This design comes from an exercise in tuning for small area, a short achievable clock period and few clock cycles per item on the open sky130 flow, not from production work.
At most, simulation tests tie the RTL to the original design; equivalence was not proved.
Some runs may be left out. An edit can pass the tests and still lose a function that they never use.
Function not checked in runs 4 to 7: the RTL went through the layout flow alone.

### Placement by cell class, run 1

Scale: 4 px per um. Fill, decap, tap and diode cells in gray.
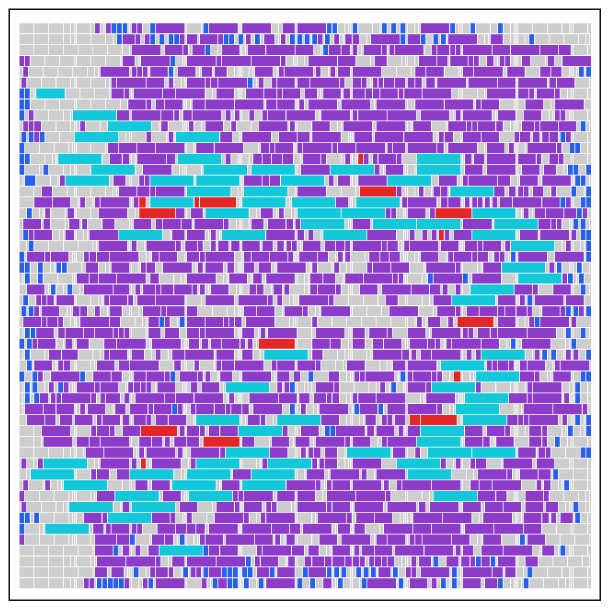
### Signal wires by layer, run 1

Scale: 4 px per um. Only two layers are drawn.
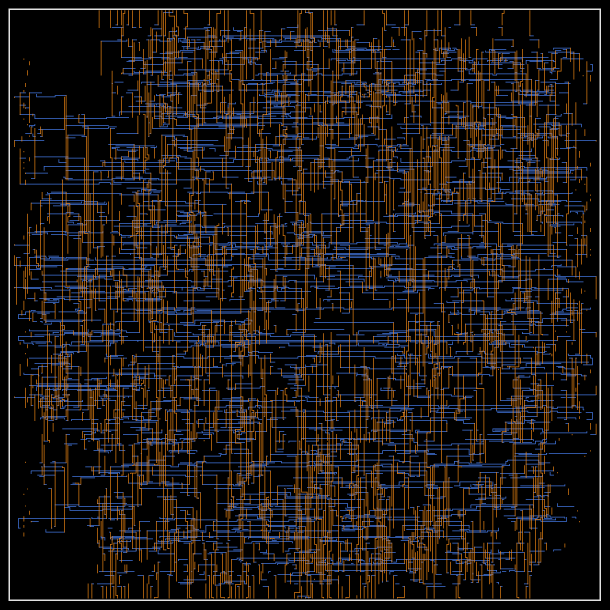
### Cell placement, run 1

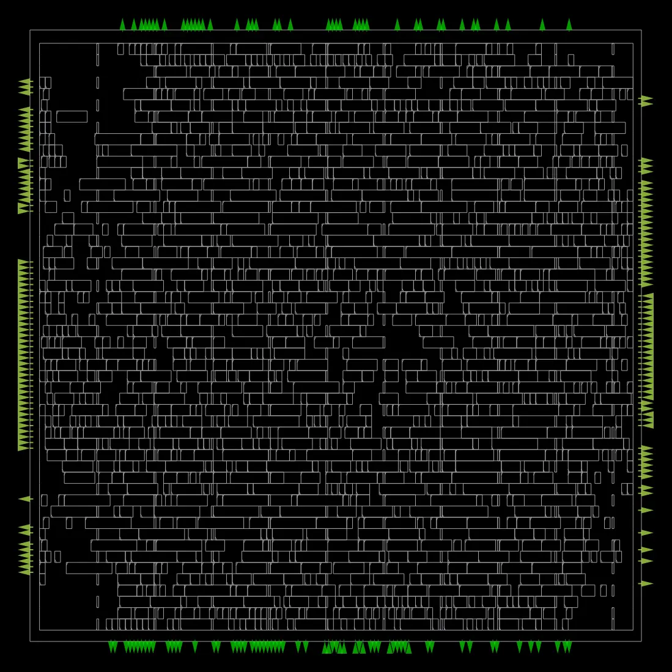
### flow/design.v
`timescale 1ns / 1ps
module fbindct_8bit #(
  parameter IN_WIDTH = 8,
  parameter INT_BITS = 6,
  parameter FRAC_BITS = 6,
  parameter INTER_WIDTH = IN_WIDTH + INT_BITS + FRAC_BITS,
  parameter OUT_WIDTH = 20
)(
  input                                        clk,
  input                                        rst,
  input signed [8*IN_WIDTH-1:0]                x_in,
  input                                        ready_in,
  input                                        load,
  output                                       valid_out,
  output signed [8*OUT_WIDTH-1:0]              y_out
);
  wire signed [7:0] x0 = x_in[ 7: 0];
  wire signed [7:0] x1 = x_in[15: 8];
  wire signed [7:0] x2 = x_in[23:16];
  wire signed [7:0] x3 = x_in[31:24];
  wire signed [7:0] x4 = x_in[39:32];
  wire signed [7:0] x5 = x_in[47:40];
  wire signed [7:0] x6 = x_in[55:48];
  wire signed [7:0] x7 = x_in[63:56];
  reg vld;
  always @(posedge clk) begin
    if (rst)
      vld <= 1'b0;
    else if (load)
      vld <= 1'b1;
    else if (ready_in)
      vld <= 1'b0;
  end
  assign valid_out = vld;
  wire [8:0] n0_a = {{1{x0[7]}}, x0};
  wire [8:0] n0_b = {{1{x7[7]}}, x7};
  wire [8:0] n0_p = n0_a ^ n0_b;
  wire [8:0] n0_g = n0_a & n0_b;
  wire n0_G1 = n0_g[1] | (n0_p[1] & n0_g[0]);
  wire n0_P1 = n0_p[1] & n0_p[0];
  wire n0_G2 = n0_g[3] | (n0_p[3] & n0_g[2]);
  wire n0_P2 = n0_p[3] & n0_p[2];
  wire n0_G3 = n0_g[5] | (n0_p[5] & n0_g[4]);
  wire n0_P3 = n0_p[5] & n0_p[4];
  wire n0_G4 = n0_g[7] | (n0_p[7] & n0_g[6]);
  wire n0_P4 = n0_p[7] & n0_p[6];
  wire n0_G5 = n0_G2 | (n0_P2 & n0_G1);
  wire n0_P5 = n0_P2 & n0_P1;
  wire n0_G6 = n0_G4 | (n0_P4 & n0_G3);
  wire n0_P6 = n0_P4 & n0_P3;
  wire n0_G7 = n0_G6 | (n0_P6 & n0_G5);
  wire n0_P7 = n0_P6 & n0_P5;
  wire n0_G8 = n0_G3 | (n0_P3 & n0_G5);
  wire n0_P8 = n0_P3 & n0_P5;
  wire n0_G9 = n0_g[2] | (n0_p[2] & n0_G1);
  wire n0_P9 = n0_p[2] & n0_P1;
  wire n0_G10 = n0_g[4] | (n0_p[4] & n0_G5);
  wire n0_P10 = n0_p[4] & n0_P5;
  wire n0_G11 = n0_g[6] | (n0_p[6] & n0_G8);
  wire n0_P11 = n0_p[6] & n0_P8;
  wire n0_G12 = n0_g[8] | (n0_p[8] & n0_G7);
  wire n0_P12 = n0_p[8] & n0_P7;
  wire [8:0] n0 = {n0_p[8] ^ n0_G7, n0_p[7] ^ n0_G11, n0_p[6] ^ n0_G8, n0_p[5] ^ n0_G10, n0_p[4] ^ n0_G5, n0_p[3] ^ n0_G9, n0_p[2] ^ n0_G1, n0_p[1] ^ n0_g[0], n0_p[0]};
  wire [8:0] n7_a = {{1{x0[7]}}, x0};
  wire [8:0] n7_b = ~{{1{x7[7]}}, x7};
  wire [8:0] n7_p = n7_a ^ n7_b;
  wire [8:0] n7_g = n7_a & n7_b;
  wire n7_g0 = n7_a[0] | n7_b[0];
  wire n7_G1 = n7_g[1] | (n7_p[1] & n7_g0);
  wire n7_P1 = n7_p[1] & n7_p[0];
  wire n7_G2 = n7_g[3] | (n7_p[3] & n7_g[2]);
  wire n7_P2 = n7_p[3] & n7_p[2];
  wire n7_G3 = n7_g[5] | (n7_p[5] & n7_g[4]);
  wire n7_P3 = n7_p[5] & n7_p[4];
  wire n7_G4 = n7_g[7] | (n7_p[7] & n7_g[6]);
  wire n7_P4 = n7_p[7] & n7_p[6];
  wire n7_G5 = n7_G2 | (n7_P2 & n7_G1);
  wire n7_P5 = n7_P2 & n7_P1;
  wire n7_G6 = n7_G4 | (n7_P4 & n7_G3);
  wire n7_P6 = n7_P4 & n7_P3;
  wire n7_G7 = n7_G6 | (n7_P6 & n7_G5);
  wire n7_P7 = n7_P6 & n7_P5;
  wire n7_G8 = n7_G3 | (n7_P3 & n7_G5);
  wire n7_P8 = n7_P3 & n7_P5;
  wire n7_G9 = n7_g[2] | (n7_p[2] & n7_G1);
  wire n7_P9 = n7_p[2] & n7_P1;
  wire n7_G10 = n7_g[4] | (n7_p[4] & n7_G5);
  wire n7_P10 = n7_p[4] & n7_P5;
  wire n7_G11 = n7_g[6] | (n7_p[6] & n7_G8);
  wire n7_P11 = n7_p[6] & n7_P8;
  wire n7_G12 = n7_g[8] | (n7_p[8] & n7_G7);
  wire n7_P12 = n7_p[8] & n7_P7;
  wire [8:0] n7 = {n7_p[8] ^ n7_G7, n7_p[7] ^ n7_G11, n7_p[6] ^ n7_G8, n7_p[5] ^ n7_G10, n7_p[4] ^ n7_G5, n7_p[3] ^ n7_G9, n7_p[2] ^ n7_G1, n7_p[1] ^ n7_g0, ~n7_p[0]};
  wire [8:0] n1_a = {{1{x1[7]}}, x1};
  wire [8:0] n1_b = {{1{x6[7]}}, x6};
  wire [8:0] n1_p = n1_a ^ n1_b;
  wire [8:0] n1_g = n1_a & n1_b;
  wire n1_G1 = n1_g[1] | (n1_p[1] & n1_g[0]);
  wire n1_P1 = n1_p[1] & n1_p[0];
  wire n1_G2 = n1_g[3] | (n1_p[3] & n1_g[2]);
  wire n1_P2 = n1_p[3] & n1_p[2];
  wire n1_G3 = n1_g[5] | (n1_p[5] & n1_g[4]);
  wire n1_P3 = n1_p[5] & n1_p[4];
  wire n1_G4 = n1_g[7] | (n1_p[7] & n1_g[6]);
  wire n1_P4 = n1_p[7] & n1_p[6];
  wire n1_G5 = n1_G2 | (n1_P2 & n1_G1);
  wire n1_P5 = n1_P2 & n1_P1;
  wire n1_G6 = n1_G4 | (n1_P4 & n1_G3);
  wire n1_P6 = n1_P4 & n1_P3;
  wire n1_G7 = n1_G6 | (n1_P6 & n1_G5);
  wire n1_P7 = n1_P6 & n1_P5;
  wire n1_G8 = n1_G3 | (n1_P3 & n1_G5);
  wire n1_P8 = n1_P3 & n1_P5;
  wire n1_G9 = n1_g[2] | (n1_p[2] & n1_G1);
  wire n1_P9 = n1_p[2] & n1_P1;
  wire n1_G10 = n1_g[4] | (n1_p[4] & n1_G5);
  wire n1_P10 = n1_p[4] & n1_P5;
  wire n1_G11 = n1_g[6] | (n1_p[6] & n1_G8);
  wire n1_P11 = n1_p[6] & n1_P8;
  wire n1_G12 = n1_g[8] | (n1_p[8] & n1_G7);
  wire n1_P12 = n1_p[8] & n1_P7;
  wire [8:0] n1 = {n1_p[8] ^ n1_G7, n1_p[7] ^ n1_G11, n1_p[6] ^ n1_G8, n1_p[5] ^ n1_G10, n1_p[4] ^ n1_G5, n1_p[3] ^ n1_G9, n1_p[2] ^ n1_G1, n1_p[1] ^ n1_g[0], n1_p[0]};
  wire [8:0] n6_a = {{1{x1[7]}}, x1};
  wire [8:0] n6_b = ~{{1{x6[7]}}, x6};
  wire [8:0] n6_p = n6_a ^ n6_b;
  wire [8:0] n6_g = n6_a & n6_b;
  wire n6_g0 = n6_a[0] | n6_b[0];
  wire n6_G1 = n6_g[1] | (n6_p[1] & n6_g0);
  wire n6_P1 = n6_p[1] & n6_p[0];
  wire n6_G2 = n6_g[3] | (n6_p[3] & n6_g[2]);
  wire n6_P2 = n6_p[3] & n6_p[2];
  wire n6_G3 = n6_g[5] | (n6_p[5] & n6_g[4]);
  wire n6_P3 = n6_p[5] & n6_p[4];
  wire n6_G4 = n6_g[7] | (n6_p[7] & n6_g[6]);
  wire n6_P4 = n6_p[7] & n6_p[6];
  wire n6_G5 = n6_G2 | (n6_P2 & n6_G1);
  wire n6_P5 = n6_P2 & n6_P1;
  wire n6_G6 = n6_G4 | (n6_P4 & n6_G3);
  wire n6_P6 = n6_P4 & n6_P3;
  wire n6_G7 = n6_G6 | (n6_P6 & n6_G5);
  wire n6_P7 = n6_P6 & n6_P5;
  wire n6_G8 = n6_G3 | (n6_P3 & n6_G5);
  wire n6_P8 = n6_P3 & n6_P5;
  wire n6_G9 = n6_g[2] | (n6_p[2] & n6_G1);
  wire n6_P9 = n6_p[2] & n6_P1;
  wire n6_G10 = n6_g[4] | (n6_p[4] & n6_G5);
  wire n6_P10 = n6_p[4] & n6_P5;
  wire n6_G11 = n6_g[6] | (n6_p[6] & n6_G8);
  wire n6_P11 = n6_p[6] & n6_P8;
  wire n6_G12 = n6_g[8] | (n6_p[8] & n6_G7);
  wire n6_P12 = n6_p[8] & n6_P7;
  wire [8:0] n6 = {n6_p[8] ^ n6_G7, n6_p[7] ^ n6_G11, n6_p[6] ^ n6_G8, n6_p[5] ^ n6_G10, n6_p[4] ^ n6_G5, n6_p[3] ^ n6_G9, n6_p[2] ^ n6_G1, n6_p[1] ^ n6_g0, ~n6_p[0]};
  wire [8:0] n2_a = {{1{x2[7]}}, x2};
  wire [8:0] n2_b = {{1{x5[7]}}, x5};
  wire [8:0] n2_p = n2_a ^ n2_b;
  wire [8:0] n2_g = n2_a & n2_b;
  wire n2_G1 = n2_g[1] | (n2_p[1] & n2_g[0]);
  wire n2_P1 = n2_p[1] & n2_p[0];
  wire n2_G2 = n2_g[3] | (n2_p[3] & n2_g[2]);
  wire n2_P2 = n2_p[3] & n2_p[2];
  wire n2_G3 = n2_g[5] | (n2_p[5] & n2_g[4]);
  wire n2_P3 = n2_p[5] & n2_p[4];
  wire n2_G4 = n2_g[7] | (n2_p[7] & n2_g[6]);
  wire n2_P4 = n2_p[7] & n2_p[6];
  wire n2_G5 = n2_G2 | (n2_P2 & n2_G1);
  wire n2_P5 = n2_P2 & n2_P1;
  wire n2_G6 = n2_G4 | (n2_P4 & n2_G3);
  wire n2_P6 = n2_P4 & n2_P3;
  wire n2_G7 = n2_G6 | (n2_P6 & n2_G5);
  wire n2_P7 = n2_P6 & n2_P5;
  wire n2_G8 = n2_G3 | (n2_P3 & n2_G5);
  wire n2_P8 = n2_P3 & n2_P5;
  wire n2_G9 = n2_g[2] | (n2_p[2] & n2_G1);
  wire n2_P9 = n2_p[2] & n2_P1;
  wire n2_G10 = n2_g[4] | (n2_p[4] & n2_G5);
  wire n2_P10 = n2_p[4] & n2_P5;
  wire n2_G11 = n2_g[6] | (n2_p[6] & n2_G8);
  wire n2_P11 = n2_p[6] & n2_P8;
  wire n2_G12 = n2_g[8] | (n2_p[8] & n2_G7);
  wire n2_P12 = n2_p[8] & n2_P7;
  wire [8:0] n2 = {n2_p[8] ^ n2_G7, n2_p[7] ^ n2_G11, n2_p[6] ^ n2_G8, n2_p[5] ^ n2_G10, n2_p[4] ^ n2_G5, n2_p[3] ^ n2_G9, n2_p[2] ^ n2_G1, n2_p[1] ^ n2_g[0], n2_p[0]};
  wire [8:0] n5_a = {{1{x2[7]}}, x2};
  wire [8:0] n5_b = ~{{1{x5[7]}}, x5};
  wire [8:0] n5_p = n5_a ^ n5_b;
  wire [8:0] n5_g = n5_a & n5_b;
  wire n5_g0 = n5_a[0] | n5_b[0];
  wire n5_G1 = n5_g[1] | (n5_p[1] & n5_g0);
  wire n5_P1 = n5_p[1] & n5_p[0];
  wire n5_G2 = n5_g[3] | (n5_p[3] & n5_g[2]);
  wire n5_P2 = n5_p[3] & n5_p[2];
  wire n5_G3 = n5_g[5] | (n5_p[5] & n5_g[4]);
  wire n5_P3 = n5_p[5] & n5_p[4];
  wire n5_G4 = n5_g[7] | (n5_p[7] & n5_g[6]);
  wire n5_P4 = n5_p[7] & n5_p[6];
  wire n5_G5 = n5_G2 | (n5_P2 & n5_G1);
  wire n5_P5 = n5_P2 & n5_P1;
  wire n5_G6 = n5_G4 | (n5_P4 & n5_G3);
  wire n5_P6 = n5_P4 & n5_P3;
  wire n5_G7 = n5_G6 | (n5_P6 & n5_G5);
  wire n5_P7 = n5_P6 & n5_P5;
  wire n5_G8 = n5_G3 | (n5_P3 & n5_G5);
  wire n5_P8 = n5_P3 & n5_P5;
  wire n5_G9 = n5_g[2] | (n5_p[2] & n5_G1);
  wire n5_P9 = n5_p[2] & n5_P1;
  wire n5_G10 = n5_g[4] | (n5_p[4] & n5_G5);
  wire n5_P10 = n5_p[4] & n5_P5;
  wire n5_G11 = n5_g[6] | (n5_p[6] & n5_G8);
  wire n5_P11 = n5_p[6] & n5_P8;
  wire n5_G12 = n5_g[8] | (n5_p[8] & n5_G7);
  wire n5_P12 = n5_p[8] & n5_P7;
  wire [8:0] n5 = {n5_p[8] ^ n5_G7, n5_p[7] ^ n5_G11, n5_p[6] ^ n5_G8, n5_p[5] ^ n5_G10, n5_p[4] ^ n5_G5, n5_p[3] ^ n5_G9, n5_p[2] ^ n5_G1, n5_p[1] ^ n5_g0, ~n5_p[0]};
  wire [8:0] n3_a = {{1{x3[7]}}, x3};
  wire [8:0] n3_b = {{1{x4[7]}}, x4};
  wire [8:0] n3_p = n3_a ^ n3_b;
  wire [8:0] n3_g = n3_a & n3_b;
  wire n3_G1 = n3_g[1] | (n3_p[1] & n3_g[0]);
  wire n3_P1 = n3_p[1] & n3_p[0];
  wire n3_G2 = n3_g[3] | (n3_p[3] & n3_g[2]);
  wire n3_P2 = n3_p[3] & n3_p[2];
  wire n3_G3 = n3_g[5] | (n3_p[5] & n3_g[4]);
  wire n3_P3 = n3_p[5] & n3_p[4];
  wire n3_G4 = n3_g[7] | (n3_p[7] & n3_g[6]);
  wire n3_P4 = n3_p[7] & n3_p[6];
  wire n3_G5 = n3_G2 | (n3_P2 & n3_G1);
  wire n3_P5 = n3_P2 & n3_P1;
  wire n3_G6 = n3_G4 | (n3_P4 & n3_G3);
  wire n3_P6 = n3_P4 & n3_P3;
  wire n3_G7 = n3_G6 | (n3_P6 & n3_G5);
  wire n3_P7 = n3_P6 & n3_P5;
  wire n3_G8 = n3_G3 | (n3_P3 & n3_G5);
  wire n3_P8 = n3_P3 & n3_P5;
  wire n3_G9 = n3_g[2] | (n3_p[2] & n3_G1);
  wire n3_P9 = n3_p[2] & n3_P1;
  wire n3_G10 = n3_g[4] | (n3_p[4] & n3_G5);
  wire n3_P10 = n3_p[4] & n3_P5;
  wire n3_G11 = n3_g[6] | (n3_p[6] & n3_G8);
  wire n3_P11 = n3_p[6] & n3_P8;
  wire n3_G12 = n3_g[8] | (n3_p[8] & n3_G7);
  wire n3_P12 = n3_p[8] & n3_P7;
  wire [8:0] n3 = {n3_p[8] ^ n3_G7, n3_p[7] ^ n3_G11, n3_p[6] ^ n3_G8, n3_p[5] ^ n3_G10, n3_p[4] ^ n3_G5, n3_p[3] ^ n3_G9, n3_p[2] ^ n3_G1, n3_p[1] ^ n3_g[0], n3_p[0]};
  wire [8:0] n4_a = {{1{x3[7]}}, x3};
  wire [8:0] n4_b = ~{{1{x4[7]}}, x4};
  wire [8:0] n4_p = n4_a ^ n4_b;
  wire [8:0] n4_g = n4_a & n4_b;
  wire n4_g0 = n4_a[0] | n4_b[0];
  wire n4_G1 = n4_g[1] | (n4_p[1] & n4_g0);
  wire n4_P1 = n4_p[1] & n4_p[0];
  wire n4_G2 = n4_g[3] | (n4_p[3] & n4_g[2]);
  wire n4_P2 = n4_p[3] & n4_p[2];
  wire n4_G3 = n4_g[5] | (n4_p[5] & n4_g[4]);
  wire n4_P3 = n4_p[5] & n4_p[4];
  wire n4_G4 = n4_g[7] | (n4_p[7] & n4_g[6]);
  wire n4_P4 = n4_p[7] & n4_p[6];
  wire n4_G5 = n4_G2 | (n4_P2 & n4_G1);
  wire n4_P5 = n4_P2 & n4_P1;
  wire n4_G6 = n4_G4 | (n4_P4 & n4_G3);
  wire n4_P6 = n4_P4 & n4_P3;
  wire n4_G7 = n4_G6 | (n4_P6 & n4_G5);
  wire n4_P7 = n4_P6 & n4_P5;
  wire n4_G8 = n4_G3 | (n4_P3 & n4_G5);
  wire n4_P8 = n4_P3 & n4_P5;
  wire n4_G9 = n4_g[2] | (n4_p[2] & n4_G1);
  wire n4_P9 = n4_p[2] & n4_P1;
  wire n4_G10 = n4_g[4] | (n4_p[4] & n4_G5);
  wire n4_P10 = n4_p[4] & n4_P5;
  wire n4_G11 = n4_g[6] | (n4_p[6] & n4_G8);
  wire n4_P11 = n4_p[6] & n4_P8;
  wire n4_G12 = n4_g[8] | (n4_p[8] & n4_G7);
  wire n4_P12 = n4_p[8] & n4_P7;
  wire [8:0] n4 = {n4_p[8] ^ n4_G7, n4_p[7] ^ n4_G11, n4_p[6] ^ n4_G8, n4_p[5] ^ n4_G10, n4_p[4] ^ n4_G5, n4_p[3] ^ n4_G9, n4_p[2] ^ n4_G1, n4_p[1] ^ n4_g0, ~n4_p[0]};
  wire [9:0] nt0_a = {{1{n0[8]}}, n0};
  wire [9:0] nt0_b = {{1{n3[8]}}, n3};
  wire [9:0] nt0_p = nt0_a ^ nt0_b;
  wire [9:0] nt0_g = nt0_a & nt0_b;
  wire nt0_G1 = nt0_g[1] | (nt0_p[1] & nt0_g[0]);
  wire nt0_P1 = nt0_p[1] & nt0_p[0];
  wire nt0_G2 = nt0_g[3] | (nt0_p[3] & nt0_g[2]);
  wire nt0_P2 = nt0_p[3] & nt0_p[2];
  wire nt0_G3 = nt0_g[5] | (nt0_p[5] & nt0_g[4]);
  wire nt0_P3 = nt0_p[5] & nt0_p[4];
  wire nt0_G4 = nt0_g[7] | (nt0_p[7] & nt0_g[6]);
  wire nt0_P4 = nt0_p[7] & nt0_p[6];
  wire nt0_G5 = nt0_g[9] | (nt0_p[9] & nt0_g[8]);
  wire nt0_P5 = nt0_p[9] & nt0_p[8];
  wire nt0_G6 = nt0_G2 | (nt0_P2 & nt0_G1);
  wire nt0_P6 = nt0_P2 & nt0_P1;
  wire nt0_G7 = nt0_G4 | (nt0_P4 & nt0_G3);
  wire nt0_P7 = nt0_P4 & nt0_P3;
  wire nt0_G8 = nt0_G7 | (nt0_P7 & nt0_G6);
  wire nt0_P8 = nt0_P7 & nt0_P6;
  wire nt0_G9 = nt0_G3 | (nt0_P3 & nt0_G6);
  wire nt0_P9 = nt0_P3 & nt0_P6;
  wire nt0_G10 = nt0_G5 | (nt0_P5 & nt0_G8);
  wire nt0_P10 = nt0_P5 & nt0_P8;
  wire nt0_G11 = nt0_g[2] | (nt0_p[2] & nt0_G1);
  wire nt0_P11 = nt0_p[2] & nt0_P1;
  wire nt0_G12 = nt0_g[4] | (nt0_p[4] & nt0_G6);
  wire nt0_P12 = nt0_p[4] & nt0_P6;
  wire nt0_G13 = nt0_g[6] | (nt0_p[6] & nt0_G9);
  wire nt0_P13 = nt0_p[6] & nt0_P9;
  wire nt0_G14 = nt0_g[8] | (nt0_p[8] & nt0_G8);
  wire nt0_P14 = nt0_p[8] & nt0_P8;
  wire [9:0] nt0 = {nt0_p[9] ^ nt0_G14, nt0_p[8] ^ nt0_G8, nt0_p[7] ^ nt0_G13, nt0_p[6] ^ nt0_G9, nt0_p[5] ^ nt0_G12, nt0_p[4] ^ nt0_G6, nt0_p[3] ^ nt0_G11, nt0_p[2] ^ nt0_G1, nt0_p[1] ^ nt0_g[0], nt0_p[0]};
  wire [9:0] nt1_a = {{1{n1[8]}}, n1};
  wire [9:0] nt1_b = {{1{n2[8]}}, n2};
  wire [9:0] nt1_p = nt1_a ^ nt1_b;
  wire [9:0] nt1_g = nt1_a & nt1_b;
  wire nt1_G1 = nt1_g[1] | (nt1_p[1] & nt1_g[0]);
  wire nt1_P1 = nt1_p[1] & nt1_p[0];
  wire nt1_G2 = nt1_g[3] | (nt1_p[3] & nt1_g[2]);
  wire nt1_P2 = nt1_p[3] & nt1_p[2];
  wire nt1_G3 = nt1_g[5] | (nt1_p[5] & nt1_g[4]);
  wire nt1_P3 = nt1_p[5] & nt1_p[4];
  wire nt1_G4 = nt1_g[7] | (nt1_p[7] & nt1_g[6]);
  wire nt1_P4 = nt1_p[7] & nt1_p[6];
  wire nt1_G5 = nt1_g[9] | (nt1_p[9] & nt1_g[8]);
  wire nt1_P5 = nt1_p[9] & nt1_p[8];
  wire nt1_G6 = nt1_G2 | (nt1_P2 & nt1_G1);
  wire nt1_P6 = nt1_P2 & nt1_P1;
  wire nt1_G7 = nt1_G4 | (nt1_P4 & nt1_G3);
  wire nt1_P7 = nt1_P4 & nt1_P3;
  wire nt1_G8 = nt1_G7 | (nt1_P7 & nt1_G6);
  wire nt1_P8 = nt1_P7 & nt1_P6;
  wire nt1_G9 = nt1_G3 | (nt1_P3 & nt1_G6);
  wire nt1_P9 = nt1_P3 & nt1_P6;
  wire nt1_G10 = nt1_G5 | (nt1_P5 & nt1_G8);
  wire nt1_P10 = nt1_P5 & nt1_P8;
  wire nt1_G11 = nt1_g[2] | (nt1_p[2] & nt1_G1);
  wire nt1_P11 = nt1_p[2] & nt1_P1;
  wire nt1_G12 = nt1_g[4] | (nt1_p[4] & nt1_G6);
  wire nt1_P12 = nt1_p[4] & nt1_P6;
  wire nt1_G13 = nt1_g[6] | (nt1_p[6] & nt1_G9);
  wire nt1_P13 = nt1_p[6] & nt1_P9;
  wire nt1_G14 = nt1_g[8] | (nt1_p[8] & nt1_G8);
  wire nt1_P14 = nt1_p[8] & nt1_P8;
  wire [9:0] nt1 = {nt1_p[9] ^ nt1_G14, nt1_p[8] ^ nt1_G8, nt1_p[7] ^ nt1_G13, nt1_p[6] ^ nt1_G9, nt1_p[5] ^ nt1_G12, nt1_p[4] ^ nt1_G6, nt1_p[3] ^ nt1_G11, nt1_p[2] ^ nt1_G1, nt1_p[1] ^ nt1_g[0], nt1_p[0]};
  wire [9:0] nc3_a = {{1{n0[8]}}, n0};
  wire [9:0] nc3_b = ~{{1{n3[8]}}, n3};
  wire [9:0] nc3_p = nc3_a ^ nc3_b;
  wire [9:0] nc3_g = nc3_a & nc3_b;
  wire nc3_g0 = nc3_a[0] | nc3_b[0];
  wire nc3_G1 = nc3_g[1] | (nc3_p[1] & nc3_g0);
  wire nc3_P1 = nc3_p[1] & nc3_p[0];
  wire nc3_G2 = nc3_g[3] | (nc3_p[3] & nc3_g[2]);
  wire nc3_P2 = nc3_p[3] & nc3_p[2];
  wire nc3_G3 = nc3_g[5] | (nc3_p[5] & nc3_g[4]);
  wire nc3_P3 = nc3_p[5] & nc3_p[4];
  wire nc3_G4 = nc3_g[7] | (nc3_p[7] & nc3_g[6]);
  wire nc3_P4 = nc3_p[7] & nc3_p[6];
  wire nc3_G5 = nc3_g[9] | (nc3_p[9] & nc3_g[8]);
  wire nc3_P5 = nc3_p[9] & nc3_p[8];
  wire nc3_G6 = nc3_G2 | (nc3_P2 & nc3_G1);
  wire nc3_P6 = nc3_P2 & nc3_P1;
  wire nc3_G7 = nc3_G4 | (nc3_P4 & nc3_G3);
  wire nc3_P7 = nc3_P4 & nc3_P3;
  wire nc3_G8 = nc3_G7 | (nc3_P7 & nc3_G6);
  wire nc3_P8 = nc3_P7 & nc3_P6;
  wire nc3_G9 = nc3_G3 | (nc3_P3 & nc3_G6);
  wire nc3_P9 = nc3_P3 & nc3_P6;
  wire nc3_G10 = nc3_G5 | (nc3_P5 & nc3_G8);
  wire nc3_P10 = nc3_P5 & nc3_P8;
  wire nc3_G11 = nc3_g[2] | (nc3_p[2] & nc3_G1);
  wire nc3_P11 = nc3_p[2] & nc3_P1;
  wire nc3_G12 = nc3_g[4] | (nc3_p[4] & nc3_G6);
  wire nc3_P12 = nc3_p[4] & nc3_P6;
  wire nc3_G13 = nc3_g[6] | (nc3_p[6] & nc3_G9);
  wire nc3_P13 = nc3_p[6] & nc3_P9;
  wire nc3_G14 = nc3_g[8] | (nc3_p[8] & nc3_G8);
  wire nc3_P14 = nc3_p[8] & nc3_P8;
  wire [9:0] nc3 = {nc3_p[9] ^ nc3_G14, nc3_p[8] ^ nc3_G8, nc3_p[7] ^ nc3_G13, nc3_p[6] ^ nc3_G9, nc3_p[5] ^ nc3_G12, nc3_p[4] ^ nc3_G6, nc3_p[3] ^ nc3_G11, nc3_p[2] ^ nc3_G1, nc3_p[1] ^ nc3_g0, ~nc3_p[0]};
  wire [9:0] nc2_a = {{1{n1[8]}}, n1};
  wire [9:0] nc2_b = ~{{1{n2[8]}}, n2};
  wire [9:0] nc2_p = nc2_a ^ nc2_b;
  wire [9:0] nc2_g = nc2_a & nc2_b;
  wire nc2_g0 = nc2_a[0] | nc2_b[0];
  wire nc2_G1 = nc2_g[1] | (nc2_p[1] & nc2_g0);
  wire nc2_P1 = nc2_p[1] & nc2_p[0];
  wire nc2_G2 = nc2_g[3] | (nc2_p[3] & nc2_g[2]);
  wire nc2_P2 = nc2_p[3] & nc2_p[2];
  wire nc2_G3 = nc2_g[5] | (nc2_p[5] & nc2_g[4]);
  wire nc2_P3 = nc2_p[5] & nc2_p[4];
  wire nc2_G4 = nc2_g[7] | (nc2_p[7] & nc2_g[6]);
  wire nc2_P4 = nc2_p[7] & nc2_p[6];
  wire nc2_G5 = nc2_g[9] | (nc2_p[9] & nc2_g[8]);
  wire nc2_P5 = nc2_p[9] & nc2_p[8];
  wire nc2_G6 = nc2_G2 | (nc2_P2 & nc2_G1);
  wire nc2_P6 = nc2_P2 & nc2_P1;
  wire nc2_G7 = nc2_G4 | (nc2_P4 & nc2_G3);
  wire nc2_P7 = nc2_P4 & nc2_P3;
  wire nc2_G8 = nc2_G7 | (nc2_P7 & nc2_G6);
  wire nc2_P8 = nc2_P7 & nc2_P6;
  wire nc2_G9 = nc2_G3 | (nc2_P3 & nc2_G6);
  wire nc2_P9 = nc2_P3 & nc2_P6;
  wire nc2_G10 = nc2_G5 | (nc2_P5 & nc2_G8);
  wire nc2_P10 = nc2_P5 & nc2_P8;
  wire nc2_G11 = nc2_g[2] | (nc2_p[2] & nc2_G1);
  wire nc2_P11 = nc2_p[2] & nc2_P1;
  wire nc2_G12 = nc2_g[4] | (nc2_p[4] & nc2_G6);
  wire nc2_P12 = nc2_p[4] & nc2_P6;
  wire nc2_G13 = nc2_g[6] | (nc2_p[6] & nc2_G9);
  wire nc2_P13 = nc2_p[6] & nc2_P9;
  wire nc2_G14 = nc2_g[8] | (nc2_p[8] & nc2_G8);
  wire nc2_P14 = nc2_p[8] & nc2_P8;
  wire [9:0] nc2 = {nc2_p[9] ^ nc2_G14, nc2_p[8] ^ nc2_G8, nc2_p[7] ^ nc2_G13, nc2_p[6] ^ nc2_G9, nc2_p[5] ^ nc2_G12, nc2_p[4] ^ nc2_G6, nc2_p[3] ^ nc2_G11, nc2_p[2] ^ nc2_G1, nc2_p[1] ^ nc2_g0, ~nc2_p[0]};
  wire [9:0] np_a = {{1{n4[8]}}, n4};
  wire [9:0] np_b = {{1{n5[8]}}, n5};
  wire [9:0] np_p = np_a ^ np_b;
  wire [9:0] np_g = np_a & np_b;
  wire np_G1 = np_g[1] | (np_p[1] & np_g[0]);
  wire np_P1 = np_p[1] & np_p[0];
  wire np_G2 = np_g[3] | (np_p[3] & np_g[2]);
  wire np_P2 = np_p[3] & np_p[2];
  wire np_G3 = np_g[5] | (np_p[5] & np_g[4]);
  wire np_P3 = np_p[5] & np_p[4];
  wire np_G4 = np_g[7] | (np_p[7] & np_g[6]);
  wire np_P4 = np_p[7] & np_p[6];
  wire np_G5 = np_g[9] | (np_p[9] & np_g[8]);
  wire np_P5 = np_p[9] & np_p[8];
  wire np_G6 = np_G2 | (np_P2 & np_G1);
  wire np_P6 = np_P2 & np_P1;
  wire np_G7 = np_G4 | (np_P4 & np_G3);
  wire np_P7 = np_P4 & np_P3;
  wire np_G8 = np_G7 | (np_P7 & np_G6);
  wire np_P8 = np_P7 & np_P6;
  wire np_G9 = np_G3 | (np_P3 & np_G6);
  wire np_P9 = np_P3 & np_P6;
  wire np_G10 = np_G5 | (np_P5 & np_G8);
  wire np_P10 = np_P5 & np_P8;
  wire np_G11 = np_g[2] | (np_p[2] & np_G1);
  wire np_P11 = np_p[2] & np_P1;
  wire np_G12 = np_g[4] | (np_p[4] & np_G6);
  wire np_P12 = np_p[4] & np_P6;
  wire np_G13 = np_g[6] | (np_p[6] & np_G9);
  wire np_P13 = np_p[6] & np_P9;
  wire np_G14 = np_g[8] | (np_p[8] & np_G8);
  wire np_P14 = np_p[8] & np_P8;
  wire [9:0] np = {np_p[9] ^ np_G14, np_p[8] ^ np_G8, np_p[7] ^ np_G13, np_p[6] ^ np_G9, np_p[5] ^ np_G12, np_p[4] ^ np_G6, np_p[3] ^ np_G11, np_p[2] ^ np_G1, np_p[1] ^ np_g[0], np_p[0]};
  wire [9:0] nz_a = {{1{n4[8]}}, n4};
  wire [9:0] nz_b = ~{{1{n5[8]}}, n5};
  wire [9:0] nz_p = nz_a ^ nz_b;
  wire [9:0] nz_g = nz_a & nz_b;
  wire nz_g0 = nz_a[0] | nz_b[0];
  wire nz_G1 = nz_g[1] | (nz_p[1] & nz_g0);
  wire nz_P1 = nz_p[1] & nz_p[0];
  wire nz_G2 = nz_g[3] | (nz_p[3] & nz_g[2]);
  wire nz_P2 = nz_p[3] & nz_p[2];
  wire nz_G3 = nz_g[5] | (nz_p[5] & nz_g[4]);
  wire nz_P3 = nz_p[5] & nz_p[4];
  wire nz_G4 = nz_g[7] | (nz_p[7] & nz_g[6]);
  wire nz_P4 = nz_p[7] & nz_p[6];
  wire nz_G5 = nz_g[9] | (nz_p[9] & nz_g[8]);
  wire nz_P5 = nz_p[9] & nz_p[8];
  wire nz_G6 = nz_G2 | (nz_P2 & nz_G1);
  wire nz_P6 = nz_P2 & nz_P1;
  wire nz_G7 = nz_G4 | (nz_P4 & nz_G3);
  wire nz_P7 = nz_P4 & nz_P3;
  wire nz_G8 = nz_G7 | (nz_P7 & nz_G6);
  wire nz_P8 = nz_P7 & nz_P6;
  wire nz_G9 = nz_G3 | (nz_P3 & nz_G6);
  wire nz_P9 = nz_P3 & nz_P6;
  wire nz_G10 = nz_G5 | (nz_P5 & nz_G8);
  wire nz_P10 = nz_P5 & nz_P8;
  wire nz_G11 = nz_g[2] | (nz_p[2] & nz_G1);
  wire nz_P11 = nz_p[2] & nz_P1;
  wire nz_G12 = nz_g[4] | (nz_p[4] & nz_G6);
  wire nz_P12 = nz_p[4] & nz_P6;
  wire nz_G13 = nz_g[6] | (nz_p[6] & nz_G9);
  wire nz_P13 = nz_p[6] & nz_P9;
  wire nz_G14 = nz_g[8] | (nz_p[8] & nz_G8);
  wire nz_P14 = nz_p[8] & nz_P8;
  wire [9:0] nz = {nz_p[9] ^ nz_G14, nz_p[8] ^ nz_G8, nz_p[7] ^ nz_G13, nz_p[6] ^ nz_G9, nz_p[5] ^ nz_G12, nz_p[4] ^ nz_G6, nz_p[3] ^ nz_G11, nz_p[2] ^ nz_G1, nz_p[1] ^ nz_g0, ~nz_p[0]};
  wire w10001 = 1'b1 ^ n5[7];
  wire w10002 = 1'b1 & n5[7];
  wire w10003 = n5[2] ^ n5[3];
  wire w10004 = n5[2] & n5[3];
  wire w10005s, w10005c;
  fbd_fa u10005 (.a(n5[3]), .b(n5[4]), .c(n6[1]), .s(w10005s), .co(w10005c));
  wire w10006s, w10006c;
  fbd_fa u10006 (.a(n5[4]), .b(n5[5]), .c(n6[2]), .s(w10006s), .co(w10006c));
  wire w10007s, w10007c;
  fbd_fa u10007 (.a(n5[5]), .b(n5[6]), .c(n6[3]), .s(w10007s), .co(w10007c));
  wire w10008s, w10008c;
  fbd_fa u10008 (.a(n5[6]), .b(n5[7]), .c(n6[4]), .s(w10008s), .co(w10008c));
  wire w10009s, w10009c;
  fbd_fa u10009 (.a(~n5[8]), .b(n6[5]), .c(w10001), .s(w10009s), .co(w10009c));
  wire w10010s, w10010c;
  fbd_fa u10010 (.a(~n5[8]), .b(n6[6]), .c(w10002), .s(w10010s), .co(w10010c));
  wire w10011 = 1'b1 ^ n6[7];
  wire w10012 = 1'b1 & n6[7];
  wire [12:0] nu_a = {1'b1, w10012, w10010c, w10009c, w10008c, w10007c, w10006c, w10005c, w10004, w10003, n5[1], n5[0], n5[0]};
  wire [12:0] nu_b = {1'b0, ~n6[8], w10011, w10010s, w10009s, w10008s, w10007s, w10006s, w10005s, n6[0], n5[2], n5[1], 1'b0};
  wire [12:0] nu_p = nu_a ^ nu_b;
  wire [12:0] nu_g = nu_a & nu_b;
  wire nu_G1 = nu_g[1] | (nu_p[1] & nu_g[0]);
  wire nu_P1 = nu_p[1] & nu_p[0];
  wire nu_G2 = nu_g[3] | (nu_p[3] & nu_g[2]);
  wire nu_P2 = nu_p[3] & nu_p[2];
  wire nu_G3 = nu_g[5] | (nu_p[5] & nu_g[4]);
  wire nu_P3 = nu_p[5] & nu_p[4];
  wire nu_G4 = nu_g[7] | (nu_p[7] & nu_g[6]);
  wire nu_P4 = nu_p[7] & nu_p[6];
  wire nu_G5 = nu_g[9] | (nu_p[9] & nu_g[8]);
  wire nu_P5 = nu_p[9] & nu_p[8];
  wire nu_G6 = nu_g[11] | (nu_p[11] & nu_g[10]);
  wire nu_P6 = nu_p[11] & nu_p[10];
  wire nu_G7 = nu_G2 | (nu_P2 & nu_G1);
  wire nu_P7 = nu_P2 & nu_P1;
  wire nu_G8 = nu_G4 | (nu_P4 & nu_G3);
  wire nu_P8 = nu_P4 & nu_P3;
  wire nu_G9 = nu_G6 | (nu_P6 & nu_G5);
  wire nu_P9 = nu_P6 & nu_P5;
  wire nu_G10 = nu_G8 | (nu_P8 & nu_G7);
  wire nu_P10 = nu_P8 & nu_P7;
  wire nu_G11 = nu_G9 | (nu_P9 & nu_G10);
  wire nu_P11 = nu_P9 & nu_P10;
  wire nu_G12 = nu_G3 | (nu_P3 & nu_G7);
  wire nu_P12 = nu_P3 & nu_P7;
  wire nu_G13 = nu_G5 | (nu_P5 & nu_G10);
  wire nu_P13 = nu_P5 & nu_P10;
  wire nu_G14 = nu_g[2] | (nu_p[2] & nu_G1);
  wire nu_P14 = nu_p[2] & nu_P1;
  wire nu_G15 = nu_g[4] | (nu_p[4] & nu_G7);
  wire nu_P15 = nu_p[4] & nu_P7;
  wire nu_G16 = nu_g[6] | (nu_p[6] & nu_G12);
  wire nu_P16 = nu_p[6] & nu_P12;
  wire nu_G17 = nu_g[8] | (nu_p[8] & nu_G10);
  wire nu_P17 = nu_p[8] & nu_P10;
  wire nu_G18 = nu_g[10] | (nu_p[10] & nu_G13);
  wire nu_P18 = nu_p[10] & nu_P13;
  wire nu_G19 = nu_g[12] | (nu_p[12] & nu_G11);
  wire nu_P19 = nu_p[12] & nu_P11;
  wire [12:0] nu = {nu_p[12] ^ nu_G11, nu_p[11] ^ nu_G18, nu_p[10] ^ nu_G13, nu_p[9] ^ nu_G17, nu_p[8] ^ nu_G10, nu_p[7] ^ nu_G16, nu_p[6] ^ nu_G12, nu_p[5] ^ nu_G15, nu_p[4] ^ nu_G7, nu_p[3] ^ nu_G14, nu_p[2] ^ nu_G1, nu_p[1] ^ nu_g[0], nu_p[0]};
  reg [9:0] t0, t1, p;
  reg [9:1] c3h, c2h, zh;
  reg [12:0] u_n;
  reg [8:0] s7;
  always @(posedge clk) begin
    if (load) begin
      t0 <= nt0; t1 <= nt1; c3h <= ~nc3[9:1]; c2h <= nc2[9:1];
      p <= np; zh <= nz[9:1]; u_n <= ~nu; s7 <= n7;
    end
  end
  wire [9:0] c3_n = {c3h, ~t0[0]}, c2 = {c2h, t1[0]}, z = {zh, p[0]};
  wire [10:0] e0_a = {{1{t0[9]}}, t0};
  wire [10:0] e0_b = {{1{t1[9]}}, t1};
  wire [10:0] e0_p = e0_a ^ e0_b;
  wire [10:0] e0_g = e0_a & e0_b;
  wire e0_G1 = e0_g[1] | (e0_p[1] & e0_g[0]);
  wire e0_P1 = e0_p[1] & e0_p[0];
  wire e0_G2 = e0_g[3] | (e0_p[3] & e0_g[2]);
  wire e0_P2 = e0_p[3] & e0_p[2];
  wire e0_G3 = e0_g[5] | (e0_p[5] & e0_g[4]);
  wire e0_P3 = e0_p[5] & e0_p[4];
  wire e0_G4 = e0_g[7] | (e0_p[7] & e0_g[6]);
  wire e0_P4 = e0_p[7] & e0_p[6];
  wire e0_G5 = e0_g[9] | (e0_p[9] & e0_g[8]);
  wire e0_P5 = e0_p[9] & e0_p[8];
  wire e0_G6 = e0_G2 | (e0_P2 & e0_G1);
  wire e0_P6 = e0_P2 & e0_P1;
  wire e0_G7 = e0_G4 | (e0_P4 & e0_G3);
  wire e0_P7 = e0_P4 & e0_P3;
  wire e0_G8 = e0_G7 | (e0_P7 & e0_G6);
  wire e0_P8 = e0_P7 & e0_P6;
  wire e0_G9 = e0_G3 | (e0_P3 & e0_G6);
  wire e0_P9 = e0_P3 & e0_P6;
  wire e0_G10 = e0_G5 | (e0_P5 & e0_G8);
  wire e0_P10 = e0_P5 & e0_P8;
  wire e0_G11 = e0_g[2] | (e0_p[2] & e0_G1);
  wire e0_P11 = e0_p[2] & e0_P1;
  wire e0_G12 = e0_g[4] | (e0_p[4] & e0_G6);
  wire e0_P12 = e0_p[4] & e0_P6;
  wire e0_G13 = e0_g[6] | (e0_p[6] & e0_G9);
  wire e0_P13 = e0_p[6] & e0_P9;
  wire e0_G14 = e0_g[8] | (e0_p[8] & e0_G8);
  wire e0_P14 = e0_p[8] & e0_P8;
  wire e0_G15 = e0_g[10] | (e0_p[10] & e0_G10);
  wire e0_P15 = e0_p[10] & e0_P10;
  wire [10:0] e0 = {e0_p[10] ^ e0_G10, e0_p[9] ^ e0_G14, e0_p[8] ^ e0_G8, e0_p[7] ^ e0_G13, e0_p[6] ^ e0_G9, e0_p[5] ^ e0_G12, e0_p[4] ^ e0_G6, e0_p[3] ^ e0_G11, e0_p[2] ^ e0_G1, e0_p[1] ^ e0_g[0], e0_p[0]};
  wire [10:0] e4_a = {{1{t0[9]}}, t0};
  wire [10:0] e4_b = ~{{1{t1[9]}}, t1};
  wire [10:0] e4_p = e4_a ^ e4_b;
  wire [10:0] e4_g = e4_a & e4_b;
  wire e4_g0 = e4_a[0] | e4_b[0];
  wire e4_G1 = e4_g[1] | (e4_p[1] & e4_g0);
  wire e4_P1 = e4_p[1] & e4_p[0];
  wire e4_G2 = e4_g[3] | (e4_p[3] & e4_g[2]);
  wire e4_P2 = e4_p[3] & e4_p[2];
  wire e4_G3 = e4_g[5] | (e4_p[5] & e4_g[4]);
  wire e4_P3 = e4_p[5] & e4_p[4];
  wire e4_G4 = e4_g[7] | (e4_p[7] & e4_g[6]);
  wire e4_P4 = e4_p[7] & e4_p[6];
  wire e4_G5 = e4_g[9] | (e4_p[9] & e4_g[8]);
  wire e4_P5 = e4_p[9] & e4_p[8];
  wire e4_G6 = e4_G2 | (e4_P2 & e4_G1);
  wire e4_P6 = e4_P2 & e4_P1;
  wire e4_G7 = e4_G4 | (e4_P4 & e4_G3);
  wire e4_P7 = e4_P4 & e4_P3;
  wire e4_G8 = e4_G7 | (e4_P7 & e4_G6);
  wire e4_P8 = e4_P7 & e4_P6;
  wire e4_G9 = e4_G3 | (e4_P3 & e4_G6);
  wire e4_P9 = e4_P3 & e4_P6;
  wire e4_G10 = e4_G5 | (e4_P5 & e4_G8);
  wire e4_P10 = e4_P5 & e4_P8;
  wire e4_G11 = e4_g[2] | (e4_p[2] & e4_G1);
  wire e4_P11 = e4_p[2] & e4_P1;
  wire e4_G12 = e4_g[4] | (e4_p[4] & e4_G6);
  wire e4_P12 = e4_p[4] & e4_P6;
  wire e4_G13 = e4_g[6] | (e4_p[6] & e4_G9);
  wire e4_P13 = e4_p[6] & e4_P9;
  wire e4_G14 = e4_g[8] | (e4_p[8] & e4_G8);
  wire e4_P14 = e4_p[8] & e4_P8;
  wire e4_G15 = e4_g[10] | (e4_p[10] & e4_G10);
  wire e4_P15 = e4_p[10] & e4_P10;
  wire [10:0] e4 = {e4_p[10] ^ e4_G10, e4_p[9] ^ e4_G14, e4_p[8] ^ e4_G8, e4_p[7] ^ e4_G13, e4_p[6] ^ e4_G9, e4_p[5] ^ e4_G12, e4_p[4] ^ e4_G6, e4_p[3] ^ e4_G11, e4_p[2] ^ e4_G1, e4_p[1] ^ e4_g0, ~e4_p[0]};
  wire w1 = 1'b1 ^ c2[6];
  wire w2 = 1'b1 & c2[6];
  wire w3 = 1'b1 ^ c3_n[0];
  wire w4 = 1'b1 & c3_n[0];
  wire w5 = c3_n[1] ^ c3_n[2];
  wire w6 = c3_n[1] & c3_n[2];
  wire w7s, w7c;
  fbd_fa u7 (.a(c2[0]), .b(c3_n[2]), .c(c3_n[3]), .s(w7s), .co(w7c));
  wire w8s, w8c;
  fbd_fa u8 (.a(c2[1]), .b(c3_n[3]), .c(c3_n[4]), .s(w8s), .co(w8c));
  wire w9s, w9c;
  fbd_fa u9 (.a(c2[2]), .b(c3_n[4]), .c(c3_n[5]), .s(w9s), .co(w9c));
  wire w10s, w10c;
  fbd_fa u10 (.a(c2[3]), .b(c3_n[5]), .c(c3_n[6]), .s(w10s), .co(w10c));
  wire w11s, w11c;
  fbd_fa u11 (.a(c2[4]), .b(c3_n[6]), .c(c3_n[7]), .s(w11s), .co(w11c));
  wire w12s, w12c;
  fbd_fa u12 (.a(c2[5]), .b(c3_n[7]), .c(c3_n[8]), .s(w12s), .co(w12c));
  wire w13s, w13c;
  fbd_fa u13 (.a(c3_n[8]), .b(~c3_n[9]), .c(w1), .s(w13s), .co(w13c));
  wire w14s, w14c;
  fbd_fa u14 (.a(c2[7]), .b(~c3_n[9]), .c(w2), .s(w14s), .co(w14c));
  wire w15 = 1'b1 ^ c2[8];
  wire w16 = 1'b1 & c2[8];
  wire [13:0] e6_a = {1'b1, w16, w14c, w13c, w12c, w11c, w10c, w9c, w8c, w7c, w6, w4, w3, 1'b1};
  wire [13:0] e6_b = {1'b0, ~c2[9], w15, w14s, w13s, w12s, w11s, w10s, w9s, w8s, w7s, w5, c3_n[1], c3_n[0]};
  wire [13:0] e6_p = e6_a ^ e6_b;
  wire [13:0] e6_g = e6_a & e6_b;
  wire e6_G1 = e6_g[1] | (e6_p[1] & e6_g[0]);
  wire e6_P1 = e6_p[1] & e6_p[0];
  wire e6_G2 = e6_g[3] | (e6_p[3] & e6_g[2]);
  wire e6_P2 = e6_p[3] & e6_p[2];
  wire e6_G3 = e6_g[5] | (e6_p[5] & e6_g[4]);
  wire e6_P3 = e6_p[5] & e6_p[4];
  wire e6_G4 = e6_g[7] | (e6_p[7] & e6_g[6]);
  wire e6_P4 = e6_p[7] & e6_p[6];
  wire e6_G5 = e6_g[9] | (e6_p[9] & e6_g[8]);
  wire e6_P5 = e6_p[9] & e6_p[8];
  wire e6_G6 = e6_g[11] | (e6_p[11] & e6_g[10]);
  wire e6_P6 = e6_p[11] & e6_p[10];
  wire e6_G7 = e6_g[13] | (e6_p[13] & e6_g[12]);
  wire e6_P7 = e6_p[13] & e6_p[12];
  wire e6_G8 = e6_G2 | (e6_P2 & e6_G1);
  wire e6_P8 = e6_P2 & e6_P1;
  wire e6_G9 = e6_G4 | (e6_P4 & e6_G3);
  wire e6_P9 = e6_P4 & e6_P3;
  wire e6_G10 = e6_G6 | (e6_P6 & e6_G5);
  wire e6_P10 = e6_P6 & e6_P5;
  wire e6_G11 = e6_G9 | (e6_P9 & e6_G8);
  wire e6_P11 = e6_P9 & e6_P8;
  wire e6_G12 = e6_G10 | (e6_P10 & e6_G11);
  wire e6_P12 = e6_P10 & e6_P11;
  wire e6_G13 = e6_G3 | (e6_P3 & e6_G8);
  wire e6_P13 = e6_P3 & e6_P8;
  wire e6_G14 = e6_G5 | (e6_P5 & e6_G11);
  wire e6_P14 = e6_P5 & e6_P11;
  wire e6_G15 = e6_G7 | (e6_P7 & e6_G12);
  wire e6_P15 = e6_P7 & e6_P12;
  wire e6_G16 = e6_g[2] | (e6_p[2] & e6_G1);
  wire e6_P16 = e6_p[2] & e6_P1;
  wire e6_G17 = e6_g[4] | (e6_p[4] & e6_G8);
  wire e6_P17 = e6_p[4] & e6_P8;
  wire e6_G18 = e6_g[6] | (e6_p[6] & e6_G13);
  wire e6_P18 = e6_p[6] & e6_P13;
  wire e6_G19 = e6_g[8] | (e6_p[8] & e6_G11);
  wire e6_P19 = e6_p[8] & e6_P11;
  wire e6_G20 = e6_g[10] | (e6_p[10] & e6_G14);
  wire e6_P20 = e6_p[10] & e6_P14;
  wire e6_G21 = e6_g[12] | (e6_p[12] & e6_G12);
  wire e6_P21 = e6_p[12] & e6_P12;
  wire [13:0] e6 = {e6_p[13] ^ e6_G21, e6_p[12] ^ e6_G12, e6_p[11] ^ e6_G20, e6_p[10] ^ e6_G14, e6_p[9] ^ e6_G19, e6_p[8] ^ e6_G11, e6_p[7] ^ e6_G18, e6_p[6] ^ e6_G13, e6_p[5] ^ e6_G17, e6_p[4] ^ e6_G8, e6_p[3] ^ e6_G16, e6_p[2] ^ e6_G1, e6_p[1] ^ e6_g[0], e6_p[0]};
  wire w17 = ~c3_n[0] ^ c3_n[3];
  wire w18 = ~c3_n[0] & c3_n[3];
  wire w19s, w19c;
  fbd_fa u19 (.a(~c3_n[1]), .b(c3_n[4]), .c(c3_n[7]), .s(w19s), .co(w19c));
  wire w20s, w20c;
  fbd_fa u20 (.a(~c3_n[2]), .b(c3_n[5]), .c(c3_n[8]), .s(w20s), .co(w20c));
  wire w21 = 1'b1 ^ ~c3_n[3] ^ c3_n[6];
  wire w22 = (1'b1 & ~c3_n[3]) | (1'b1 & c3_n[6]) | (~c3_n[3] & c3_n[6]);
  wire w23 = ~c3_n[9] ^ c2[5];
  wire w24 = ~c3_n[9] & c2[5];
  wire w25 = 1'b1 ^ ~c3_n[4] ^ c3_n[7];
  wire w26 = (1'b1 & ~c3_n[4]) | (1'b1 & c3_n[7]) | (~c3_n[4] & c3_n[7]);
  wire w27 = c2[6] ^ c2[7];
  wire w28 = c2[6] & c2[7];
  wire w29 = 1'b1 ^ ~c3_n[5] ^ c3_n[8];
  wire w30 = (1'b1 & ~c3_n[5]) | (1'b1 & c3_n[8]) | (~c3_n[5] & c3_n[8]);
  wire w31 = c2[7] ^ c2[8];
  wire w32 = c2[7] & c2[8];
  wire w33 = 1'b0 ^ c3_n[6] ^ c3_n[9];
  wire w34 = (1'b0 & c3_n[6]) | (1'b0 & c3_n[9]) | (c3_n[6] & c3_n[9]);
  wire w35 = c2[8] ^ ~c2[9];
  wire w36 = c2[8] & ~c2[9];
  wire w37 = 1'b1 ^ ~c3_n[7];
  wire w38 = 1'b1 & ~c3_n[7];
  wire w39 = 1'b1 ^ c3_n[0];
  wire w40 = 1'b1 & c3_n[0];
  wire w41s, w41c;
  fbd_fa u41 (.a(c3_n[1]), .b(c3_n[4]), .c(c2[0]), .s(w41s), .co(w41c));
  wire w42s, w42c;
  fbd_fa u42 (.a(c3_n[2]), .b(c3_n[5]), .c(c2[1]), .s(w42s), .co(w42c));
  wire w43s, w43c;
  fbd_fa u43 (.a(c3_n[6]), .b(c2[2]), .c(c2[3]), .s(w43s), .co(w43c));
  wire w44s, w44c;
  fbd_fa u44 (.a(c2[3]), .b(c2[4]), .c(w18), .s(w44s), .co(w44c));
  wire w45s, w45c;
  fbd_fa u45 (.a(c2[4]), .b(c2[5]), .c(w19c), .s(w45s), .co(w45c));
  wire w46s, w46c;
  fbd_fa u46 (.a(c2[6]), .b(w23), .c(w20c), .s(w46s), .co(w46c));
  wire w47s, w47c;
  fbd_fa u47 (.a(w24), .b(w27), .c(w22), .s(w47s), .co(w47c));
  wire w48s, w48c;
  fbd_fa u48 (.a(w28), .b(w31), .c(w26), .s(w48s), .co(w48c));
  wire w49s, w49c;
  fbd_fa u49 (.a(w32), .b(w35), .c(w30), .s(w49s), .co(w49c));
  wire w50s, w50c;
  fbd_fa u50 (.a(~c2[9]), .b(w36), .c(w37), .s(w50s), .co(w50c));
  wire w51 = c3_n[3] ^ c2[0];
  wire w52 = c3_n[3] & c2[0];
  wire w53s, w53c;
  fbd_fa u53 (.a(c2[1]), .b(w40), .c(w41s), .s(w53s), .co(w53c));
  wire w54s, w54c;
  fbd_fa u54 (.a(c2[2]), .b(w41c), .c(w42s), .s(w54s), .co(w54c));
  wire w55s, w55c;
  fbd_fa u55 (.a(w17), .b(w42c), .c(w43s), .s(w55s), .co(w55c));
  wire w56s, w56c;
  fbd_fa u56 (.a(w43c), .b(w19s), .c(w44s), .s(w56s), .co(w56c));
  wire w57s, w57c;
  fbd_fa u57 (.a(w20s), .b(w44c), .c(w45s), .s(w57s), .co(w57c));
  wire w58s, w58c;
  fbd_fa u58 (.a(w21), .b(w45c), .c(w46s), .s(w58s), .co(w58c));
  wire w59s, w59c;
  fbd_fa u59 (.a(w25), .b(w46c), .c(w47s), .s(w59s), .co(w59c));
  wire w60s, w60c;
  fbd_fa u60 (.a(w29), .b(w47c), .c(w48s), .s(w60s), .co(w60c));
  wire w61s, w61c;
  fbd_fa u61 (.a(~w33), .b(w48c), .c(w49s), .s(w61s), .co(w61c));
  wire w62s, w62c;
  fbd_fa u62 (.a(~w34), .b(w50s), .c(w49c), .s(w62s), .co(w62c));
  wire w63s, w63c;
  fbd_fa u63 (.a(~c3_n[8]), .b(w38), .c(w50c), .s(w63s), .co(w63c));
  wire [16:0] e2_a = {1'b1, w63c, w62c, w61c, w60c, w59c, w58c, w57c, w56c, w55c, w54c, w53c, w52, w51, c3_n[2], c3_n[1], 1'b1};
  wire [16:0] e2_b = {1'b0, c3_n[9], w63s, w62s, w61s, w60s, w59s, w58s, w57s, w56s, w55s, w54s, w53s, w39, 1'b0, 1'b0, c3_n[0]};
  wire [16:0] e2_p = e2_a ^ e2_b;
  wire [16:0] e2_g = e2_a & e2_b;
  wire e2_G1 = e2_g[1] | (e2_p[1] & e2_g[0]);
  wire e2_P1 = e2_p[1] & e2_p[0];
  wire e2_G2 = e2_g[3] | (e2_p[3] & e2_g[2]);
  wire e2_P2 = e2_p[3] & e2_p[2];
  wire e2_G3 = e2_g[5] | (e2_p[5] & e2_g[4]);
  wire e2_P3 = e2_p[5] & e2_p[4];
  wire e2_G4 = e2_g[7] | (e2_p[7] & e2_g[6]);
  wire e2_P4 = e2_p[7] & e2_p[6];
  wire e2_G5 = e2_g[9] | (e2_p[9] & e2_g[8]);
  wire e2_P5 = e2_p[9] & e2_p[8];
  wire e2_G6 = e2_g[11] | (e2_p[11] & e2_g[10]);
  wire e2_P6 = e2_p[11] & e2_p[10];
  wire e2_G7 = e2_g[13] | (e2_p[13] & e2_g[12]);
  wire e2_P7 = e2_p[13] & e2_p[12];
  wire e2_G8 = e2_g[15] | (e2_p[15] & e2_g[14]);
  wire e2_P8 = e2_p[15] & e2_p[14];
  wire e2_G9 = e2_G2 | (e2_P2 & e2_G1);
  wire e2_P9 = e2_P2 & e2_P1;
  wire e2_G10 = e2_G4 | (e2_P4 & e2_G3);
  wire e2_P10 = e2_P4 & e2_P3;
  wire e2_G11 = e2_G6 | (e2_P6 & e2_G5);
  wire e2_P11 = e2_P6 & e2_P5;
  wire e2_G12 = e2_G8 | (e2_P8 & e2_G7);
  wire e2_P12 = e2_P8 & e2_P7;
  wire e2_G13 = e2_G10 | (e2_P10 & e2_G9);
  wire e2_P13 = e2_P10 & e2_P9;
  wire e2_G14 = e2_G12 | (e2_P12 & e2_G11);
  wire e2_P14 = e2_P12 & e2_P11;
  wire e2_G15 = e2_G14 | (e2_P14 & e2_G13);
  wire e2_P15 = e2_P14 & e2_P13;
  wire e2_G16 = e2_G11 | (e2_P11 & e2_G13);
  wire e2_P16 = e2_P11 & e2_P13;
  wire e2_G17 = e2_G3 | (e2_P3 & e2_G9);
  wire e2_P17 = e2_P3 & e2_P9;
  wire e2_G18 = e2_G5 | (e2_P5 & e2_G13);
  wire e2_P18 = e2_P5 & e2_P13;
  wire e2_G19 = e2_G7 | (e2_P7 & e2_G16);
  wire e2_P19 = e2_P7 & e2_P16;
  wire e2_G20 = e2_g[2] | (e2_p[2] & e2_G1);
  wire e2_P20 = e2_p[2] & e2_P1;
  wire e2_G21 = e2_g[4] | (e2_p[4] & e2_G9);
  wire e2_P21 = e2_p[4] & e2_P9;
  wire e2_G22 = e2_g[6] | (e2_p[6] & e2_G17);
  wire e2_P22 = e2_p[6] & e2_P17;
  wire e2_G23 = e2_g[8] | (e2_p[8] & e2_G13);
  wire e2_P23 = e2_p[8] & e2_P13;
  wire e2_G24 = e2_g[10] | (e2_p[10] & e2_G18);
  wire e2_P24 = e2_p[10] & e2_P18;
  wire e2_G25 = e2_g[12] | (e2_p[12] & e2_G16);
  wire e2_P25 = e2_p[12] & e2_P16;
  wire e2_G26 = e2_g[14] | (e2_p[14] & e2_G19);
  wire e2_P26 = e2_p[14] & e2_P19;
  wire e2_G27 = e2_g[16] | (e2_p[16] & e2_G15);
  wire e2_P27 = e2_p[16] & e2_P15;
  wire [16:0] e2 = {e2_p[16] ^ e2_G15, e2_p[15] ^ e2_G26, e2_p[14] ^ e2_G19, e2_p[13] ^ e2_G25, e2_p[12] ^ e2_G16, e2_p[11] ^ e2_G24, e2_p[10] ^ e2_G18, e2_p[9] ^ e2_G23, e2_p[8] ^ e2_G13, e2_p[7] ^ e2_G22, e2_p[6] ^ e2_G17, e2_p[5] ^ e2_G21, e2_p[4] ^ e2_G9, e2_p[3] ^ e2_G20, e2_p[2] ^ e2_G1, e2_p[1] ^ e2_g[0], e2_p[0]};
  wire [13:0] o1_a = ~{{1{u_n[12]}}, u_n};
  wire [13:0] o1_b = {{2{s7[8]}}, s7, 3'b0};
  wire [13:0] o1_p = o1_a ^ o1_b;
  wire [13:0] o1_g = o1_a & o1_b;
  wire o1_G1 = o1_g[1] | (o1_p[1] & o1_g[0]);
  wire o1_P1 = o1_p[1] & o1_p[0];
  wire o1_G2 = o1_g[3] | (o1_p[3] & o1_g[2]);
  wire o1_P2 = o1_p[3] & o1_p[2];
  wire o1_G3 = o1_g[5] | (o1_p[5] & o1_g[4]);
  wire o1_P3 = o1_p[5] & o1_p[4];
  wire o1_G4 = o1_g[7] | (o1_p[7] & o1_g[6]);
  wire o1_P4 = o1_p[7] & o1_p[6];
  wire o1_G5 = o1_g[9] | (o1_p[9] & o1_g[8]);
  wire o1_P5 = o1_p[9] & o1_p[8];
  wire o1_G6 = o1_g[11] | (o1_p[11] & o1_g[10]);
  wire o1_P6 = o1_p[11] & o1_p[10];
  wire o1_G7 = o1_g[13] | (o1_p[13] & o1_g[12]);
  wire o1_P7 = o1_p[13] & o1_p[12];
  wire o1_G8 = o1_G2 | (o1_P2 & o1_G1);
  wire o1_P8 = o1_P2 & o1_P1;
  wire o1_G9 = o1_G4 | (o1_P4 & o1_G3);
  wire o1_P9 = o1_P4 & o1_P3;
  wire o1_G10 = o1_G6 | (o1_P6 & o1_G5);
  wire o1_P10 = o1_P6 & o1_P5;
  wire o1_G11 = o1_G9 | (o1_P9 & o1_G8);
  wire o1_P11 = o1_P9 & o1_P8;
  wire o1_G12 = o1_G10 | (o1_P10 & o1_G11);
  wire o1_P12 = o1_P10 & o1_P11;
  wire o1_G13 = o1_G3 | (o1_P3 & o1_G8);
  wire o1_P13 = o1_P3 & o1_P8;
  wire o1_G14 = o1_G5 | (o1_P5 & o1_G11);
  wire o1_P14 = o1_P5 & o1_P11;
  wire o1_G15 = o1_G7 | (o1_P7 & o1_G12);
  wire o1_P15 = o1_P7 & o1_P12;
  wire o1_G16 = o1_g[2] | (o1_p[2] & o1_G1);
  wire o1_P16 = o1_p[2] & o1_P1;
  wire o1_G17 = o1_g[4] | (o1_p[4] & o1_G8);
  wire o1_P17 = o1_p[4] & o1_P8;
  wire o1_G18 = o1_g[6] | (o1_p[6] & o1_G13);
  wire o1_P18 = o1_p[6] & o1_P13;
  wire o1_G19 = o1_g[8] | (o1_p[8] & o1_G11);
  wire o1_P19 = o1_p[8] & o1_P11;
  wire o1_G20 = o1_g[10] | (o1_p[10] & o1_G14);
  wire o1_P20 = o1_p[10] & o1_P14;
  wire o1_G21 = o1_g[12] | (o1_p[12] & o1_G12);
  wire o1_P21 = o1_p[12] & o1_P12;
  wire [13:0] o1 = {o1_p[13] ^ o1_G21, o1_p[12] ^ o1_G12, o1_p[11] ^ o1_G20, o1_p[10] ^ o1_G14, o1_p[9] ^ o1_G19, o1_p[8] ^ o1_G11, o1_p[7] ^ o1_G18, o1_p[6] ^ o1_G13, o1_p[5] ^ o1_G17, o1_p[4] ^ o1_G8, o1_p[3] ^ o1_G16, o1_p[2] ^ o1_G1, o1_p[1] ^ o1_g[0], o1_p[0]};
  wire w64 = 1'b1 ^ z[5];
  wire w65 = 1'b1 & z[5];
  wire w66 = 1'b1 ^ z[6];
  wire w67 = 1'b1 & z[6];
  wire w68 = 1'b1 ^ z[7];
  wire w69 = 1'b1 & z[7];
  wire w70 = 1'b1 ^ ~u_n[1];
  wire w71 = 1'b1 & ~u_n[1];
  wire w72 = ~u_n[2] ^ ~s7[1];
  wire w73 = ~u_n[2] & ~s7[1];
  wire w74 = ~u_n[3] ^ ~s7[2];
  wire w75 = ~u_n[3] & ~s7[2];
  wire w76s, w76c;
  fbd_fa u76 (.a(~z[0]), .b(u_n[4]), .c(s7[3]), .s(w76s), .co(w76c));
  wire w77s, w77c;
  fbd_fa u77 (.a(~z[1]), .b(u_n[5]), .c(s7[4]), .s(w77s), .co(w77c));
  wire w78s, w78c;
  fbd_fa u78 (.a(~z[2]), .b(u_n[6]), .c(s7[5]), .s(w78s), .co(w78c));
  wire w79s, w79c;
  fbd_fa u79 (.a(~z[3]), .b(u_n[7]), .c(s7[6]), .s(w79s), .co(w79c));
  wire w80s, w80c;
  fbd_fa u80 (.a(~z[4]), .b(u_n[8]), .c(s7[7]), .s(w80s), .co(w80c));
  wire w81s, w81c;
  fbd_fa u81 (.a(~u_n[9]), .b(s7[8]), .c(w64), .s(w81s), .co(w81c));
  wire w82s, w82c;
  fbd_fa u82 (.a(~u_n[10]), .b(w65), .c(w66), .s(w82s), .co(w82c));
  wire w83s, w83c;
  fbd_fa u83 (.a(~u_n[11]), .b(w67), .c(w68), .s(w83s), .co(w83c));
  wire w84s, w84c;
  fbd_fa u84 (.a(z[8]), .b(u_n[12]), .c(w69), .s(w84s), .co(w84c));
  wire [14:0] o7_a = {1'b1, w84c, w83c, w82c, w81c, ~w80c, ~w79c, ~w78c, ~w77c, ~w76c, w75, w73, w71, w70, ~u_n[0]};
  wire [14:0] o7_b = {1'b0, ~z[9], w84s, w83s, w82s, w81s, ~w80s, ~w79s, ~w78s, ~w77s, ~w76s, w74, w72, ~s7[0], 1'b0};
  wire [14:0] o7_p = o7_a ^ o7_b;
  wire [14:0] o7_g = o7_a & o7_b;
  wire o7_G1 = o7_g[1] | (o7_p[1] & o7_g[0]);
  wire o7_P1 = o7_p[1] & o7_p[0];
  wire o7_G2 = o7_g[3] | (o7_p[3] & o7_g[2]);
  wire o7_P2 = o7_p[3] & o7_p[2];
  wire o7_G3 = o7_g[5] | (o7_p[5] & o7_g[4]);
  wire o7_P3 = o7_p[5] & o7_p[4];
  wire o7_G4 = o7_g[7] | (o7_p[7] & o7_g[6]);
  wire o7_P4 = o7_p[7] & o7_p[6];
  wire o7_G5 = o7_g[9] | (o7_p[9] & o7_g[8]);
  wire o7_P5 = o7_p[9] & o7_p[8];
  wire o7_G6 = o7_g[11] | (o7_p[11] & o7_g[10]);
  wire o7_P6 = o7_p[11] & o7_p[10];
  wire o7_G7 = o7_g[13] | (o7_p[13] & o7_g[12]);
  wire o7_P7 = o7_p[13] & o7_p[12];
  wire o7_G8 = o7_G2 | (o7_P2 & o7_G1);
  wire o7_P8 = o7_P2 & o7_P1;
  wire o7_G9 = o7_G4 | (o7_P4 & o7_G3);
  wire o7_P9 = o7_P4 & o7_P3;
  wire o7_G10 = o7_G6 | (o7_P6 & o7_G5);
  wire o7_P10 = o7_P6 & o7_P5;
  wire o7_G11 = o7_G9 | (o7_P9 & o7_G8);
  wire o7_P11 = o7_P9 & o7_P8;
  wire o7_G12 = o7_G10 | (o7_P10 & o7_G11);
  wire o7_P12 = o7_P10 & o7_P11;
  wire o7_G13 = o7_G3 | (o7_P3 & o7_G8);
  wire o7_P13 = o7_P3 & o7_P8;
  wire o7_G14 = o7_G5 | (o7_P5 & o7_G11);
  wire o7_P14 = o7_P5 & o7_P11;
  wire o7_G15 = o7_G7 | (o7_P7 & o7_G12);
  wire o7_P15 = o7_P7 & o7_P12;
  wire o7_G16 = o7_g[2] | (o7_p[2] & o7_G1);
  wire o7_P16 = o7_p[2] & o7_P1;
  wire o7_G17 = o7_g[4] | (o7_p[4] & o7_G8);
  wire o7_P17 = o7_p[4] & o7_P8;
  wire o7_G18 = o7_g[6] | (o7_p[6] & o7_G13);
  wire o7_P18 = o7_p[6] & o7_P13;
  wire o7_G19 = o7_g[8] | (o7_p[8] & o7_G11);
  wire o7_P19 = o7_p[8] & o7_P11;
  wire o7_G20 = o7_g[10] | (o7_p[10] & o7_G14);
  wire o7_P20 = o7_p[10] & o7_P14;
  wire o7_G21 = o7_g[12] | (o7_p[12] & o7_G12);
  wire o7_P21 = o7_p[12] & o7_P12;
  wire o7_G22 = o7_g[14] | (o7_p[14] & o7_G15);
  wire o7_P22 = o7_p[14] & o7_P15;
  wire [14:0] o7 = {o7_p[14] ^ o7_G15, o7_p[13] ^ o7_G21, o7_p[12] ^ o7_G12, o7_p[11] ^ o7_G20, o7_p[10] ^ o7_G14, o7_p[9] ^ o7_G19, o7_p[8] ^ o7_G11, o7_p[7] ^ o7_G18, o7_p[6] ^ o7_G13, o7_p[5] ^ o7_G17, o7_p[4] ^ o7_G8, o7_p[3] ^ o7_G16, o7_p[2] ^ o7_G1, o7_p[1] ^ o7_g[0], o7_p[0]};
  wire w85 = p[0] ^ u_n[3];
  wire w86 = p[0] & u_n[3];
  wire w87s, w87c;
  fbd_fa u87 (.a(p[1]), .b(u_n[4]), .c(u_n[5]), .s(w87s), .co(w87c));
  wire w88s, w88c;
  fbd_fa u88 (.a(p[2]), .b(u_n[5]), .c(u_n[6]), .s(w88s), .co(w88c));
  wire w89s, w89c;
  fbd_fa u89 (.a(p[3]), .b(u_n[6]), .c(u_n[7]), .s(w89s), .co(w89c));
  wire w90s, w90c;
  fbd_fa u90 (.a(p[4]), .b(u_n[7]), .c(u_n[8]), .s(w90s), .co(w90c));
  wire w91 = 1'b1 ^ p[5] ^ u_n[8];
  wire w92 = (1'b1 & p[5]) | (1'b1 & u_n[8]) | (p[5] & u_n[8]);
  wire w93 = u_n[9] ^ s7[5];
  wire w94 = u_n[9] & s7[5];
  wire w95 = 1'b1 ^ p[6] ^ u_n[9];
  wire w96 = (1'b1 & p[6]) | (1'b1 & u_n[9]) | (p[6] & u_n[9]);
  wire w97 = u_n[10] ^ s7[6];
  wire w98 = u_n[10] & s7[6];
  wire w99 = 1'b1 ^ p[7] ^ u_n[10];
  wire w100 = (1'b1 & p[7]) | (1'b1 & u_n[10]) | (p[7] & u_n[10]);
  wire w101 = u_n[11] ^ s7[7];
  wire w102 = u_n[11] & s7[7];
  wire w103 = 1'b1 ^ p[8] ^ u_n[11];
  wire w104 = (1'b1 & p[8]) | (1'b1 & u_n[11]) | (p[8] & u_n[11]);
  wire w105 = ~u_n[12] ^ ~s7[8];
  wire w106 = ~u_n[12] & ~s7[8];
  wire w107 = 1'b1 ^ u_n[1];
  wire w108 = 1'b1 & u_n[1];
  wire w109 = u_n[2] ^ u_n[3];
  wire w110 = u_n[2] & u_n[3];
  wire w111s, w111c;
  fbd_fa u111 (.a(u_n[4]), .b(s7[0]), .c(~s7[3]), .s(w111s), .co(w111c));
  wire w112s, w112c;
  fbd_fa u112 (.a(s7[1]), .b(w86), .c(w87s), .s(w112s), .co(w112c));
  wire w113s, w113c;
  fbd_fa u113 (.a(s7[2]), .b(w87c), .c(w88s), .s(w113s), .co(w113c));
  wire w114s, w114c;
  fbd_fa u114 (.a(s7[3]), .b(w88c), .c(w89s), .s(w114s), .co(w114c));
  wire w115s, w115c;
  fbd_fa u115 (.a(s7[4]), .b(w89c), .c(w90s), .s(w115s), .co(w115c));
  wire w116s, w116c;
  fbd_fa u116 (.a(s7[8]), .b(w93), .c(w90c), .s(w116s), .co(w116c));
  wire w117s, w117c;
  fbd_fa u117 (.a(w94), .b(w97), .c(w92), .s(w117s), .co(w117c));
  wire w118s, w118c;
  fbd_fa u118 (.a(w98), .b(w101), .c(w96), .s(w118s), .co(w118c));
  wire w119s, w119c;
  fbd_fa u119 (.a(w102), .b(w105), .c(w100), .s(w119s), .co(w119c));
  wire w120s, w120c;
  fbd_fa u120 (.a(p[9]), .b(u_n[12]), .c(~w106), .s(w120s), .co(w120c));
  wire w121 = u_n[0] ^ u_n[1];
  wire w122 = u_n[0] & u_n[1];
  wire w123s, w123c;
  fbd_fa u123 (.a(u_n[2]), .b(~s7[1]), .c(w107), .s(w123s), .co(w123c));
  wire w124s, w124c;
  fbd_fa u124 (.a(~s7[2]), .b(w108), .c(w109), .s(w124s), .co(w124c));
  wire w125s, w125c;
  fbd_fa u125 (.a(w110), .b(w85), .c(w111s), .s(w125s), .co(w125c));
  wire w126s, w126c;
  fbd_fa u126 (.a(~s7[4]), .b(w111c), .c(w112s), .s(w126s), .co(w126c));
  wire w127s, w127c;
  fbd_fa u127 (.a(~s7[5]), .b(w112c), .c(w113s), .s(w127s), .co(w127c));
  wire w128s, w128c;
  fbd_fa u128 (.a(~s7[6]), .b(w113c), .c(w114s), .s(w128s), .co(w128c));
  wire w129s, w129c;
  fbd_fa u129 (.a(~s7[7]), .b(w114c), .c(w115s), .s(w129s), .co(w129c));
  wire w130s, w130c;
  fbd_fa u130 (.a(w91), .b(w115c), .c(w116s), .s(w130s), .co(w130c));
  wire w131s, w131c;
  fbd_fa u131 (.a(w95), .b(w116c), .c(w117s), .s(w131s), .co(w131c));
  wire w132s, w132c;
  fbd_fa u132 (.a(w99), .b(w117c), .c(w118s), .s(w132s), .co(w132c));
  wire w133s, w133c;
  fbd_fa u133 (.a(w103), .b(w118c), .c(w119s), .s(w133s), .co(w133c));
  wire w134s, w134c;
  fbd_fa u134 (.a(w104), .b(~w120s), .c(w119c), .s(w134s), .co(w134c));
  wire [14:0] o5_a = {w134c, w133c, w132c, w131c, w130c, w129c, w128c, w127c, w126c, w125c, w124c, w123c, w122, w121, 1'b1};
  wire [14:0] o5_b = {~w120c, w134s, w133s, w132s, w131s, w130s, w129s, w128s, w127s, w126s, w125s, w124s, w123s, ~s7[0], u_n[0]};
  wire [14:0] o5_p = o5_a ^ o5_b;
  wire [14:0] o5_g = o5_a & o5_b;
  wire o5_G1 = o5_g[1] | (o5_p[1] & o5_g[0]);
  wire o5_P1 = o5_p[1] & o5_p[0];
  wire o5_G2 = o5_g[3] | (o5_p[3] & o5_g[2]);
  wire o5_P2 = o5_p[3] & o5_p[2];
  wire o5_G3 = o5_g[5] | (o5_p[5] & o5_g[4]);
  wire o5_P3 = o5_p[5] & o5_p[4];
  wire o5_G4 = o5_g[7] | (o5_p[7] & o5_g[6]);
  wire o5_P4 = o5_p[7] & o5_p[6];
  wire o5_G5 = o5_g[9] | (o5_p[9] & o5_g[8]);
  wire o5_P5 = o5_p[9] & o5_p[8];
  wire o5_G6 = o5_g[11] | (o5_p[11] & o5_g[10]);
  wire o5_P6 = o5_p[11] & o5_p[10];
  wire o5_G7 = o5_g[13] | (o5_p[13] & o5_g[12]);
  wire o5_P7 = o5_p[13] & o5_p[12];
  wire o5_G8 = o5_G2 | (o5_P2 & o5_G1);
  wire o5_P8 = o5_P2 & o5_P1;
  wire o5_G9 = o5_G4 | (o5_P4 & o5_G3);
  wire o5_P9 = o5_P4 & o5_P3;
  wire o5_G10 = o5_G6 | (o5_P6 & o5_G5);
  wire o5_P10 = o5_P6 & o5_P5;
  wire o5_G11 = o5_G9 | (o5_P9 & o5_G8);
  wire o5_P11 = o5_P9 & o5_P8;
  wire o5_G12 = o5_G10 | (o5_P10 & o5_G11);
  wire o5_P12 = o5_P10 & o5_P11;
  wire o5_G13 = o5_G3 | (o5_P3 & o5_G8);
  wire o5_P13 = o5_P3 & o5_P8;
  wire o5_G14 = o5_G5 | (o5_P5 & o5_G11);
  wire o5_P14 = o5_P5 & o5_P11;
  wire o5_G15 = o5_G7 | (o5_P7 & o5_G12);
  wire o5_P15 = o5_P7 & o5_P12;
  wire o5_G16 = o5_g[2] | (o5_p[2] & o5_G1);
  wire o5_P16 = o5_p[2] & o5_P1;
  wire o5_G17 = o5_g[4] | (o5_p[4] & o5_G8);
  wire o5_P17 = o5_p[4] & o5_P8;
  wire o5_G18 = o5_g[6] | (o5_p[6] & o5_G13);
  wire o5_P18 = o5_p[6] & o5_P13;
  wire o5_G19 = o5_g[8] | (o5_p[8] & o5_G11);
  wire o5_P19 = o5_p[8] & o5_P11;
  wire o5_G20 = o5_g[10] | (o5_p[10] & o5_G14);
  wire o5_P20 = o5_p[10] & o5_P14;
  wire o5_G21 = o5_g[12] | (o5_p[12] & o5_G12);
  wire o5_P21 = o5_p[12] & o5_P12;
  wire o5_G22 = o5_g[14] | (o5_p[14] & o5_G15);
  wire o5_P22 = o5_p[14] & o5_P15;
  wire [14:0] o5 = {o5_p[14] ^ o5_G15, o5_p[13] ^ o5_G21, o5_p[12] ^ o5_G12, o5_p[11] ^ o5_G20, o5_p[10] ^ o5_G14, o5_p[9] ^ o5_G19, o5_p[8] ^ o5_G11, o5_p[7] ^ o5_G18, o5_p[6] ^ o5_G13, o5_p[5] ^ o5_G17, o5_p[4] ^ o5_G8, o5_p[3] ^ o5_G16, o5_p[2] ^ o5_G1, o5_p[1] ^ o5_g[0], o5_p[0]};
  wire w135 = 1'b1 ^ ~p[0];
  wire w136 = 1'b1 & ~p[0];
  wire w137 = ~p[1] ^ u_n[5];
  wire w138 = ~p[1] & u_n[5];
  wire w139 = ~p[2] ^ u_n[6];
  wire w140 = ~p[2] & u_n[6];
  wire w141 = ~p[3] ^ u_n[7];
  wire w142 = ~p[3] & u_n[7];
  wire w143 = ~p[4] ^ u_n[8];
  wire w144 = ~p[4] & u_n[8];
  wire w145 = 1'b1 ^ ~p[5] ^ u_n[9];
  wire w146 = (1'b1 & ~p[5]) | (1'b1 & u_n[9]) | (~p[5] & u_n[9]);
  wire w147 = 1'b1 ^ ~p[6];
  wire w148 = 1'b1 & ~p[6];
  wire w149 = 1'b1 ^ ~p[7];
  wire w150 = 1'b1 & ~p[7];
  wire w151 = 1'b1 ^ ~p[8];
  wire w152 = 1'b1 & ~p[8];
  wire w153 = u_n[4] ^ s7[0];
  wire w154 = u_n[4] & s7[0];
  wire w155s, w155c;
  fbd_fa u155 (.a(s7[1]), .b(s7[4]), .c(w136), .s(w155s), .co(w155c));
  wire w156s, w156c;
  fbd_fa u156 (.a(s7[2]), .b(s7[5]), .c(w138), .s(w156s), .co(w156c));
  wire w157s, w157c;
  fbd_fa u157 (.a(s7[3]), .b(s7[6]), .c(w140), .s(w157s), .co(w157c));
  wire w158s, w158c;
  fbd_fa u158 (.a(s7[4]), .b(s7[7]), .c(w142), .s(w158s), .co(w158c));
  wire w159s, w159c;
  fbd_fa u159 (.a(s7[5]), .b(~s7[8]), .c(w144), .s(w159s), .co(w159c));
  wire w160s, w160c;
  fbd_fa u160 (.a(u_n[10]), .b(s7[6]), .c(w147), .s(w160s), .co(w160c));
  wire w161s, w161c;
  fbd_fa u161 (.a(u_n[11]), .b(s7[7]), .c(w148), .s(w161s), .co(w161c));
  wire w162s, w162c;
  fbd_fa u162 (.a(u_n[12]), .b(s7[8]), .c(~w150), .s(w162s), .co(w162c));
  wire w163 = 1'b1 ^ p[9];
  wire w164 = 1'b1 & p[9];
  wire w165 = s7[3] ^ w153;
  wire w166 = s7[3] & w153;
  wire w167s, w167c;
  fbd_fa u167 (.a(w154), .b(w137), .c(w155s), .s(w167s), .co(w167c));
  wire w168s, w168c;
  fbd_fa u168 (.a(w139), .b(w155c), .c(w156s), .s(w168s), .co(w168c));
  wire w169s, w169c;
  fbd_fa u169 (.a(w141), .b(w156c), .c(w157s), .s(w169s), .co(w169c));
  wire w170s, w170c;
  fbd_fa u170 (.a(w143), .b(w157c), .c(w158s), .s(w170s), .co(w170c));
  wire w171s, w171c;
  fbd_fa u171 (.a(w145), .b(w158c), .c(w159s), .s(w171s), .co(w171c));
  wire w172s, w172c;
  fbd_fa u172 (.a(w146), .b(w159c), .c(w160s), .s(w172s), .co(w172c));
  wire w173s, w173c;
  fbd_fa u173 (.a(w149), .b(w160c), .c(w161s), .s(w173s), .co(w173c));
  wire w174s, w174c;
  fbd_fa u174 (.a(w151), .b(w161c), .c(~w162s), .s(w174s), .co(w174c));
  wire w175s, w175c;
  fbd_fa u175 (.a(w152), .b(w163), .c(~w162c), .s(w175s), .co(w175c));
  wire [14:0] o3_a = {w175c, w174c, w173c, w172c, w171c, w170c, w169c, w168c, w167c, w166, w165, u_n[3], u_n[2], u_n[1], 1'b1};
  wire [14:0] o3_b = {w164, w175s, w174s, w173s, w172s, w171s, w170s, w169s, w168s, w167s, w135, s7[2], s7[1], s7[0], u_n[0]};
  wire [14:0] o3_p = o3_a ^ o3_b;
  wire [14:0] o3_g = o3_a & o3_b;
  wire o3_G1 = o3_g[1] | (o3_p[1] & o3_g[0]);
  wire o3_P1 = o3_p[1] & o3_p[0];
  wire o3_G2 = o3_g[3] | (o3_p[3] & o3_g[2]);
  wire o3_P2 = o3_p[3] & o3_p[2];
  wire o3_G3 = o3_g[5] | (o3_p[5] & o3_g[4]);
  wire o3_P3 = o3_p[5] & o3_p[4];
  wire o3_G4 = o3_g[7] | (o3_p[7] & o3_g[6]);
  wire o3_P4 = o3_p[7] & o3_p[6];
  wire o3_G5 = o3_g[9] | (o3_p[9] & o3_g[8]);
  wire o3_P5 = o3_p[9] & o3_p[8];
  wire o3_G6 = o3_g[11] | (o3_p[11] & o3_g[10]);
  wire o3_P6 = o3_p[11] & o3_p[10];
  wire o3_G7 = o3_g[13] | (o3_p[13] & o3_g[12]);
  wire o3_P7 = o3_p[13] & o3_p[12];
  wire o3_G8 = o3_G2 | (o3_P2 & o3_G1);
  wire o3_P8 = o3_P2 & o3_P1;
  wire o3_G9 = o3_G4 | (o3_P4 & o3_G3);
  wire o3_P9 = o3_P4 & o3_P3;
  wire o3_G10 = o3_G6 | (o3_P6 & o3_G5);
  wire o3_P10 = o3_P6 & o3_P5;
  wire o3_G11 = o3_G9 | (o3_P9 & o3_G8);
  wire o3_P11 = o3_P9 & o3_P8;
  wire o3_G12 = o3_G10 | (o3_P10 & o3_G11);
  wire o3_P12 = o3_P10 & o3_P11;
  wire o3_G13 = o3_G3 | (o3_P3 & o3_G8);
  wire o3_P13 = o3_P3 & o3_P8;
  wire o3_G14 = o3_G5 | (o3_P5 & o3_G11);
  wire o3_P14 = o3_P5 & o3_P11;
  wire o3_G15 = o3_G7 | (o3_P7 & o3_G12);
  wire o3_P15 = o3_P7 & o3_P12;
  wire o3_G16 = o3_g[2] | (o3_p[2] & o3_G1);
  wire o3_P16 = o3_p[2] & o3_P1;
  wire o3_G17 = o3_g[4] | (o3_p[4] & o3_G8);
  wire o3_P17 = o3_p[4] & o3_P8;
  wire o3_G18 = o3_g[6] | (o3_p[6] & o3_G13);
  wire o3_P18 = o3_p[6] & o3_P13;
  wire o3_G19 = o3_g[8] | (o3_p[8] & o3_G11);
  wire o3_P19 = o3_p[8] & o3_P11;
  wire o3_G20 = o3_g[10] | (o3_p[10] & o3_G14);
  wire o3_P20 = o3_p[10] & o3_P14;
  wire o3_G21 = o3_g[12] | (o3_p[12] & o3_G12);
  wire o3_P21 = o3_p[12] & o3_P12;
  wire o3_G22 = o3_g[14] | (o3_p[14] & o3_G15);
  wire o3_P22 = o3_p[14] & o3_P15;
  wire [14:0] o3 = {o3_p[14] ^ o3_G15, o3_p[13] ^ o3_G21, o3_p[12] ^ o3_G12, o3_p[11] ^ o3_G20, o3_p[10] ^ o3_G14, o3_p[9] ^ o3_G19, o3_p[8] ^ o3_G11, o3_p[7] ^ o3_G18, o3_p[6] ^ o3_G13, o3_p[5] ^ o3_G17, o3_p[4] ^ o3_G8, o3_p[3] ^ o3_G16, o3_p[2] ^ o3_G1, o3_p[1] ^ o3_g[0], o3_p[0]};
  assign y_out[19:0] = {{3{e0[10]}}, e0, 6'b0};
  assign y_out[39:20] = {{3{o1[13]}}, o1, 3'b0};
  assign y_out[59:40] = {{3{e2[16]}}, e2};
  assign y_out[79:60] = {{4{o3[14]}}, o3, 1'b0};
  assign y_out[99:80] = {{4{e4[10]}}, e4, 5'b0};
  assign y_out[119:100] = {{3{o5[14]}}, o5, 2'b0};
  assign y_out[139:120] = {{3{e6[13]}}, e6, 3'b0};
  assign y_out[159:140] = {{3{o7[14]}}, o7, 2'b0};
endmodule
module fbd_fa (
  input  a,
  input  b,
  input  c,
  output s,
  output co
);
  assign s  = a ^ b ^ c;
  assign co = (a & b) | (a & c) | (b & c);
endmodule
### flow/flow/run.sh
#!/bin/bash
# The standard layout, with plain buf_1 cells as the port buffers instead of the
# delay buffers buffer_ports picks by default. Every port still gets its buffer.
set -euo pipefail
bash standard.sh "BUFFER_PORTS_ARGS=-buffer_cell sky130_fd_sc_hd__buf_1" finish > standard_flow.log 2>&1
### flow/standard.sh
#!/bin/bash
# synth_recipe.tcl (not shown) runs the flow's synth.tcl, then flattens the netlist and writes it again
# the make line also repeats each setting of config.mk as NAME=value (left out here)
make -C /OpenROAD-flow-scripts/flow DESIGN_CONFIG=/design/flow/config.mk WORK_HOME=/design/flow/orfs CLKGATE_MAP_FILE= SYNTH_SCRIPT=/design/flow/synth_recipe.tcl "${@:-finish}"
### flow/config.mk
export PLATFORM = sky130hd
export DESIGN_NAME = fbindct_8bit
export DESIGN_NICKNAME = fbindct_8bit
export VERILOG_FILES = /design/flow/design.v
export SDC_FILE = /design/flow/constraint.sdc
export NUM_CORES = 4
export LEC_CHECK = 0
export CAP_MARGIN = 20
export CORE_MARGIN = 2
export CORE_UTILIZATION = 65
export PLACE_DENSITY = 0.8
export SLEW_MARGIN = 20
export SYNTH_HIERARCHICAL = 1
### flow/constraint.sdc
create_clock -name core_clock -period 10.0 [get_ports {clk}]
set_input_delay 2.0000 -clock core_clock [delete_from_list [all_inputs] [get_ports {clk}]]
set_output_delay 2.0000 -clock core_clock [all_outputs]
set_load 0.01 [all_outputs]
==> run summary, run 1 <==
- HP Class: flop to flop
- Layout cells sized above 1: 2.06%
- Top-count cell post-synth: inv_1
- Final Instance Area: 14,400 um2
- CP endpoint kind: output pin
- Critical path data required time: 8000 ps
- Largest net degree at the start of global routing: 81
- CP max FO: 5
- Clock Pin Slew Worst Setup and Hold Paths: 60 ps
- Reg2reg end: vld
- Ys async rst share: 0%
- Outcome: no timing/DRC/antenna violations
- Nets: 1,906
- Pre-antenna DRT Iters: 5
- Die width: 147 um
- H-tree lvl count: 3
- Clk_skew: 0 ps
- Mapped Cells: 1,233
- GRT Total Usage: 25.4%
- Highest clock rate: 0.157 GHz
- Multi-input logic area: 9520 um2
- Largest family of logic cells by synthesized area: adder cells
- Drt drc: 0
- Critical path startpoint: u_n[4]
- Synth Area in Compound Gates: 9.19%
- Filler cell count: 1,536
- Max transition margin: 30.3%
- Cts repair resizes: 0
- Synthesized area: 13,400 um2
- Gr ovfl total: 0
- Die area: 21,700 um2
- Vias per inst: 5.16
- Post-Synth Adder-Cell Area: 51.9%
- Worst setup SP type: flop
- Most area-hungry cell type in the Yosys netlist: fa_1
- Synth Area per Inst: 10.8 um2
- Final antenna-violating net count: 0
- Clock Latency Late Sink: 340 ps
- Hold Startpoint: vld
- CTS tree: built
- Layout area overhead: 7.42%
- Initial antenna violation count: 2
- YS warnings: 7
- Slew @ Worst Pin: 1050 ps
Testbench counts for the RTL of run 1, summed over its fixed seeds: cycles 4,096, rows 2,048.
Notes on 'Placement by cell class' above:
- sequential cells: cyan (cells 80; share of their area 17%)
- remaining logic cells: purple (cells 1,108; share of their area 76%)
- remaining buffers and delay cells: blue (cells 206; share of their area 5.5%)
- clock drivers and dummy loads: red (cells 16; share of their area 1.8%)

Notes on 'Signal wires by layer' above:
- M1: blue (wire length 11,700 um)
- M2: orange (wire length 13,000 um)
Post-Route WL: 26,400 um
via count: 8,675
WL/cell: 15.7 um

Notes on 'Cell placement' above:
Seq cells: 80
row cnt: 52

## run 1: per-stage QoR
step	utilization, %	std cells	hold WS, ps
after global routing	70.9	1681	576
after CTS	70.9	1680	525
final	70.9	1681	512
after floorplan	-	1254	521
after global placement	69.6	1664	467
after detailed placement	69.6	1664	513
## run 1: modules after synthesis (local to each module, per instance)
module / cells inside / cell area (um2) / copies in the design / flops+latches
fbd_fa: 1 / 20.0 / 89 / 0
fbindct_8bit: 1144 / 11600 / 1 / 80
## run 1: critical path, cell delays in order (launching register included)
cell	delay (ps)
edfxtp_1	520
fa_1	530
fa_1	510
fa_1	420
ha_1	340
a21oi_1	210
nor2_1	70
a211oi_1	330
a211o_1	240
nand2_1	80
fa_1	400
xor2_1	190
buf_1	180
## run 1: metal layers
| metal | part of all wire (%) | GRT usage, % |
|---|---|---|
| met1 | 44 | 34.8 |
| met2 | 49 | 43.1 |
| met3 | 4.9 | 4.17 |
| met4 | 1.7 | 5.77 |
| met5 | 0.061 | 0 |
## run 1: cell type report
| type | instances | share of cell area [%] |
|---|---|---|
| clock inverters | 4 | 0.148 |
| inverters | 284 | 7.43 |
| flip-flops and latches | 80 | 16.7 |
| well taps | 270 | 2.35 |
| multi-input cells | 824 | 66.3 |
| repair buffers | 206 | 5.41 |
| clock buffers | 12 | 1.65 |
| diodes | 1 | 0.0174 |
## run 1: state kept, by name, summed over array words and instances, names as in the netlist
signal	count
c2h	9
u_n	13
s7	9
zh	9
t0	10
p	10
t1	10
vld	1
c3h	9
## run 1: layout by cell type, fill, tap and decap left out, types with 22 or more instances in the layout
cell type,n
inv_1,284
ha_1,231
buf_1,205
fa_1,202
edfxtp_1,79
xor2_1,60
a21oi_1,50
xnor2_1,38
nor2_1,35
a21o_1,35
nand2_1,24
o21bai_1,22
conb_1,22
## run 1: logic make-up (layout without fill, tap and decap cells)
family          after synthesis  in the layout
other cells                   1             23
fa+ha+maj                   433            433
compound gates              182            182
buf+inv                     350            506
xor+xnor                     98             98
simple gates                 87             87
mux                           2              2
flops                        80             80
## run 1: worst max path at each step
stage | to | slack [ps]
3_3_place_gp | u_n[11] | 3500
6_report | y_out[115] | 3640
5_1_grt | y_out[115] | 3400
2_1_floorplan | u_n[10] | 3960
4_1_cts | y_out[115] | 3610
3_5_place_dp | u_n[10] | 3420
==> inputs of run 2 (changes only) <==
--- a/flow/config.mk
+++ b/flow/config.mk
@@ -6,8 +6,8 @@
 export NUM_CORES = 4
 export LEC_CHECK = 0
+export ABC_AREA = 1
 export CAP_MARGIN = 20
 export CORE_MARGIN = 2
-export CORE_UTILIZATION = 65
-export PLACE_DENSITY = 0.8
+export CORE_UTILIZATION = 40
 export SLEW_MARGIN = 20
 export SYNTH_HIERARCHICAL = 1
### M2 wires, run 2

Scale: 2 px per um.
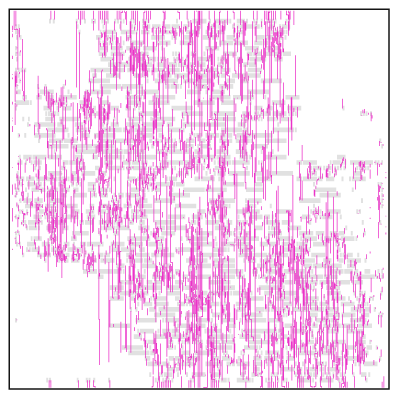
- wire length on this layer: 14,200 um
- main direction: vertical
- longest straight run: 86.5 um
- nets with wire on the layer: 1,634

==> run 2 against run 1 <==
Effect of this change: sequential share of layout area fell by 0.65 points; global-route usage is 7.6 points lower; critical path depth grew 3; critical endpoint is now y_out[55]; largest cell class unchanged; highest routed layer unchanged.
==> run summary, run 2 <==
- Largest net degree at the start of global routing: 70
- Highest clock rate: 0.165 GHz
- Critical path data required time: 8000 ps
- CORE AREA: 33,600 um2
- CP endpoint kind: output pin
- H-tree lvl count: 3
- CP max FO: 8
- Max transition margin: 38.4%
- Layout area overhead: 8.90%
- CTS tree: built
- Top post-synthesis cells by area: fa_1 29%, ha_1 21%, edfxtp_1 17%, inv_1 8.7%, xor2_1 3.8%
- Clk_skew: 0 ps
- Synth Area per Inst: 10.2 um2
- Layout cells sized above 1: 3.34%
- Die area: 35,800 um2
- Multi-input logic area: 9670 um2
- Initial antenna violation count: 4
- Row cnt: 67
- Cts repair resizes: 0
- DP HPWL: 26,800 um
- Util after Layout: 44.4%
- GRT Total Usage: 17.8%
- Top-count cell post-synth: inv_1
- Buf/Inv on CP: 3
- Slew @ Worst Pin: 924 ps
- Outcome: no timing/DRC/antenna violations
- Global-route wire length before repair: 49,600 um
- Worst setup SP type: flop
- Final antenna-violating net count: 0
- Top FF cell, synth: edfxtp_1
- YS warnings: 7
- Ys async rst share: 0%
- Via count: 9,085
- Top reg by flops: u_n
- Post-Route WL: 30,200 um
- Most numerous cell on the critical path: fa_1
- CTS max path bufs: 2
- Most frequent cells in the layout: 316 x inv_1, 231 x ha_1, 205 x buf_1, 202 x fa_1, 111 x nand2_1
- CP delay by family, top: adder cells
- Clock Latency Late Sink: 350 ps
- Clock Pin Slew Worst Setup and Hold Paths: 60 ps
- Most common cell after layout, fill and taps aside: inv_1
- WL/cell: 15.3 um
- Unique masters post-synth: 41
- Pre-antenna DRT Iters: 4
- Filler cell count: 3,259
- Crit-path slowest cell: edfxtp_1
- Synthesized area: 13,700 um2
- Mapped Cells: 1,350
- Crit-path cells: inv_1 > fa_1 > fa_1 > fa_1 > ha_1 > a21o_1 > nand3_1 > nand2_1 > inv_1 > nand2_1 > nand3_1 > nand2_1 > fa_1 > xor2_1 > buf_1
- Crit-path max cell delay: 580 ps
- Gr ovfl total: 0
- Final Instance Area: 14,900 um2
### Signal wires by layer, run 2

Scale: 3 px per um. Only two layers are drawn.
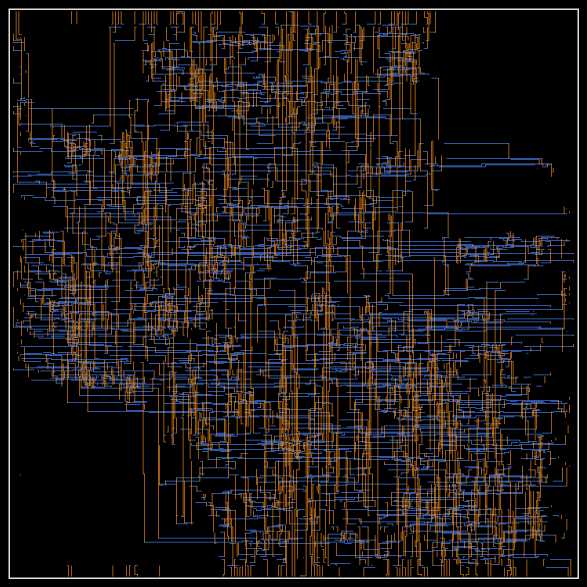
- M1: blue (wire length 14,200 um)
- M2: orange (wire length 14,200 um)

==> run 2: cell types whose count changed after synthesis, moves of 10 or more <==
cell / delta
a21o_1: -10
nand2_1: +87
nand3_1: +26
o21ai_0: -16
inv_1: +32
nand4_1: +10
inv_2: +12
==> run 2: area by class of cell <==
class                      instances  area share, %
timing repair buffer             207           5.25
clock buffer                      10           1.53
multi-input combinational        893           64.7
clock inverter                     6          0.394
sequential                        80           16.0
inverter                         329           8.27
tap                              448           3.75
antenna                            2         0.0335
==> run 2: path summary, 6_finish.rpt <==
check | startpoint | cells after the start | endpoint | slack, ps
min reg2reg | vld | 2 | vld | 530
max | c3h[2] | 15 | y_out[55] | 3940
min | vld | 2 | vld | 530
max reg2reg | vld | 2 | vld | 9390
==> run 2: per-stage QoR <==
stage,hold WS (ps),std cells
floorplan,524,1371
global placement,478,1957
finish,532,1975
global route,601,1973
CTS,555,1973
detailed placement,537,1957
==> run 2: cells by family (layout without fill, tap and decap cells) <==
family	count (synthesis)	in the layout	share of synthesized area, %
AOI/OAI and AO/OA	136	136	6.62
xor gates and xnor gates	98	98	6.26
adders and majority gates	433	433	50.6
buffers and inverters	398	552	12.6
DFF	80	80	17.4
other	1	24	0.0273
and+or+nand+nor	204	204	6.44
==> run 2: worst reg2reg max path, cell delays in order, from the launching register on <==
cell and delay (ps):
dfxtp_1 310, a21oi_1 140, nor2_1 60
==> run 2: routing by layer <==
layer,wire length (um),share of wire (%),global-route usage [%]
met1,14200,47,24.6
met5,27,0.089,0
met2,14200,47,30.2
met3,1440,4.8,2.61
met4,264,0.87,2.61
==> run 2: per-module statistics from Yosys, one instance, submodules excluded <==
module        cell area [um2]  times used  flip-flops and latches  cells
fbd_fa                   20.0          89                       0      1
fbindct_8bit            11900           1                      80   1261
==> inputs of run 3 (changes only) <==
--- a/flow/config.mk
+++ b/flow/config.mk
@@ -10,4 +10,5 @@
 export CORE_MARGIN = 2
 export CORE_UTILIZATION = 40
+export CTS_BUF_LIST = sky130_fd_sc_hd__clkbuf_4 sky130_fd_sc_hd__clkbuf_8
 export SLEW_MARGIN = 20
 export SYNTH_HIERARCHICAL = 1
==> run 3 against run 2 <==
Effect of this change: clock-buffer cell count unchanged; worst hold slack better by 7.8 ps; final cell count hardly changed; first-iteration DRC count stayed put; via count rose by 0.24%; critical path depth is the same; sequential share of layout area rose by 0.11 points; global-route usage barely moved; critical path type unchanged; flip-flop and latch count stayed put.
==> run summary, run 3 <==
- Outcome: no timing/DRC/antenna violations
- Most frequent cells in the layout: 316 x inv_1, 231 x ha_1, 205 x buf_1, 202 x fa_1, 111 x nand2_1
- Gr ovfl total: 0
- Drt drc: 0
- Number of flip-flops in the largest register: 13
- Highest clock rate: 0.164 GHz
- Most common cell after layout, fill and taps aside: inv_1
- Critical path data required time: 8000 ps
- Final hold slack: 540 ps
- Most area-hungry cell type in the Yosys netlist: fa_1
- Ys async rst share: 0%
- Synth Area per Inst: 10.2 um2
- Global-route wire length before repair: 49,600 um
- Placed Instances: 1,957
- CP endpoint kind: output pin
- Clock Pin Slew Worst Setup and Hold Paths: 90 ps
- Max transition margin: 37.8%
- CP max FO: 8
- Synthesized area: 13,700 um2
- Util after Layout: 44.1%
- Clock Latency Late Sink: 370 ps
- Top FF cell, synth: edfxtp_1
- Row cnt: 67
- Die width: 189 um
- GRT Total Usage: 17.8%
- CORE AREA: 33,600 um2
==> run 3: changes by cell type in the layout (fill, tap and decap cells not counted), sizes merged <==
cell / before / now
diode: 2 / 1
==> run 3: per-layer routing <==
metal / GRT usage [%] / part of all wire (%) / vias up
li1: - / - / 4467
met1: 24.6 / 47 / 4407
met3: 2.39 / 4.8 / 24
met4: 2.97 / 1.1 / 6
met5: 0 / 0.14 / -
met2: 30.3 / 47 / 203
==> run 3: kinds of logic after synthesis <==
logic type               share of synthesized area, %
adder cells (fa/ha/maj)                          50.6
buffers and inverters                            12.6
AND/OR/NAND/NOR                                  6.44
AO/OA/AOI/OAI                                    6.62
XOR/XNOR                                         6.26
flip-flops                                       17.4
other                                          0.0273
==> run 3: worst max-delay path: stages (launching register included) <==
cell and delay (ps):
edfxtp_1 590, inv_1 120, fa_1 460, fa_1 510, fa_1 410, ha_1 330, a21o_1 200, nand3_1 60
nand2_1 50, inv_1 50, nand2_1 110, nand3_1 90, nand2_1 60, fa_1 370, xor2_1 150, buf_1 170
==> run 3: stage by stage <==
step,instance area (um2)
CTS,14800
detailed placement,14600
finish,14800
global route,14800
floorplan,13800
global placement,14600
==> run 3: area by class of cell <==
type                       count  area (um2)  share of cell area [%]
sequential                    80        2390                    16.1
multi-input combinational    893        9670                    65.2
timing repair buffer         207         785                    5.29
clock inverter                 6        58.8                   0.396
clock buffer                  10         131                   0.886
inverter                     329        1230                    8.33
tap                          448         561                    3.78
antenna                        1        2.50                  0.0169
==> run 3: path summary, 6_finish.rpt <==
| check | from | endpoint | cells after the start |
|---|---|---|---|
| setup / recovery | c3h[2] | y_out[55] | 15 |
| hold / removal | vld | vld | 2 |
| setup reg to reg | vld | vld | 2 |
| hold reg to reg | vld | vld | 2 |
==> run 3: per-module statistics from Yosys, one instance, submodules excluded <==
module | area (um2) | flops+latches | copies in the design | cells
fbindct_8bit | 11900 | 80 | 1 | 1261
fbd_fa | 20.0 | 0 | 89 | 1
### Placement by cell class, run 3

Scale: 3 px per um. Fill, decap, tap and diode cells in gray.
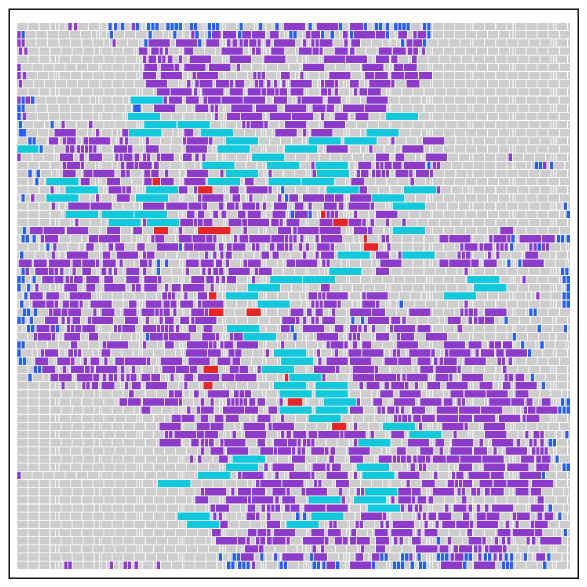
- clock drivers and dummy loads: red (cells 16; share of their area 1.3%)
- remaining buffers and delay cells: blue (cells 207; share of their area 5.5%)
- sequential cells: cyan (cells 80; share of their area 17%)
- remaining logic cells: purple (cells 1,222; share of their area 76%)

### M2 wires, run 3

Scale: 2 px per um.
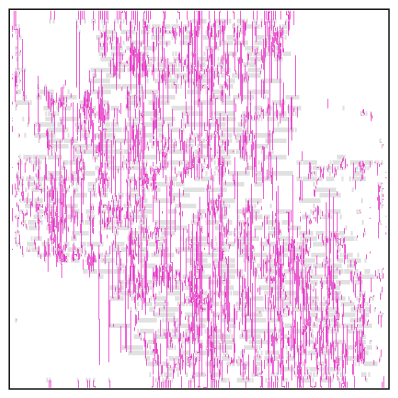
- main direction: vertical
- share of all routed wire: 47%
- wire length on this layer: 14,200 um
- nets with wire on the layer: 1,634
Post-Route WL: 30,200 um
met2 usage: 30.3%
via count: 9,107

==> inputs of run 4 (changes only) <==
--- a/flow/design.v
+++ b/flow/design.v
@@ -121,34 +121,4 @@
   wire n1_P12 = n1_p[8] & n1_P7;
   wire [8:0] n1 = {n1_p[8] ^ n1_G7, n1_p[7] ^ n1_G11, n1_p[6] ^ n1_G8, n1_p[5] ^ n1_G10, n1_p[4] ^ n1_G5, n1_p[3] ^ n1_G9, n1_p[2] ^ n1_G1, n1_p[1] ^ n1_g[0], n1_p[0]};
-  wire [8:0] n6_a = {{1{x1[7]}}, x1};
-  wire [8:0] n6_b = ~{{1{x6[7]}}, x6};
-  wire [8:0] n6_p = n6_a ^ n6_b;
-  wire [8:0] n6_g = n6_a & n6_b;
-  wire n6_g0 = n6_a[0] | n6_b[0];
-  wire n6_G1 = n6_g[1] | (n6_p[1] & n6_g0);
-  wire n6_P1 = n6_p[1] & n6_p[0];
-  wire n6_G2 = n6_g[3] | (n6_p[3] & n6_g[2]);
-  wire n6_P2 = n6_p[3] & n6_p[2];
-  wire n6_G3 = n6_g[5] | (n6_p[5] & n6_g[4]);
-  wire n6_P3 = n6_p[5] & n6_p[4];
-  wire n6_G4 = n6_g[7] | (n6_p[7] & n6_g[6]);
-  wire n6_P4 = n6_p[7] & n6_p[6];
-  wire n6_G5 = n6_G2 | (n6_P2 & n6_G1);
-  wire n6_P5 = n6_P2 & n6_P1;
-  wire n6_G6 = n6_G4 | (n6_P4 & n6_G3);
-  wire n6_P6 = n6_P4 & n6_P3;
-  wire n6_G7 = n6_G6 | (n6_P6 & n6_G5);
-  wire n6_P7 = n6_P6 & n6_P5;
-  wire n6_G8 = n6_G3 | (n6_P3 & n6_G5);
-  wire n6_P8 = n6_P3 & n6_P5;
-  wire n6_G9 = n6_g[2] | (n6_p[2] & n6_G1);
-  wire n6_P9 = n6_p[2] & n6_P1;
-  wire n6_G10 = n6_g[4] | (n6_p[4] & n6_G5);
-  wire n6_P10 = n6_p[4] & n6_P5;
-  wire n6_G11 = n6_g[6] | (n6_p[6] & n6_G8);
-  wire n6_P11 = n6_p[6] & n6_P8;
-  wire n6_G12 = n6_g[8] | (n6_p[8] & n6_G7);
-  wire n6_P12 = n6_p[8] & n6_P7;
-  wire [8:0] n6 = {n6_p[8] ^ n6_G7, n6_p[7] ^ n6_G11, n6_p[6] ^ n6_G8, n6_p[5] ^ n6_G10, n6_p[4] ^ n6_G5, n6_p[3] ^ n6_G9, n6_p[2] ^ n6_G1, n6_p[1] ^ n6_g0, ~n6_p[0]};
   wire [8:0] n2_a = {{1{x2[7]}}, x2};
   wire [8:0] n2_b = {{1{x5[7]}}, x5};
@@ -470,24 +440,86 @@
   wire nz_P14 = nz_p[8] & nz_P8;
   wire [9:0] nz = {nz_p[9] ^ nz_G14, nz_p[8] ^ nz_G8, nz_p[7] ^ nz_G13, nz_p[6] ^ nz_G9, nz_p[5] ^ nz_G12, nz_p[4] ^ nz_G6, nz_p[3] ^ nz_G11, nz_p[2] ^ nz_G1, nz_p[1] ^ nz_g0, ~nz_p[0]};
-  wire w10001 = 1'b1 ^ n5[7];
-  wire w10002 = 1'b1 & n5[7];
-  wire w10003 = n5[2] ^ n5[3];
-  wire w10004 = n5[2] & n5[3];
-  wire w10005s, w10005c;
-  fbd_fa u10005 (.a(n5[3]), .b(n5[4]), .c(n6[1]), .s(w10005s), .co(w10005c));
-  wire w10006s, w10006c;
-  fbd_fa u10006 (.a(n5[4]), .b(n5[5]), .c(n6[2]), .s(w10006s), .co(w10006c));
-  wire w10007s, w10007c;
-  fbd_fa u10007 (.a(n5[5]), .b(n5[6]), .c(n6[3]), .s(w10007s), .co(w10007c));
-  wire w10008s, w10008c;
-  fbd_fa u10008 (.a(n5[6]), .b(n5[7]), .c(n6[4]), .s(w10008s), .co(w10008c));
-  wire w10009s, w10009c;
-  fbd_fa u10009 (.a(~n5[8]), .b(n6[5]), .c(w10001), .s(w10009s), .co(w10009c));
-  wire w10010s, w10010c;
-  fbd_fa u10010 (.a(~n5[8]), .b(n6[6]), .c(w10002), .s(w10010s), .co(w10010c));
-  wire w10011 = 1'b1 ^ n6[7];
-  wire w10012 = 1'b1 & n6[7];
-  wire [12:0] nu_a = {1'b1, w10012, w10010c, w10009c, w10008c, w10007c, w10006c, w10005c, w10004, w10003, n5[1], n5[0], n5[0]};
-  wire [12:0] nu_b = {1'b0, ~n6[8], w10011, w10010s, w10009s, w10008s, w10007s, w10006s, w10005s, n6[0], n5[2], n5[1], 1'b0};
+  wire w10001 = 1'b1 ^ x2[2];
+  wire w10002 = 1'b1 & x2[2];
+  wire w10003 = x2[3] ^ x2[4];
+  wire w10004 = x2[3] & x2[4];
+  wire w10005 = x2[4] ^ x2[5];
+  wire w10006 = x2[4] & x2[5];
+  wire w10007 = x2[5] ^ x2[6];
+  wire w10008 = x2[5] & x2[6];
+  wire w10009 = x2[6] ^ ~x2[7];
+  wire w10010 = x2[6] & ~x2[7];
+  wire w10011 = 1'b1 ^ x2[0];
+  wire w10012 = 1'b1 & x2[0];
+  wire w10013 = x2[1] ^ x2[2];
+  wire w10014 = x2[1] & x2[2];
+  wire w10015s, w10015c;
+  fbd_fa u10015 (.a(~x2[3]), .b(x5[2]), .c(x5[3]), .s(w10015s), .co(w10015c));
+  wire w10016 = x1[0] ^ ~x6[0];
+  wire w10017 = x1[0] & ~x6[0];
+  wire w10018s, w10018c;
+  fbd_fa u10018 (.a(x5[3]), .b(x5[4]), .c(x6[1]), .s(w10018s), .co(w10018c));
+  wire w10019s, w10019c;
+  fbd_fa u10019 (.a(x1[1]), .b(w10002), .c(w10003), .s(w10019s), .co(w10019c));
+  wire w10020s, w10020c;
+  fbd_fa u10020 (.a(x5[4]), .b(x5[5]), .c(x6[2]), .s(w10020s), .co(w10020c));
+  wire w10021s, w10021c;
+  fbd_fa u10021 (.a(x1[2]), .b(w10004), .c(w10005), .s(w10021s), .co(w10021c));
+  wire w10022s, w10022c;
+  fbd_fa u10022 (.a(x5[5]), .b(x5[6]), .c(x6[3]), .s(w10022s), .co(w10022c));
+  wire w10023s, w10023c;
+  fbd_fa u10023 (.a(x1[3]), .b(w10006), .c(w10007), .s(w10023s), .co(w10023c));
+  wire w10024s, w10024c;
+  fbd_fa u10024 (.a(~x5[6]), .b(x5[7]), .c(x1[4]), .s(w10024s), .co(w10024c));
+  wire w10025s, w10025c;
+  fbd_fa u10025 (.a(~x6[4]), .b(w10008), .c(w10009), .s(w10025s), .co(w10025c));
+  wire w10026 = 1'b1 ^ ~x2[7] ^ x5[7];
+  wire w10027 = (1'b1 & ~x2[7]) | (1'b1 & x5[7]) | (~x2[7] & x5[7]);
+  wire w10028s, w10028c;
+  fbd_fa u10028 (.a(x1[5]), .b(~x6[5]), .c(w10010), .s(w10028s), .co(w10028c));
+  wire w10029 = x2[1] ^ ~x5[0];
+  wire w10030 = x2[1] & ~x5[0];
+  wire w10031s, w10031c;
+  fbd_fa u10031 (.a(x5[1]), .b(x5[2]), .c(~w10012), .s(w10031s), .co(w10031c));
+  wire w10032s, w10032c;
+  fbd_fa u10032 (.a(w10014), .b(w10016), .c(w10001), .s(w10032s), .co(w10032c));
+  wire w10033s, w10033c;
+  fbd_fa u10033 (.a(~w10017), .b(w10018s), .c(w10015c), .s(w10033s), .co(w10033c));
+  wire w10034s, w10034c;
+  fbd_fa u10034 (.a(w10018c), .b(w10020s), .c(~w10019c), .s(w10034s), .co(w10034c));
+  wire w10035s, w10035c;
+  fbd_fa u10035 (.a(w10020c), .b(w10022s), .c(~w10021c), .s(w10035s), .co(w10035c));
+  wire w10036s, w10036c;
+  fbd_fa u10036 (.a(~w10022c), .b(w10024s), .c(w10023c), .s(w10036s), .co(w10036c));
+  wire w10037s, w10037c;
+  fbd_fa u10037 (.a(w10024c), .b(w10026), .c(w10025c), .s(w10037s), .co(w10037c));
+  wire w10038s, w10038c;
+  fbd_fa u10038 (.a(x1[6]), .b(~x6[6]), .c(w10027), .s(w10038s), .co(w10038c));
+  wire w10039 = 1'b1 ^ ~x1[7];
+  wire w10040 = 1'b1 & ~x1[7];
+  wire w10041 = 1'b1 ^ x2[0];
+  wire w10042 = 1'b1 & x2[0];
+  wire w10043s, w10043c;
+  fbd_fa u10043 (.a(~x5[1]), .b(w10029), .c(w10011), .s(w10043s), .co(w10043c));
+  wire w10044s, w10044c;
+  fbd_fa u10044 (.a(w10030), .b(w10013), .c(~w10031s), .s(w10044s), .co(w10044c));
+  wire w10045s, w10045c;
+  fbd_fa u10045 (.a(w10015s), .b(w10031c), .c(~w10032s), .s(w10045s), .co(w10045c));
+  wire w10046s, w10046c;
+  fbd_fa u10046 (.a(w10032c), .b(w10019s), .c(~w10033s), .s(w10046s), .co(w10046c));
+  wire w10047s, w10047c;
+  fbd_fa u10047 (.a(~w10021s), .b(w10033c), .c(w10034s), .s(w10047s), .co(w10047c));
+  wire w10048s, w10048c;
+  fbd_fa u10048 (.a(~w10023s), .b(w10034c), .c(w10035s), .s(w10048s), .co(w10048c));
+  wire w10049s, w10049c;
+  fbd_fa u10049 (.a(w10025s), .b(~w10035c), .c(w10036s), .s(w10049s), .co(w10049c));
+  wire w10050s, w10050c;
+  fbd_fa u10050 (.a(w10028s), .b(w10036c), .c(w10037s), .s(w10050s), .co(w10050c));
+  wire w10051s, w10051c;
+  fbd_fa u10051 (.a(w10028c), .b(w10038s), .c(w10037c), .s(w10051s), .co(w10051c));
+  wire w10052s, w10052c;
+  fbd_fa u10052 (.a(x6[7]), .b(w10039), .c(w10038c), .s(w10052s), .co(w10052c));
+  wire [12:0] nu_a = {1'b1, w10052c, w10051c, w10050c, w10049c, ~w10048c, ~w10047c, w10046c, ~w10045c, w10044c, w10043c, w10042, w10041};
+  wire [12:0] nu_b = {1'b0, w10040, w10052s, w10051s, w10050s, w10049s, ~w10048s, ~w10047s, w10046s, ~w10045s, w10044s, w10043s, ~x5[0]};
   wire [12:0] nu_p = nu_a ^ nu_b;
   wire [12:0] nu_g = nu_a & nu_b;
--- a/flow/config.mk
+++ b/flow/config.mk
@@ -6,9 +6,8 @@
 export NUM_CORES = 4
 export LEC_CHECK = 0
-export ABC_AREA = 1
 export CAP_MARGIN = 20
 export CORE_MARGIN = 2
 export CORE_UTILIZATION = 40
-export CTS_BUF_LIST = sky130_fd_sc_hd__clkbuf_4 sky130_fd_sc_hd__clkbuf_8
+export SETUP_SLACK_MARGIN = 4.2
 export SLEW_MARGIN = 20
 export SYNTH_HIERARCHICAL = 1
### Signal wires by layer, run 4

Scale: 3 px per um. Only two layers are drawn.
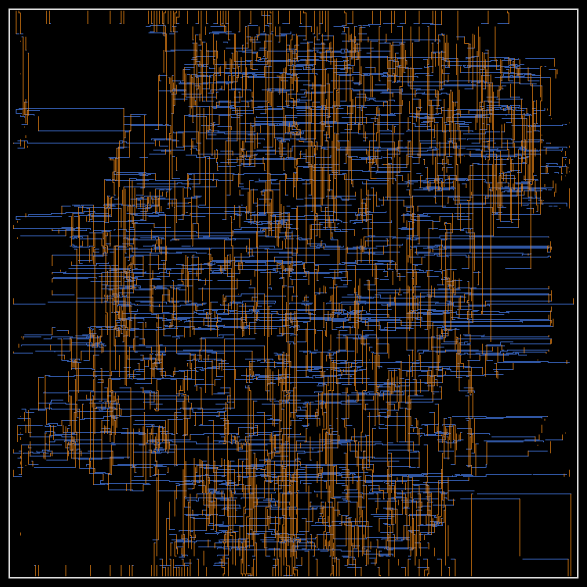
- M2: orange (wire length 14,500 um)
- M1: blue (wire length 13,600 um)

==> run 4 against run 3 <==
Effect of this change: clock skew stayed put; clock-buffer cell count down 1; synthesized area shrank 0.16%; worst setup slack improved by 69 ps; non-clock buffer count increased by 35; final area increased by 5.8%.
==> run summary, run 4 <==
- Outcome: no timing/DRC/antenna violations
- HP Class: flop to flop
- Largest net degree at the start of global routing: 80
- DP HPWL: 26,000 um
- Clock Pin Slew Worst Setup and Hold Paths: 70 ps
- Most area-hungry cell type in the Yosys netlist: fa_1
- Highest clock rate: 0.166 GHz
- Gr ovfl total: 0
- Layout cells sized above 1: 10.6%
- Synth Area in Compound Gates: 8.81%
- Most frequent cells in the layout: 299 x inv_1, 217 x ha_1, 210 x fa_1, 180 x buf_1, 79 x edfxtp_1
- Crit-path cells: fa_1 > fa_1 > fa_1 > ha_4 > nand4_1 > a211oi_2 > o21bai_2 > a211o_1 > nand2_1 > fa_2 > buf_2
- YS warnings: 7
- Clock Latency Late Sink: 340 ps
- Synthesized area: 13,700 um2
- Slew @ Worst Pin: 1060 ps
- Post-synthesis simple-gate area fraction: 2.75%
- Post-Route WL: 29,900 um
- CP max FO: 4
- Final Non-Filler Cells: 1,922
- Number of flip-flops in the largest register: 13
- Mux cell area share after synthesis: 0.0731%
- Mapped Cells: 1,253
- Synth Area per Inst: 10.9 um2
- GRT Total Usage: 17.4%
- Register area: 2390 um2
- Drt drc: 0
### Zoomed window, run 4

Window x 122 to 162, y 27 to 67 um. Cells in gray, sequential cells in the stronger gray; small squares are vias.
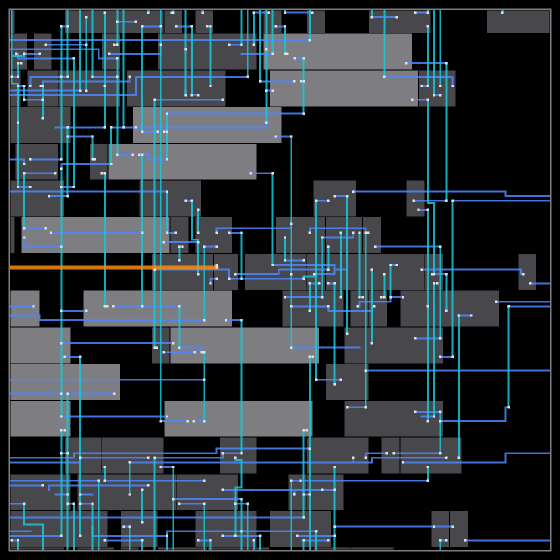
- M3: orange
- M2: cyan
- M1: blue
- most frequent: inv_1 (19), ha_1 (13), fa_1 (12)
- cells with their middle in the window: 68
- netlist names of flops here include: t0 (4), c3h (2), t1 (2)
- sequential cells in the window: 9

-- run 4: cell count changes after synthesis, sizes merged, moves of 9 or more --
| cell | delta |
|---|---|
| a21o | +9 |
| nand2 | -97 |
| buf | -10 |
| o21ai | +11 |
| fa | +18 |
| nand4 | -10 |
| nand2b | +9 |
| nand3 | -27 |
| inv | -25 |
-- run 4: layout make-up --
cell class                 instances  share of cell area, %
inverter                         303                   7.25
tap                              448                   3.57
antenna                            5                 0.0798
clock buffer                       9                   1.44
sequential                        80                   15.3
timing repair buffer             242                   7.03
multi-input combinational        828                   64.8
clock inverter                     7                  0.614
-- run 4: worst max-delay path, delay by kind of cell, from the launching register on --
family | cells | cell delay, ps
adders and majority gates | 5 | 2190
AOI/OAI and AO/OA | 3 | 680
buffers and inverters | 1 | 150
and+or+nand+nor | 2 | 200
DFF | 1 | 470
-- run 4: stage by stage --
stage	cell area [um2]	setup WS (ps)	utilization (%)	hold WS (ps)
after floorplan	13800	4320	-	521
after global placement	14700	4110	43.6	470
after detailed placement	14700	4050	43.6	474
after CTS	15400	3980	45.9	494
after global routing	15700	3750	46.6	512
final	15700	3970	46.7	495
-- run 4: cell families after synthesis --
kind of cell    Yosys count
compound gates          177
xor+xnor                 95
mux                       1
flops                    80
simple gates             83
fa+ha+maj               450
other cells               1
buf+inv                 366
-- run 4: layer usage --
layer | GRT usage [%] | up-vias | wire length [um]
li1 | - | 4319 | -
met1 | 23.6 | 4243 | 13600
met2 | 29.6 | 151 | 14500
met3 | 3.35 | 17 | 1490
met4 | 2.64 | 4 | 225
met5 | 0 | - | 24
-- run 4: per-module statistics from Yosys (local to each module, per instance) --
module        area [um2]  times used
fbindct_8bit       11500           1
fbd_fa              20.0         111
-- run 4: path summary, 6_finish.rpt --
kind           from         end  slack, ps  depth (start not counted)
max          u_n[5]  y_out[114]       3970                         11
max reg2reg     vld         vld       9430                          2
min             vld         vld        490                          2
min reg2reg     vld         vld        490                          2
-- run 4: timing repair --
| item | 4_1_cts | 5_1_grt |
|---|---|---|
| setup buffers | 28 | 7 |
| cloned | 0 | 0 |
| pin swaps | 18 | 22 |
| gates resized for setup | 52 | 53 |
| endpoints found under the setup margin | 33 | 31 |
==> inputs of run 5 (changes only) <==
--- a/flow/config.mk
+++ b/flow/config.mk
@@ -9,5 +9,4 @@
 export CORE_MARGIN = 2
 export CORE_UTILIZATION = 40
-export SETUP_SLACK_MARGIN = 4.2
 export SLEW_MARGIN = 20
 export SYNTH_HIERARCHICAL = 1
==> run 5 against run 4 <==
Effect of this change: register-to-register slack about the same; critical endpoint is now y_out[113]; maximum frequency down 4.7%; worst setup slack worse by 300 ps; critical path type unchanged; wire length down 3.6%.
==> run summary, run 5 <==
- Most frequent cells in the layout: 303 x inv_1, 230 x ha_1, 220 x fa_1, 205 x buf_1, 79 x edfxtp_1
- Final antenna-violating net count: 0
- Slew @ Worst Pin: 1070 ps
- Global-route wire length before repair: 47,500 um
- Buffer count from post-CTS setup fixing: 0
- DP Worst Slack: 4050 ps
- Crit-path max cell delay: 520 ps
- CTS max path bufs: 2
- Most common cell after layout, fill and taps aside: inv_1
- CP max FO: 5
- HP Class: flop to flop
- Top-count cell post-synth: inv_1
- CTS tree: built
- CP delay by family, top: adder cells
- Clock Pin Slew Worst Setup and Hold Paths: 70 ps
- Worst setup SP type: flop
- Pre-antenna DRT Iters: 4
- Number of flip-flops in the largest register: 13
- Ys async rst share: 0%
- Clk_skew: 0 ps
- DP HPWL: 26,000 um
- Max transition margin: 28.6%
- Clock Latency Late Sink: 340 ps
- Final Instance Area: 15,000 um2
- CORE AREA: 33,600 um2
- Crit-path cells: fa_1 > fa_1 > fa_1 > ha_1 > a21oi_1 > nor2_1 > a211oi_1 > and2_1 > o21ai_0 > fa_1 > xor2_1 > buf_1
- Largest net degree at the start of global routing: 80
- Die width: 189 um
- H-tree lvl count: 3
- Top reg by flops: u_n
- Row cnt: 67
- Layout cells sized above 1: 2.72%
- Synth Area per Inst: 10.9 um2
- Post-Route WL: 28,800 um
- Crit-path slowest cell: edfxtp_1
- Unique masters post-synth: 49
- Top FF cell, synth: edfxtp_1
- Vias per inst: 4.53
- Most area-hungry cell type in the Yosys netlist: fa_1
- Top post-synthesis cells by area: fa_1 32%, ha_1 21%, edfxtp_1 17%, inv_1 8.3%, xor2_1 3.5%
- Outcome: no timing/DRC/antenna violations
- Critical path data required time: 8000 ps
[run 5: cell counts after synthesis]
Identical to the previous run, type by type.
[run 5: worst register-to-register path, cell delays in order (launching register included)]
cell	delay, ps
dfxtp_1	310
a21oi_1	110
nor2_1	50
[run 5: cell type report]
cell class	instances	area share [%]
diodes	5	0.0834
clock buffers	9	1.50
clock inverters	7	0.642
inverters	303	7.58
multi-input cells	828	65.3
flip-flops and latches	80	16.0
well taps	448	3.74
repair buffers	207	5.23
[run 5: modules after synthesis (local to each module, per instance)]
module | cells | area (um2) | times used | flip-flops and latches
fbd_fa | 1 | 20.0 | 111 | 0
fbindct_8bit | 1142 | 11500 | 1 | 80
[run 5: per-stage QoR]
| step | util (%) | cells |
|---|---|---|
| after CTS | 44.6 | 1882 |
| after global placement | 43.6 | 1866 |
| after detailed placement | 43.6 | 1866 |
| after floorplan | - | 1274 |
| final | 44.6 | 1887 |
| after global routing | 44.6 | 1884 |
[run 5: path summary, 6_finish.rpt]
check / from / endpoint / slack, ps / cells after the start
worst max-delay path: u_n[4] / y_out[113] / 3670 / 12
worst max register to register: vld / vld / 9430 / 2
worst min-delay path: vld / vld / 490 / 2
worst min register to register: vld / vld / 490 / 2
[run 5: kinds of logic after synthesis]
family,after synthesis,synth area share [%]
adders and majority gates,450,53.2
buffers and inverters,366,11.6
AOI/OAI and AO/OA,177,8.81
xor gates and xnor gates,95,6.08
and+or+nand+nor,83,2.75
DFF,80,17.5
other,1,0.0274
muxes,1,0.0731
[run 5: per-layer routing]
layer,wire length [um],track usage (%)
met1,13200,23.0
met2,13800,28.7
met3,1530,3.35
met4,221,2.64
met5,24,0
### Signal wires by layer, run 5

Scale: 3 px per um. Only two layers are drawn.
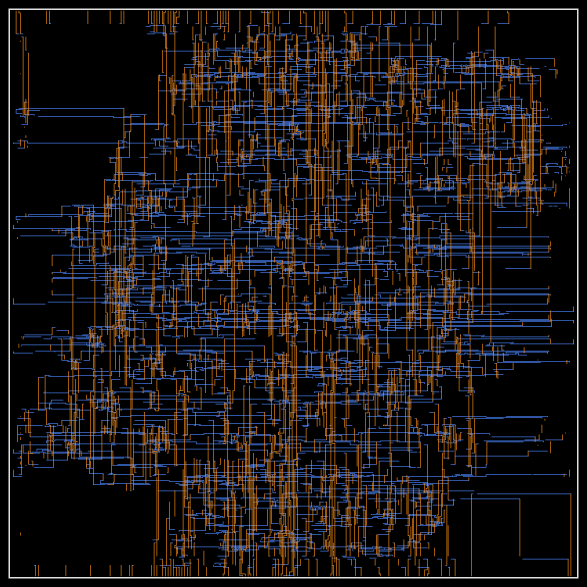
- M1: blue (wire length 13,200 um)
- M2: orange (wire length 13,800 um)
GRT Total Usage: 17.0%
via count: 8,540
WL/cell: 15.3 um

### Cell placement, run 5

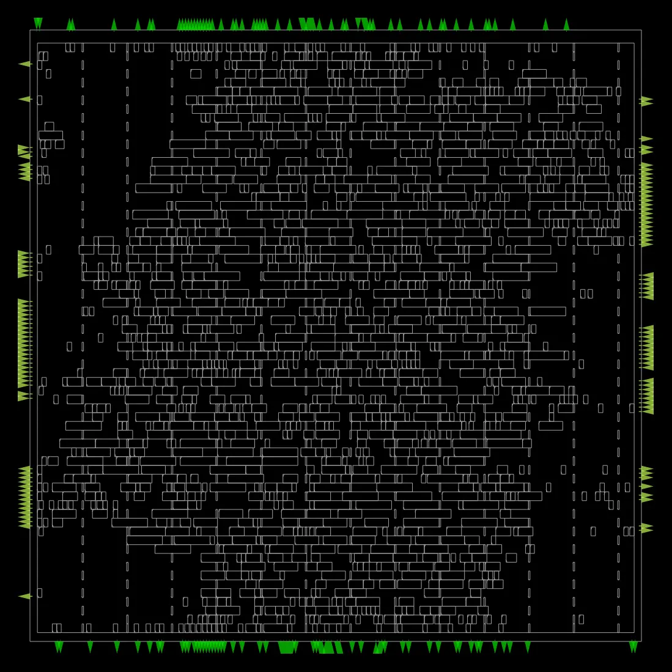
sequential cell area share: 16.0%
filler cell count: 3,238
Final Non-Filler Cells: 1,887
n_taps: 448

==> inputs of run 6 (changes only) <==
--- a/flow/config.mk
+++ b/flow/config.mk
@@ -6,4 +6,5 @@
 export NUM_CORES = 4
 export LEC_CHECK = 0
+export ABC_AREA = 1
 export CAP_MARGIN = 20
 export CORE_MARGIN = 2
### Placement by cell class, run 6

Scale: 3 px per um. Fill, decap, tap and diode cells in gray.
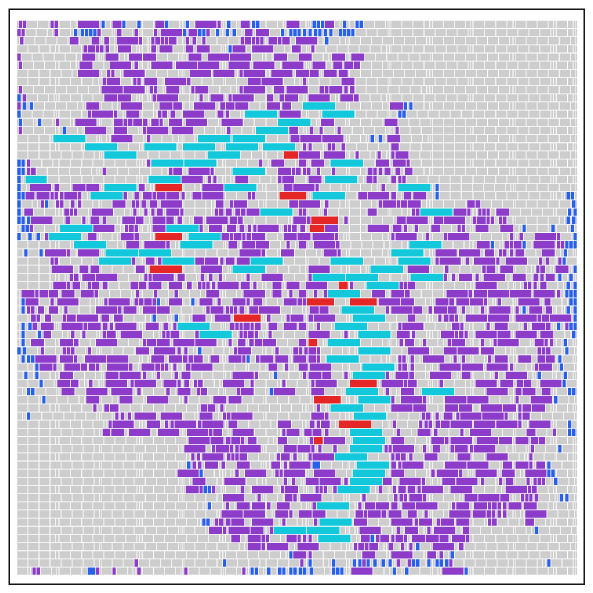
- clock drivers and dummy loads: red (cells 16; share of their area 2.3%)
- sequential cells: cyan (cells 80; share of their area 16%)
- remaining logic cells: purple (cells 1,239; share of their area 76%)
- remaining buffers and delay cells: blue (cells 207; share of their area 5.3%)
Util after Layout: 44.3%
sequential cell area share: 15.6%
CORE AREA: 34,500 um2
row cnt: 68

==> run 6 against run 5 <==
Effect of this change: utilization decreased by 0.31 points; register-to-register slack worse by 40 ps; via count up 7.6%; clock skew did not move; critical path type unchanged; critical endpoint is now y_out[55].
==> run summary, run 6 <==
- Layout area overhead: 9.26%
- Mapped Cells: 1,364
- Clk_skew: 0 ps
- Die width: 191 um
- YS warnings: 7
- Initial antenna violation count: 5
- CP delay by family, top: adder cells
- Unique masters post-synth: 41
- Max transition margin: 37.4%
- Most common cell after layout, fill and taps aside: inv_1
- Ys async rst share: 0%
- Number of flip-flops in the largest register: 13
- Post-synthesis simple-gate area fraction: 6.31%
- Critical path data required time: 8000 ps
- Top reg by flops: u_n
- Placed Instances: 1,981
- Largest family of logic cells by synthesized area: adder cells
- Multi-input logic area: 9920 um2
- CTS max path bufs: 2
- Outcome: no timing/DRC/antenna violations
- CP endpoint kind: output pin
### Signal wires by layer, run 6

Scale: 3 px per um. Only two layers are drawn.
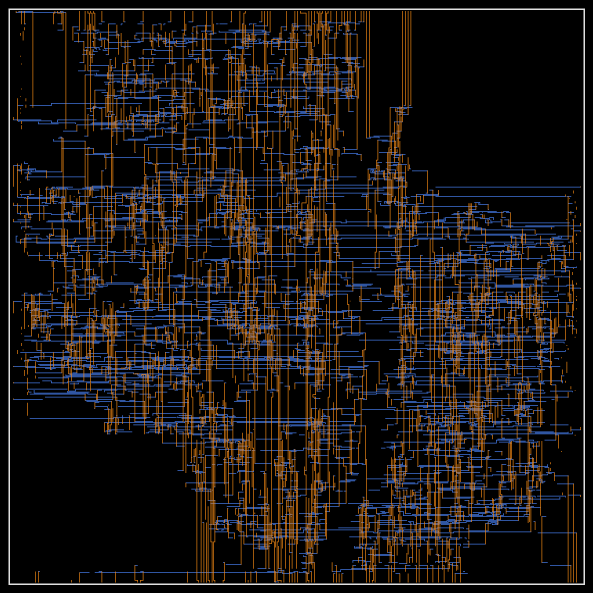
- M2: orange (wire length 14,600 um)
- M1: blue (wire length 13,900 um)
via count: 9,189
Post-Route WL: 30,200 um
WL/cell: 15.1 um
GRT Total Usage: 17.1%

## run 6: changes by cell type in the layout (fill, tap and decap cells not counted), moves of 6 or more
cell / previous run / this run
a21o_1: 32 / 23
inv_1: 303 / 323
inv_2: 0 / 18
nand2_1: 23 / 108
nand2_2: 0 / 10
nand2b_1: 9 / 0
nand3_1: 0 / 25
o21a_1: 9 / 3
o21ai_0: 20 / 4
## run 6: per-layer routing
| layer | wire (um) | GRT usage (%) | up-vias |
|---|---|---|---|
| met5 | 44 | 0 | - |
| met4 | 429 | 3.61 | 6 |
| met3 | 1230 | 2.26 | 28 |
| met2 | 14600 | 29.5 | 192 |
| met1 | 13900 | 23.0 | 4458 |
| li1 | - | - | 4505 |
## run 6: worst min-delay path: cells and delay by family (launching register included)
family,cells,cell delay [ps]
compound gates,1,70
flops,1,330
simple gates,1,70
## run 6: kinds of logic after synthesis
group,count (synthesis)
fa+ha+maj,450
buf+inv,410
simple gates,200
compound gates,128
xor+xnor,95
flops,80
other cells,1
## run 6: per-module statistics from Yosys, one instance, submodules excluded
| module | times used | cells inside | flip-flops and latches | area (um2) |
|---|---|---|---|---|
| fbindct_8bit | 1 | 1253 | 80 | 11800 |
| fbd_fa | 111 | 1 | 0 | 20.0 |
## run 6: final cells by class
type / count / share of cell area, %
clock buffer: 11 / 1.65
tap: 455 / 3.72
timing repair buffer: 207 / 5.13
antenna: 2 / 0.0327
clock inverter: 5 / 0.564
sequential: 80 / 15.6
multi-input combinational: 895 / 64.8
inverter: 344 / 8.44
## run 6: path summary, 6_finish.rpt
check        cells after the start        end  slack (ps)   start
max reg2reg                      2        vld        9390     vld
min                              2        vld         500     vld
min reg2reg                      2        vld         500     vld
max                             15  y_out[55]        3960  c3h[2]
## run 6: metrics by stage
step	hold WS (ps)	setup slack (ps)	instance area (um2)
floorplan	524	4620	14100
global placement	473	4360	15000
detailed placement	491	4270	15000
CTS	506	3920	15300
global route	553	3710	15300
finish	504	3960	15300
### Cell placement, run 6

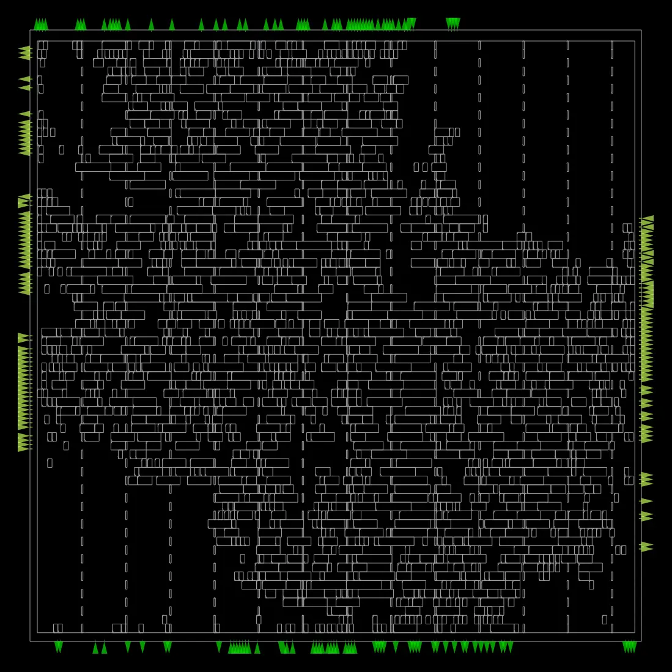

## Run 7: large edit since run 6, in outline
flow/design.v: 1223 -> 1013 lines; modules unchanged: 1
  fbindct_8bit: edited, 1212 -> 1002 lines
### Cell placement, run 7

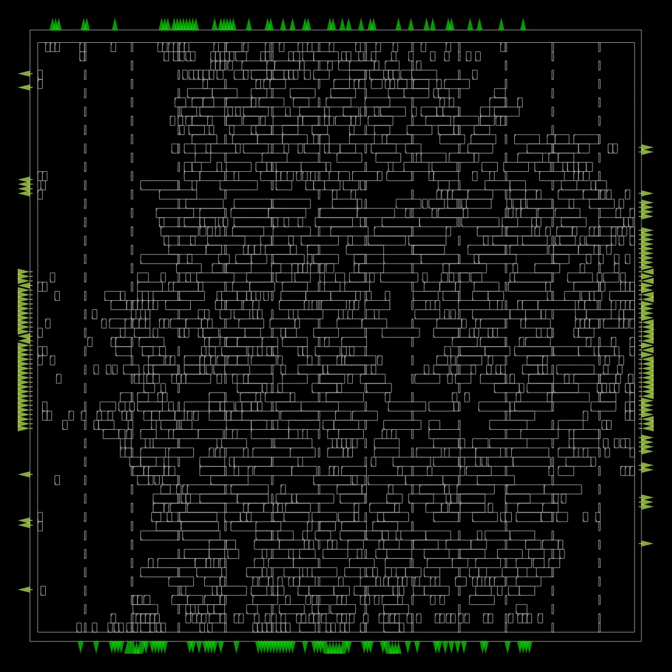
filler cell count: 2,960
Final Non-Filler Cells: 1,719

==> run 7 against run 6 <==
Effect of this change: die area is 11% lower; global-route usage is 0.64 points lower; clock-buffer cell count is 1 lower; still clean on timing, DRC and antenna; via count is 17% lower; sequential share of layout area is 1.8 points higher; maximum frequency is 2.4% lower; worst setup slack worse by 150 ps; critical path type unchanged; final area is 10% lower.
==> run summary, run 7 <==
- Outcome: no timing/DRC/antenna violations
- Initial antenna violation count: 2
- Layout cells sized above 1: 2.72%
- Crit-path slowest cell: edfxtp_1
- HP Class: flop to flop
- Post-Route WL: 25,700 um
- Top reg by flops: u_n
- Buf/Inv on CP: 3
- Nets: 1,785
- Cts repair resizes: 0
- Post-Synth Adder-Cell Area: 54.5%
- WL/cell: 15.0 um
- CTS max path bufs: 2
- Die width: 181 um
- Worst setup SP type: flop
- Layout area overhead: 10.1%
- GRT Total Usage: 16.5%
- DP HPWL: 23,600 um
- Row cnt: 64
- CORE AREA: 30,700 um2
- Synth Area per Inst: 11.0 um2
- CP delay by family, top: adder cells
- Largest family of logic cells by synthesized area: adder cells
- Buffer count from post-CTS setup fixing: 0
- Placed Instances: 1,702
- Slew @ Worst Pin: 979 ps
- Clk_skew: 0 ps
- Drt drc: 0
- Synth Area in Compound Gates: 3.89%
### Placement by cell class, run 7

Scale: 3 px per um. Fill, decap, tap and diode cells in gray.
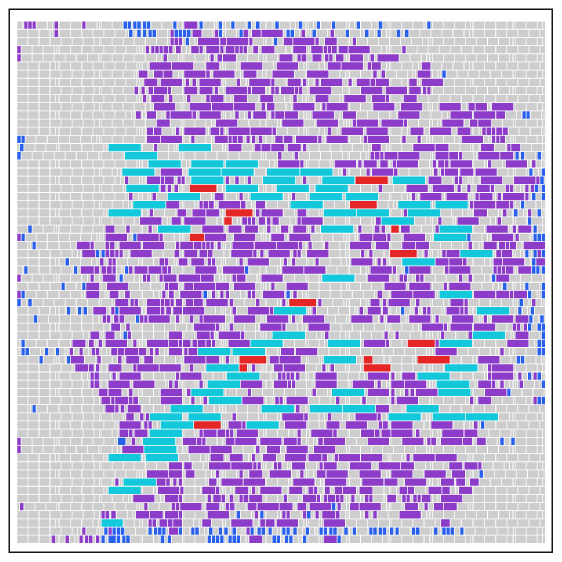
- remaining buffers and delay cells: blue (cells 207; share of their area 5.9%)
- remaining logic cells: purple (cells 1,019; share of their area 73%)
- clock drivers and dummy loads: red (cells 16; share of their area 2.5%)
- sequential cells: cyan (cells 80; share of their area 18%)

## run 7: final timing paths
kind | start | end | cells past startpoint
worst max-delay path | s7[1] | y_out[154] | 13
worst min-delay path | vld | vld | 2
worst max register to register | vld | vld | 2
worst min register to register | vld | vld | 2
## run 7: per-stage QoR
step	setup slack, ps
after global routing	3530
final	3820
after CTS	3740
after global placement	3850
after floorplan	4160
after detailed placement	3720
## run 7: routing by layer
layer | global-route usage, % | vias up | wire length (um)
li1 | - | 3718 | -
met1 | 22.4 | 3751 | 11500
met2 | 27.8 | 167 | 12700
met3 | 3.42 | 11 | 1260
met4 | 2.71 | 2 | 233
met5 | 0 | - | 12
## run 7: cell families (layout without fill, tap and decap cells)
logic type	after synthesis	in the layout
flops	80	80
other cells	1	23
simple gates	131	131
compound gates	76	76
xor+xnor	62	62
buf+inv	387	551
fa+ha+maj	400	400
## run 7: area by class of cell
class                   instances  area, um2
fillers                      2960      17000
multi-input cells             691       8480
flip-flops and latches         80       2390
inverters                     328       1230
repair buffers                207        785
well taps                     396        495
clock buffers                  10        239
clock inverters                 6       91.3
diodes                          1       2.50
## run 7: modules after synthesis (local to each module, per instance)
module	flip-flops and latches	cells inside	cell area (um2)	copies in the design
fbd_fa	0	1	20.0	89
fbindct_8bit	80	1048	10700	1
## run 7: worst reg2reg max path: cells and delay by family (launching register included)
family	cells	cell delay [ps]
compound gates	1	140
flops	1	310
simple gates	1	50
==> inputs of run 8 (changes only) <==
--- a/flow/design.v
+++ b/flow/design.v
@@ -42,14 +42,8 @@
   wire n0_G4 = n0_g[4] | (n0_p[4] & n0_G3);
   wire n0_G5 = n0_g[5] | (n0_p[5] & n0_G4);
-  wire n0_P5 = n0_p[5] & 1'b0;
-  wire n0_G6 = n0_g[7] | (n0_p[7] & n0_g[6]);
-  wire n0_P6 = n0_p[7] & n0_p[6];
-  wire n0_G7 = n0_G6 | (n0_P6 & n0_G5);
-  wire n0_P7 = n0_P6 & n0_P5;
-  wire n0_G8 = n0_g[6] | (n0_p[6] & n0_G5);
-  wire n0_P8 = n0_p[6] & n0_P5;
-  wire n0_G9 = n0_g[8] | (n0_p[8] & n0_G7);
-  wire n0_P9 = n0_p[8] & n0_P7;
-  wire [8:0] n0 = {n0_p[8] ^ n0_G7, n0_p[7] ^ n0_G8, n0_p[6] ^ n0_G5, n0_p[5] ^ n0_G4, n0_p[4] ^ n0_G3, n0_p[3] ^ n0_G2, n0_p[2] ^ n0_G1, n0_p[1] ^ n0_g[0], n0_p[0]};
+  wire n0_G6 = n0_g[6] | (n0_p[6] & n0_G5);
+  wire n0_G7 = n0_g[7] | (n0_p[7] & n0_G6);
+  wire n0_G8 = n0_g[8] | (n0_p[8] & n0_G7);
+  wire [8:0] n0 = {n0_p[8] ^ n0_G7, n0_p[7] ^ n0_G6, n0_p[6] ^ n0_G5, n0_p[5] ^ n0_G4, n0_p[4] ^ n0_G3, n0_p[3] ^ n0_G2, n0_p[2] ^ n0_G1, n0_p[1] ^ n0_g[0], n0_p[0]};
   wire [8:0] n7_a = {{1{x0[7]}}, x0};
   wire [8:0] n7_b = ~{{1{x7[7]}}, x7};
@@ -62,14 +56,8 @@
   wire n7_G4 = n7_g[4] | (n7_p[4] & n7_G3);
   wire n7_G5 = n7_g[5] | (n7_p[5] & n7_G4);
-  wire n7_P5 = n7_p[5] & 1'b0;
-  wire n7_G6 = n7_g[7] | (n7_p[7] & n7_g[6]);
-  wire n7_P6 = n7_p[7] & n7_p[6];
-  wire n7_G7 = n7_G6 | (n7_P6 & n7_G5);
-  wire n7_P7 = n7_P6 & n7_P5;
-  wire n7_G8 = n7_g[6] | (n7_p[6] & n7_G5);
-  wire n7_P8 = n7_p[6] & n7_P5;
-  wire n7_G9 = n7_g[8] | (n7_p[8] & n7_G7);
-  wire n7_P9 = n7_p[8] & n7_P7;
-  wire [8:0] n7 = {n7_p[8] ^ n7_G7, n7_p[7] ^ n7_G8, n7_p[6] ^ n7_G5, n7_p[5] ^ n7_G4, n7_p[4] ^ n7_G3, n7_p[3] ^ n7_G2, n7_p[2] ^ n7_G1, n7_p[1] ^ n7_g0, ~n7_p[0]};
+  wire n7_G6 = n7_g[6] | (n7_p[6] & n7_G5);
+  wire n7_G7 = n7_g[7] | (n7_p[7] & n7_G6);
+  wire n7_G8 = n7_g[8] | (n7_p[8] & n7_G7);
+  wire [8:0] n7 = {n7_p[8] ^ n7_G7, n7_p[7] ^ n7_G6, n7_p[6] ^ n7_G5, n7_p[5] ^ n7_G4, n7_p[4] ^ n7_G3, n7_p[3] ^ n7_G2, n7_p[2] ^ n7_G1, n7_p[1] ^ n7_g0, ~n7_p[0]};
   wire [8:0] n1_a = {{1{x1[7]}}, x1};
   wire [8:0] n1_b = {{1{x6[7]}}, x6};
@@ -81,14 +69,8 @@
   wire n1_G4 = n1_g[4] | (n1_p[4] & n1_G3);
   wire n1_G5 = n1_g[5] | (n1_p[5] & n1_G4);
-  wire n1_P5 = n1_p[5] & 1'b0;
-  wire n1_G6 = n1_g[7] | (n1_p[7] & n1_g[6]);
-  wire n1_P6 = n1_p[7] & n1_p[6];
-  wire n1_G7 = n1_G6 | (n1_P6 & n1_G5);
-  wire n1_P7 = n1_P6 & n1_P5;
-  wire n1_G8 = n1_g[6] | (n1_p[6] & n1_G5);
-  wire n1_P8 = n1_p[6] & n1_P5;
-  wire n1_G9 = n1_g[8] | (n1_p[8] & n1_G7);
-  wire n1_P9 = n1_p[8] & n1_P7;
-  wire [8:0] n1 = {n1_p[8] ^ n1_G7, n1_p[7] ^ n1_G8, n1_p[6] ^ n1_G5, n1_p[5] ^ n1_G4, n1_p[4] ^ n1_G3, n1_p[3] ^ n1_G2, n1_p[2] ^ n1_G1, n1_p[1] ^ n1_g[0], n1_p[0]};
+  wire n1_G6 = n1_g[6] | (n1_p[6] & n1_G5);
+  wire n1_G7 = n1_g[7] | (n1_p[7] & n1_G6);
+  wire n1_G8 = n1_g[8] | (n1_p[8] & n1_G7);
+  wire [8:0] n1 = {n1_p[8] ^ n1_G7, n1_p[7] ^ n1_G6, n1_p[6] ^ n1_G5, n1_p[5] ^ n1_G4, n1_p[4] ^ n1_G3, n1_p[3] ^ n1_G2, n1_p[2] ^ n1_G1, n1_p[1] ^ n1_g[0], n1_p[0]};
   wire [8:0] n6_a = {{1{x1[7]}}, x1};
   wire [8:0] n6_b = ~{{1{x6[7]}}, x6};
@@ -130,14 +112,8 @@
   wire n2_G4 = n2_g[4] | (n2_p[4] & n2_G3);
   wire n2_G5 = n2_g[5] | (n2_p[5] & n2_G4);
-  wire n2_P5 = n2_p[5] & 1'b0;
-  wire n2_G6 = n2_g[7] | (n2_p[7] & n2_g[6]);
-  wire n2_P6 = n2_p[7] & n2_p[6];
-  wire n2_G7 = n2_G6 | (n2_P6 & n2_G5);
-  wire n2_P7 = n2_P6 & n2_P5;
-  wire n2_G8 = n2_g[6] | (n2_p[6] & n2_G5);
-  wire n2_P8 = n2_p[6] & n2_P5;
-  wire n2_G9 = n2_g[8] | (n2_p[8] & n2_G7);
-  wire n2_P9 = n2_p[8] & n2_P7;
-  wire [8:0] n2 = {n2_p[8] ^ n2_G7, n2_p[7] ^ n2_G8, n2_p[6] ^ n2_G5, n2_p[5] ^ n2_G4, n2_p[4] ^ n2_G3, n2_p[3] ^ n2_G2, n2_p[2] ^ n2_G1, n2_p[1] ^ n2_g[0], n2_p[0]};
+  wire n2_G6 = n2_g[6] | (n2_p[6] & n2_G5);
+  wire n2_G7 = n2_g[7] | (n2_p[7] & n2_G6);
+  wire n2_G8 = n2_g[8] | (n2_p[8] & n2_G7);
+  wire [8:0] n2 = {n2_p[8] ^ n2_G7, n2_p[7] ^ n2_G6, n2_p[6] ^ n2_G5, n2_p[5] ^ n2_G4, n2_p[4] ^ n2_G3, n2_p[3] ^ n2_G2, n2_p[2] ^ n2_G1, n2_p[1] ^ n2_g[0], n2_p[0]};
   wire [8:0] n5_a = {{1{x2[7]}}, x2};
   wire [8:0] n5_b = ~{{1{x5[7]}}, x5};
@@ -179,14 +155,8 @@
   wire n3_G4 = n3_g[4] | (n3_p[4] & n3_G3);
   wire n3_G5 = n3_g[5] | (n3_p[5] & n3_G4);
-  wire n3_P5 = n3_p[5] & 1'b0;
-  wire n3_G6 = n3_g[7] | (n3_p[7] & n3_g[6]);
-  wire n3_P6 = n3_p[7] & n3_p[6];
-  wire n3_G7 = n3_G6 | (n3_P6 & n3_G5);
-  wire n3_P7 = n3_P6 & n3_P5;
-  wire n3_G8 = n3_g[6] | (n3_p[6] & n3_G5);
-  wire n3_P8 = n3_p[6] & n3_P5;
-  wire n3_G9 = n3_g[8] | (n3_p[8] & n3_G7);
-  wire n3_P9 = n3_p[8] & n3_P7;
-  wire [8:0] n3 = {n3_p[8] ^ n3_G7, n3_p[7] ^ n3_G8, n3_p[6] ^ n3_G5, n3_p[5] ^ n3_G4, n3_p[4] ^ n3_G3, n3_p[3] ^ n3_G2, n3_p[2] ^ n3_G1, n3_p[1] ^ n3_g[0], n3_p[0]};
+  wire n3_G6 = n3_g[6] | (n3_p[6] & n3_G5);
+  wire n3_G7 = n3_g[7] | (n3_p[7] & n3_G6);
+  wire n3_G8 = n3_g[8] | (n3_p[8] & n3_G7);
+  wire [8:0] n3 = {n3_p[8] ^ n3_G7, n3_p[7] ^ n3_G6, n3_p[6] ^ n3_G5, n3_p[5] ^ n3_G4, n3_p[4] ^ n3_G3, n3_p[3] ^ n3_G2, n3_p[2] ^ n3_G1, n3_p[1] ^ n3_g[0], n3_p[0]};
   wire [8:0] n4_a = {{1{x3[7]}}, x3};
   wire [8:0] n4_b = ~{{1{x4[7]}}, x4};
@@ -199,14 +169,8 @@
   wire n4_G4 = n4_g[4] | (n4_p[4] & n4_G3);
   wire n4_G5 = n4_g[5] | (n4_p[5] & n4_G4);
-  wire n4_P5 = n4_p[5] & 1'b0;
-  wire n4_G6 = n4_g[7] | (n4_p[7] & n4_g[6]);
-  wire n4_P6 = n4_p[7] & n4_p[6];
-  wire n4_G7 = n4_G6 | (n4_P6 & n4_G5);
-  wire n4_P7 = n4_P6 & n4_P5;
-  wire n4_G8 = n4_g[6] | (n4_p[6] & n4_G5);
-  wire n4_P8 = n4_p[6] & n4_P5;
-  wire n4_G9 = n4_g[8] | (n4_p[8] & n4_G7);
-  wire n4_P9 = n4_p[8] & n4_P7;
-  wire [8:0] n4 = {n4_p[8] ^ n4_G7, n4_p[7] ^ n4_G8, n4_p[6] ^ n4_G5, n4_p[5] ^ n4_G4, n4_p[4] ^ n4_G3, n4_p[3] ^ n4_G2, n4_p[2] ^ n4_G1, n4_p[1] ^ n4_g0, ~n4_p[0]};
+  wire n4_G6 = n4_g[6] | (n4_p[6] & n4_G5);
+  wire n4_G7 = n4_g[7] | (n4_p[7] & n4_G6);
+  wire n4_G8 = n4_g[8] | (n4_p[8] & n4_G7);
+  wire [8:0] n4 = {n4_p[8] ^ n4_G7, n4_p[7] ^ n4_G6, n4_p[6] ^ n4_G5, n4_p[5] ^ n4_G4, n4_p[4] ^ n4_G3, n4_p[3] ^ n4_G2, n4_p[2] ^ n4_G1, n4_p[1] ^ n4_g0, ~n4_p[0]};
   wire [9:0] nt0_a = {{1{n0[8]}}, n0};
   wire [9:0] nt0_b = {{1{n3[8]}}, n3};
### Signal wires by layer, run 8

Scale: 3 px per um. Only two layers are drawn.
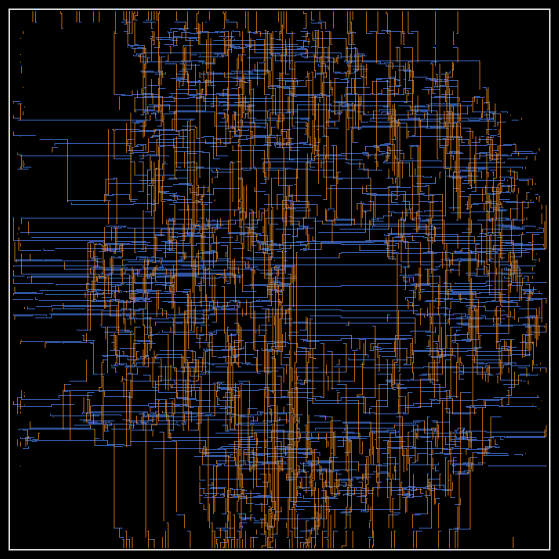
- M1: blue (wire length 11,700 um)
- M2: orange (wire length 12,100 um)

### Cell placement, run 8

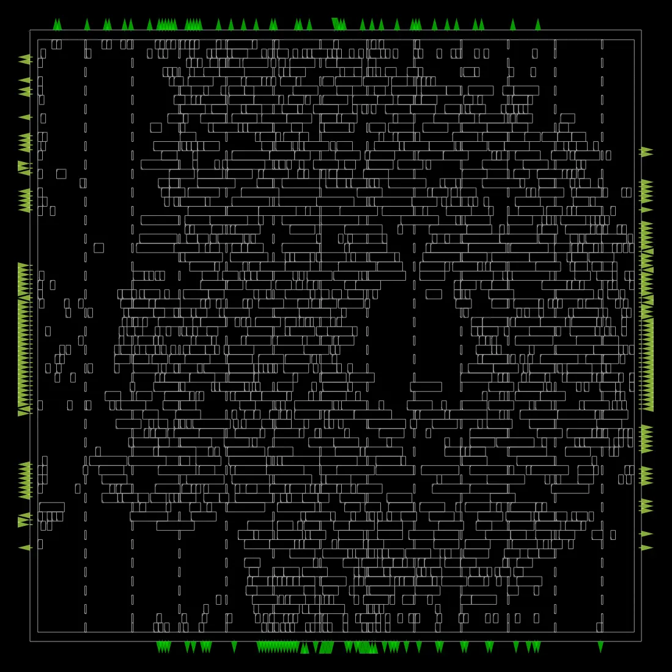
sequential cell area share: 17.6%
CORE AREA: 30,500 um2
Util after Layout: 44.5%
filler cell count: 2,932
n_taps: 396

==> run 8 against run 7 <==
Effect of this change: still clean; non-clock buffer count unchanged; register-to-register slack got worse by 20 ps; maximum frequency about the same; wire length decreased by 1.2%; synthesized area decreased by 0.95%; final area decreased by 1.0%; first-iteration DRC count increased by 14%; worst hold slack improved by 3.6 ps; final cell count decreased by 1.5%; utilization decreased by 0.23 points; worst setup slack got worse by 3.0 ps; critical path type unchanged.
==> run summary, run 8 <==
- Outcome: no timing/DRC/antenna violations
- Mapped Cells: 1,105
- Worst setup SP type: flop
- Most frequent cells in the layout: 327 x inv_1, 246 x fa_1, 205 x buf_1, 150 x ha_1, 79 x edfxtp_1
- Pre-antenna DRT Iters: 4
- Final Non-Filler Cells: 1,693
- Final hold slack: 504 ps
- Gr ovfl total: 0
- Crit-path cells: inv_1 > ha_1 > inv_1 > fa_1 > fa_1 > fa_1 > fa_1 > nand3b_1 > nand3_1 > nand4_1 > nand3_1 > fa_1 > buf_1
- Clock Tree Root: clkbuf_16
- Placed Instances: 1,672
- Critical path startpoint: s7[1]
- R2R Path Start: vld
- Final antenna-violating net count: 0
- WL/cell: 15.0 um
- Crit-path slowest cell: edfxtp_1
- Setup slack after layout: 3810 ps
- Layout cells sized above 1: 2.94%
- Cts repair resizes: 0
- Stages on worst setup path: 13
- Buf/Inv on CP: 3
- Clock Pin Slew Worst Setup and Hold Paths: 60 ps
- Die area: 32,300 um2
- Unique masters post-synth: 39
- Global-route wire length before repair: 43,300 um
- Ys async rst share: 0%
- Top-count cell post-synth: inv_1
- CP max FO: 5
- Reg2Reg Depth: 2
- Nets: 1,751
- Slew @ Worst Pin: 1030 ps
- Critical path data required time: 8000 ps
- Synth Area per Inst: 11.2 um2
- Hold Path Depth: 2
- CTS max path bufs: 2
- Row cnt: 64
- Top FF cell, synth: edfxtp_1
- DP Worst Slack: 3600 ps
- H-tree lvl count: 3
- Number of flip-flops in the largest register: 13
- Most numerous cell on the critical path: fa_1
- Initial antenna violation count: 5
- HP Class: flop to flop
- Hold Startpoint: vld
- Max transition margin: 31.0%
- CTS tree: built
- Largest net degree at the start of global routing: 78
- Clk_skew: 0 ps
- Crit-path max cell delay: 570 ps
- GRT Total Usage: 17.0%
- Most area-hungry cell type in the Yosys netlist: fa_1
- Clock Latency Late Sink: 350 ps
- DP HPWL: 23,300 um
- Top reg by flops: u_n
- Post-Route WL: 25,400 um
- Drt drc: 0
- Layout area overhead: 9.97%
- Vias per inst: 4.44
Testbench counts for the RTL of run 8, summed over its fixed seeds: cycles 4,096, rows 2,048.
run 8: cell types whose count changed after synthesis, sizes merged, moves of 3 or more:
cell and change:
nor2 -3, nand2 -3, fa +8, nand3 -5
xor2 -5, o21ai -11, ha -12
run 8: cell type report:
cell class                 instances  area (um2)  share of cell area [%]
antenna                            5        12.5                  0.0922
clock inverter                     7        62.6                   0.461
timing repair buffer             207         785                    5.78
clock buffer                       9         225                    1.66
sequential                        80        2390                    17.6
multi-input combinational        658        8360                    61.6
inverter                         331        1240                    9.15
tap                              396         495                    3.65
run 8: cell families (layout without fill, tap and decap cells):
family                   after synthesis  count (layout)  share of synthesized area, %
AO/OA/AOI/OAI                         65              65                          3.69
buffers and inverters                388             554                          13.5
other                                  1              27                        0.0304
AND/OR/NAND/NOR                      120             120                          4.36
adder cells (fa/ha/maj)              396             396                          55.1
XOR/XNOR                              55              55                          3.90
flip-flops                            80              80                          19.4
run 8: final timing paths:
kind | slack, ps | endpoint
worst max-delay path | 3810 | y_out[154]
worst min-delay path | 500 | vld
worst max register to register | 9390 | vld
worst min register to register | 500 | vld
run 8: stage by stage:
stage                     instance area (um2)
after floorplan                         12400
after global placement                  13300
after detailed placement                13300
after CTS                               13600
after global routing                    13600
final                                   13600
run 8: metal layers:
| layer | global-route usage (%) | vias to the layer above | routed length [um] |
|---|---|---|---|
| met1 | 23.2 | 3705 | 11700 |
| met4 | 3.22 | 2 | 316 |
| met2 | 28.2 | 183 | 12100 |
| li1 | - | 3607 | - |
| met3 | 3.75 | 19 | 1370 |
| met5 | 0 | - | 13 |
run 8: modules after synthesis, one instance, submodules excluded:
module,flops+latches,area [um2],copies in the design,cells inside
fbd_fa,0,20.0,89,1
fbindct_8bit,80,10600,1,1016
run 8: worst register-to-register path: cells and delay by family (launching register included):
kind / cells / cell delay, ps
AOI/OAI and AO/OA: 1 / 140
DFF: 1 / 310
and+or+nand+nor: 1 / 60
==> inputs of run 9 (changes only) <==
--- a/flow/config.mk
+++ b/flow/config.mk
@@ -10,4 +10,5 @@
 export CORE_MARGIN = 2
 export CORE_UTILIZATION = 40
+export CTS_BUF_LIST = sky130_fd_sc_hd__clkbuf_4 sky130_fd_sc_hd__clkbuf_8
 export SLEW_MARGIN = 20
 export SYNTH_HIERARCHICAL = 1
### Signal wires by layer, run 9

Scale: 3 px per um. Only two layers are drawn.
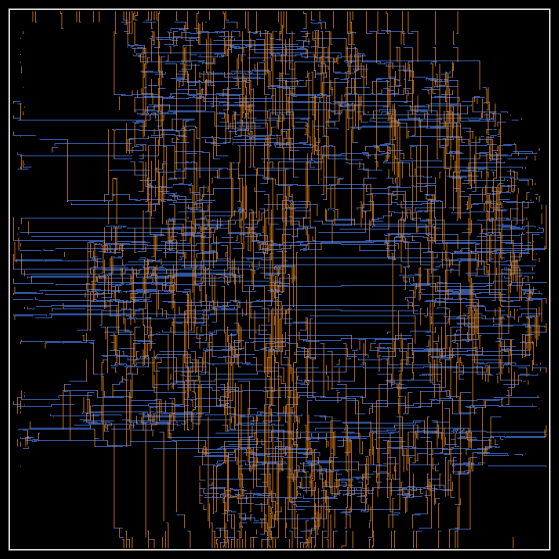
- M2: orange (wire length 12,000 um)
- M1: blue (wire length 11,700 um)

==> run 9 against run 8 <==
Effect of this change: flip-flop and latch count unchanged; worst setup slack got worse by 29 ps; non-clock buffer count unchanged; final cell count unchanged; maximum frequency decreased by 0.47%; via count decreased by 0.12%; critical path type unchanged; highest routed layer unchanged.
==> run summary, run 9 <==
- Final Instance Area: 13,500 um2
- CP delay by family, top: adder cells
- Clock Latency Late Sink: 370 ps
- Placed Instances: 1,672
- HP Class: flop to flop
- Hold Startpoint: vld
- Worst hold path endpoint: vld
- Outcome: no timing/DRC/antenna violations
- Number of flip-flops in the largest register: 13
- Buf/Inv on CP: 3
- CTS max path bufs: 2
- Critical path data required time: 8000 ps
- GRT Total Usage: 17.0%
- Most numerous cell on the critical path: fa_1
- Slew @ Worst Pin: 1050 ps
- Synth Area per Inst: 11.2 um2
- Nets: 1,751
- Layout cells sized above 1: 2.94%
- R2R Path Start: vld
- Top reg by flops: u_n
- Clk_skew: 0 ps
- Ys async rst share: 0%
- DP HPWL: 23,300 um
- Via count: 7,507
- Worst setup SP type: flop
- Reg2Reg Setup Slack: 9380 ps
- Most frequent cells in the layout: 327 x inv_1, 246 x fa_1, 205 x buf_1, 150 x ha_1, 79 x edfxtp_1
- Synthesized area: 12,300 um2
- WL/cell: 15.0 um
- Gr ovfl total: 0
- Reg2Reg Depth: 2
### Cell placement, run 9

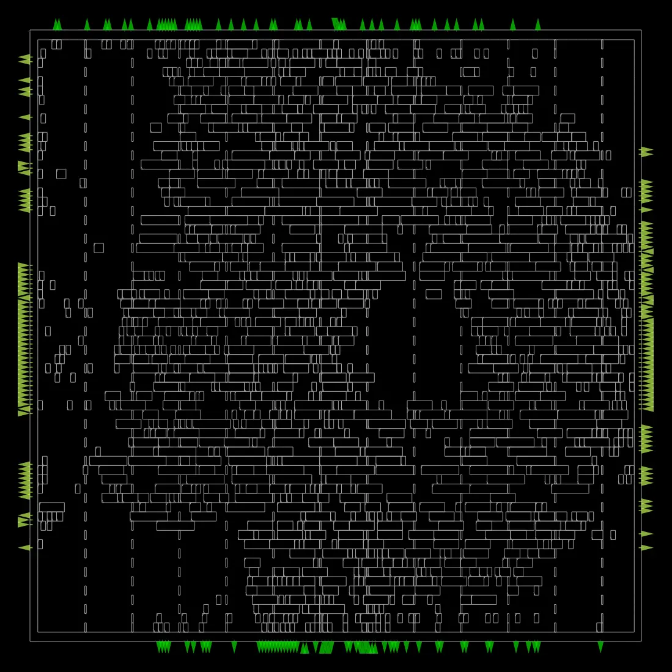
filler cell count: 2,934
row cnt: 64
sequential cell area share: 17.8%
Util after Layout: 44.2%
Final Non-Filler Cells: 1,693

[run 9: cell counts after synthesis]
Identical to the previous run, type by type.
[run 9: per-module statistics from Yosys (local to each module, per instance)]
module	cell area, um2	flops+latches
fbd_fa	20.0	0
fbindct_8bit	10600	80
[run 9: how the worst max path moves through the flow]
stage / from / endpoint / slack (ps)
after floorplan: x_in[24] / zh[8] / 4030
after global placement: x_in[24] / zh[8] / 3720
after detailed placement: x_in[32] / t0[8] / 3600
after CTS: s7[1] / y_out[155] / 3660
after global routing: s7[1] / y_out[154] / 3460
final: s7[1] / y_out[154] / 3780
[run 9: final cells by class]
type | count | area (um2) | area share (%)
Clock buffer | 9 | 124 | 0.919
Clock inverter | 7 | 62.6 | 0.464
Multi-Input combinational cell | 658 | 8360 | 62.0
Antenna cell | 5 | 12.5 | 0.0929
Inverter | 331 | 1240 | 9.22
Tap cell | 396 | 495 | 3.68
Timing Repair Buffer | 207 | 785 | 5.82
Sequential cell | 80 | 2390 | 17.8
[run 9: layer usage]
layer  routed length, um  up-vias  GRT usage [%]
met2               12000      178           28.1
met5                  13        -              0
met3                1400       22           3.38
li1                    -     3607              -
met1               11700     3698           23.3
met4                 340        2           3.32
[run 9: logic make-up after synthesis]
family                     count (synthesis)  synth area share (%)
xor gates and xnor gates                  55                  3.90
AOI/OAI and AO/OA                         65                  3.69
other                                      1                0.0304
adders and majority gates                396                  55.1
buffers and inverters                    388                  13.5
DFF                                       80                  19.4
and+or+nand+nor                          120                  4.36
[run 9: metrics by stage]
step                util [%]  hold slack [ps]
CTS                     44.1              516
detailed placement      43.5              495
global placement        43.5              473
floorplan                  -              524
finish                  44.2              510
global route            44.1              565
[run 9: worst min-delay path: stages (launching register included)]
cell,delay [ps]
dfxtp_1,330
a21oi_1,70
nor2_1,80
==> inputs of run 10 (changes only) <==
--- a/flow/config.mk
+++ b/flow/config.mk
@@ -11,4 +11,5 @@
 export CORE_UTILIZATION = 40
 export CTS_BUF_LIST = sky130_fd_sc_hd__clkbuf_4 sky130_fd_sc_hd__clkbuf_8
+export SETUP_SLACK_MARGIN = 4.3
 export SLEW_MARGIN = 20
 export SYNTH_HIERARCHICAL = 1
==> run 10 against run 9 <==
Effect of this change: final area grew 13%; worst hold slack lost 4.9 ps; final cell count grew 4.3%.
==> run summary, run 10 <==
- Most common cell after layout, fill and taps aside: inv_1
- Pre-antenna DRT Iters: 4
- Top FF cell, synth: edfxtp_1
- Synth Area per Inst: 11.2 um2
- Most area-hungry cell type in the Yosys netlist: fa_1
- HP Class: flop to flop
- WL/cell: 15.4 um
- Via count: 7,912
- Top-count cell post-synth: inv_1
- Max transition margin: 28.0%
- Clk_skew: 0 ps
- Reg2Reg Depth: 2
- Die width: 180 um
- Outcome: no timing/DRC/antenna violations
- YS warnings: 7
- Final antenna-violating net count: 0
- CORE AREA: 30,500 um2
- Number of flip-flops in the largest register: 13
- Reg2Reg Setup Slack: 9390 ps
- Hold Path Depth: 2
- Initial antenna violation count: 4
- H-tree lvl count: 3
- Clock Latency Late Sink: 370 ps
- CP endpoint kind: output pin
- Top reg by flops: u_n
- Most frequent cells in the layout: 301 x inv_1, 158 x fa_1, 138 x buf_1, 124 x ha_1, 88 x fa_2
- CTS max path bufs: 2
- Critical path data required time: 8000 ps
- Highest clock rate: 0.169 GHz
==> run 10: cell types whose count changed in the layout (fill, tap and decap cells not counted), moves of 26 or more <==
cell   before  now
buf_2       0   26
buf_4       1   56
fa_2        0   88
fa_1      246  158
ha_1      150  124
buf_1     205  138
inv_1     327  301
buf_6       0   48
==> run 10: layout make-up <==
| class | instances | area [um2] | area share [%] |
|---|---|---|---|
| Multi-Input combinational cell | 658 | 9220 | 60.3 |
| Sequential cell | 80 | 2390 | 15.7 |
| Timing Repair Buffer | 283 | 1700 | 11.1 |
| Inverter | 331 | 1250 | 8.18 |
| Tap cell | 396 | 495 | 3.24 |
| Clock buffer | 11 | 139 | 0.909 |
| Clock inverter | 5 | 81.3 | 0.533 |
| Antenna cell | 1 | 2.50 | 0.0164 |
==> run 10: timing repair <==
item | CTS | global route
setup endpoints to repair | 72 | 86
gates cloned | 0 | 0
pin swaps | 57 | 81
resized for setup | 134 | 202
hold buffers | 0 | 0
hold endpoints to repair | 0 | 0
setup buffers | 52 | 24
==> run 10: worst paths after layout <==
kind / start / to
worst min register to register: vld / vld
worst min-delay path: vld / vld
worst max register to register: vld / vld
worst max-delay path: u_n[5] / y_out[112]
==> run 10: per-layer routing <==
metal | up-vias | wire length (um) | track usage (%)
li1 | 3741 | - | -
met1 | 3971 | 11900 | 23.1
met2 | 167 | 13500 | 29.7
met3 | 27 | 1430 | 4.05
met4 | 6 | 306 | 3.28
met5 | - | 37 | 0
==> run 10: critical path, cell delays in order (launching register included) <==
cell and delay [ps]:
edfxtp_1 470, buf_6 160, fa_1 530, fa_2 460, fa_2 590, ha_4 220
nand2_4 80, nor2_4 50, nor2_4 90, nand2_4 80, a31o_1 190, fa_2 530
buf_6 100
==> run 10: cell families (layout without fill, tap and decap cells) <==
kind of cell               count (synthesis)  after routing  synth area share [%]
other                                      1             23                0.0304
adders and majority gates                396            396                  55.1
xor gates and xnor gates                  55             55                  3.90
buffers and inverters                    388            630                  13.5
AOI/OAI and AO/OA                         65             65                  3.69
DFF                                       80             80                  19.4
and+or+nand+nor                          120            120                  4.36
==> run 10: through the flow <==
stage / cells / cell area [um2] / hold slack, ps / setup slack, ps
final: 1765 / 15300 / 505 / 4090
after global routing: 1764 / 15300 / 565 / 3940
after CTS: 1740 / 14500 / 515 / 4090
after detailed placement: 1672 / 13400 / 497 / 3700
after global placement: 1672 / 13400 / 475 / 3850
after floorplan: 1126 / 12500 / 524 / 4200
==> run 10: per-module statistics from Yosys (local to each module, per instance) <==
module	cells	flip-flops and latches	copies in the design	cell area, um2
fbindct_8bit	1016	80	1	10600
fbd_fa	1	0	89	20.0
### Placement by cell class, run 10

Scale: 3 px per um. Fill, decap, tap and diode cells in gray.
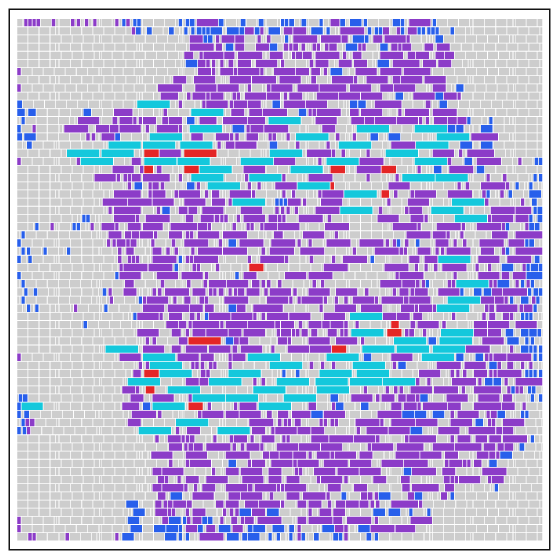
- sequential cells: cyan (cells 80; share of their area 16%)
- clock drivers and dummy loads: red (cells 16; share of their area 1.5%)
- remaining logic cells: purple (cells 989; share of their area 71%)
- remaining buffers and delay cells: blue (cells 283; share of their area 11%)

### Cell placement, run 10

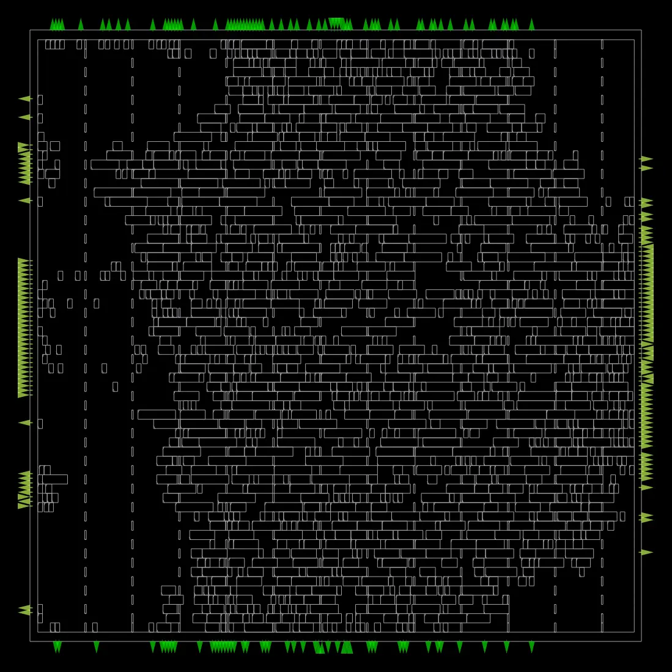
sequential cell area share: 15.7%
Final Non-Filler Cells: 1,765
filler cell count: 2,786
Util after Layout: 50.1%

==> inputs of run 11 (changes only) <==
--- a/flow/config.mk
+++ b/flow/config.mk
@@ -11,5 +11,5 @@
 export CORE_UTILIZATION = 40
 export CTS_BUF_LIST = sky130_fd_sc_hd__clkbuf_4 sky130_fd_sc_hd__clkbuf_8
-export SETUP_SLACK_MARGIN = 4.3
+export SETUP_SLACK_MARGIN = 4.6
 export SLEW_MARGIN = 20
 export SYNTH_HIERARCHICAL = 1
==> run 11 against run 10 <==
Effect of this change: via count increased by 0.25%; largest cell class unchanged; critical endpoint is now y_out[135]; clock skew is the same; highest routed layer unchanged; global-route usage about the same; first-iteration DRC count decreased by 0.37%; worst setup slack worse by 5.5 ps; register-to-register slack better by 20 ps; still clean; utilization up 1.6 points; sequential share of layout area is 0.48 points lower; critical path type unchanged.
==> run summary, run 11 <==
- Util after Layout: 51.6%
- Clock Tree Root: clkbuf_8
- Buf/Inv on CP: 4
- Die width: 180 um
- Clock Latency Late Sink: 380 ps
- Layout cells sized above 1: 33.4%
- Mapped Cells: 1,105
- Stages on worst setup path: 15
- Synth Area per Inst: 11.2 um2
- Gr ovfl total: 0
- Post-Route WL: 27,400 um
- YS warnings: 7
- Most frequent cells in the layout: 288 x inv_1, 145 x fa_1, 124 x ha_1, 109 x buf_1, 101 x fa_2
- Top reg by flops: u_n
- Vias per inst: 4.42
- Synthesized area: 12,300 um2
- Critical path data required time: 8000 ps
- Highest clock rate: 0.169 GHz
- Initial antenna violation count: 9
- Cell Area, Placed: 13,600 um2
- Final Instance Area: 15,800 um2
- Reg2Reg Depth: 2
- CTS max path bufs: 2
- HP Class: flop to flop
- Clk_skew: 0 ps
- Setup slack after layout: 4090 ps
- CP endpoint kind: output pin
- Most numerous cell on the critical path: fa_2
- Largest net degree at the start of global routing: 79
- Drt drc: 0
- Reg2Reg Setup Slack: 9410 ps
- Most common cell after layout, fill and taps aside: inv_1
- Crit-path max cell delay: 500 ps
- Most area-hungry cell type in the Yosys netlist: fa_1
- Ys async rst share: 0%
- WL/cell: 15.3 um
- Outcome: no timing/DRC/antenna violations
- Crit-path slowest cell: fa_1
- DP HPWL: 23,100 um
- Nets: 1,849
- H-tree lvl count: 3
- Max transition margin: 33.0%
- Row cnt: 64
- Worst setup SP type: flop
- Top FF cell, synth: edfxtp_1
- Global-route wire length before repair: 44,200 um
- Top-count cell post-synth: inv_1
- Pre-antenna DRT Iters: 4
- Layout area overhead: 27.6%
- Slew @ Worst Pin: 1000 ps
- CP delay by family, top: adder cells
[run 11: cell counts after synthesis]
No cell type changed its count.
[run 11: routing by layer]
metal  wire length, um  GRT usage, %  vias to the layer above
met5                16             0                        -
met4               420          3.84                        2
met3              1450          4.40                       23
met2             13900          29.9                      154
met1             11600          22.6                     3956
li1                  -             -                     3797
[run 11: kinds of logic after synthesis]
| group | after synthesis | synth area share (%) |
|---|---|---|
| XOR/XNOR | 55 | 3.90 |
| adder cells (fa/ha/maj) | 396 | 55.1 |
| AND/OR/NAND/NOR | 120 | 4.36 |
| other | 1 | 0.0304 |
| AO/OA/AOI/OAI | 65 | 3.69 |
| buffers and inverters | 388 | 13.5 |
| flip-flops | 80 | 19.4 |
[run 11: final cells by class]
class	count	area, um2	area share, %
timing repair buffer	305	2020	12.8
tap	396	495	3.15
clock buffer	10	131	0.834
antenna	7	17.5	0.111
sequential	80	2390	15.2
multi-input combinational	658	9370	59.5
clock inverter	6	50.0	0.318
inverter	331	1280	8.11
[run 11: stage by stage]
| stage | hold slack, ps | std cells |
|---|---|---|
| 2_1_floorplan | 524 | 1126 |
| 3_3_place_gp | 472 | 1672 |
| 3_5_place_dp | 490 | 1672 |
| 4_1_cts | 510 | 1754 |
| 5_1_grt | 543 | 1789 |
| 6_report | 501 | 1793 |
[run 11: path summary, 6_finish.rpt]
kind | startpoint | to
worst max-delay path | c3h[3] | y_out[135]
worst max register to register | vld | vld
worst min-delay path | vld | vld
worst min register to register | vld | vld
[run 11: modules after synthesis, one instance, submodules excluded]
module | cell area [um2] | flip-flops and latches | cells
fbd_fa | 20.0 | 0 | 1
fbindct_8bit | 10600 | 80 | 1016
[run 11: worst register-to-register path, delay by kind of cell, from the launching register on]
kind	cells	cell delay [ps]
DFF	1	320
AOI/OAI and AO/OA	1	130
and+or+nand+nor	1	40
[run 11: what timing repair did]
item | CTS | global route
pin swaps | 50 | 58
setup buffers | 66 | 32
gates resized for setup | 246 | 123
cloned | 0 | 0
setup endpoints to repair | 106 | 102
### Placement by cell class, run 11

Scale: 3 px per um. Fill, decap, tap and diode cells in gray.
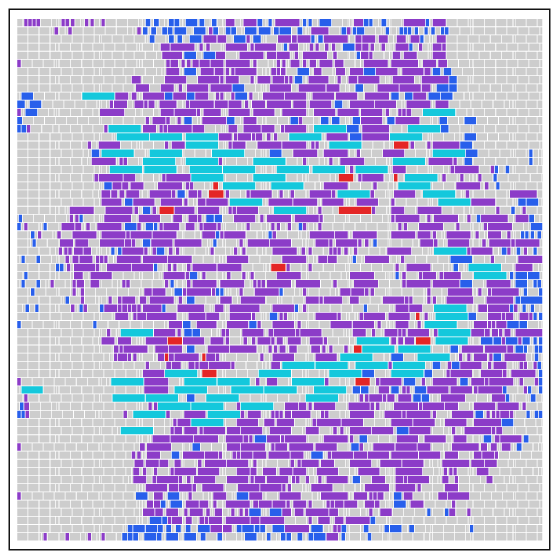
- sequential cells: cyan (cells 80; share of their area 16%)
- remaining logic cells: purple (cells 989; share of their area 70%)
- remaining buffers and delay cells: blue (cells 305; share of their area 13%)
- clock drivers and dummy loads: red (cells 16; share of their area 1.2%)

### Cell placement, run 11

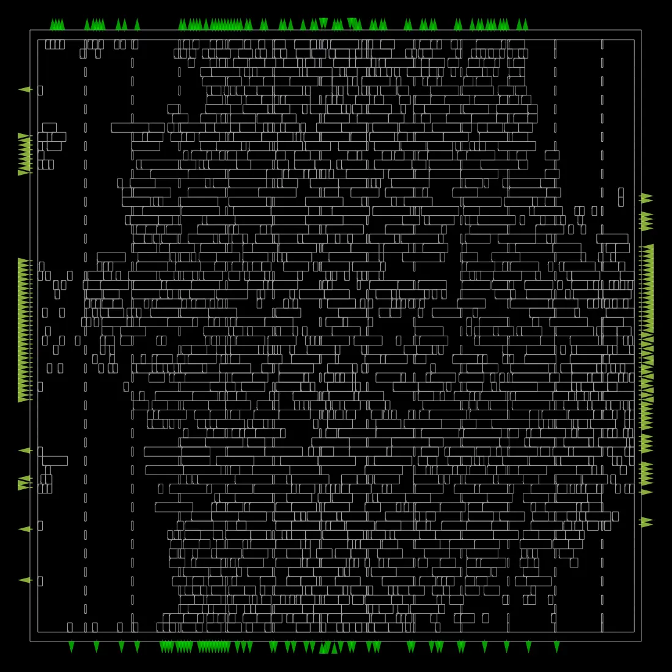
sequential cell area share: 15.2%
filler cell count: 2,699

==> inputs of run 12 (changes only) <==
--- a/flow/config.mk
+++ b/flow/config.mk
@@ -11,5 +11,6 @@
 export CORE_UTILIZATION = 40
 export CTS_BUF_LIST = sky130_fd_sc_hd__clkbuf_4 sky130_fd_sc_hd__clkbuf_8
-export SETUP_SLACK_MARGIN = 4.6
+export SETUP_SLACK_MARGIN = 4.0
 export SLEW_MARGIN = 20
 export SYNTH_HIERARCHICAL = 1
+export TNS_END_PERCENT = 20
==> run 12 against run 11 <==
Effect of this change: flip-flop and latch count unchanged; synthesized cell count unchanged; maximum frequency decreased by 0.23%; sequential share of layout area increased by 2.0 points; first-iteration DRC count increased by 18%; clock-buffer cell count decreased by 1; wire length decreased by 4.8%.
==> run summary, run 12 <==
- Top FF cell, synth: edfxtp_1
- H-tree lvl count: 3
- Outcome: no timing/DRC/antenna violations
- Final Instance Area: 13,900 um2
- Initial antenna violation count: 5
- Critical path data required time: 8000 ps
- Slew @ Worst Pin: 1040 ps
- Worst setup SP type: flop
- Global-route wire length before repair: 43,500 um
- Via count: 7,676
- Die area: 32,300 um2
- Max transition margin: 30.8%
- Clock Latency Late Sink: 370 ps
- Largest family of logic cells by synthesized area: adder cells
- Ys async rst share: 0%
- HP Class: flop to flop
- WL/cell: 15.1 um
- Highest clock rate: 0.169 GHz
- Die width: 180 um
- Layout cells sized above 1: 9.12%
- Number of flip-flops in the largest register: 13
- Clock Tree Root: clkbuf_8
- Most common cell after layout, fill and taps aside: inv_1
- Synth Area per Inst: 11.2 um2
- Top-count cell post-synth: inv_1
- GRT Total Usage: 17.1%
- CP max FO: 5
- Post-synthesis simple-gate area fraction: 4.36%
- XOR/XNOR share of the synthesized area: 3.90%
- YS warnings: 7
- Row cnt: 64
- Top reg by flops: u_n
- CTS max path bufs: 2
- Pre-antenna DRT Iters: 4
- Most frequent cells in the layout: 326 x inv_1, 229 x fa_1, 196 x buf_1, 143 x ha_1, 79 x edfxtp_1
- Mapped Cells: 1,105
- Layout area overhead: 12.9%
- Top post-synthesis cells by area: fa_1 40%, edfxtp_1 19%, ha_1 15%, inv_1 9.9%, buf_4 3.5%
- Nets: 1,786
- Post-Synth Adder-Cell Area: 55.1%
[run 12: path summary, 6_finish.rpt]
path / startpoint / endpoint / slack, ps / depth (start not counted)
setup / recovery: u_n[6] / y_out[113] / 4070 / 11
hold / removal: vld / vld / 510 / 2
setup reg to reg: vld / vld / 9390 / 2
hold reg to reg: vld / vld / 510 / 2
[run 12: kinds of logic after synthesis]
kind of cell               count (synthesis)
AOI/OAI and AO/OA                         65
xor gates and xnor gates                  55
adders and majority gates                396
buffers and inverters                    388
DFF                                       80
other                                      1
and+or+nand+nor                          120
[run 12: per-module statistics from Yosys (local to each module, per instance)]
module | flip-flops and latches | times used | area (um2) | cells
fbd_fa | 0 | 89 | 20.0 | 1
fbindct_8bit | 80 | 1 | 10600 | 1016
[run 12: area by class of cell]
class	instances	area, um2
inverter	331	1240
timing repair buffer	242	1060
clock inverter	7	62.6
fill	2902	16600
sequential	80	2390
tap	396	495
clock buffer	9	124
multi-input combinational	658	8550
antenna	5	12.5
[run 12: what timing repair did]
item / 4_1_cts / 5_1_grt
setup endpoints to repair: 30 / 46
resized for setup: 8 / 43
pin swaps: 1 / 16
endpoints found under the hold margin: 0 / 0
buffers inserted: 9 / 26
[run 12: routing by layer]
metal,track usage [%],up-vias,wire length [um]
li1,-,3677,-
met1,23.4,3799,11900
met2,28.4,175,12500
met3,3.38,23,1320
met4,3.32,2,362
met5,0,-,13
[run 12: stage by stage]
step / hold WS [ps] / utilization (%) / std cells / setup WS (ps)
2_1_floorplan: 524 / - / 1126 / 4030
3_3_place_gp: 473 / 43.5 / 1672 / 3720
3_5_place_dp: 495 / 43.5 / 1672 / 3600
4_1_cts: 516 / 44.4 / 1697 / 3950
5_1_grt: 565 / 45.7 / 1725 / 3890
6_report: 509 / 45.7 / 1728 / 4070
[run 12: worst max-delay path, stage by stage, from the launching register on]
cell and delay (ps):
edfxtp_1 510, fa_1 560, fa_1 430, fa_2 590
ha_4 220, a21o_1 200, nor2_4 120, nand2_4 80
a31o_1 190, fa_1 370, xor2_1 140, clkbuf_2 150
### Placement by cell class, run 12

Scale: 3 px per um. Fill, decap, tap and diode cells in gray.
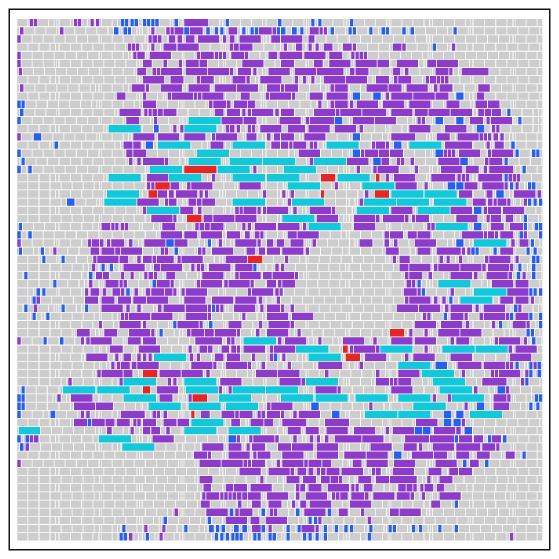
- remaining logic cells: purple (cells 989; share of their area 73%)
- remaining buffers and delay cells: blue (cells 242; share of their area 7.9%)
- sequential cells: cyan (cells 80; share of their area 18%)
- clock drivers and dummy loads: red (cells 16; share of their area 1.4%)

### Zoomed window, run 12

Window x 115 to 155, y 25 to 65 um. Cells in gray, sequential cells in the stronger gray; small squares are vias.
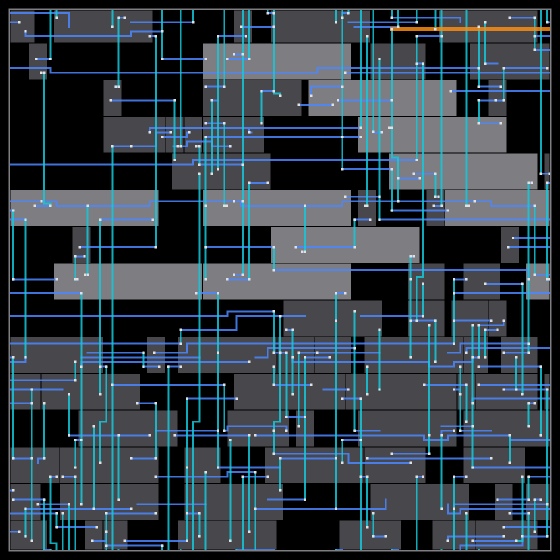
- M2: cyan
- M3: orange
- M1: blue
- cells with their middle in the window: 71
- netlist names of flops here include: c2h (3), t1 (3), c3h (2)
- sequential cells in the window: 10
- most frequent: fa_1 (19), inv_1 (12), edfxtp_1 (10)

### Signal wires by layer, run 12

Scale: 3 px per um. Only two layers are drawn.
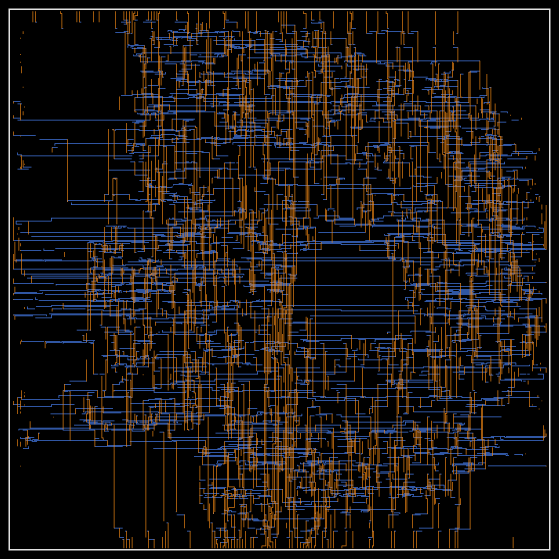

==> inputs of run 13 (changes only) <==
--- a/flow/config.mk
+++ b/flow/config.mk
@@ -14,3 +14,3 @@
 export SLEW_MARGIN = 20
 export SYNTH_HIERARCHICAL = 1
-export TNS_END_PERCENT = 20
+export TNS_END_PERCENT = 50
### Signal wires by layer, run 13

Scale: 3 px per um. Only two layers are drawn.
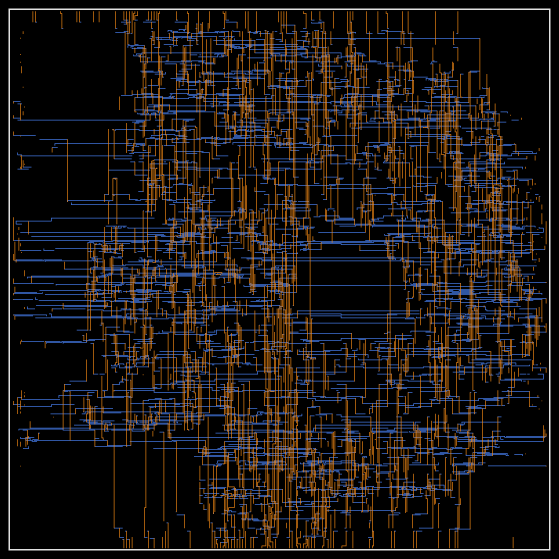
- M2: orange (wire length 12,600 um)
- M1: blue (wire length 11,800 um)

==> run 13 against run 12 <==
Effect of this change: clock skew is the same; final cell count grew 0.17%; sequential share of layout area decreased by 0.087 points; maximum frequency increased by 0.23%; clock-buffer cell count unchanged; register-to-register slack hardly changed; utilization grew 0.23 points; global-route usage barely moved; die area unchanged; wire length increased by 0.12%; largest cell class unchanged.
==> run summary, run 13 <==
- Slew @ Worst Pin: 1040 ps
- CP endpoint kind: output pin
- Max transition margin: 30.4%
- Post-Route WL: 26,100 um
- Clk_skew: 0 ps
- Most frequent cells in the layout: 325 x inv_1, 221 x fa_1, 192 x buf_1, 140 x ha_1, 79 x edfxtp_1
- Final Instance Area: 14,000 um2
- Worst setup SP type: flop
- Most area-hungry cell type in the Yosys netlist: fa_1
- Gr ovfl total: 0
- Outcome: no timing/DRC/antenna violations
- Crit-path slowest cell: fa_2
- Crit-path cells: fa_1 > fa_1 > fa_2 > ha_4 > a21o_1 > nor2_4 > nand2_4 > a31o_1 > fa_1 > xor2_1 > clkbuf_2
- HP Class: flop to flop
- Final antenna-violating net count: 0
- Vias per inst: 4.43
- GRT Total Usage: 17.1%
- Synthesized area: 12,300 um2
- Die width: 180 um
- Number of flip-flops in the largest register: 13
- CORE AREA: 30,500 um2
- Setup slack after layout: 4090 ps
- H-tree lvl count: 3
- Clock Pin Slew Worst Setup and Hold Paths: 80 ps
- Ys async rst share: 0%
- Top FF cell, synth: edfxtp_1
- Most numerous cell on the critical path: fa_1
- Synth Area per Inst: 11.2 um2
- Most common cell after layout, fill and taps aside: inv_1
- Die area: 32,300 um2
- CP max FO: 5
### M2 wires, run 13

Scale: 3 px per um.
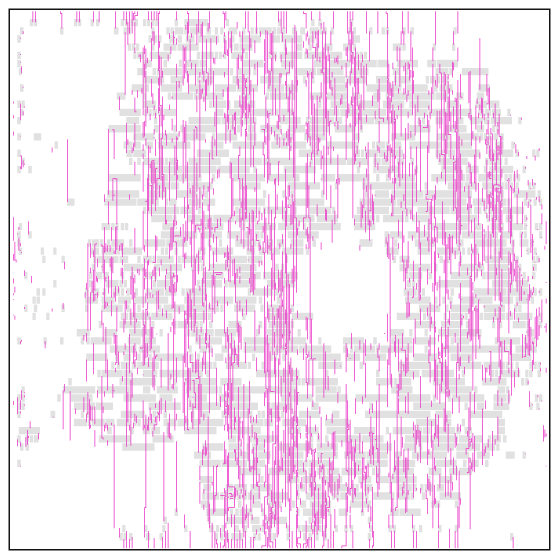
- share of all routed wire: 48%
- main direction: vertical
- longest straight run: 75.8 um
- wire length on this layer: 12,600 um
- nets with wire on the layer: 1,508

run 13: repair_timing:
| action | in CTS | in global routing |
|---|---|---|
| endpoints found under the setup margin | 30 | 46 |
| pin swaps | 1 | 22 |
| gates cloned | 0 | 0 |
| gates resized for setup | 10 | 60 |
| buffers inserted | 9 | 29 |
run 13: layout make-up:
class | instances | area, um2
clock buffer | 9 | 124
antenna | 5 | 12.5
fill | 2894 | 16500
clock inverter | 7 | 62.6
tap | 396 | 495
inverter | 331 | 1240
sequential | 80 | 2390
multi-input combinational | 658 | 8590
timing repair buffer | 245 | 1090
run 13: path summary, 6_finish.rpt:
path / endpoint / slack, ps / depth (start not counted)
worst min register to register: vld / 510 / 2
worst min-delay path: vld / 510 / 2
worst max-delay path: y_out[113] / 4090 / 11
worst max register to register: vld / 9380 / 2
run 13: layer usage:
| metal | share of wire (%) | routed length [um] | global-route usage (%) |
|---|---|---|---|
| met5 | 0.050 | 13 | 0 |
| met3 | 5.3 | 1390 | 3.38 |
| met2 | 48 | 12600 | 28.5 |
| met4 | 1.4 | 363 | 3.32 |
| met1 | 45 | 11800 | 23.4 |
run 13: kinds of logic after synthesis:
group | share of synthesized area, %
AOI/OAI and AO/OA | 3.69
adders and majority gates | 55.1
DFF | 19.4
xor gates and xnor gates | 3.90
and+or+nand+nor | 4.36
other | 0.0304
buffers and inverters | 13.5
run 13: Yosys stat by module, one instance, submodules excluded:
| module | flip-flops and latches | cells | area [um2] | copies in the design |
|---|---|---|---|---|
| fbindct_8bit | 80 | 1016 | 10600 | 1 |
| fbd_fa | 0 | 1 | 20.0 | 89 |
run 13: critical path, delay by kind of cell (launching register included):
kind	cells	cell delay (ps)
buf+inv	1	150
simple gates	2	190
flops	1	510
fa+ha+maj	5	2170
xor+xnor	1	140
compound gates	2	380
run 13: per-stage QoR:
step	std cells	util (%)	hold slack, ps
6_report	1731	45.9	509
5_1_grt	1728	45.9	565
4_1_cts	1697	44.4	516
3_5_place_dp	1672	43.5	495
3_3_place_gp	1672	43.5	473
2_1_floorplan	1126	-	524
==> inputs of run 14 (changes only) <==
--- a/flow/config.mk
+++ b/flow/config.mk
@@ -14,3 +14,2 @@
 export SLEW_MARGIN = 20
 export SYNTH_HIERARCHICAL = 1
-export TNS_END_PERCENT = 50
### Placement by cell class, run 14

Scale: 3 px per um. Fill, decap, tap and diode cells in gray.
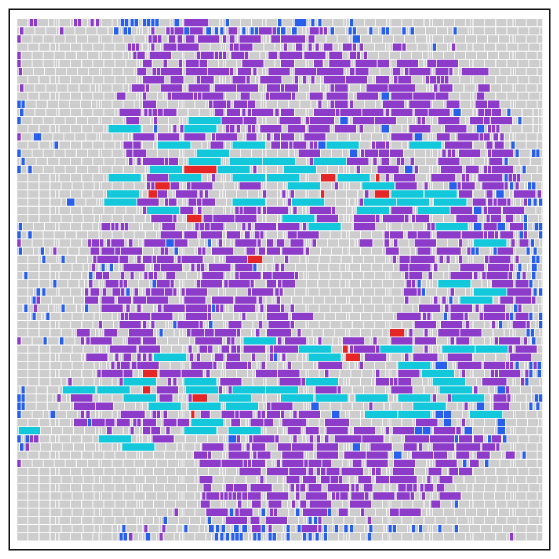
- sequential cells: cyan (cells 80; share of their area 18%)
- clock drivers and dummy loads: red (cells 16; share of their area 1.4%)
- remaining logic cells: purple (cells 989; share of their area 73%)
- remaining buffers and delay cells: blue (cells 239; share of their area 7.8%)

### M2 wires, run 14

Scale: 3 px per um.
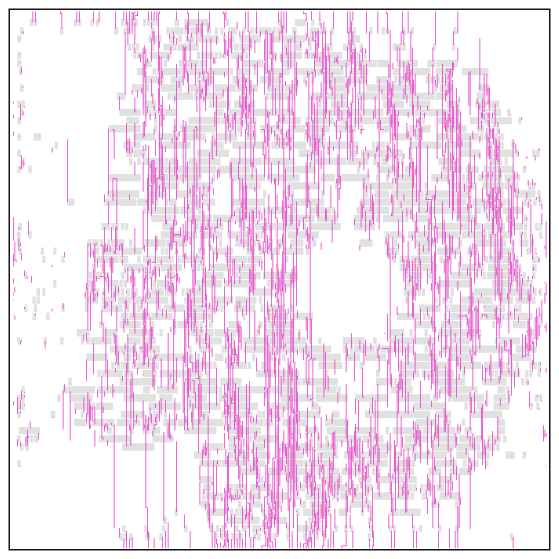
- nets with wire on the layer: 1,504
- longest straight run: 75.8 um
- wire length on this layer: 12,700 um
- share of all routed wire: 48%
- main direction: vertical

==> run 14 against run 13 <==
Effect of this change: worst setup slack improved by 16 ps; still clean on timing, DRC and antenna; via count unchanged; critical endpoint is now y_out[15]; clock-buffer cell count unchanged; sequential share of layout area about the same.
==> run summary, run 14 <==
- Unique masters post-synth: 39
- WL/cell: 15.2 um
- Final antenna-violating net count: 0
- Initial antenna violation count: 5
- Outcome: no timing/DRC/antenna violations
- Clock Pin Slew Worst Setup and Hold Paths: 90 ps
- Max transition margin: 30.2%
- Hold Path Depth: 2
- Top-count cell post-synth: inv_1
- Hold Startpoint: vld
- Most area-hungry cell type in the Yosys netlist: fa_1
- Pre-antenna DRT Iters: 4
- Top reg by flops: u_n
- Top FF cell, synth: edfxtp_1
- Top post-synthesis cells by area: fa_1 40%, edfxtp_1 19%, ha_1 15%, inv_1 9.9%, buf_4 3.5%
- Crit-path cells: ha_2 > inv_1 > fa_1 > inv_1 > fa_2 > fa_2 > fa_2 > fa_2 > a21oi_2 > o21bai_2 > fa_2 > xnor2_2 > buf_2
- CORE AREA: 30,500 um2
- Crit-path slowest cell: edfxtp_1
- DP Worst Slack: 3600 ps
- YS warnings: 7
- Ys async rst share: 0%
- Synth Area per Inst: 11.2 um2
- Clock Tree Root: clkbuf_8
- CP Capture Point: y_out[15]
- Critical path startpoint: t1[0]
- Setup slack after layout: 4100 ps
- DP HPWL: 23,300 um
- Most frequent cells in the layout: 325 x inv_1, 220 x fa_1, 192 x buf_1, 138 x ha_1, 79 x edfxtp_1
- CP max FO: 3
==> run 14: per-layer routing <==
layer | up-vias | GRT usage [%] | wire length [um] | part of all wire (%)
met5 | - | 0 | 13 | 0.050
met4 | 2 | 3.32 | 344 | 1.3
met3 | 23 | 3.38 | 1510 | 5.8
met2 | 191 | 28.6 | 12700 | 48
met1 | 3785 | 23.4 | 11700 | 45
li1 | 3672 | - | - | -
==> run 14: worst min path at each step <==
stage | end | slack [ps]
6_report | vld | 510
5_1_grt | vld | 570
4_1_cts | vld | 520
3_5_place_dp | vld | 500
3_3_place_gp | vld | 470
2_1_floorplan | vld | 520
==> run 14: cells by family (layout without fill, tap and decap cells) <==
logic type	count (synthesis)	count (layout)	synth area share, %
xor+xnor	55	55	3.90
buf+inv	388	586	13.5
simple gates	120	120	4.36
other cells	1	26	0.0304
compound gates	65	65	3.69
flops	80	80	19.4
fa+ha+maj	396	396	55.1
==> run 14: per-module statistics from Yosys (local to each module, per instance) <==
module | cells inside | flops+latches
fbindct_8bit | 1016 | 80
fbd_fa | 1 | 0
==> run 14: final cells by class <==
| type | count | area, um2 |
|---|---|---|
| fill | 2894 | 16500 |
| multi-input combinational | 658 | 8620 |
| sequential | 80 | 2390 |
| inverter | 331 | 1240 |
| timing repair buffer | 239 | 1050 |
| tap | 396 | 495 |
| clock buffer | 9 | 124 |
| clock inverter | 7 | 62.6 |
| antenna | 4 | 10.0 |
==> run 14: what timing repair did <==
| action | in CTS | in global routing |
|---|---|---|
| hold buffers | 0 | 0 |
| setup buffers | 17 | 15 |
| setup endpoints to repair | 30 | 42 |
| pin swaps | 1 | 30 |
| gates resized for setup | 10 | 68 |
==> run 14: worst max-delay path: cells and delay by family (launching register included) <==
| kind | cells | cell delay [ps] |
|---|---|---|
| AOI/OAI and AO/OA | 2 | 270 |
| buffers and inverters | 3 | 260 |
| xor gates and xnor gates | 1 | 170 |
| DFF | 1 | 470 |
| adders and majority gates | 7 | 2360 |
==> run 14: through the flow <==
step           instances  util (%)  instance area (um2)
3_3_place_gp        1672      43.5                13300
4_1_cts             1705      44.6                13600
6_report            1724      45.9                14000
5_1_grt             1722      45.9                14000
3_5_place_dp        1672      43.5                13300
2_1_floorplan       1126         -                12400
==> inputs of run 15 (changes only) <==
--- a/flow/config.mk
+++ b/flow/config.mk
@@ -6,5 +6,5 @@
 export NUM_CORES = 4
 export LEC_CHECK = 0
-export ABC_AREA = 1
+export ABC_AREA = 0
 export CAP_MARGIN = 20
 export CORE_MARGIN = 2
### Cell placement, run 15

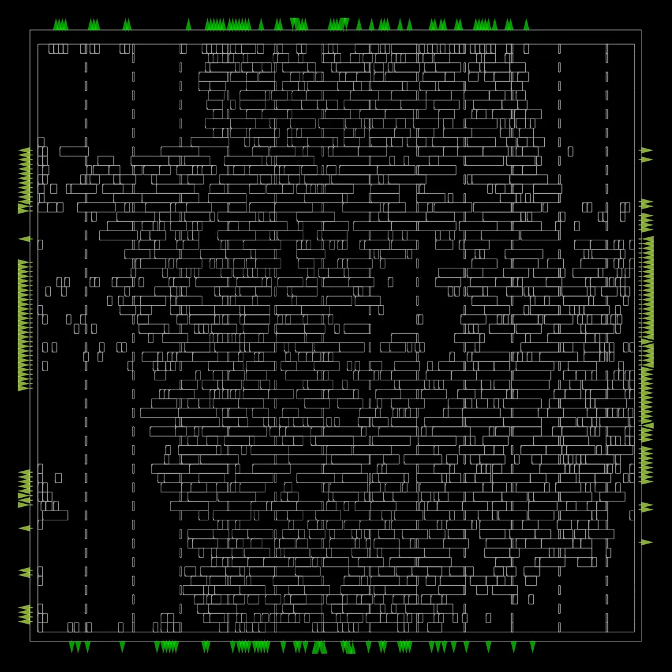
n_taps: 390
row cnt: 63

### Signal wires by layer, run 15

Scale: 3 px per um. Only two layers are drawn.
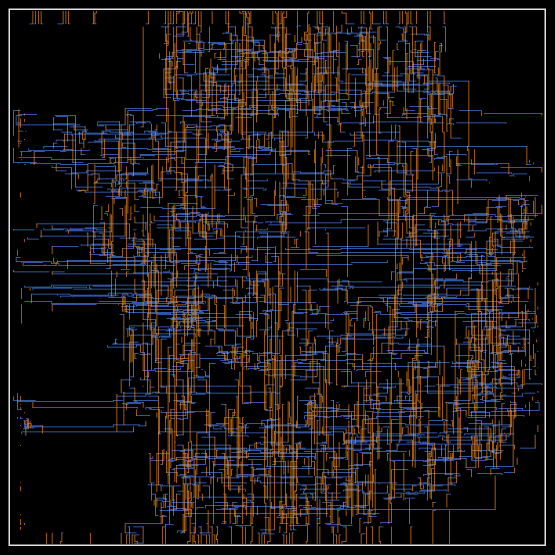
- M2: orange (wire length 12,400 um)
- M1: blue (wire length 11,400 um)
WL/cell: 15.3 um
Post-Route WL: 25,700 um

==> run 15 against run 14 <==
Effect of this change: clock skew did not move; register-to-register slack gained 20 ps; critical path depth is 2 lower; critical endpoint is now y_out[114]; utilization increased by 2.0 points; maximum frequency shrank 2.8%; die area down 1.6%; flip-flop and latch count unchanged.
==> run summary, run 15 <==
- Crit-path max cell delay: 550 ps
- H-tree lvl count: 3
- Global-route wire length before repair: 39,800 um
- CTS max path bufs: 2
- Setup slack after layout: 3930 ps
- Gr ovfl total: 0
- GRT Total Usage: 16.6%
- CORE AREA: 29,800 um2
- Top FF cell, synth: edfxtp_1
- CP endpoint kind: output pin
- Synthesized area: 12,100 um2
- Ys async rst share: 0%
- Die width: 178 um
- Top post-synthesis cells by area: fa_1 41%, edfxtp_1 20%, ha_1 15%, inv_1 9.6%, buf_4 3.5%
- Clk_skew: 0 ps
- YS warnings: 7
- Most frequent cells in the layout: 299 x inv_1, 201 x fa_1, 171 x buf_1, 137 x ha_1, 79 x edfxtp_1
- Top reg by flops: u_n
- Crit-path slowest cell: fa_2
- Outcome: no timing/DRC/antenna violations
- Layout area overhead: 17.7%
- Mapped Cells: 1,041
- Most area-hungry cell type in the Yosys netlist: fa_1
- DP Worst Slack: 3580 ps
- Top-count cell post-synth: inv_1
- Most common cell after layout, fill and taps aside: inv_1
- Drt drc: 0
- CP max FO: 3
- Initial antenna violation count: 3
- Critical path data required time: 8000 ps
- Clock Tree Root: clkbuf_8
- Util after Layout: 47.9%
- Layout cells sized above 1: 17.0%
## run 15: cell count changes in the layout (fill, tap and decap cells not counted), moves of 6 or more
| cell | before | now |
|---|---|---|
| a21o_1 | 10 | 33 |
| a21oi_2 | 4 | 12 |
| buf_1 | 192 | 171 |
| buf_2 | 6 | 22 |
| buf_4 | 32 | 50 |
| buf_6 | 2 | 18 |
| fa_1 | 220 | 201 |
| fa_2 | 26 | 45 |
| inv_1 | 325 | 299 |
| inv_2 | 5 | 11 |
| nand2_1 | 63 | 8 |
| nand2_2 | 11 | 5 |
| nand2b_1 | 0 | 6 |
| nand3_1 | 11 | 1 |
## run 15: metrics by stage
| stage | hold slack, ps | instances |
|---|---|---|
| floorplan | 521 | 1062 |
| global placement | 469 | 1602 |
| detailed placement | 489 | 1602 |
| CTS | 507 | 1651 |
| global route | 548 | 1677 |
| finish | 507 | 1679 |
## run 15: cell type report
cell class                      count  area, um2  share of cell area [%]
Timing Repair Buffer              266       1360                    9.51
Multi-Input combinational cell    614       8700                    60.9
Inverter                          311       1170                    8.19
Clock buffer                        9        124                   0.867
Sequential cell                    80       2390                    16.7
Clock inverter                      7       48.8                   0.342
Tap cell                          390        488                    3.42
Antenna cell                        2       5.00                  0.0350
## run 15: worst max-delay path: cells and delay by family (launching register included)
family | cells | cell delay (ps)
adders and majority gates | 5 | 2260
DFF | 1 | 490
buffers and inverters | 3 | 440
AOI/OAI and AO/OA | 2 | 310
and+or+nand+nor | 1 | 190
## run 15: modules after synthesis (local to each module, per instance)
module / times used / area (um2) / cells
fbindct_8bit: 1 / 10400 / 952
fbd_fa: 89 / 20.0 / 1
## run 15: kinds of logic (layout without fill, tap and decap cells)
| kind of cell | count (synthesis) | in the layout | share of synthesized area (%) |
|---|---|---|---|
| compound gates | 96 | 96 | 5.29 |
| xor+xnor | 56 | 56 | 4.04 |
| fa+ha+maj | 396 | 396 | 56.0 |
| buf+inv | 368 | 593 | 13.1 |
| flops | 80 | 80 | 19.7 |
| mux | 1 | 1 | 0.0825 |
| other cells | 1 | 24 | 0.0309 |
| simple gates | 43 | 43 | 1.68 |
## run 15: metal layers
layer  track usage, %  wire length [um]  vias up
li1                 -                 -     3558
met1             22.6             11400     3729
met2             27.1             12400      167
met3             4.37              1700       17
met4             2.61               198        2
met5                0                13        -
## run 15: what timing repair did
action | CTS | global route
resized for setup | 49 | 134
pin swaps | 29 | 58
endpoints found under the setup margin | 49 | 64
hold buffers | 0 | 0
buffers inserted | 33 | 26
endpoints found under the hold margin | 0 | 0
## run 15: path summary, 6_finish.rpt
check / startpoint / endpoint / slack, ps / depth (start not counted)
setup reg to reg: vld / vld / 9400 / 2
setup / recovery: u_n[5] / y_out[114] / 3930 / 11
hold reg to reg: vld / vld / 510 / 2
hold / removal: vld / vld / 510 / 2
==> inputs of run 16 (changes only) <==
--- a/flow/config.mk
+++ b/flow/config.mk
@@ -6,9 +6,10 @@
 export NUM_CORES = 4
 export LEC_CHECK = 0
-export ABC_AREA = 0
+export ABC_AREA = 1
 export CAP_MARGIN = 20
 export CORE_MARGIN = 2
-export CORE_UTILIZATION = 40
+export CORE_UTILIZATION = 60
 export CTS_BUF_LIST = sky130_fd_sc_hd__clkbuf_4 sky130_fd_sc_hd__clkbuf_8
+export PLACE_DENSITY = 0.75
 export SETUP_SLACK_MARGIN = 4.0
 export SLEW_MARGIN = 20
### Cell placement, run 16

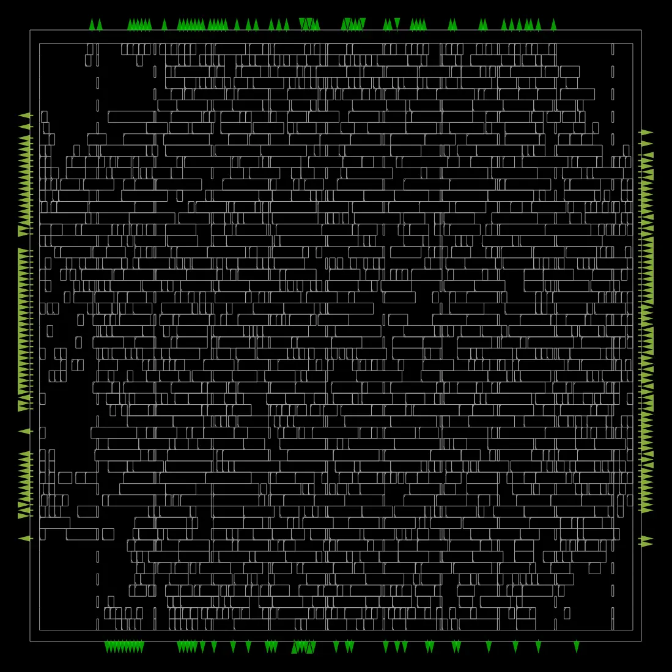
filler cell count: 1,561
CORE AREA: 20,200 um2
row cnt: 52
Final Non-Filler Cells: 1,597

### Zoomed window, run 16

Window x 91 to 131, y 17 to 57 um. Cells in gray, sequential cells in the stronger gray; small squares are vias.
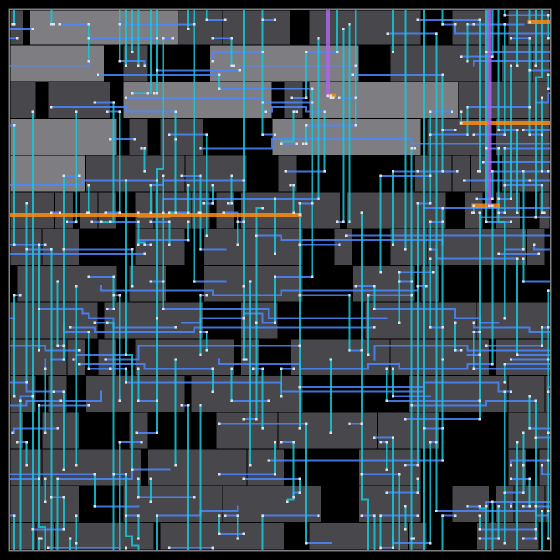
- M3: orange
- M1: blue
- M4: purple
- M2: cyan
- cells with their middle in the window: 100
- sequential cells in the window: 8
- netlist names of flops here include: p (3), u_n (2), zh (2)
- most frequent: fa_1 (26), inv_1 (24), ha_1 (12)

==> run 16 against run 15 <==
Effect of this change: register-to-register slack hardly changed; first-iteration DRC count increased by 27%; critical path type unchanged; utilization is 20 points higher; worst setup slack better by 120 ps; die area is 32% lower.
==> run summary, run 16 <==
- Outcome: no timing/DRC/antenna violations
- Via count: 7,744
- Most area-hungry cell type in the Yosys netlist: fa_1
- Highest metal used: met4
- CP endpoint kind: output pin
- WL/cell: 15.5 um
- Critical path data required time: 8000 ps
- Clock Latency Late Sink: 370 ps
- YS warnings: 7
- Worst setup SP type: flop
- Setup slack after layout: 4050 ps
- Largest net degree at the start of global routing: 81
- Global-route wire length before repair: 40,200 um
- CTS max path bufs: 2
- Nets: 1,782
- Unique masters post-synth: 39
- Post-Route WL: 24,800 um
- Clk_skew: 0 ps
- Pre-antenna DRT Iters: 4
- Top post-synthesis cells by area: fa_1 40%, edfxtp_1 19%, ha_1 15%, inv_1 9.9%, buf_4 3.5%
- Drt drc: 0
- H-tree lvl count: 3
- Max transition margin: 30.2%
- Hold buffers post-CTS: 0
- Top-count cell post-synth: inv_1
- Vias per inst: 4.85
- Initial antenna violation count: 3
- Clock Pin Slew Worst Setup and Hold Paths: 80 ps
- CP max FO: 3
- Layout area overhead: 11.5%
- Layout cells sized above 1: 9.22%
- Die area: 21,700 um2
## run 16: cell types whose count changed in the layout (fill, tap and decap cells not counted), moves of 7 or more
cell	change
buf_2	-18
nand2_1	+58
buf_6	-17
fa_1	+23
inv_1	+27
a21o_1	-23
buf_4	-18
nand3_1	+11
inv_2	-7
fa_2	-23
a21oi_2	-7
buf_1	+24
## run 16: metal layers
layer,track usage (%),vias up
met3,5.25,31
li1,-,3661
met1,32.9,3859
met4,4.33,0
met5,0,-
met2,40.5,193
## run 16: worst paths after layout
kind	from	to	cells after the start
max	c3h[2]	y_out[135]	15
min reg2reg	vld	vld	2
max reg2reg	vld	vld	2
min	vld	vld	2
## run 16: kinds of logic after synthesis
family | Yosys count | share of synthesized area, %
XOR/XNOR | 55 | 3.90
adder cells (fa/ha/maj) | 396 | 55.1
buffers and inverters | 388 | 13.5
flip-flops | 80 | 19.4
AND/OR/NAND/NOR | 120 | 4.36
other | 1 | 0.0304
AO/OA/AOI/OAI | 65 | 3.69
## run 16: modules after synthesis (local to each module, per instance)
| module | flip-flops and latches | cell area, um2 | cells inside | copies in the design |
|---|---|---|---|---|
| fbd_fa | 0 | 20.0 | 1 | 89 |
| fbindct_8bit | 80 | 10600 | 1016 | 1 |
## run 16: stage by stage
| step | instance area, um2 | instances | hold slack [ps] |
|---|---|---|---|
| after global routing | 13800 | 1594 | 536 |
| after global placement | 13100 | 1546 | 473 |
| after detailed placement | 13100 | 1546 | 489 |
| after floorplan | 12400 | 1126 | 524 |
| after CTS | 13500 | 1579 | 508 |
| final | 13800 | 1597 | 499 |
## run 16: layout make-up
cell class | instances | area (um2) | area share (%)
Antenna cell | 4 | 10.0 | 0.0727
Timing Repair Buffer | 238 | 1040 | 7.53
Clock buffer | 10 | 131 | 0.954
Inverter | 331 | 1240 | 9.03
Multi-Input combinational cell | 658 | 8560 | 62.2
Clock inverter | 6 | 50.0 | 0.364
Tap cell | 270 | 338 | 2.45
Sequential cell | 80 | 2390 | 17.4
## run 16: critical path: stages (launching register included)
cell	delay, ps
edfxtp_1	430
buf_4	160
fa_1	520
fa_2	390
fa_2	350
fa_2	360
a21oi_2	140
inv_1	60
a21oi_2	190
o21ai_2	100
nand2_1	70
nand2_1	60
a21oi_2	130
fa_1	420
inv_1	60
clkbuf_2	120
## run 16: repair_timing
action | 4_1_cts | 5_1_grt
gates resized for setup | 16 | 41
setup buffers | 17 | 14
setup endpoints to repair | 31 | 35
pin swaps | 1 | 11

==> screenshots <==
Placement by cell class.
picture 1
Scale: 3 px per um. Fill, decap, tap and diode cells in gray.
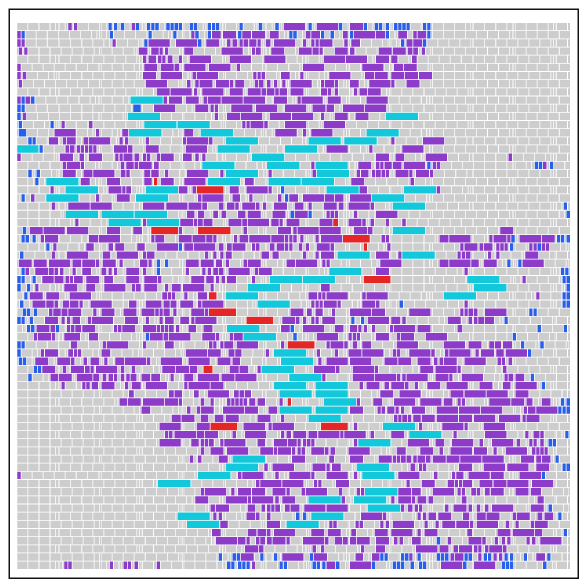
picture 2
Scale: 3 px per um. Fill, decap, tap and diode cells in gray.
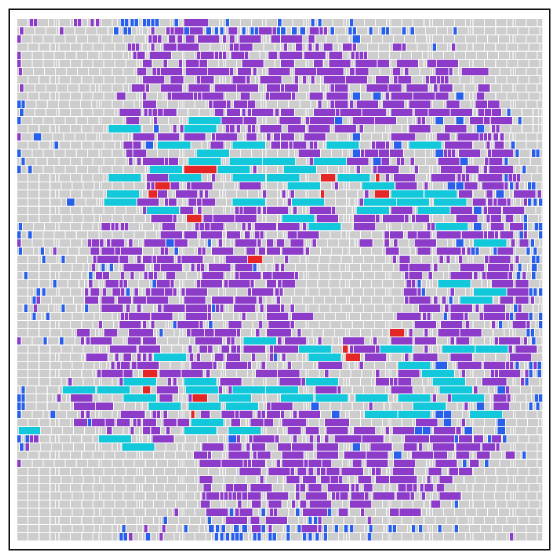
picture 3
Scale: 4 px per um. Fill, decap, tap and diode cells in gray.
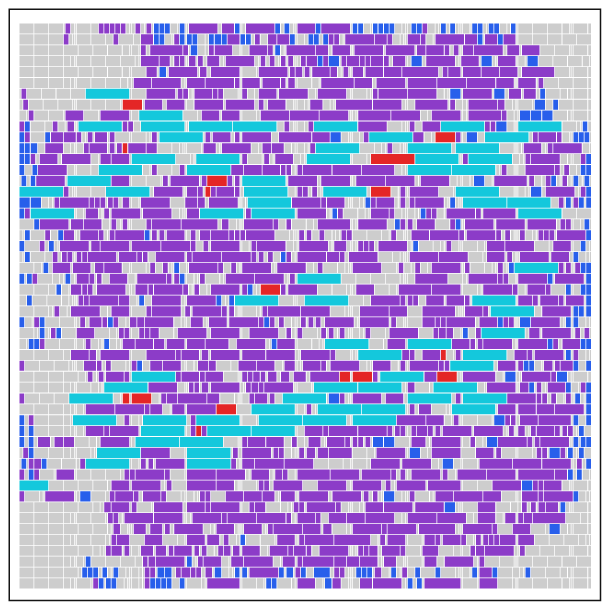
picture 4
Scale: 3 px per um. Fill, decap, tap and diode cells in gray.
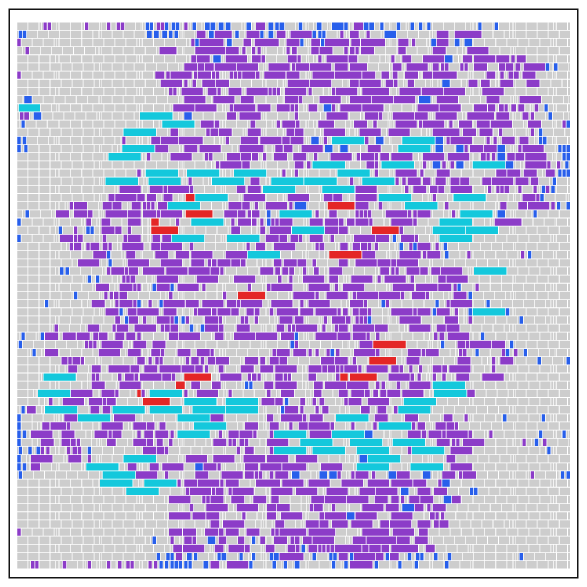
picture 5
Scale: 3 px per um. Fill, decap, tap and diode cells in gray.
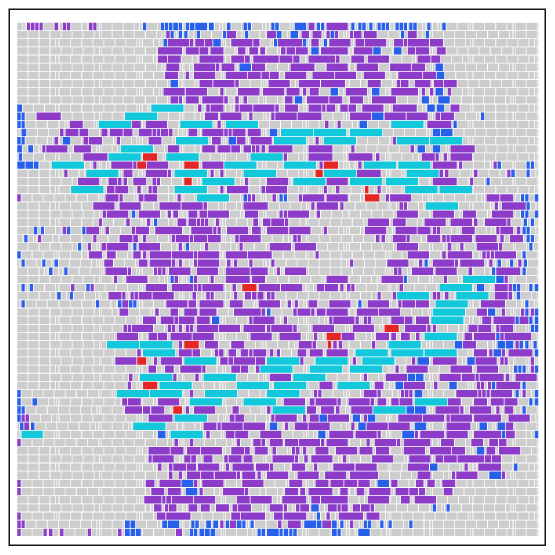
Picture 1 is run 2.
Picture 2 is run 13.
Picture 3 is run 16.
Picture 5 is run 15.
Picture 4 is run 4.
The one with the highest utilization is picture 3.
The one with the smallest die is picture 3.

-- port drivers added, routing unchanged --
In the flow no input, the clock included, has a driving cell. The finished layouts below were timed again as built, in two steps. Step 1 assumes that a clkbuf_16 drives the clock port and a buf_2 every other input. Step 2 adds t to the input delays and takes it off the output delays; t is the mean of the earliest and latest rising clock arrival at the registers after step 1. Input paths then give back, and output paths get back, about the clock's delay inside the block. Slacks: ideal ports / drivers / drivers and shift; pairs: ideal ports / drivers.
| run | t (ns) | setup WS [ns] | latest minus earliest clock arrival (ns) |
|---|---|---|---|
| run 1 | 0.383 | 3.641 / 3.599 / 3.397 | 0.006 / 0.007 |
| run 2 | 0.389 | 3.942 / 3.896 / 3.826 | 0.006 / 0.006 |
| run 3 | 0.411 | 3.899 / 3.857 / 3.798 | 0.010 / 0.010 |
| run 4 | 0.384 | 3.968 / 3.924 / 4.229 | 0.010 / 0.010 |
| run 5 | 0.385 | 3.672 / 3.627 / 4.012 | 0.009 / 0.010 |
| run 6 | 0.382 | 3.962 / 3.917 / 4.239 | 0.013 / 0.014 |
| run 7 | 0.389 | 3.816 / 3.771 / 3.711 | 0.007 / 0.007 |
| run 8 | 0.390 | 3.813 / 3.768 / 3.652 | 0.009 / 0.009 |
| run 9 | 0.406 | 3.784 / 3.746 / 3.652 | 0.013 / 0.014 |
| run 10 | 0.408 | 4.091 / 4.052 / 3.943 | 0.010 / 0.010 |
| run 11 | 0.408 | 4.085 / 4.046 / 3.977 | 0.011 / 0.011 |
| run 12 | 0.405 | 4.072 / 4.034 / 3.695 | 0.016 / 0.016 |
| run 13 | 0.402 | 4.085 / 4.047 / 3.716 | 0.013 / 0.013 |
| run 14 | 0.405 | 4.101 / 4.063 / 3.771 | 0.019 / 0.019 |
| run 15 | 0.412 | 3.930 / 3.893 / 3.761 | 0.012 / 0.013 |
| run 16 | 0.399 | 4.053 / 4.020 / 3.742 | 0.005 / 0.006 |
After both steps every run listed still meets setup and hold. For run 12, which loses most, drivers alone change the setup slack by -0.038 ns; drivers and shift together by -0.377 ns.
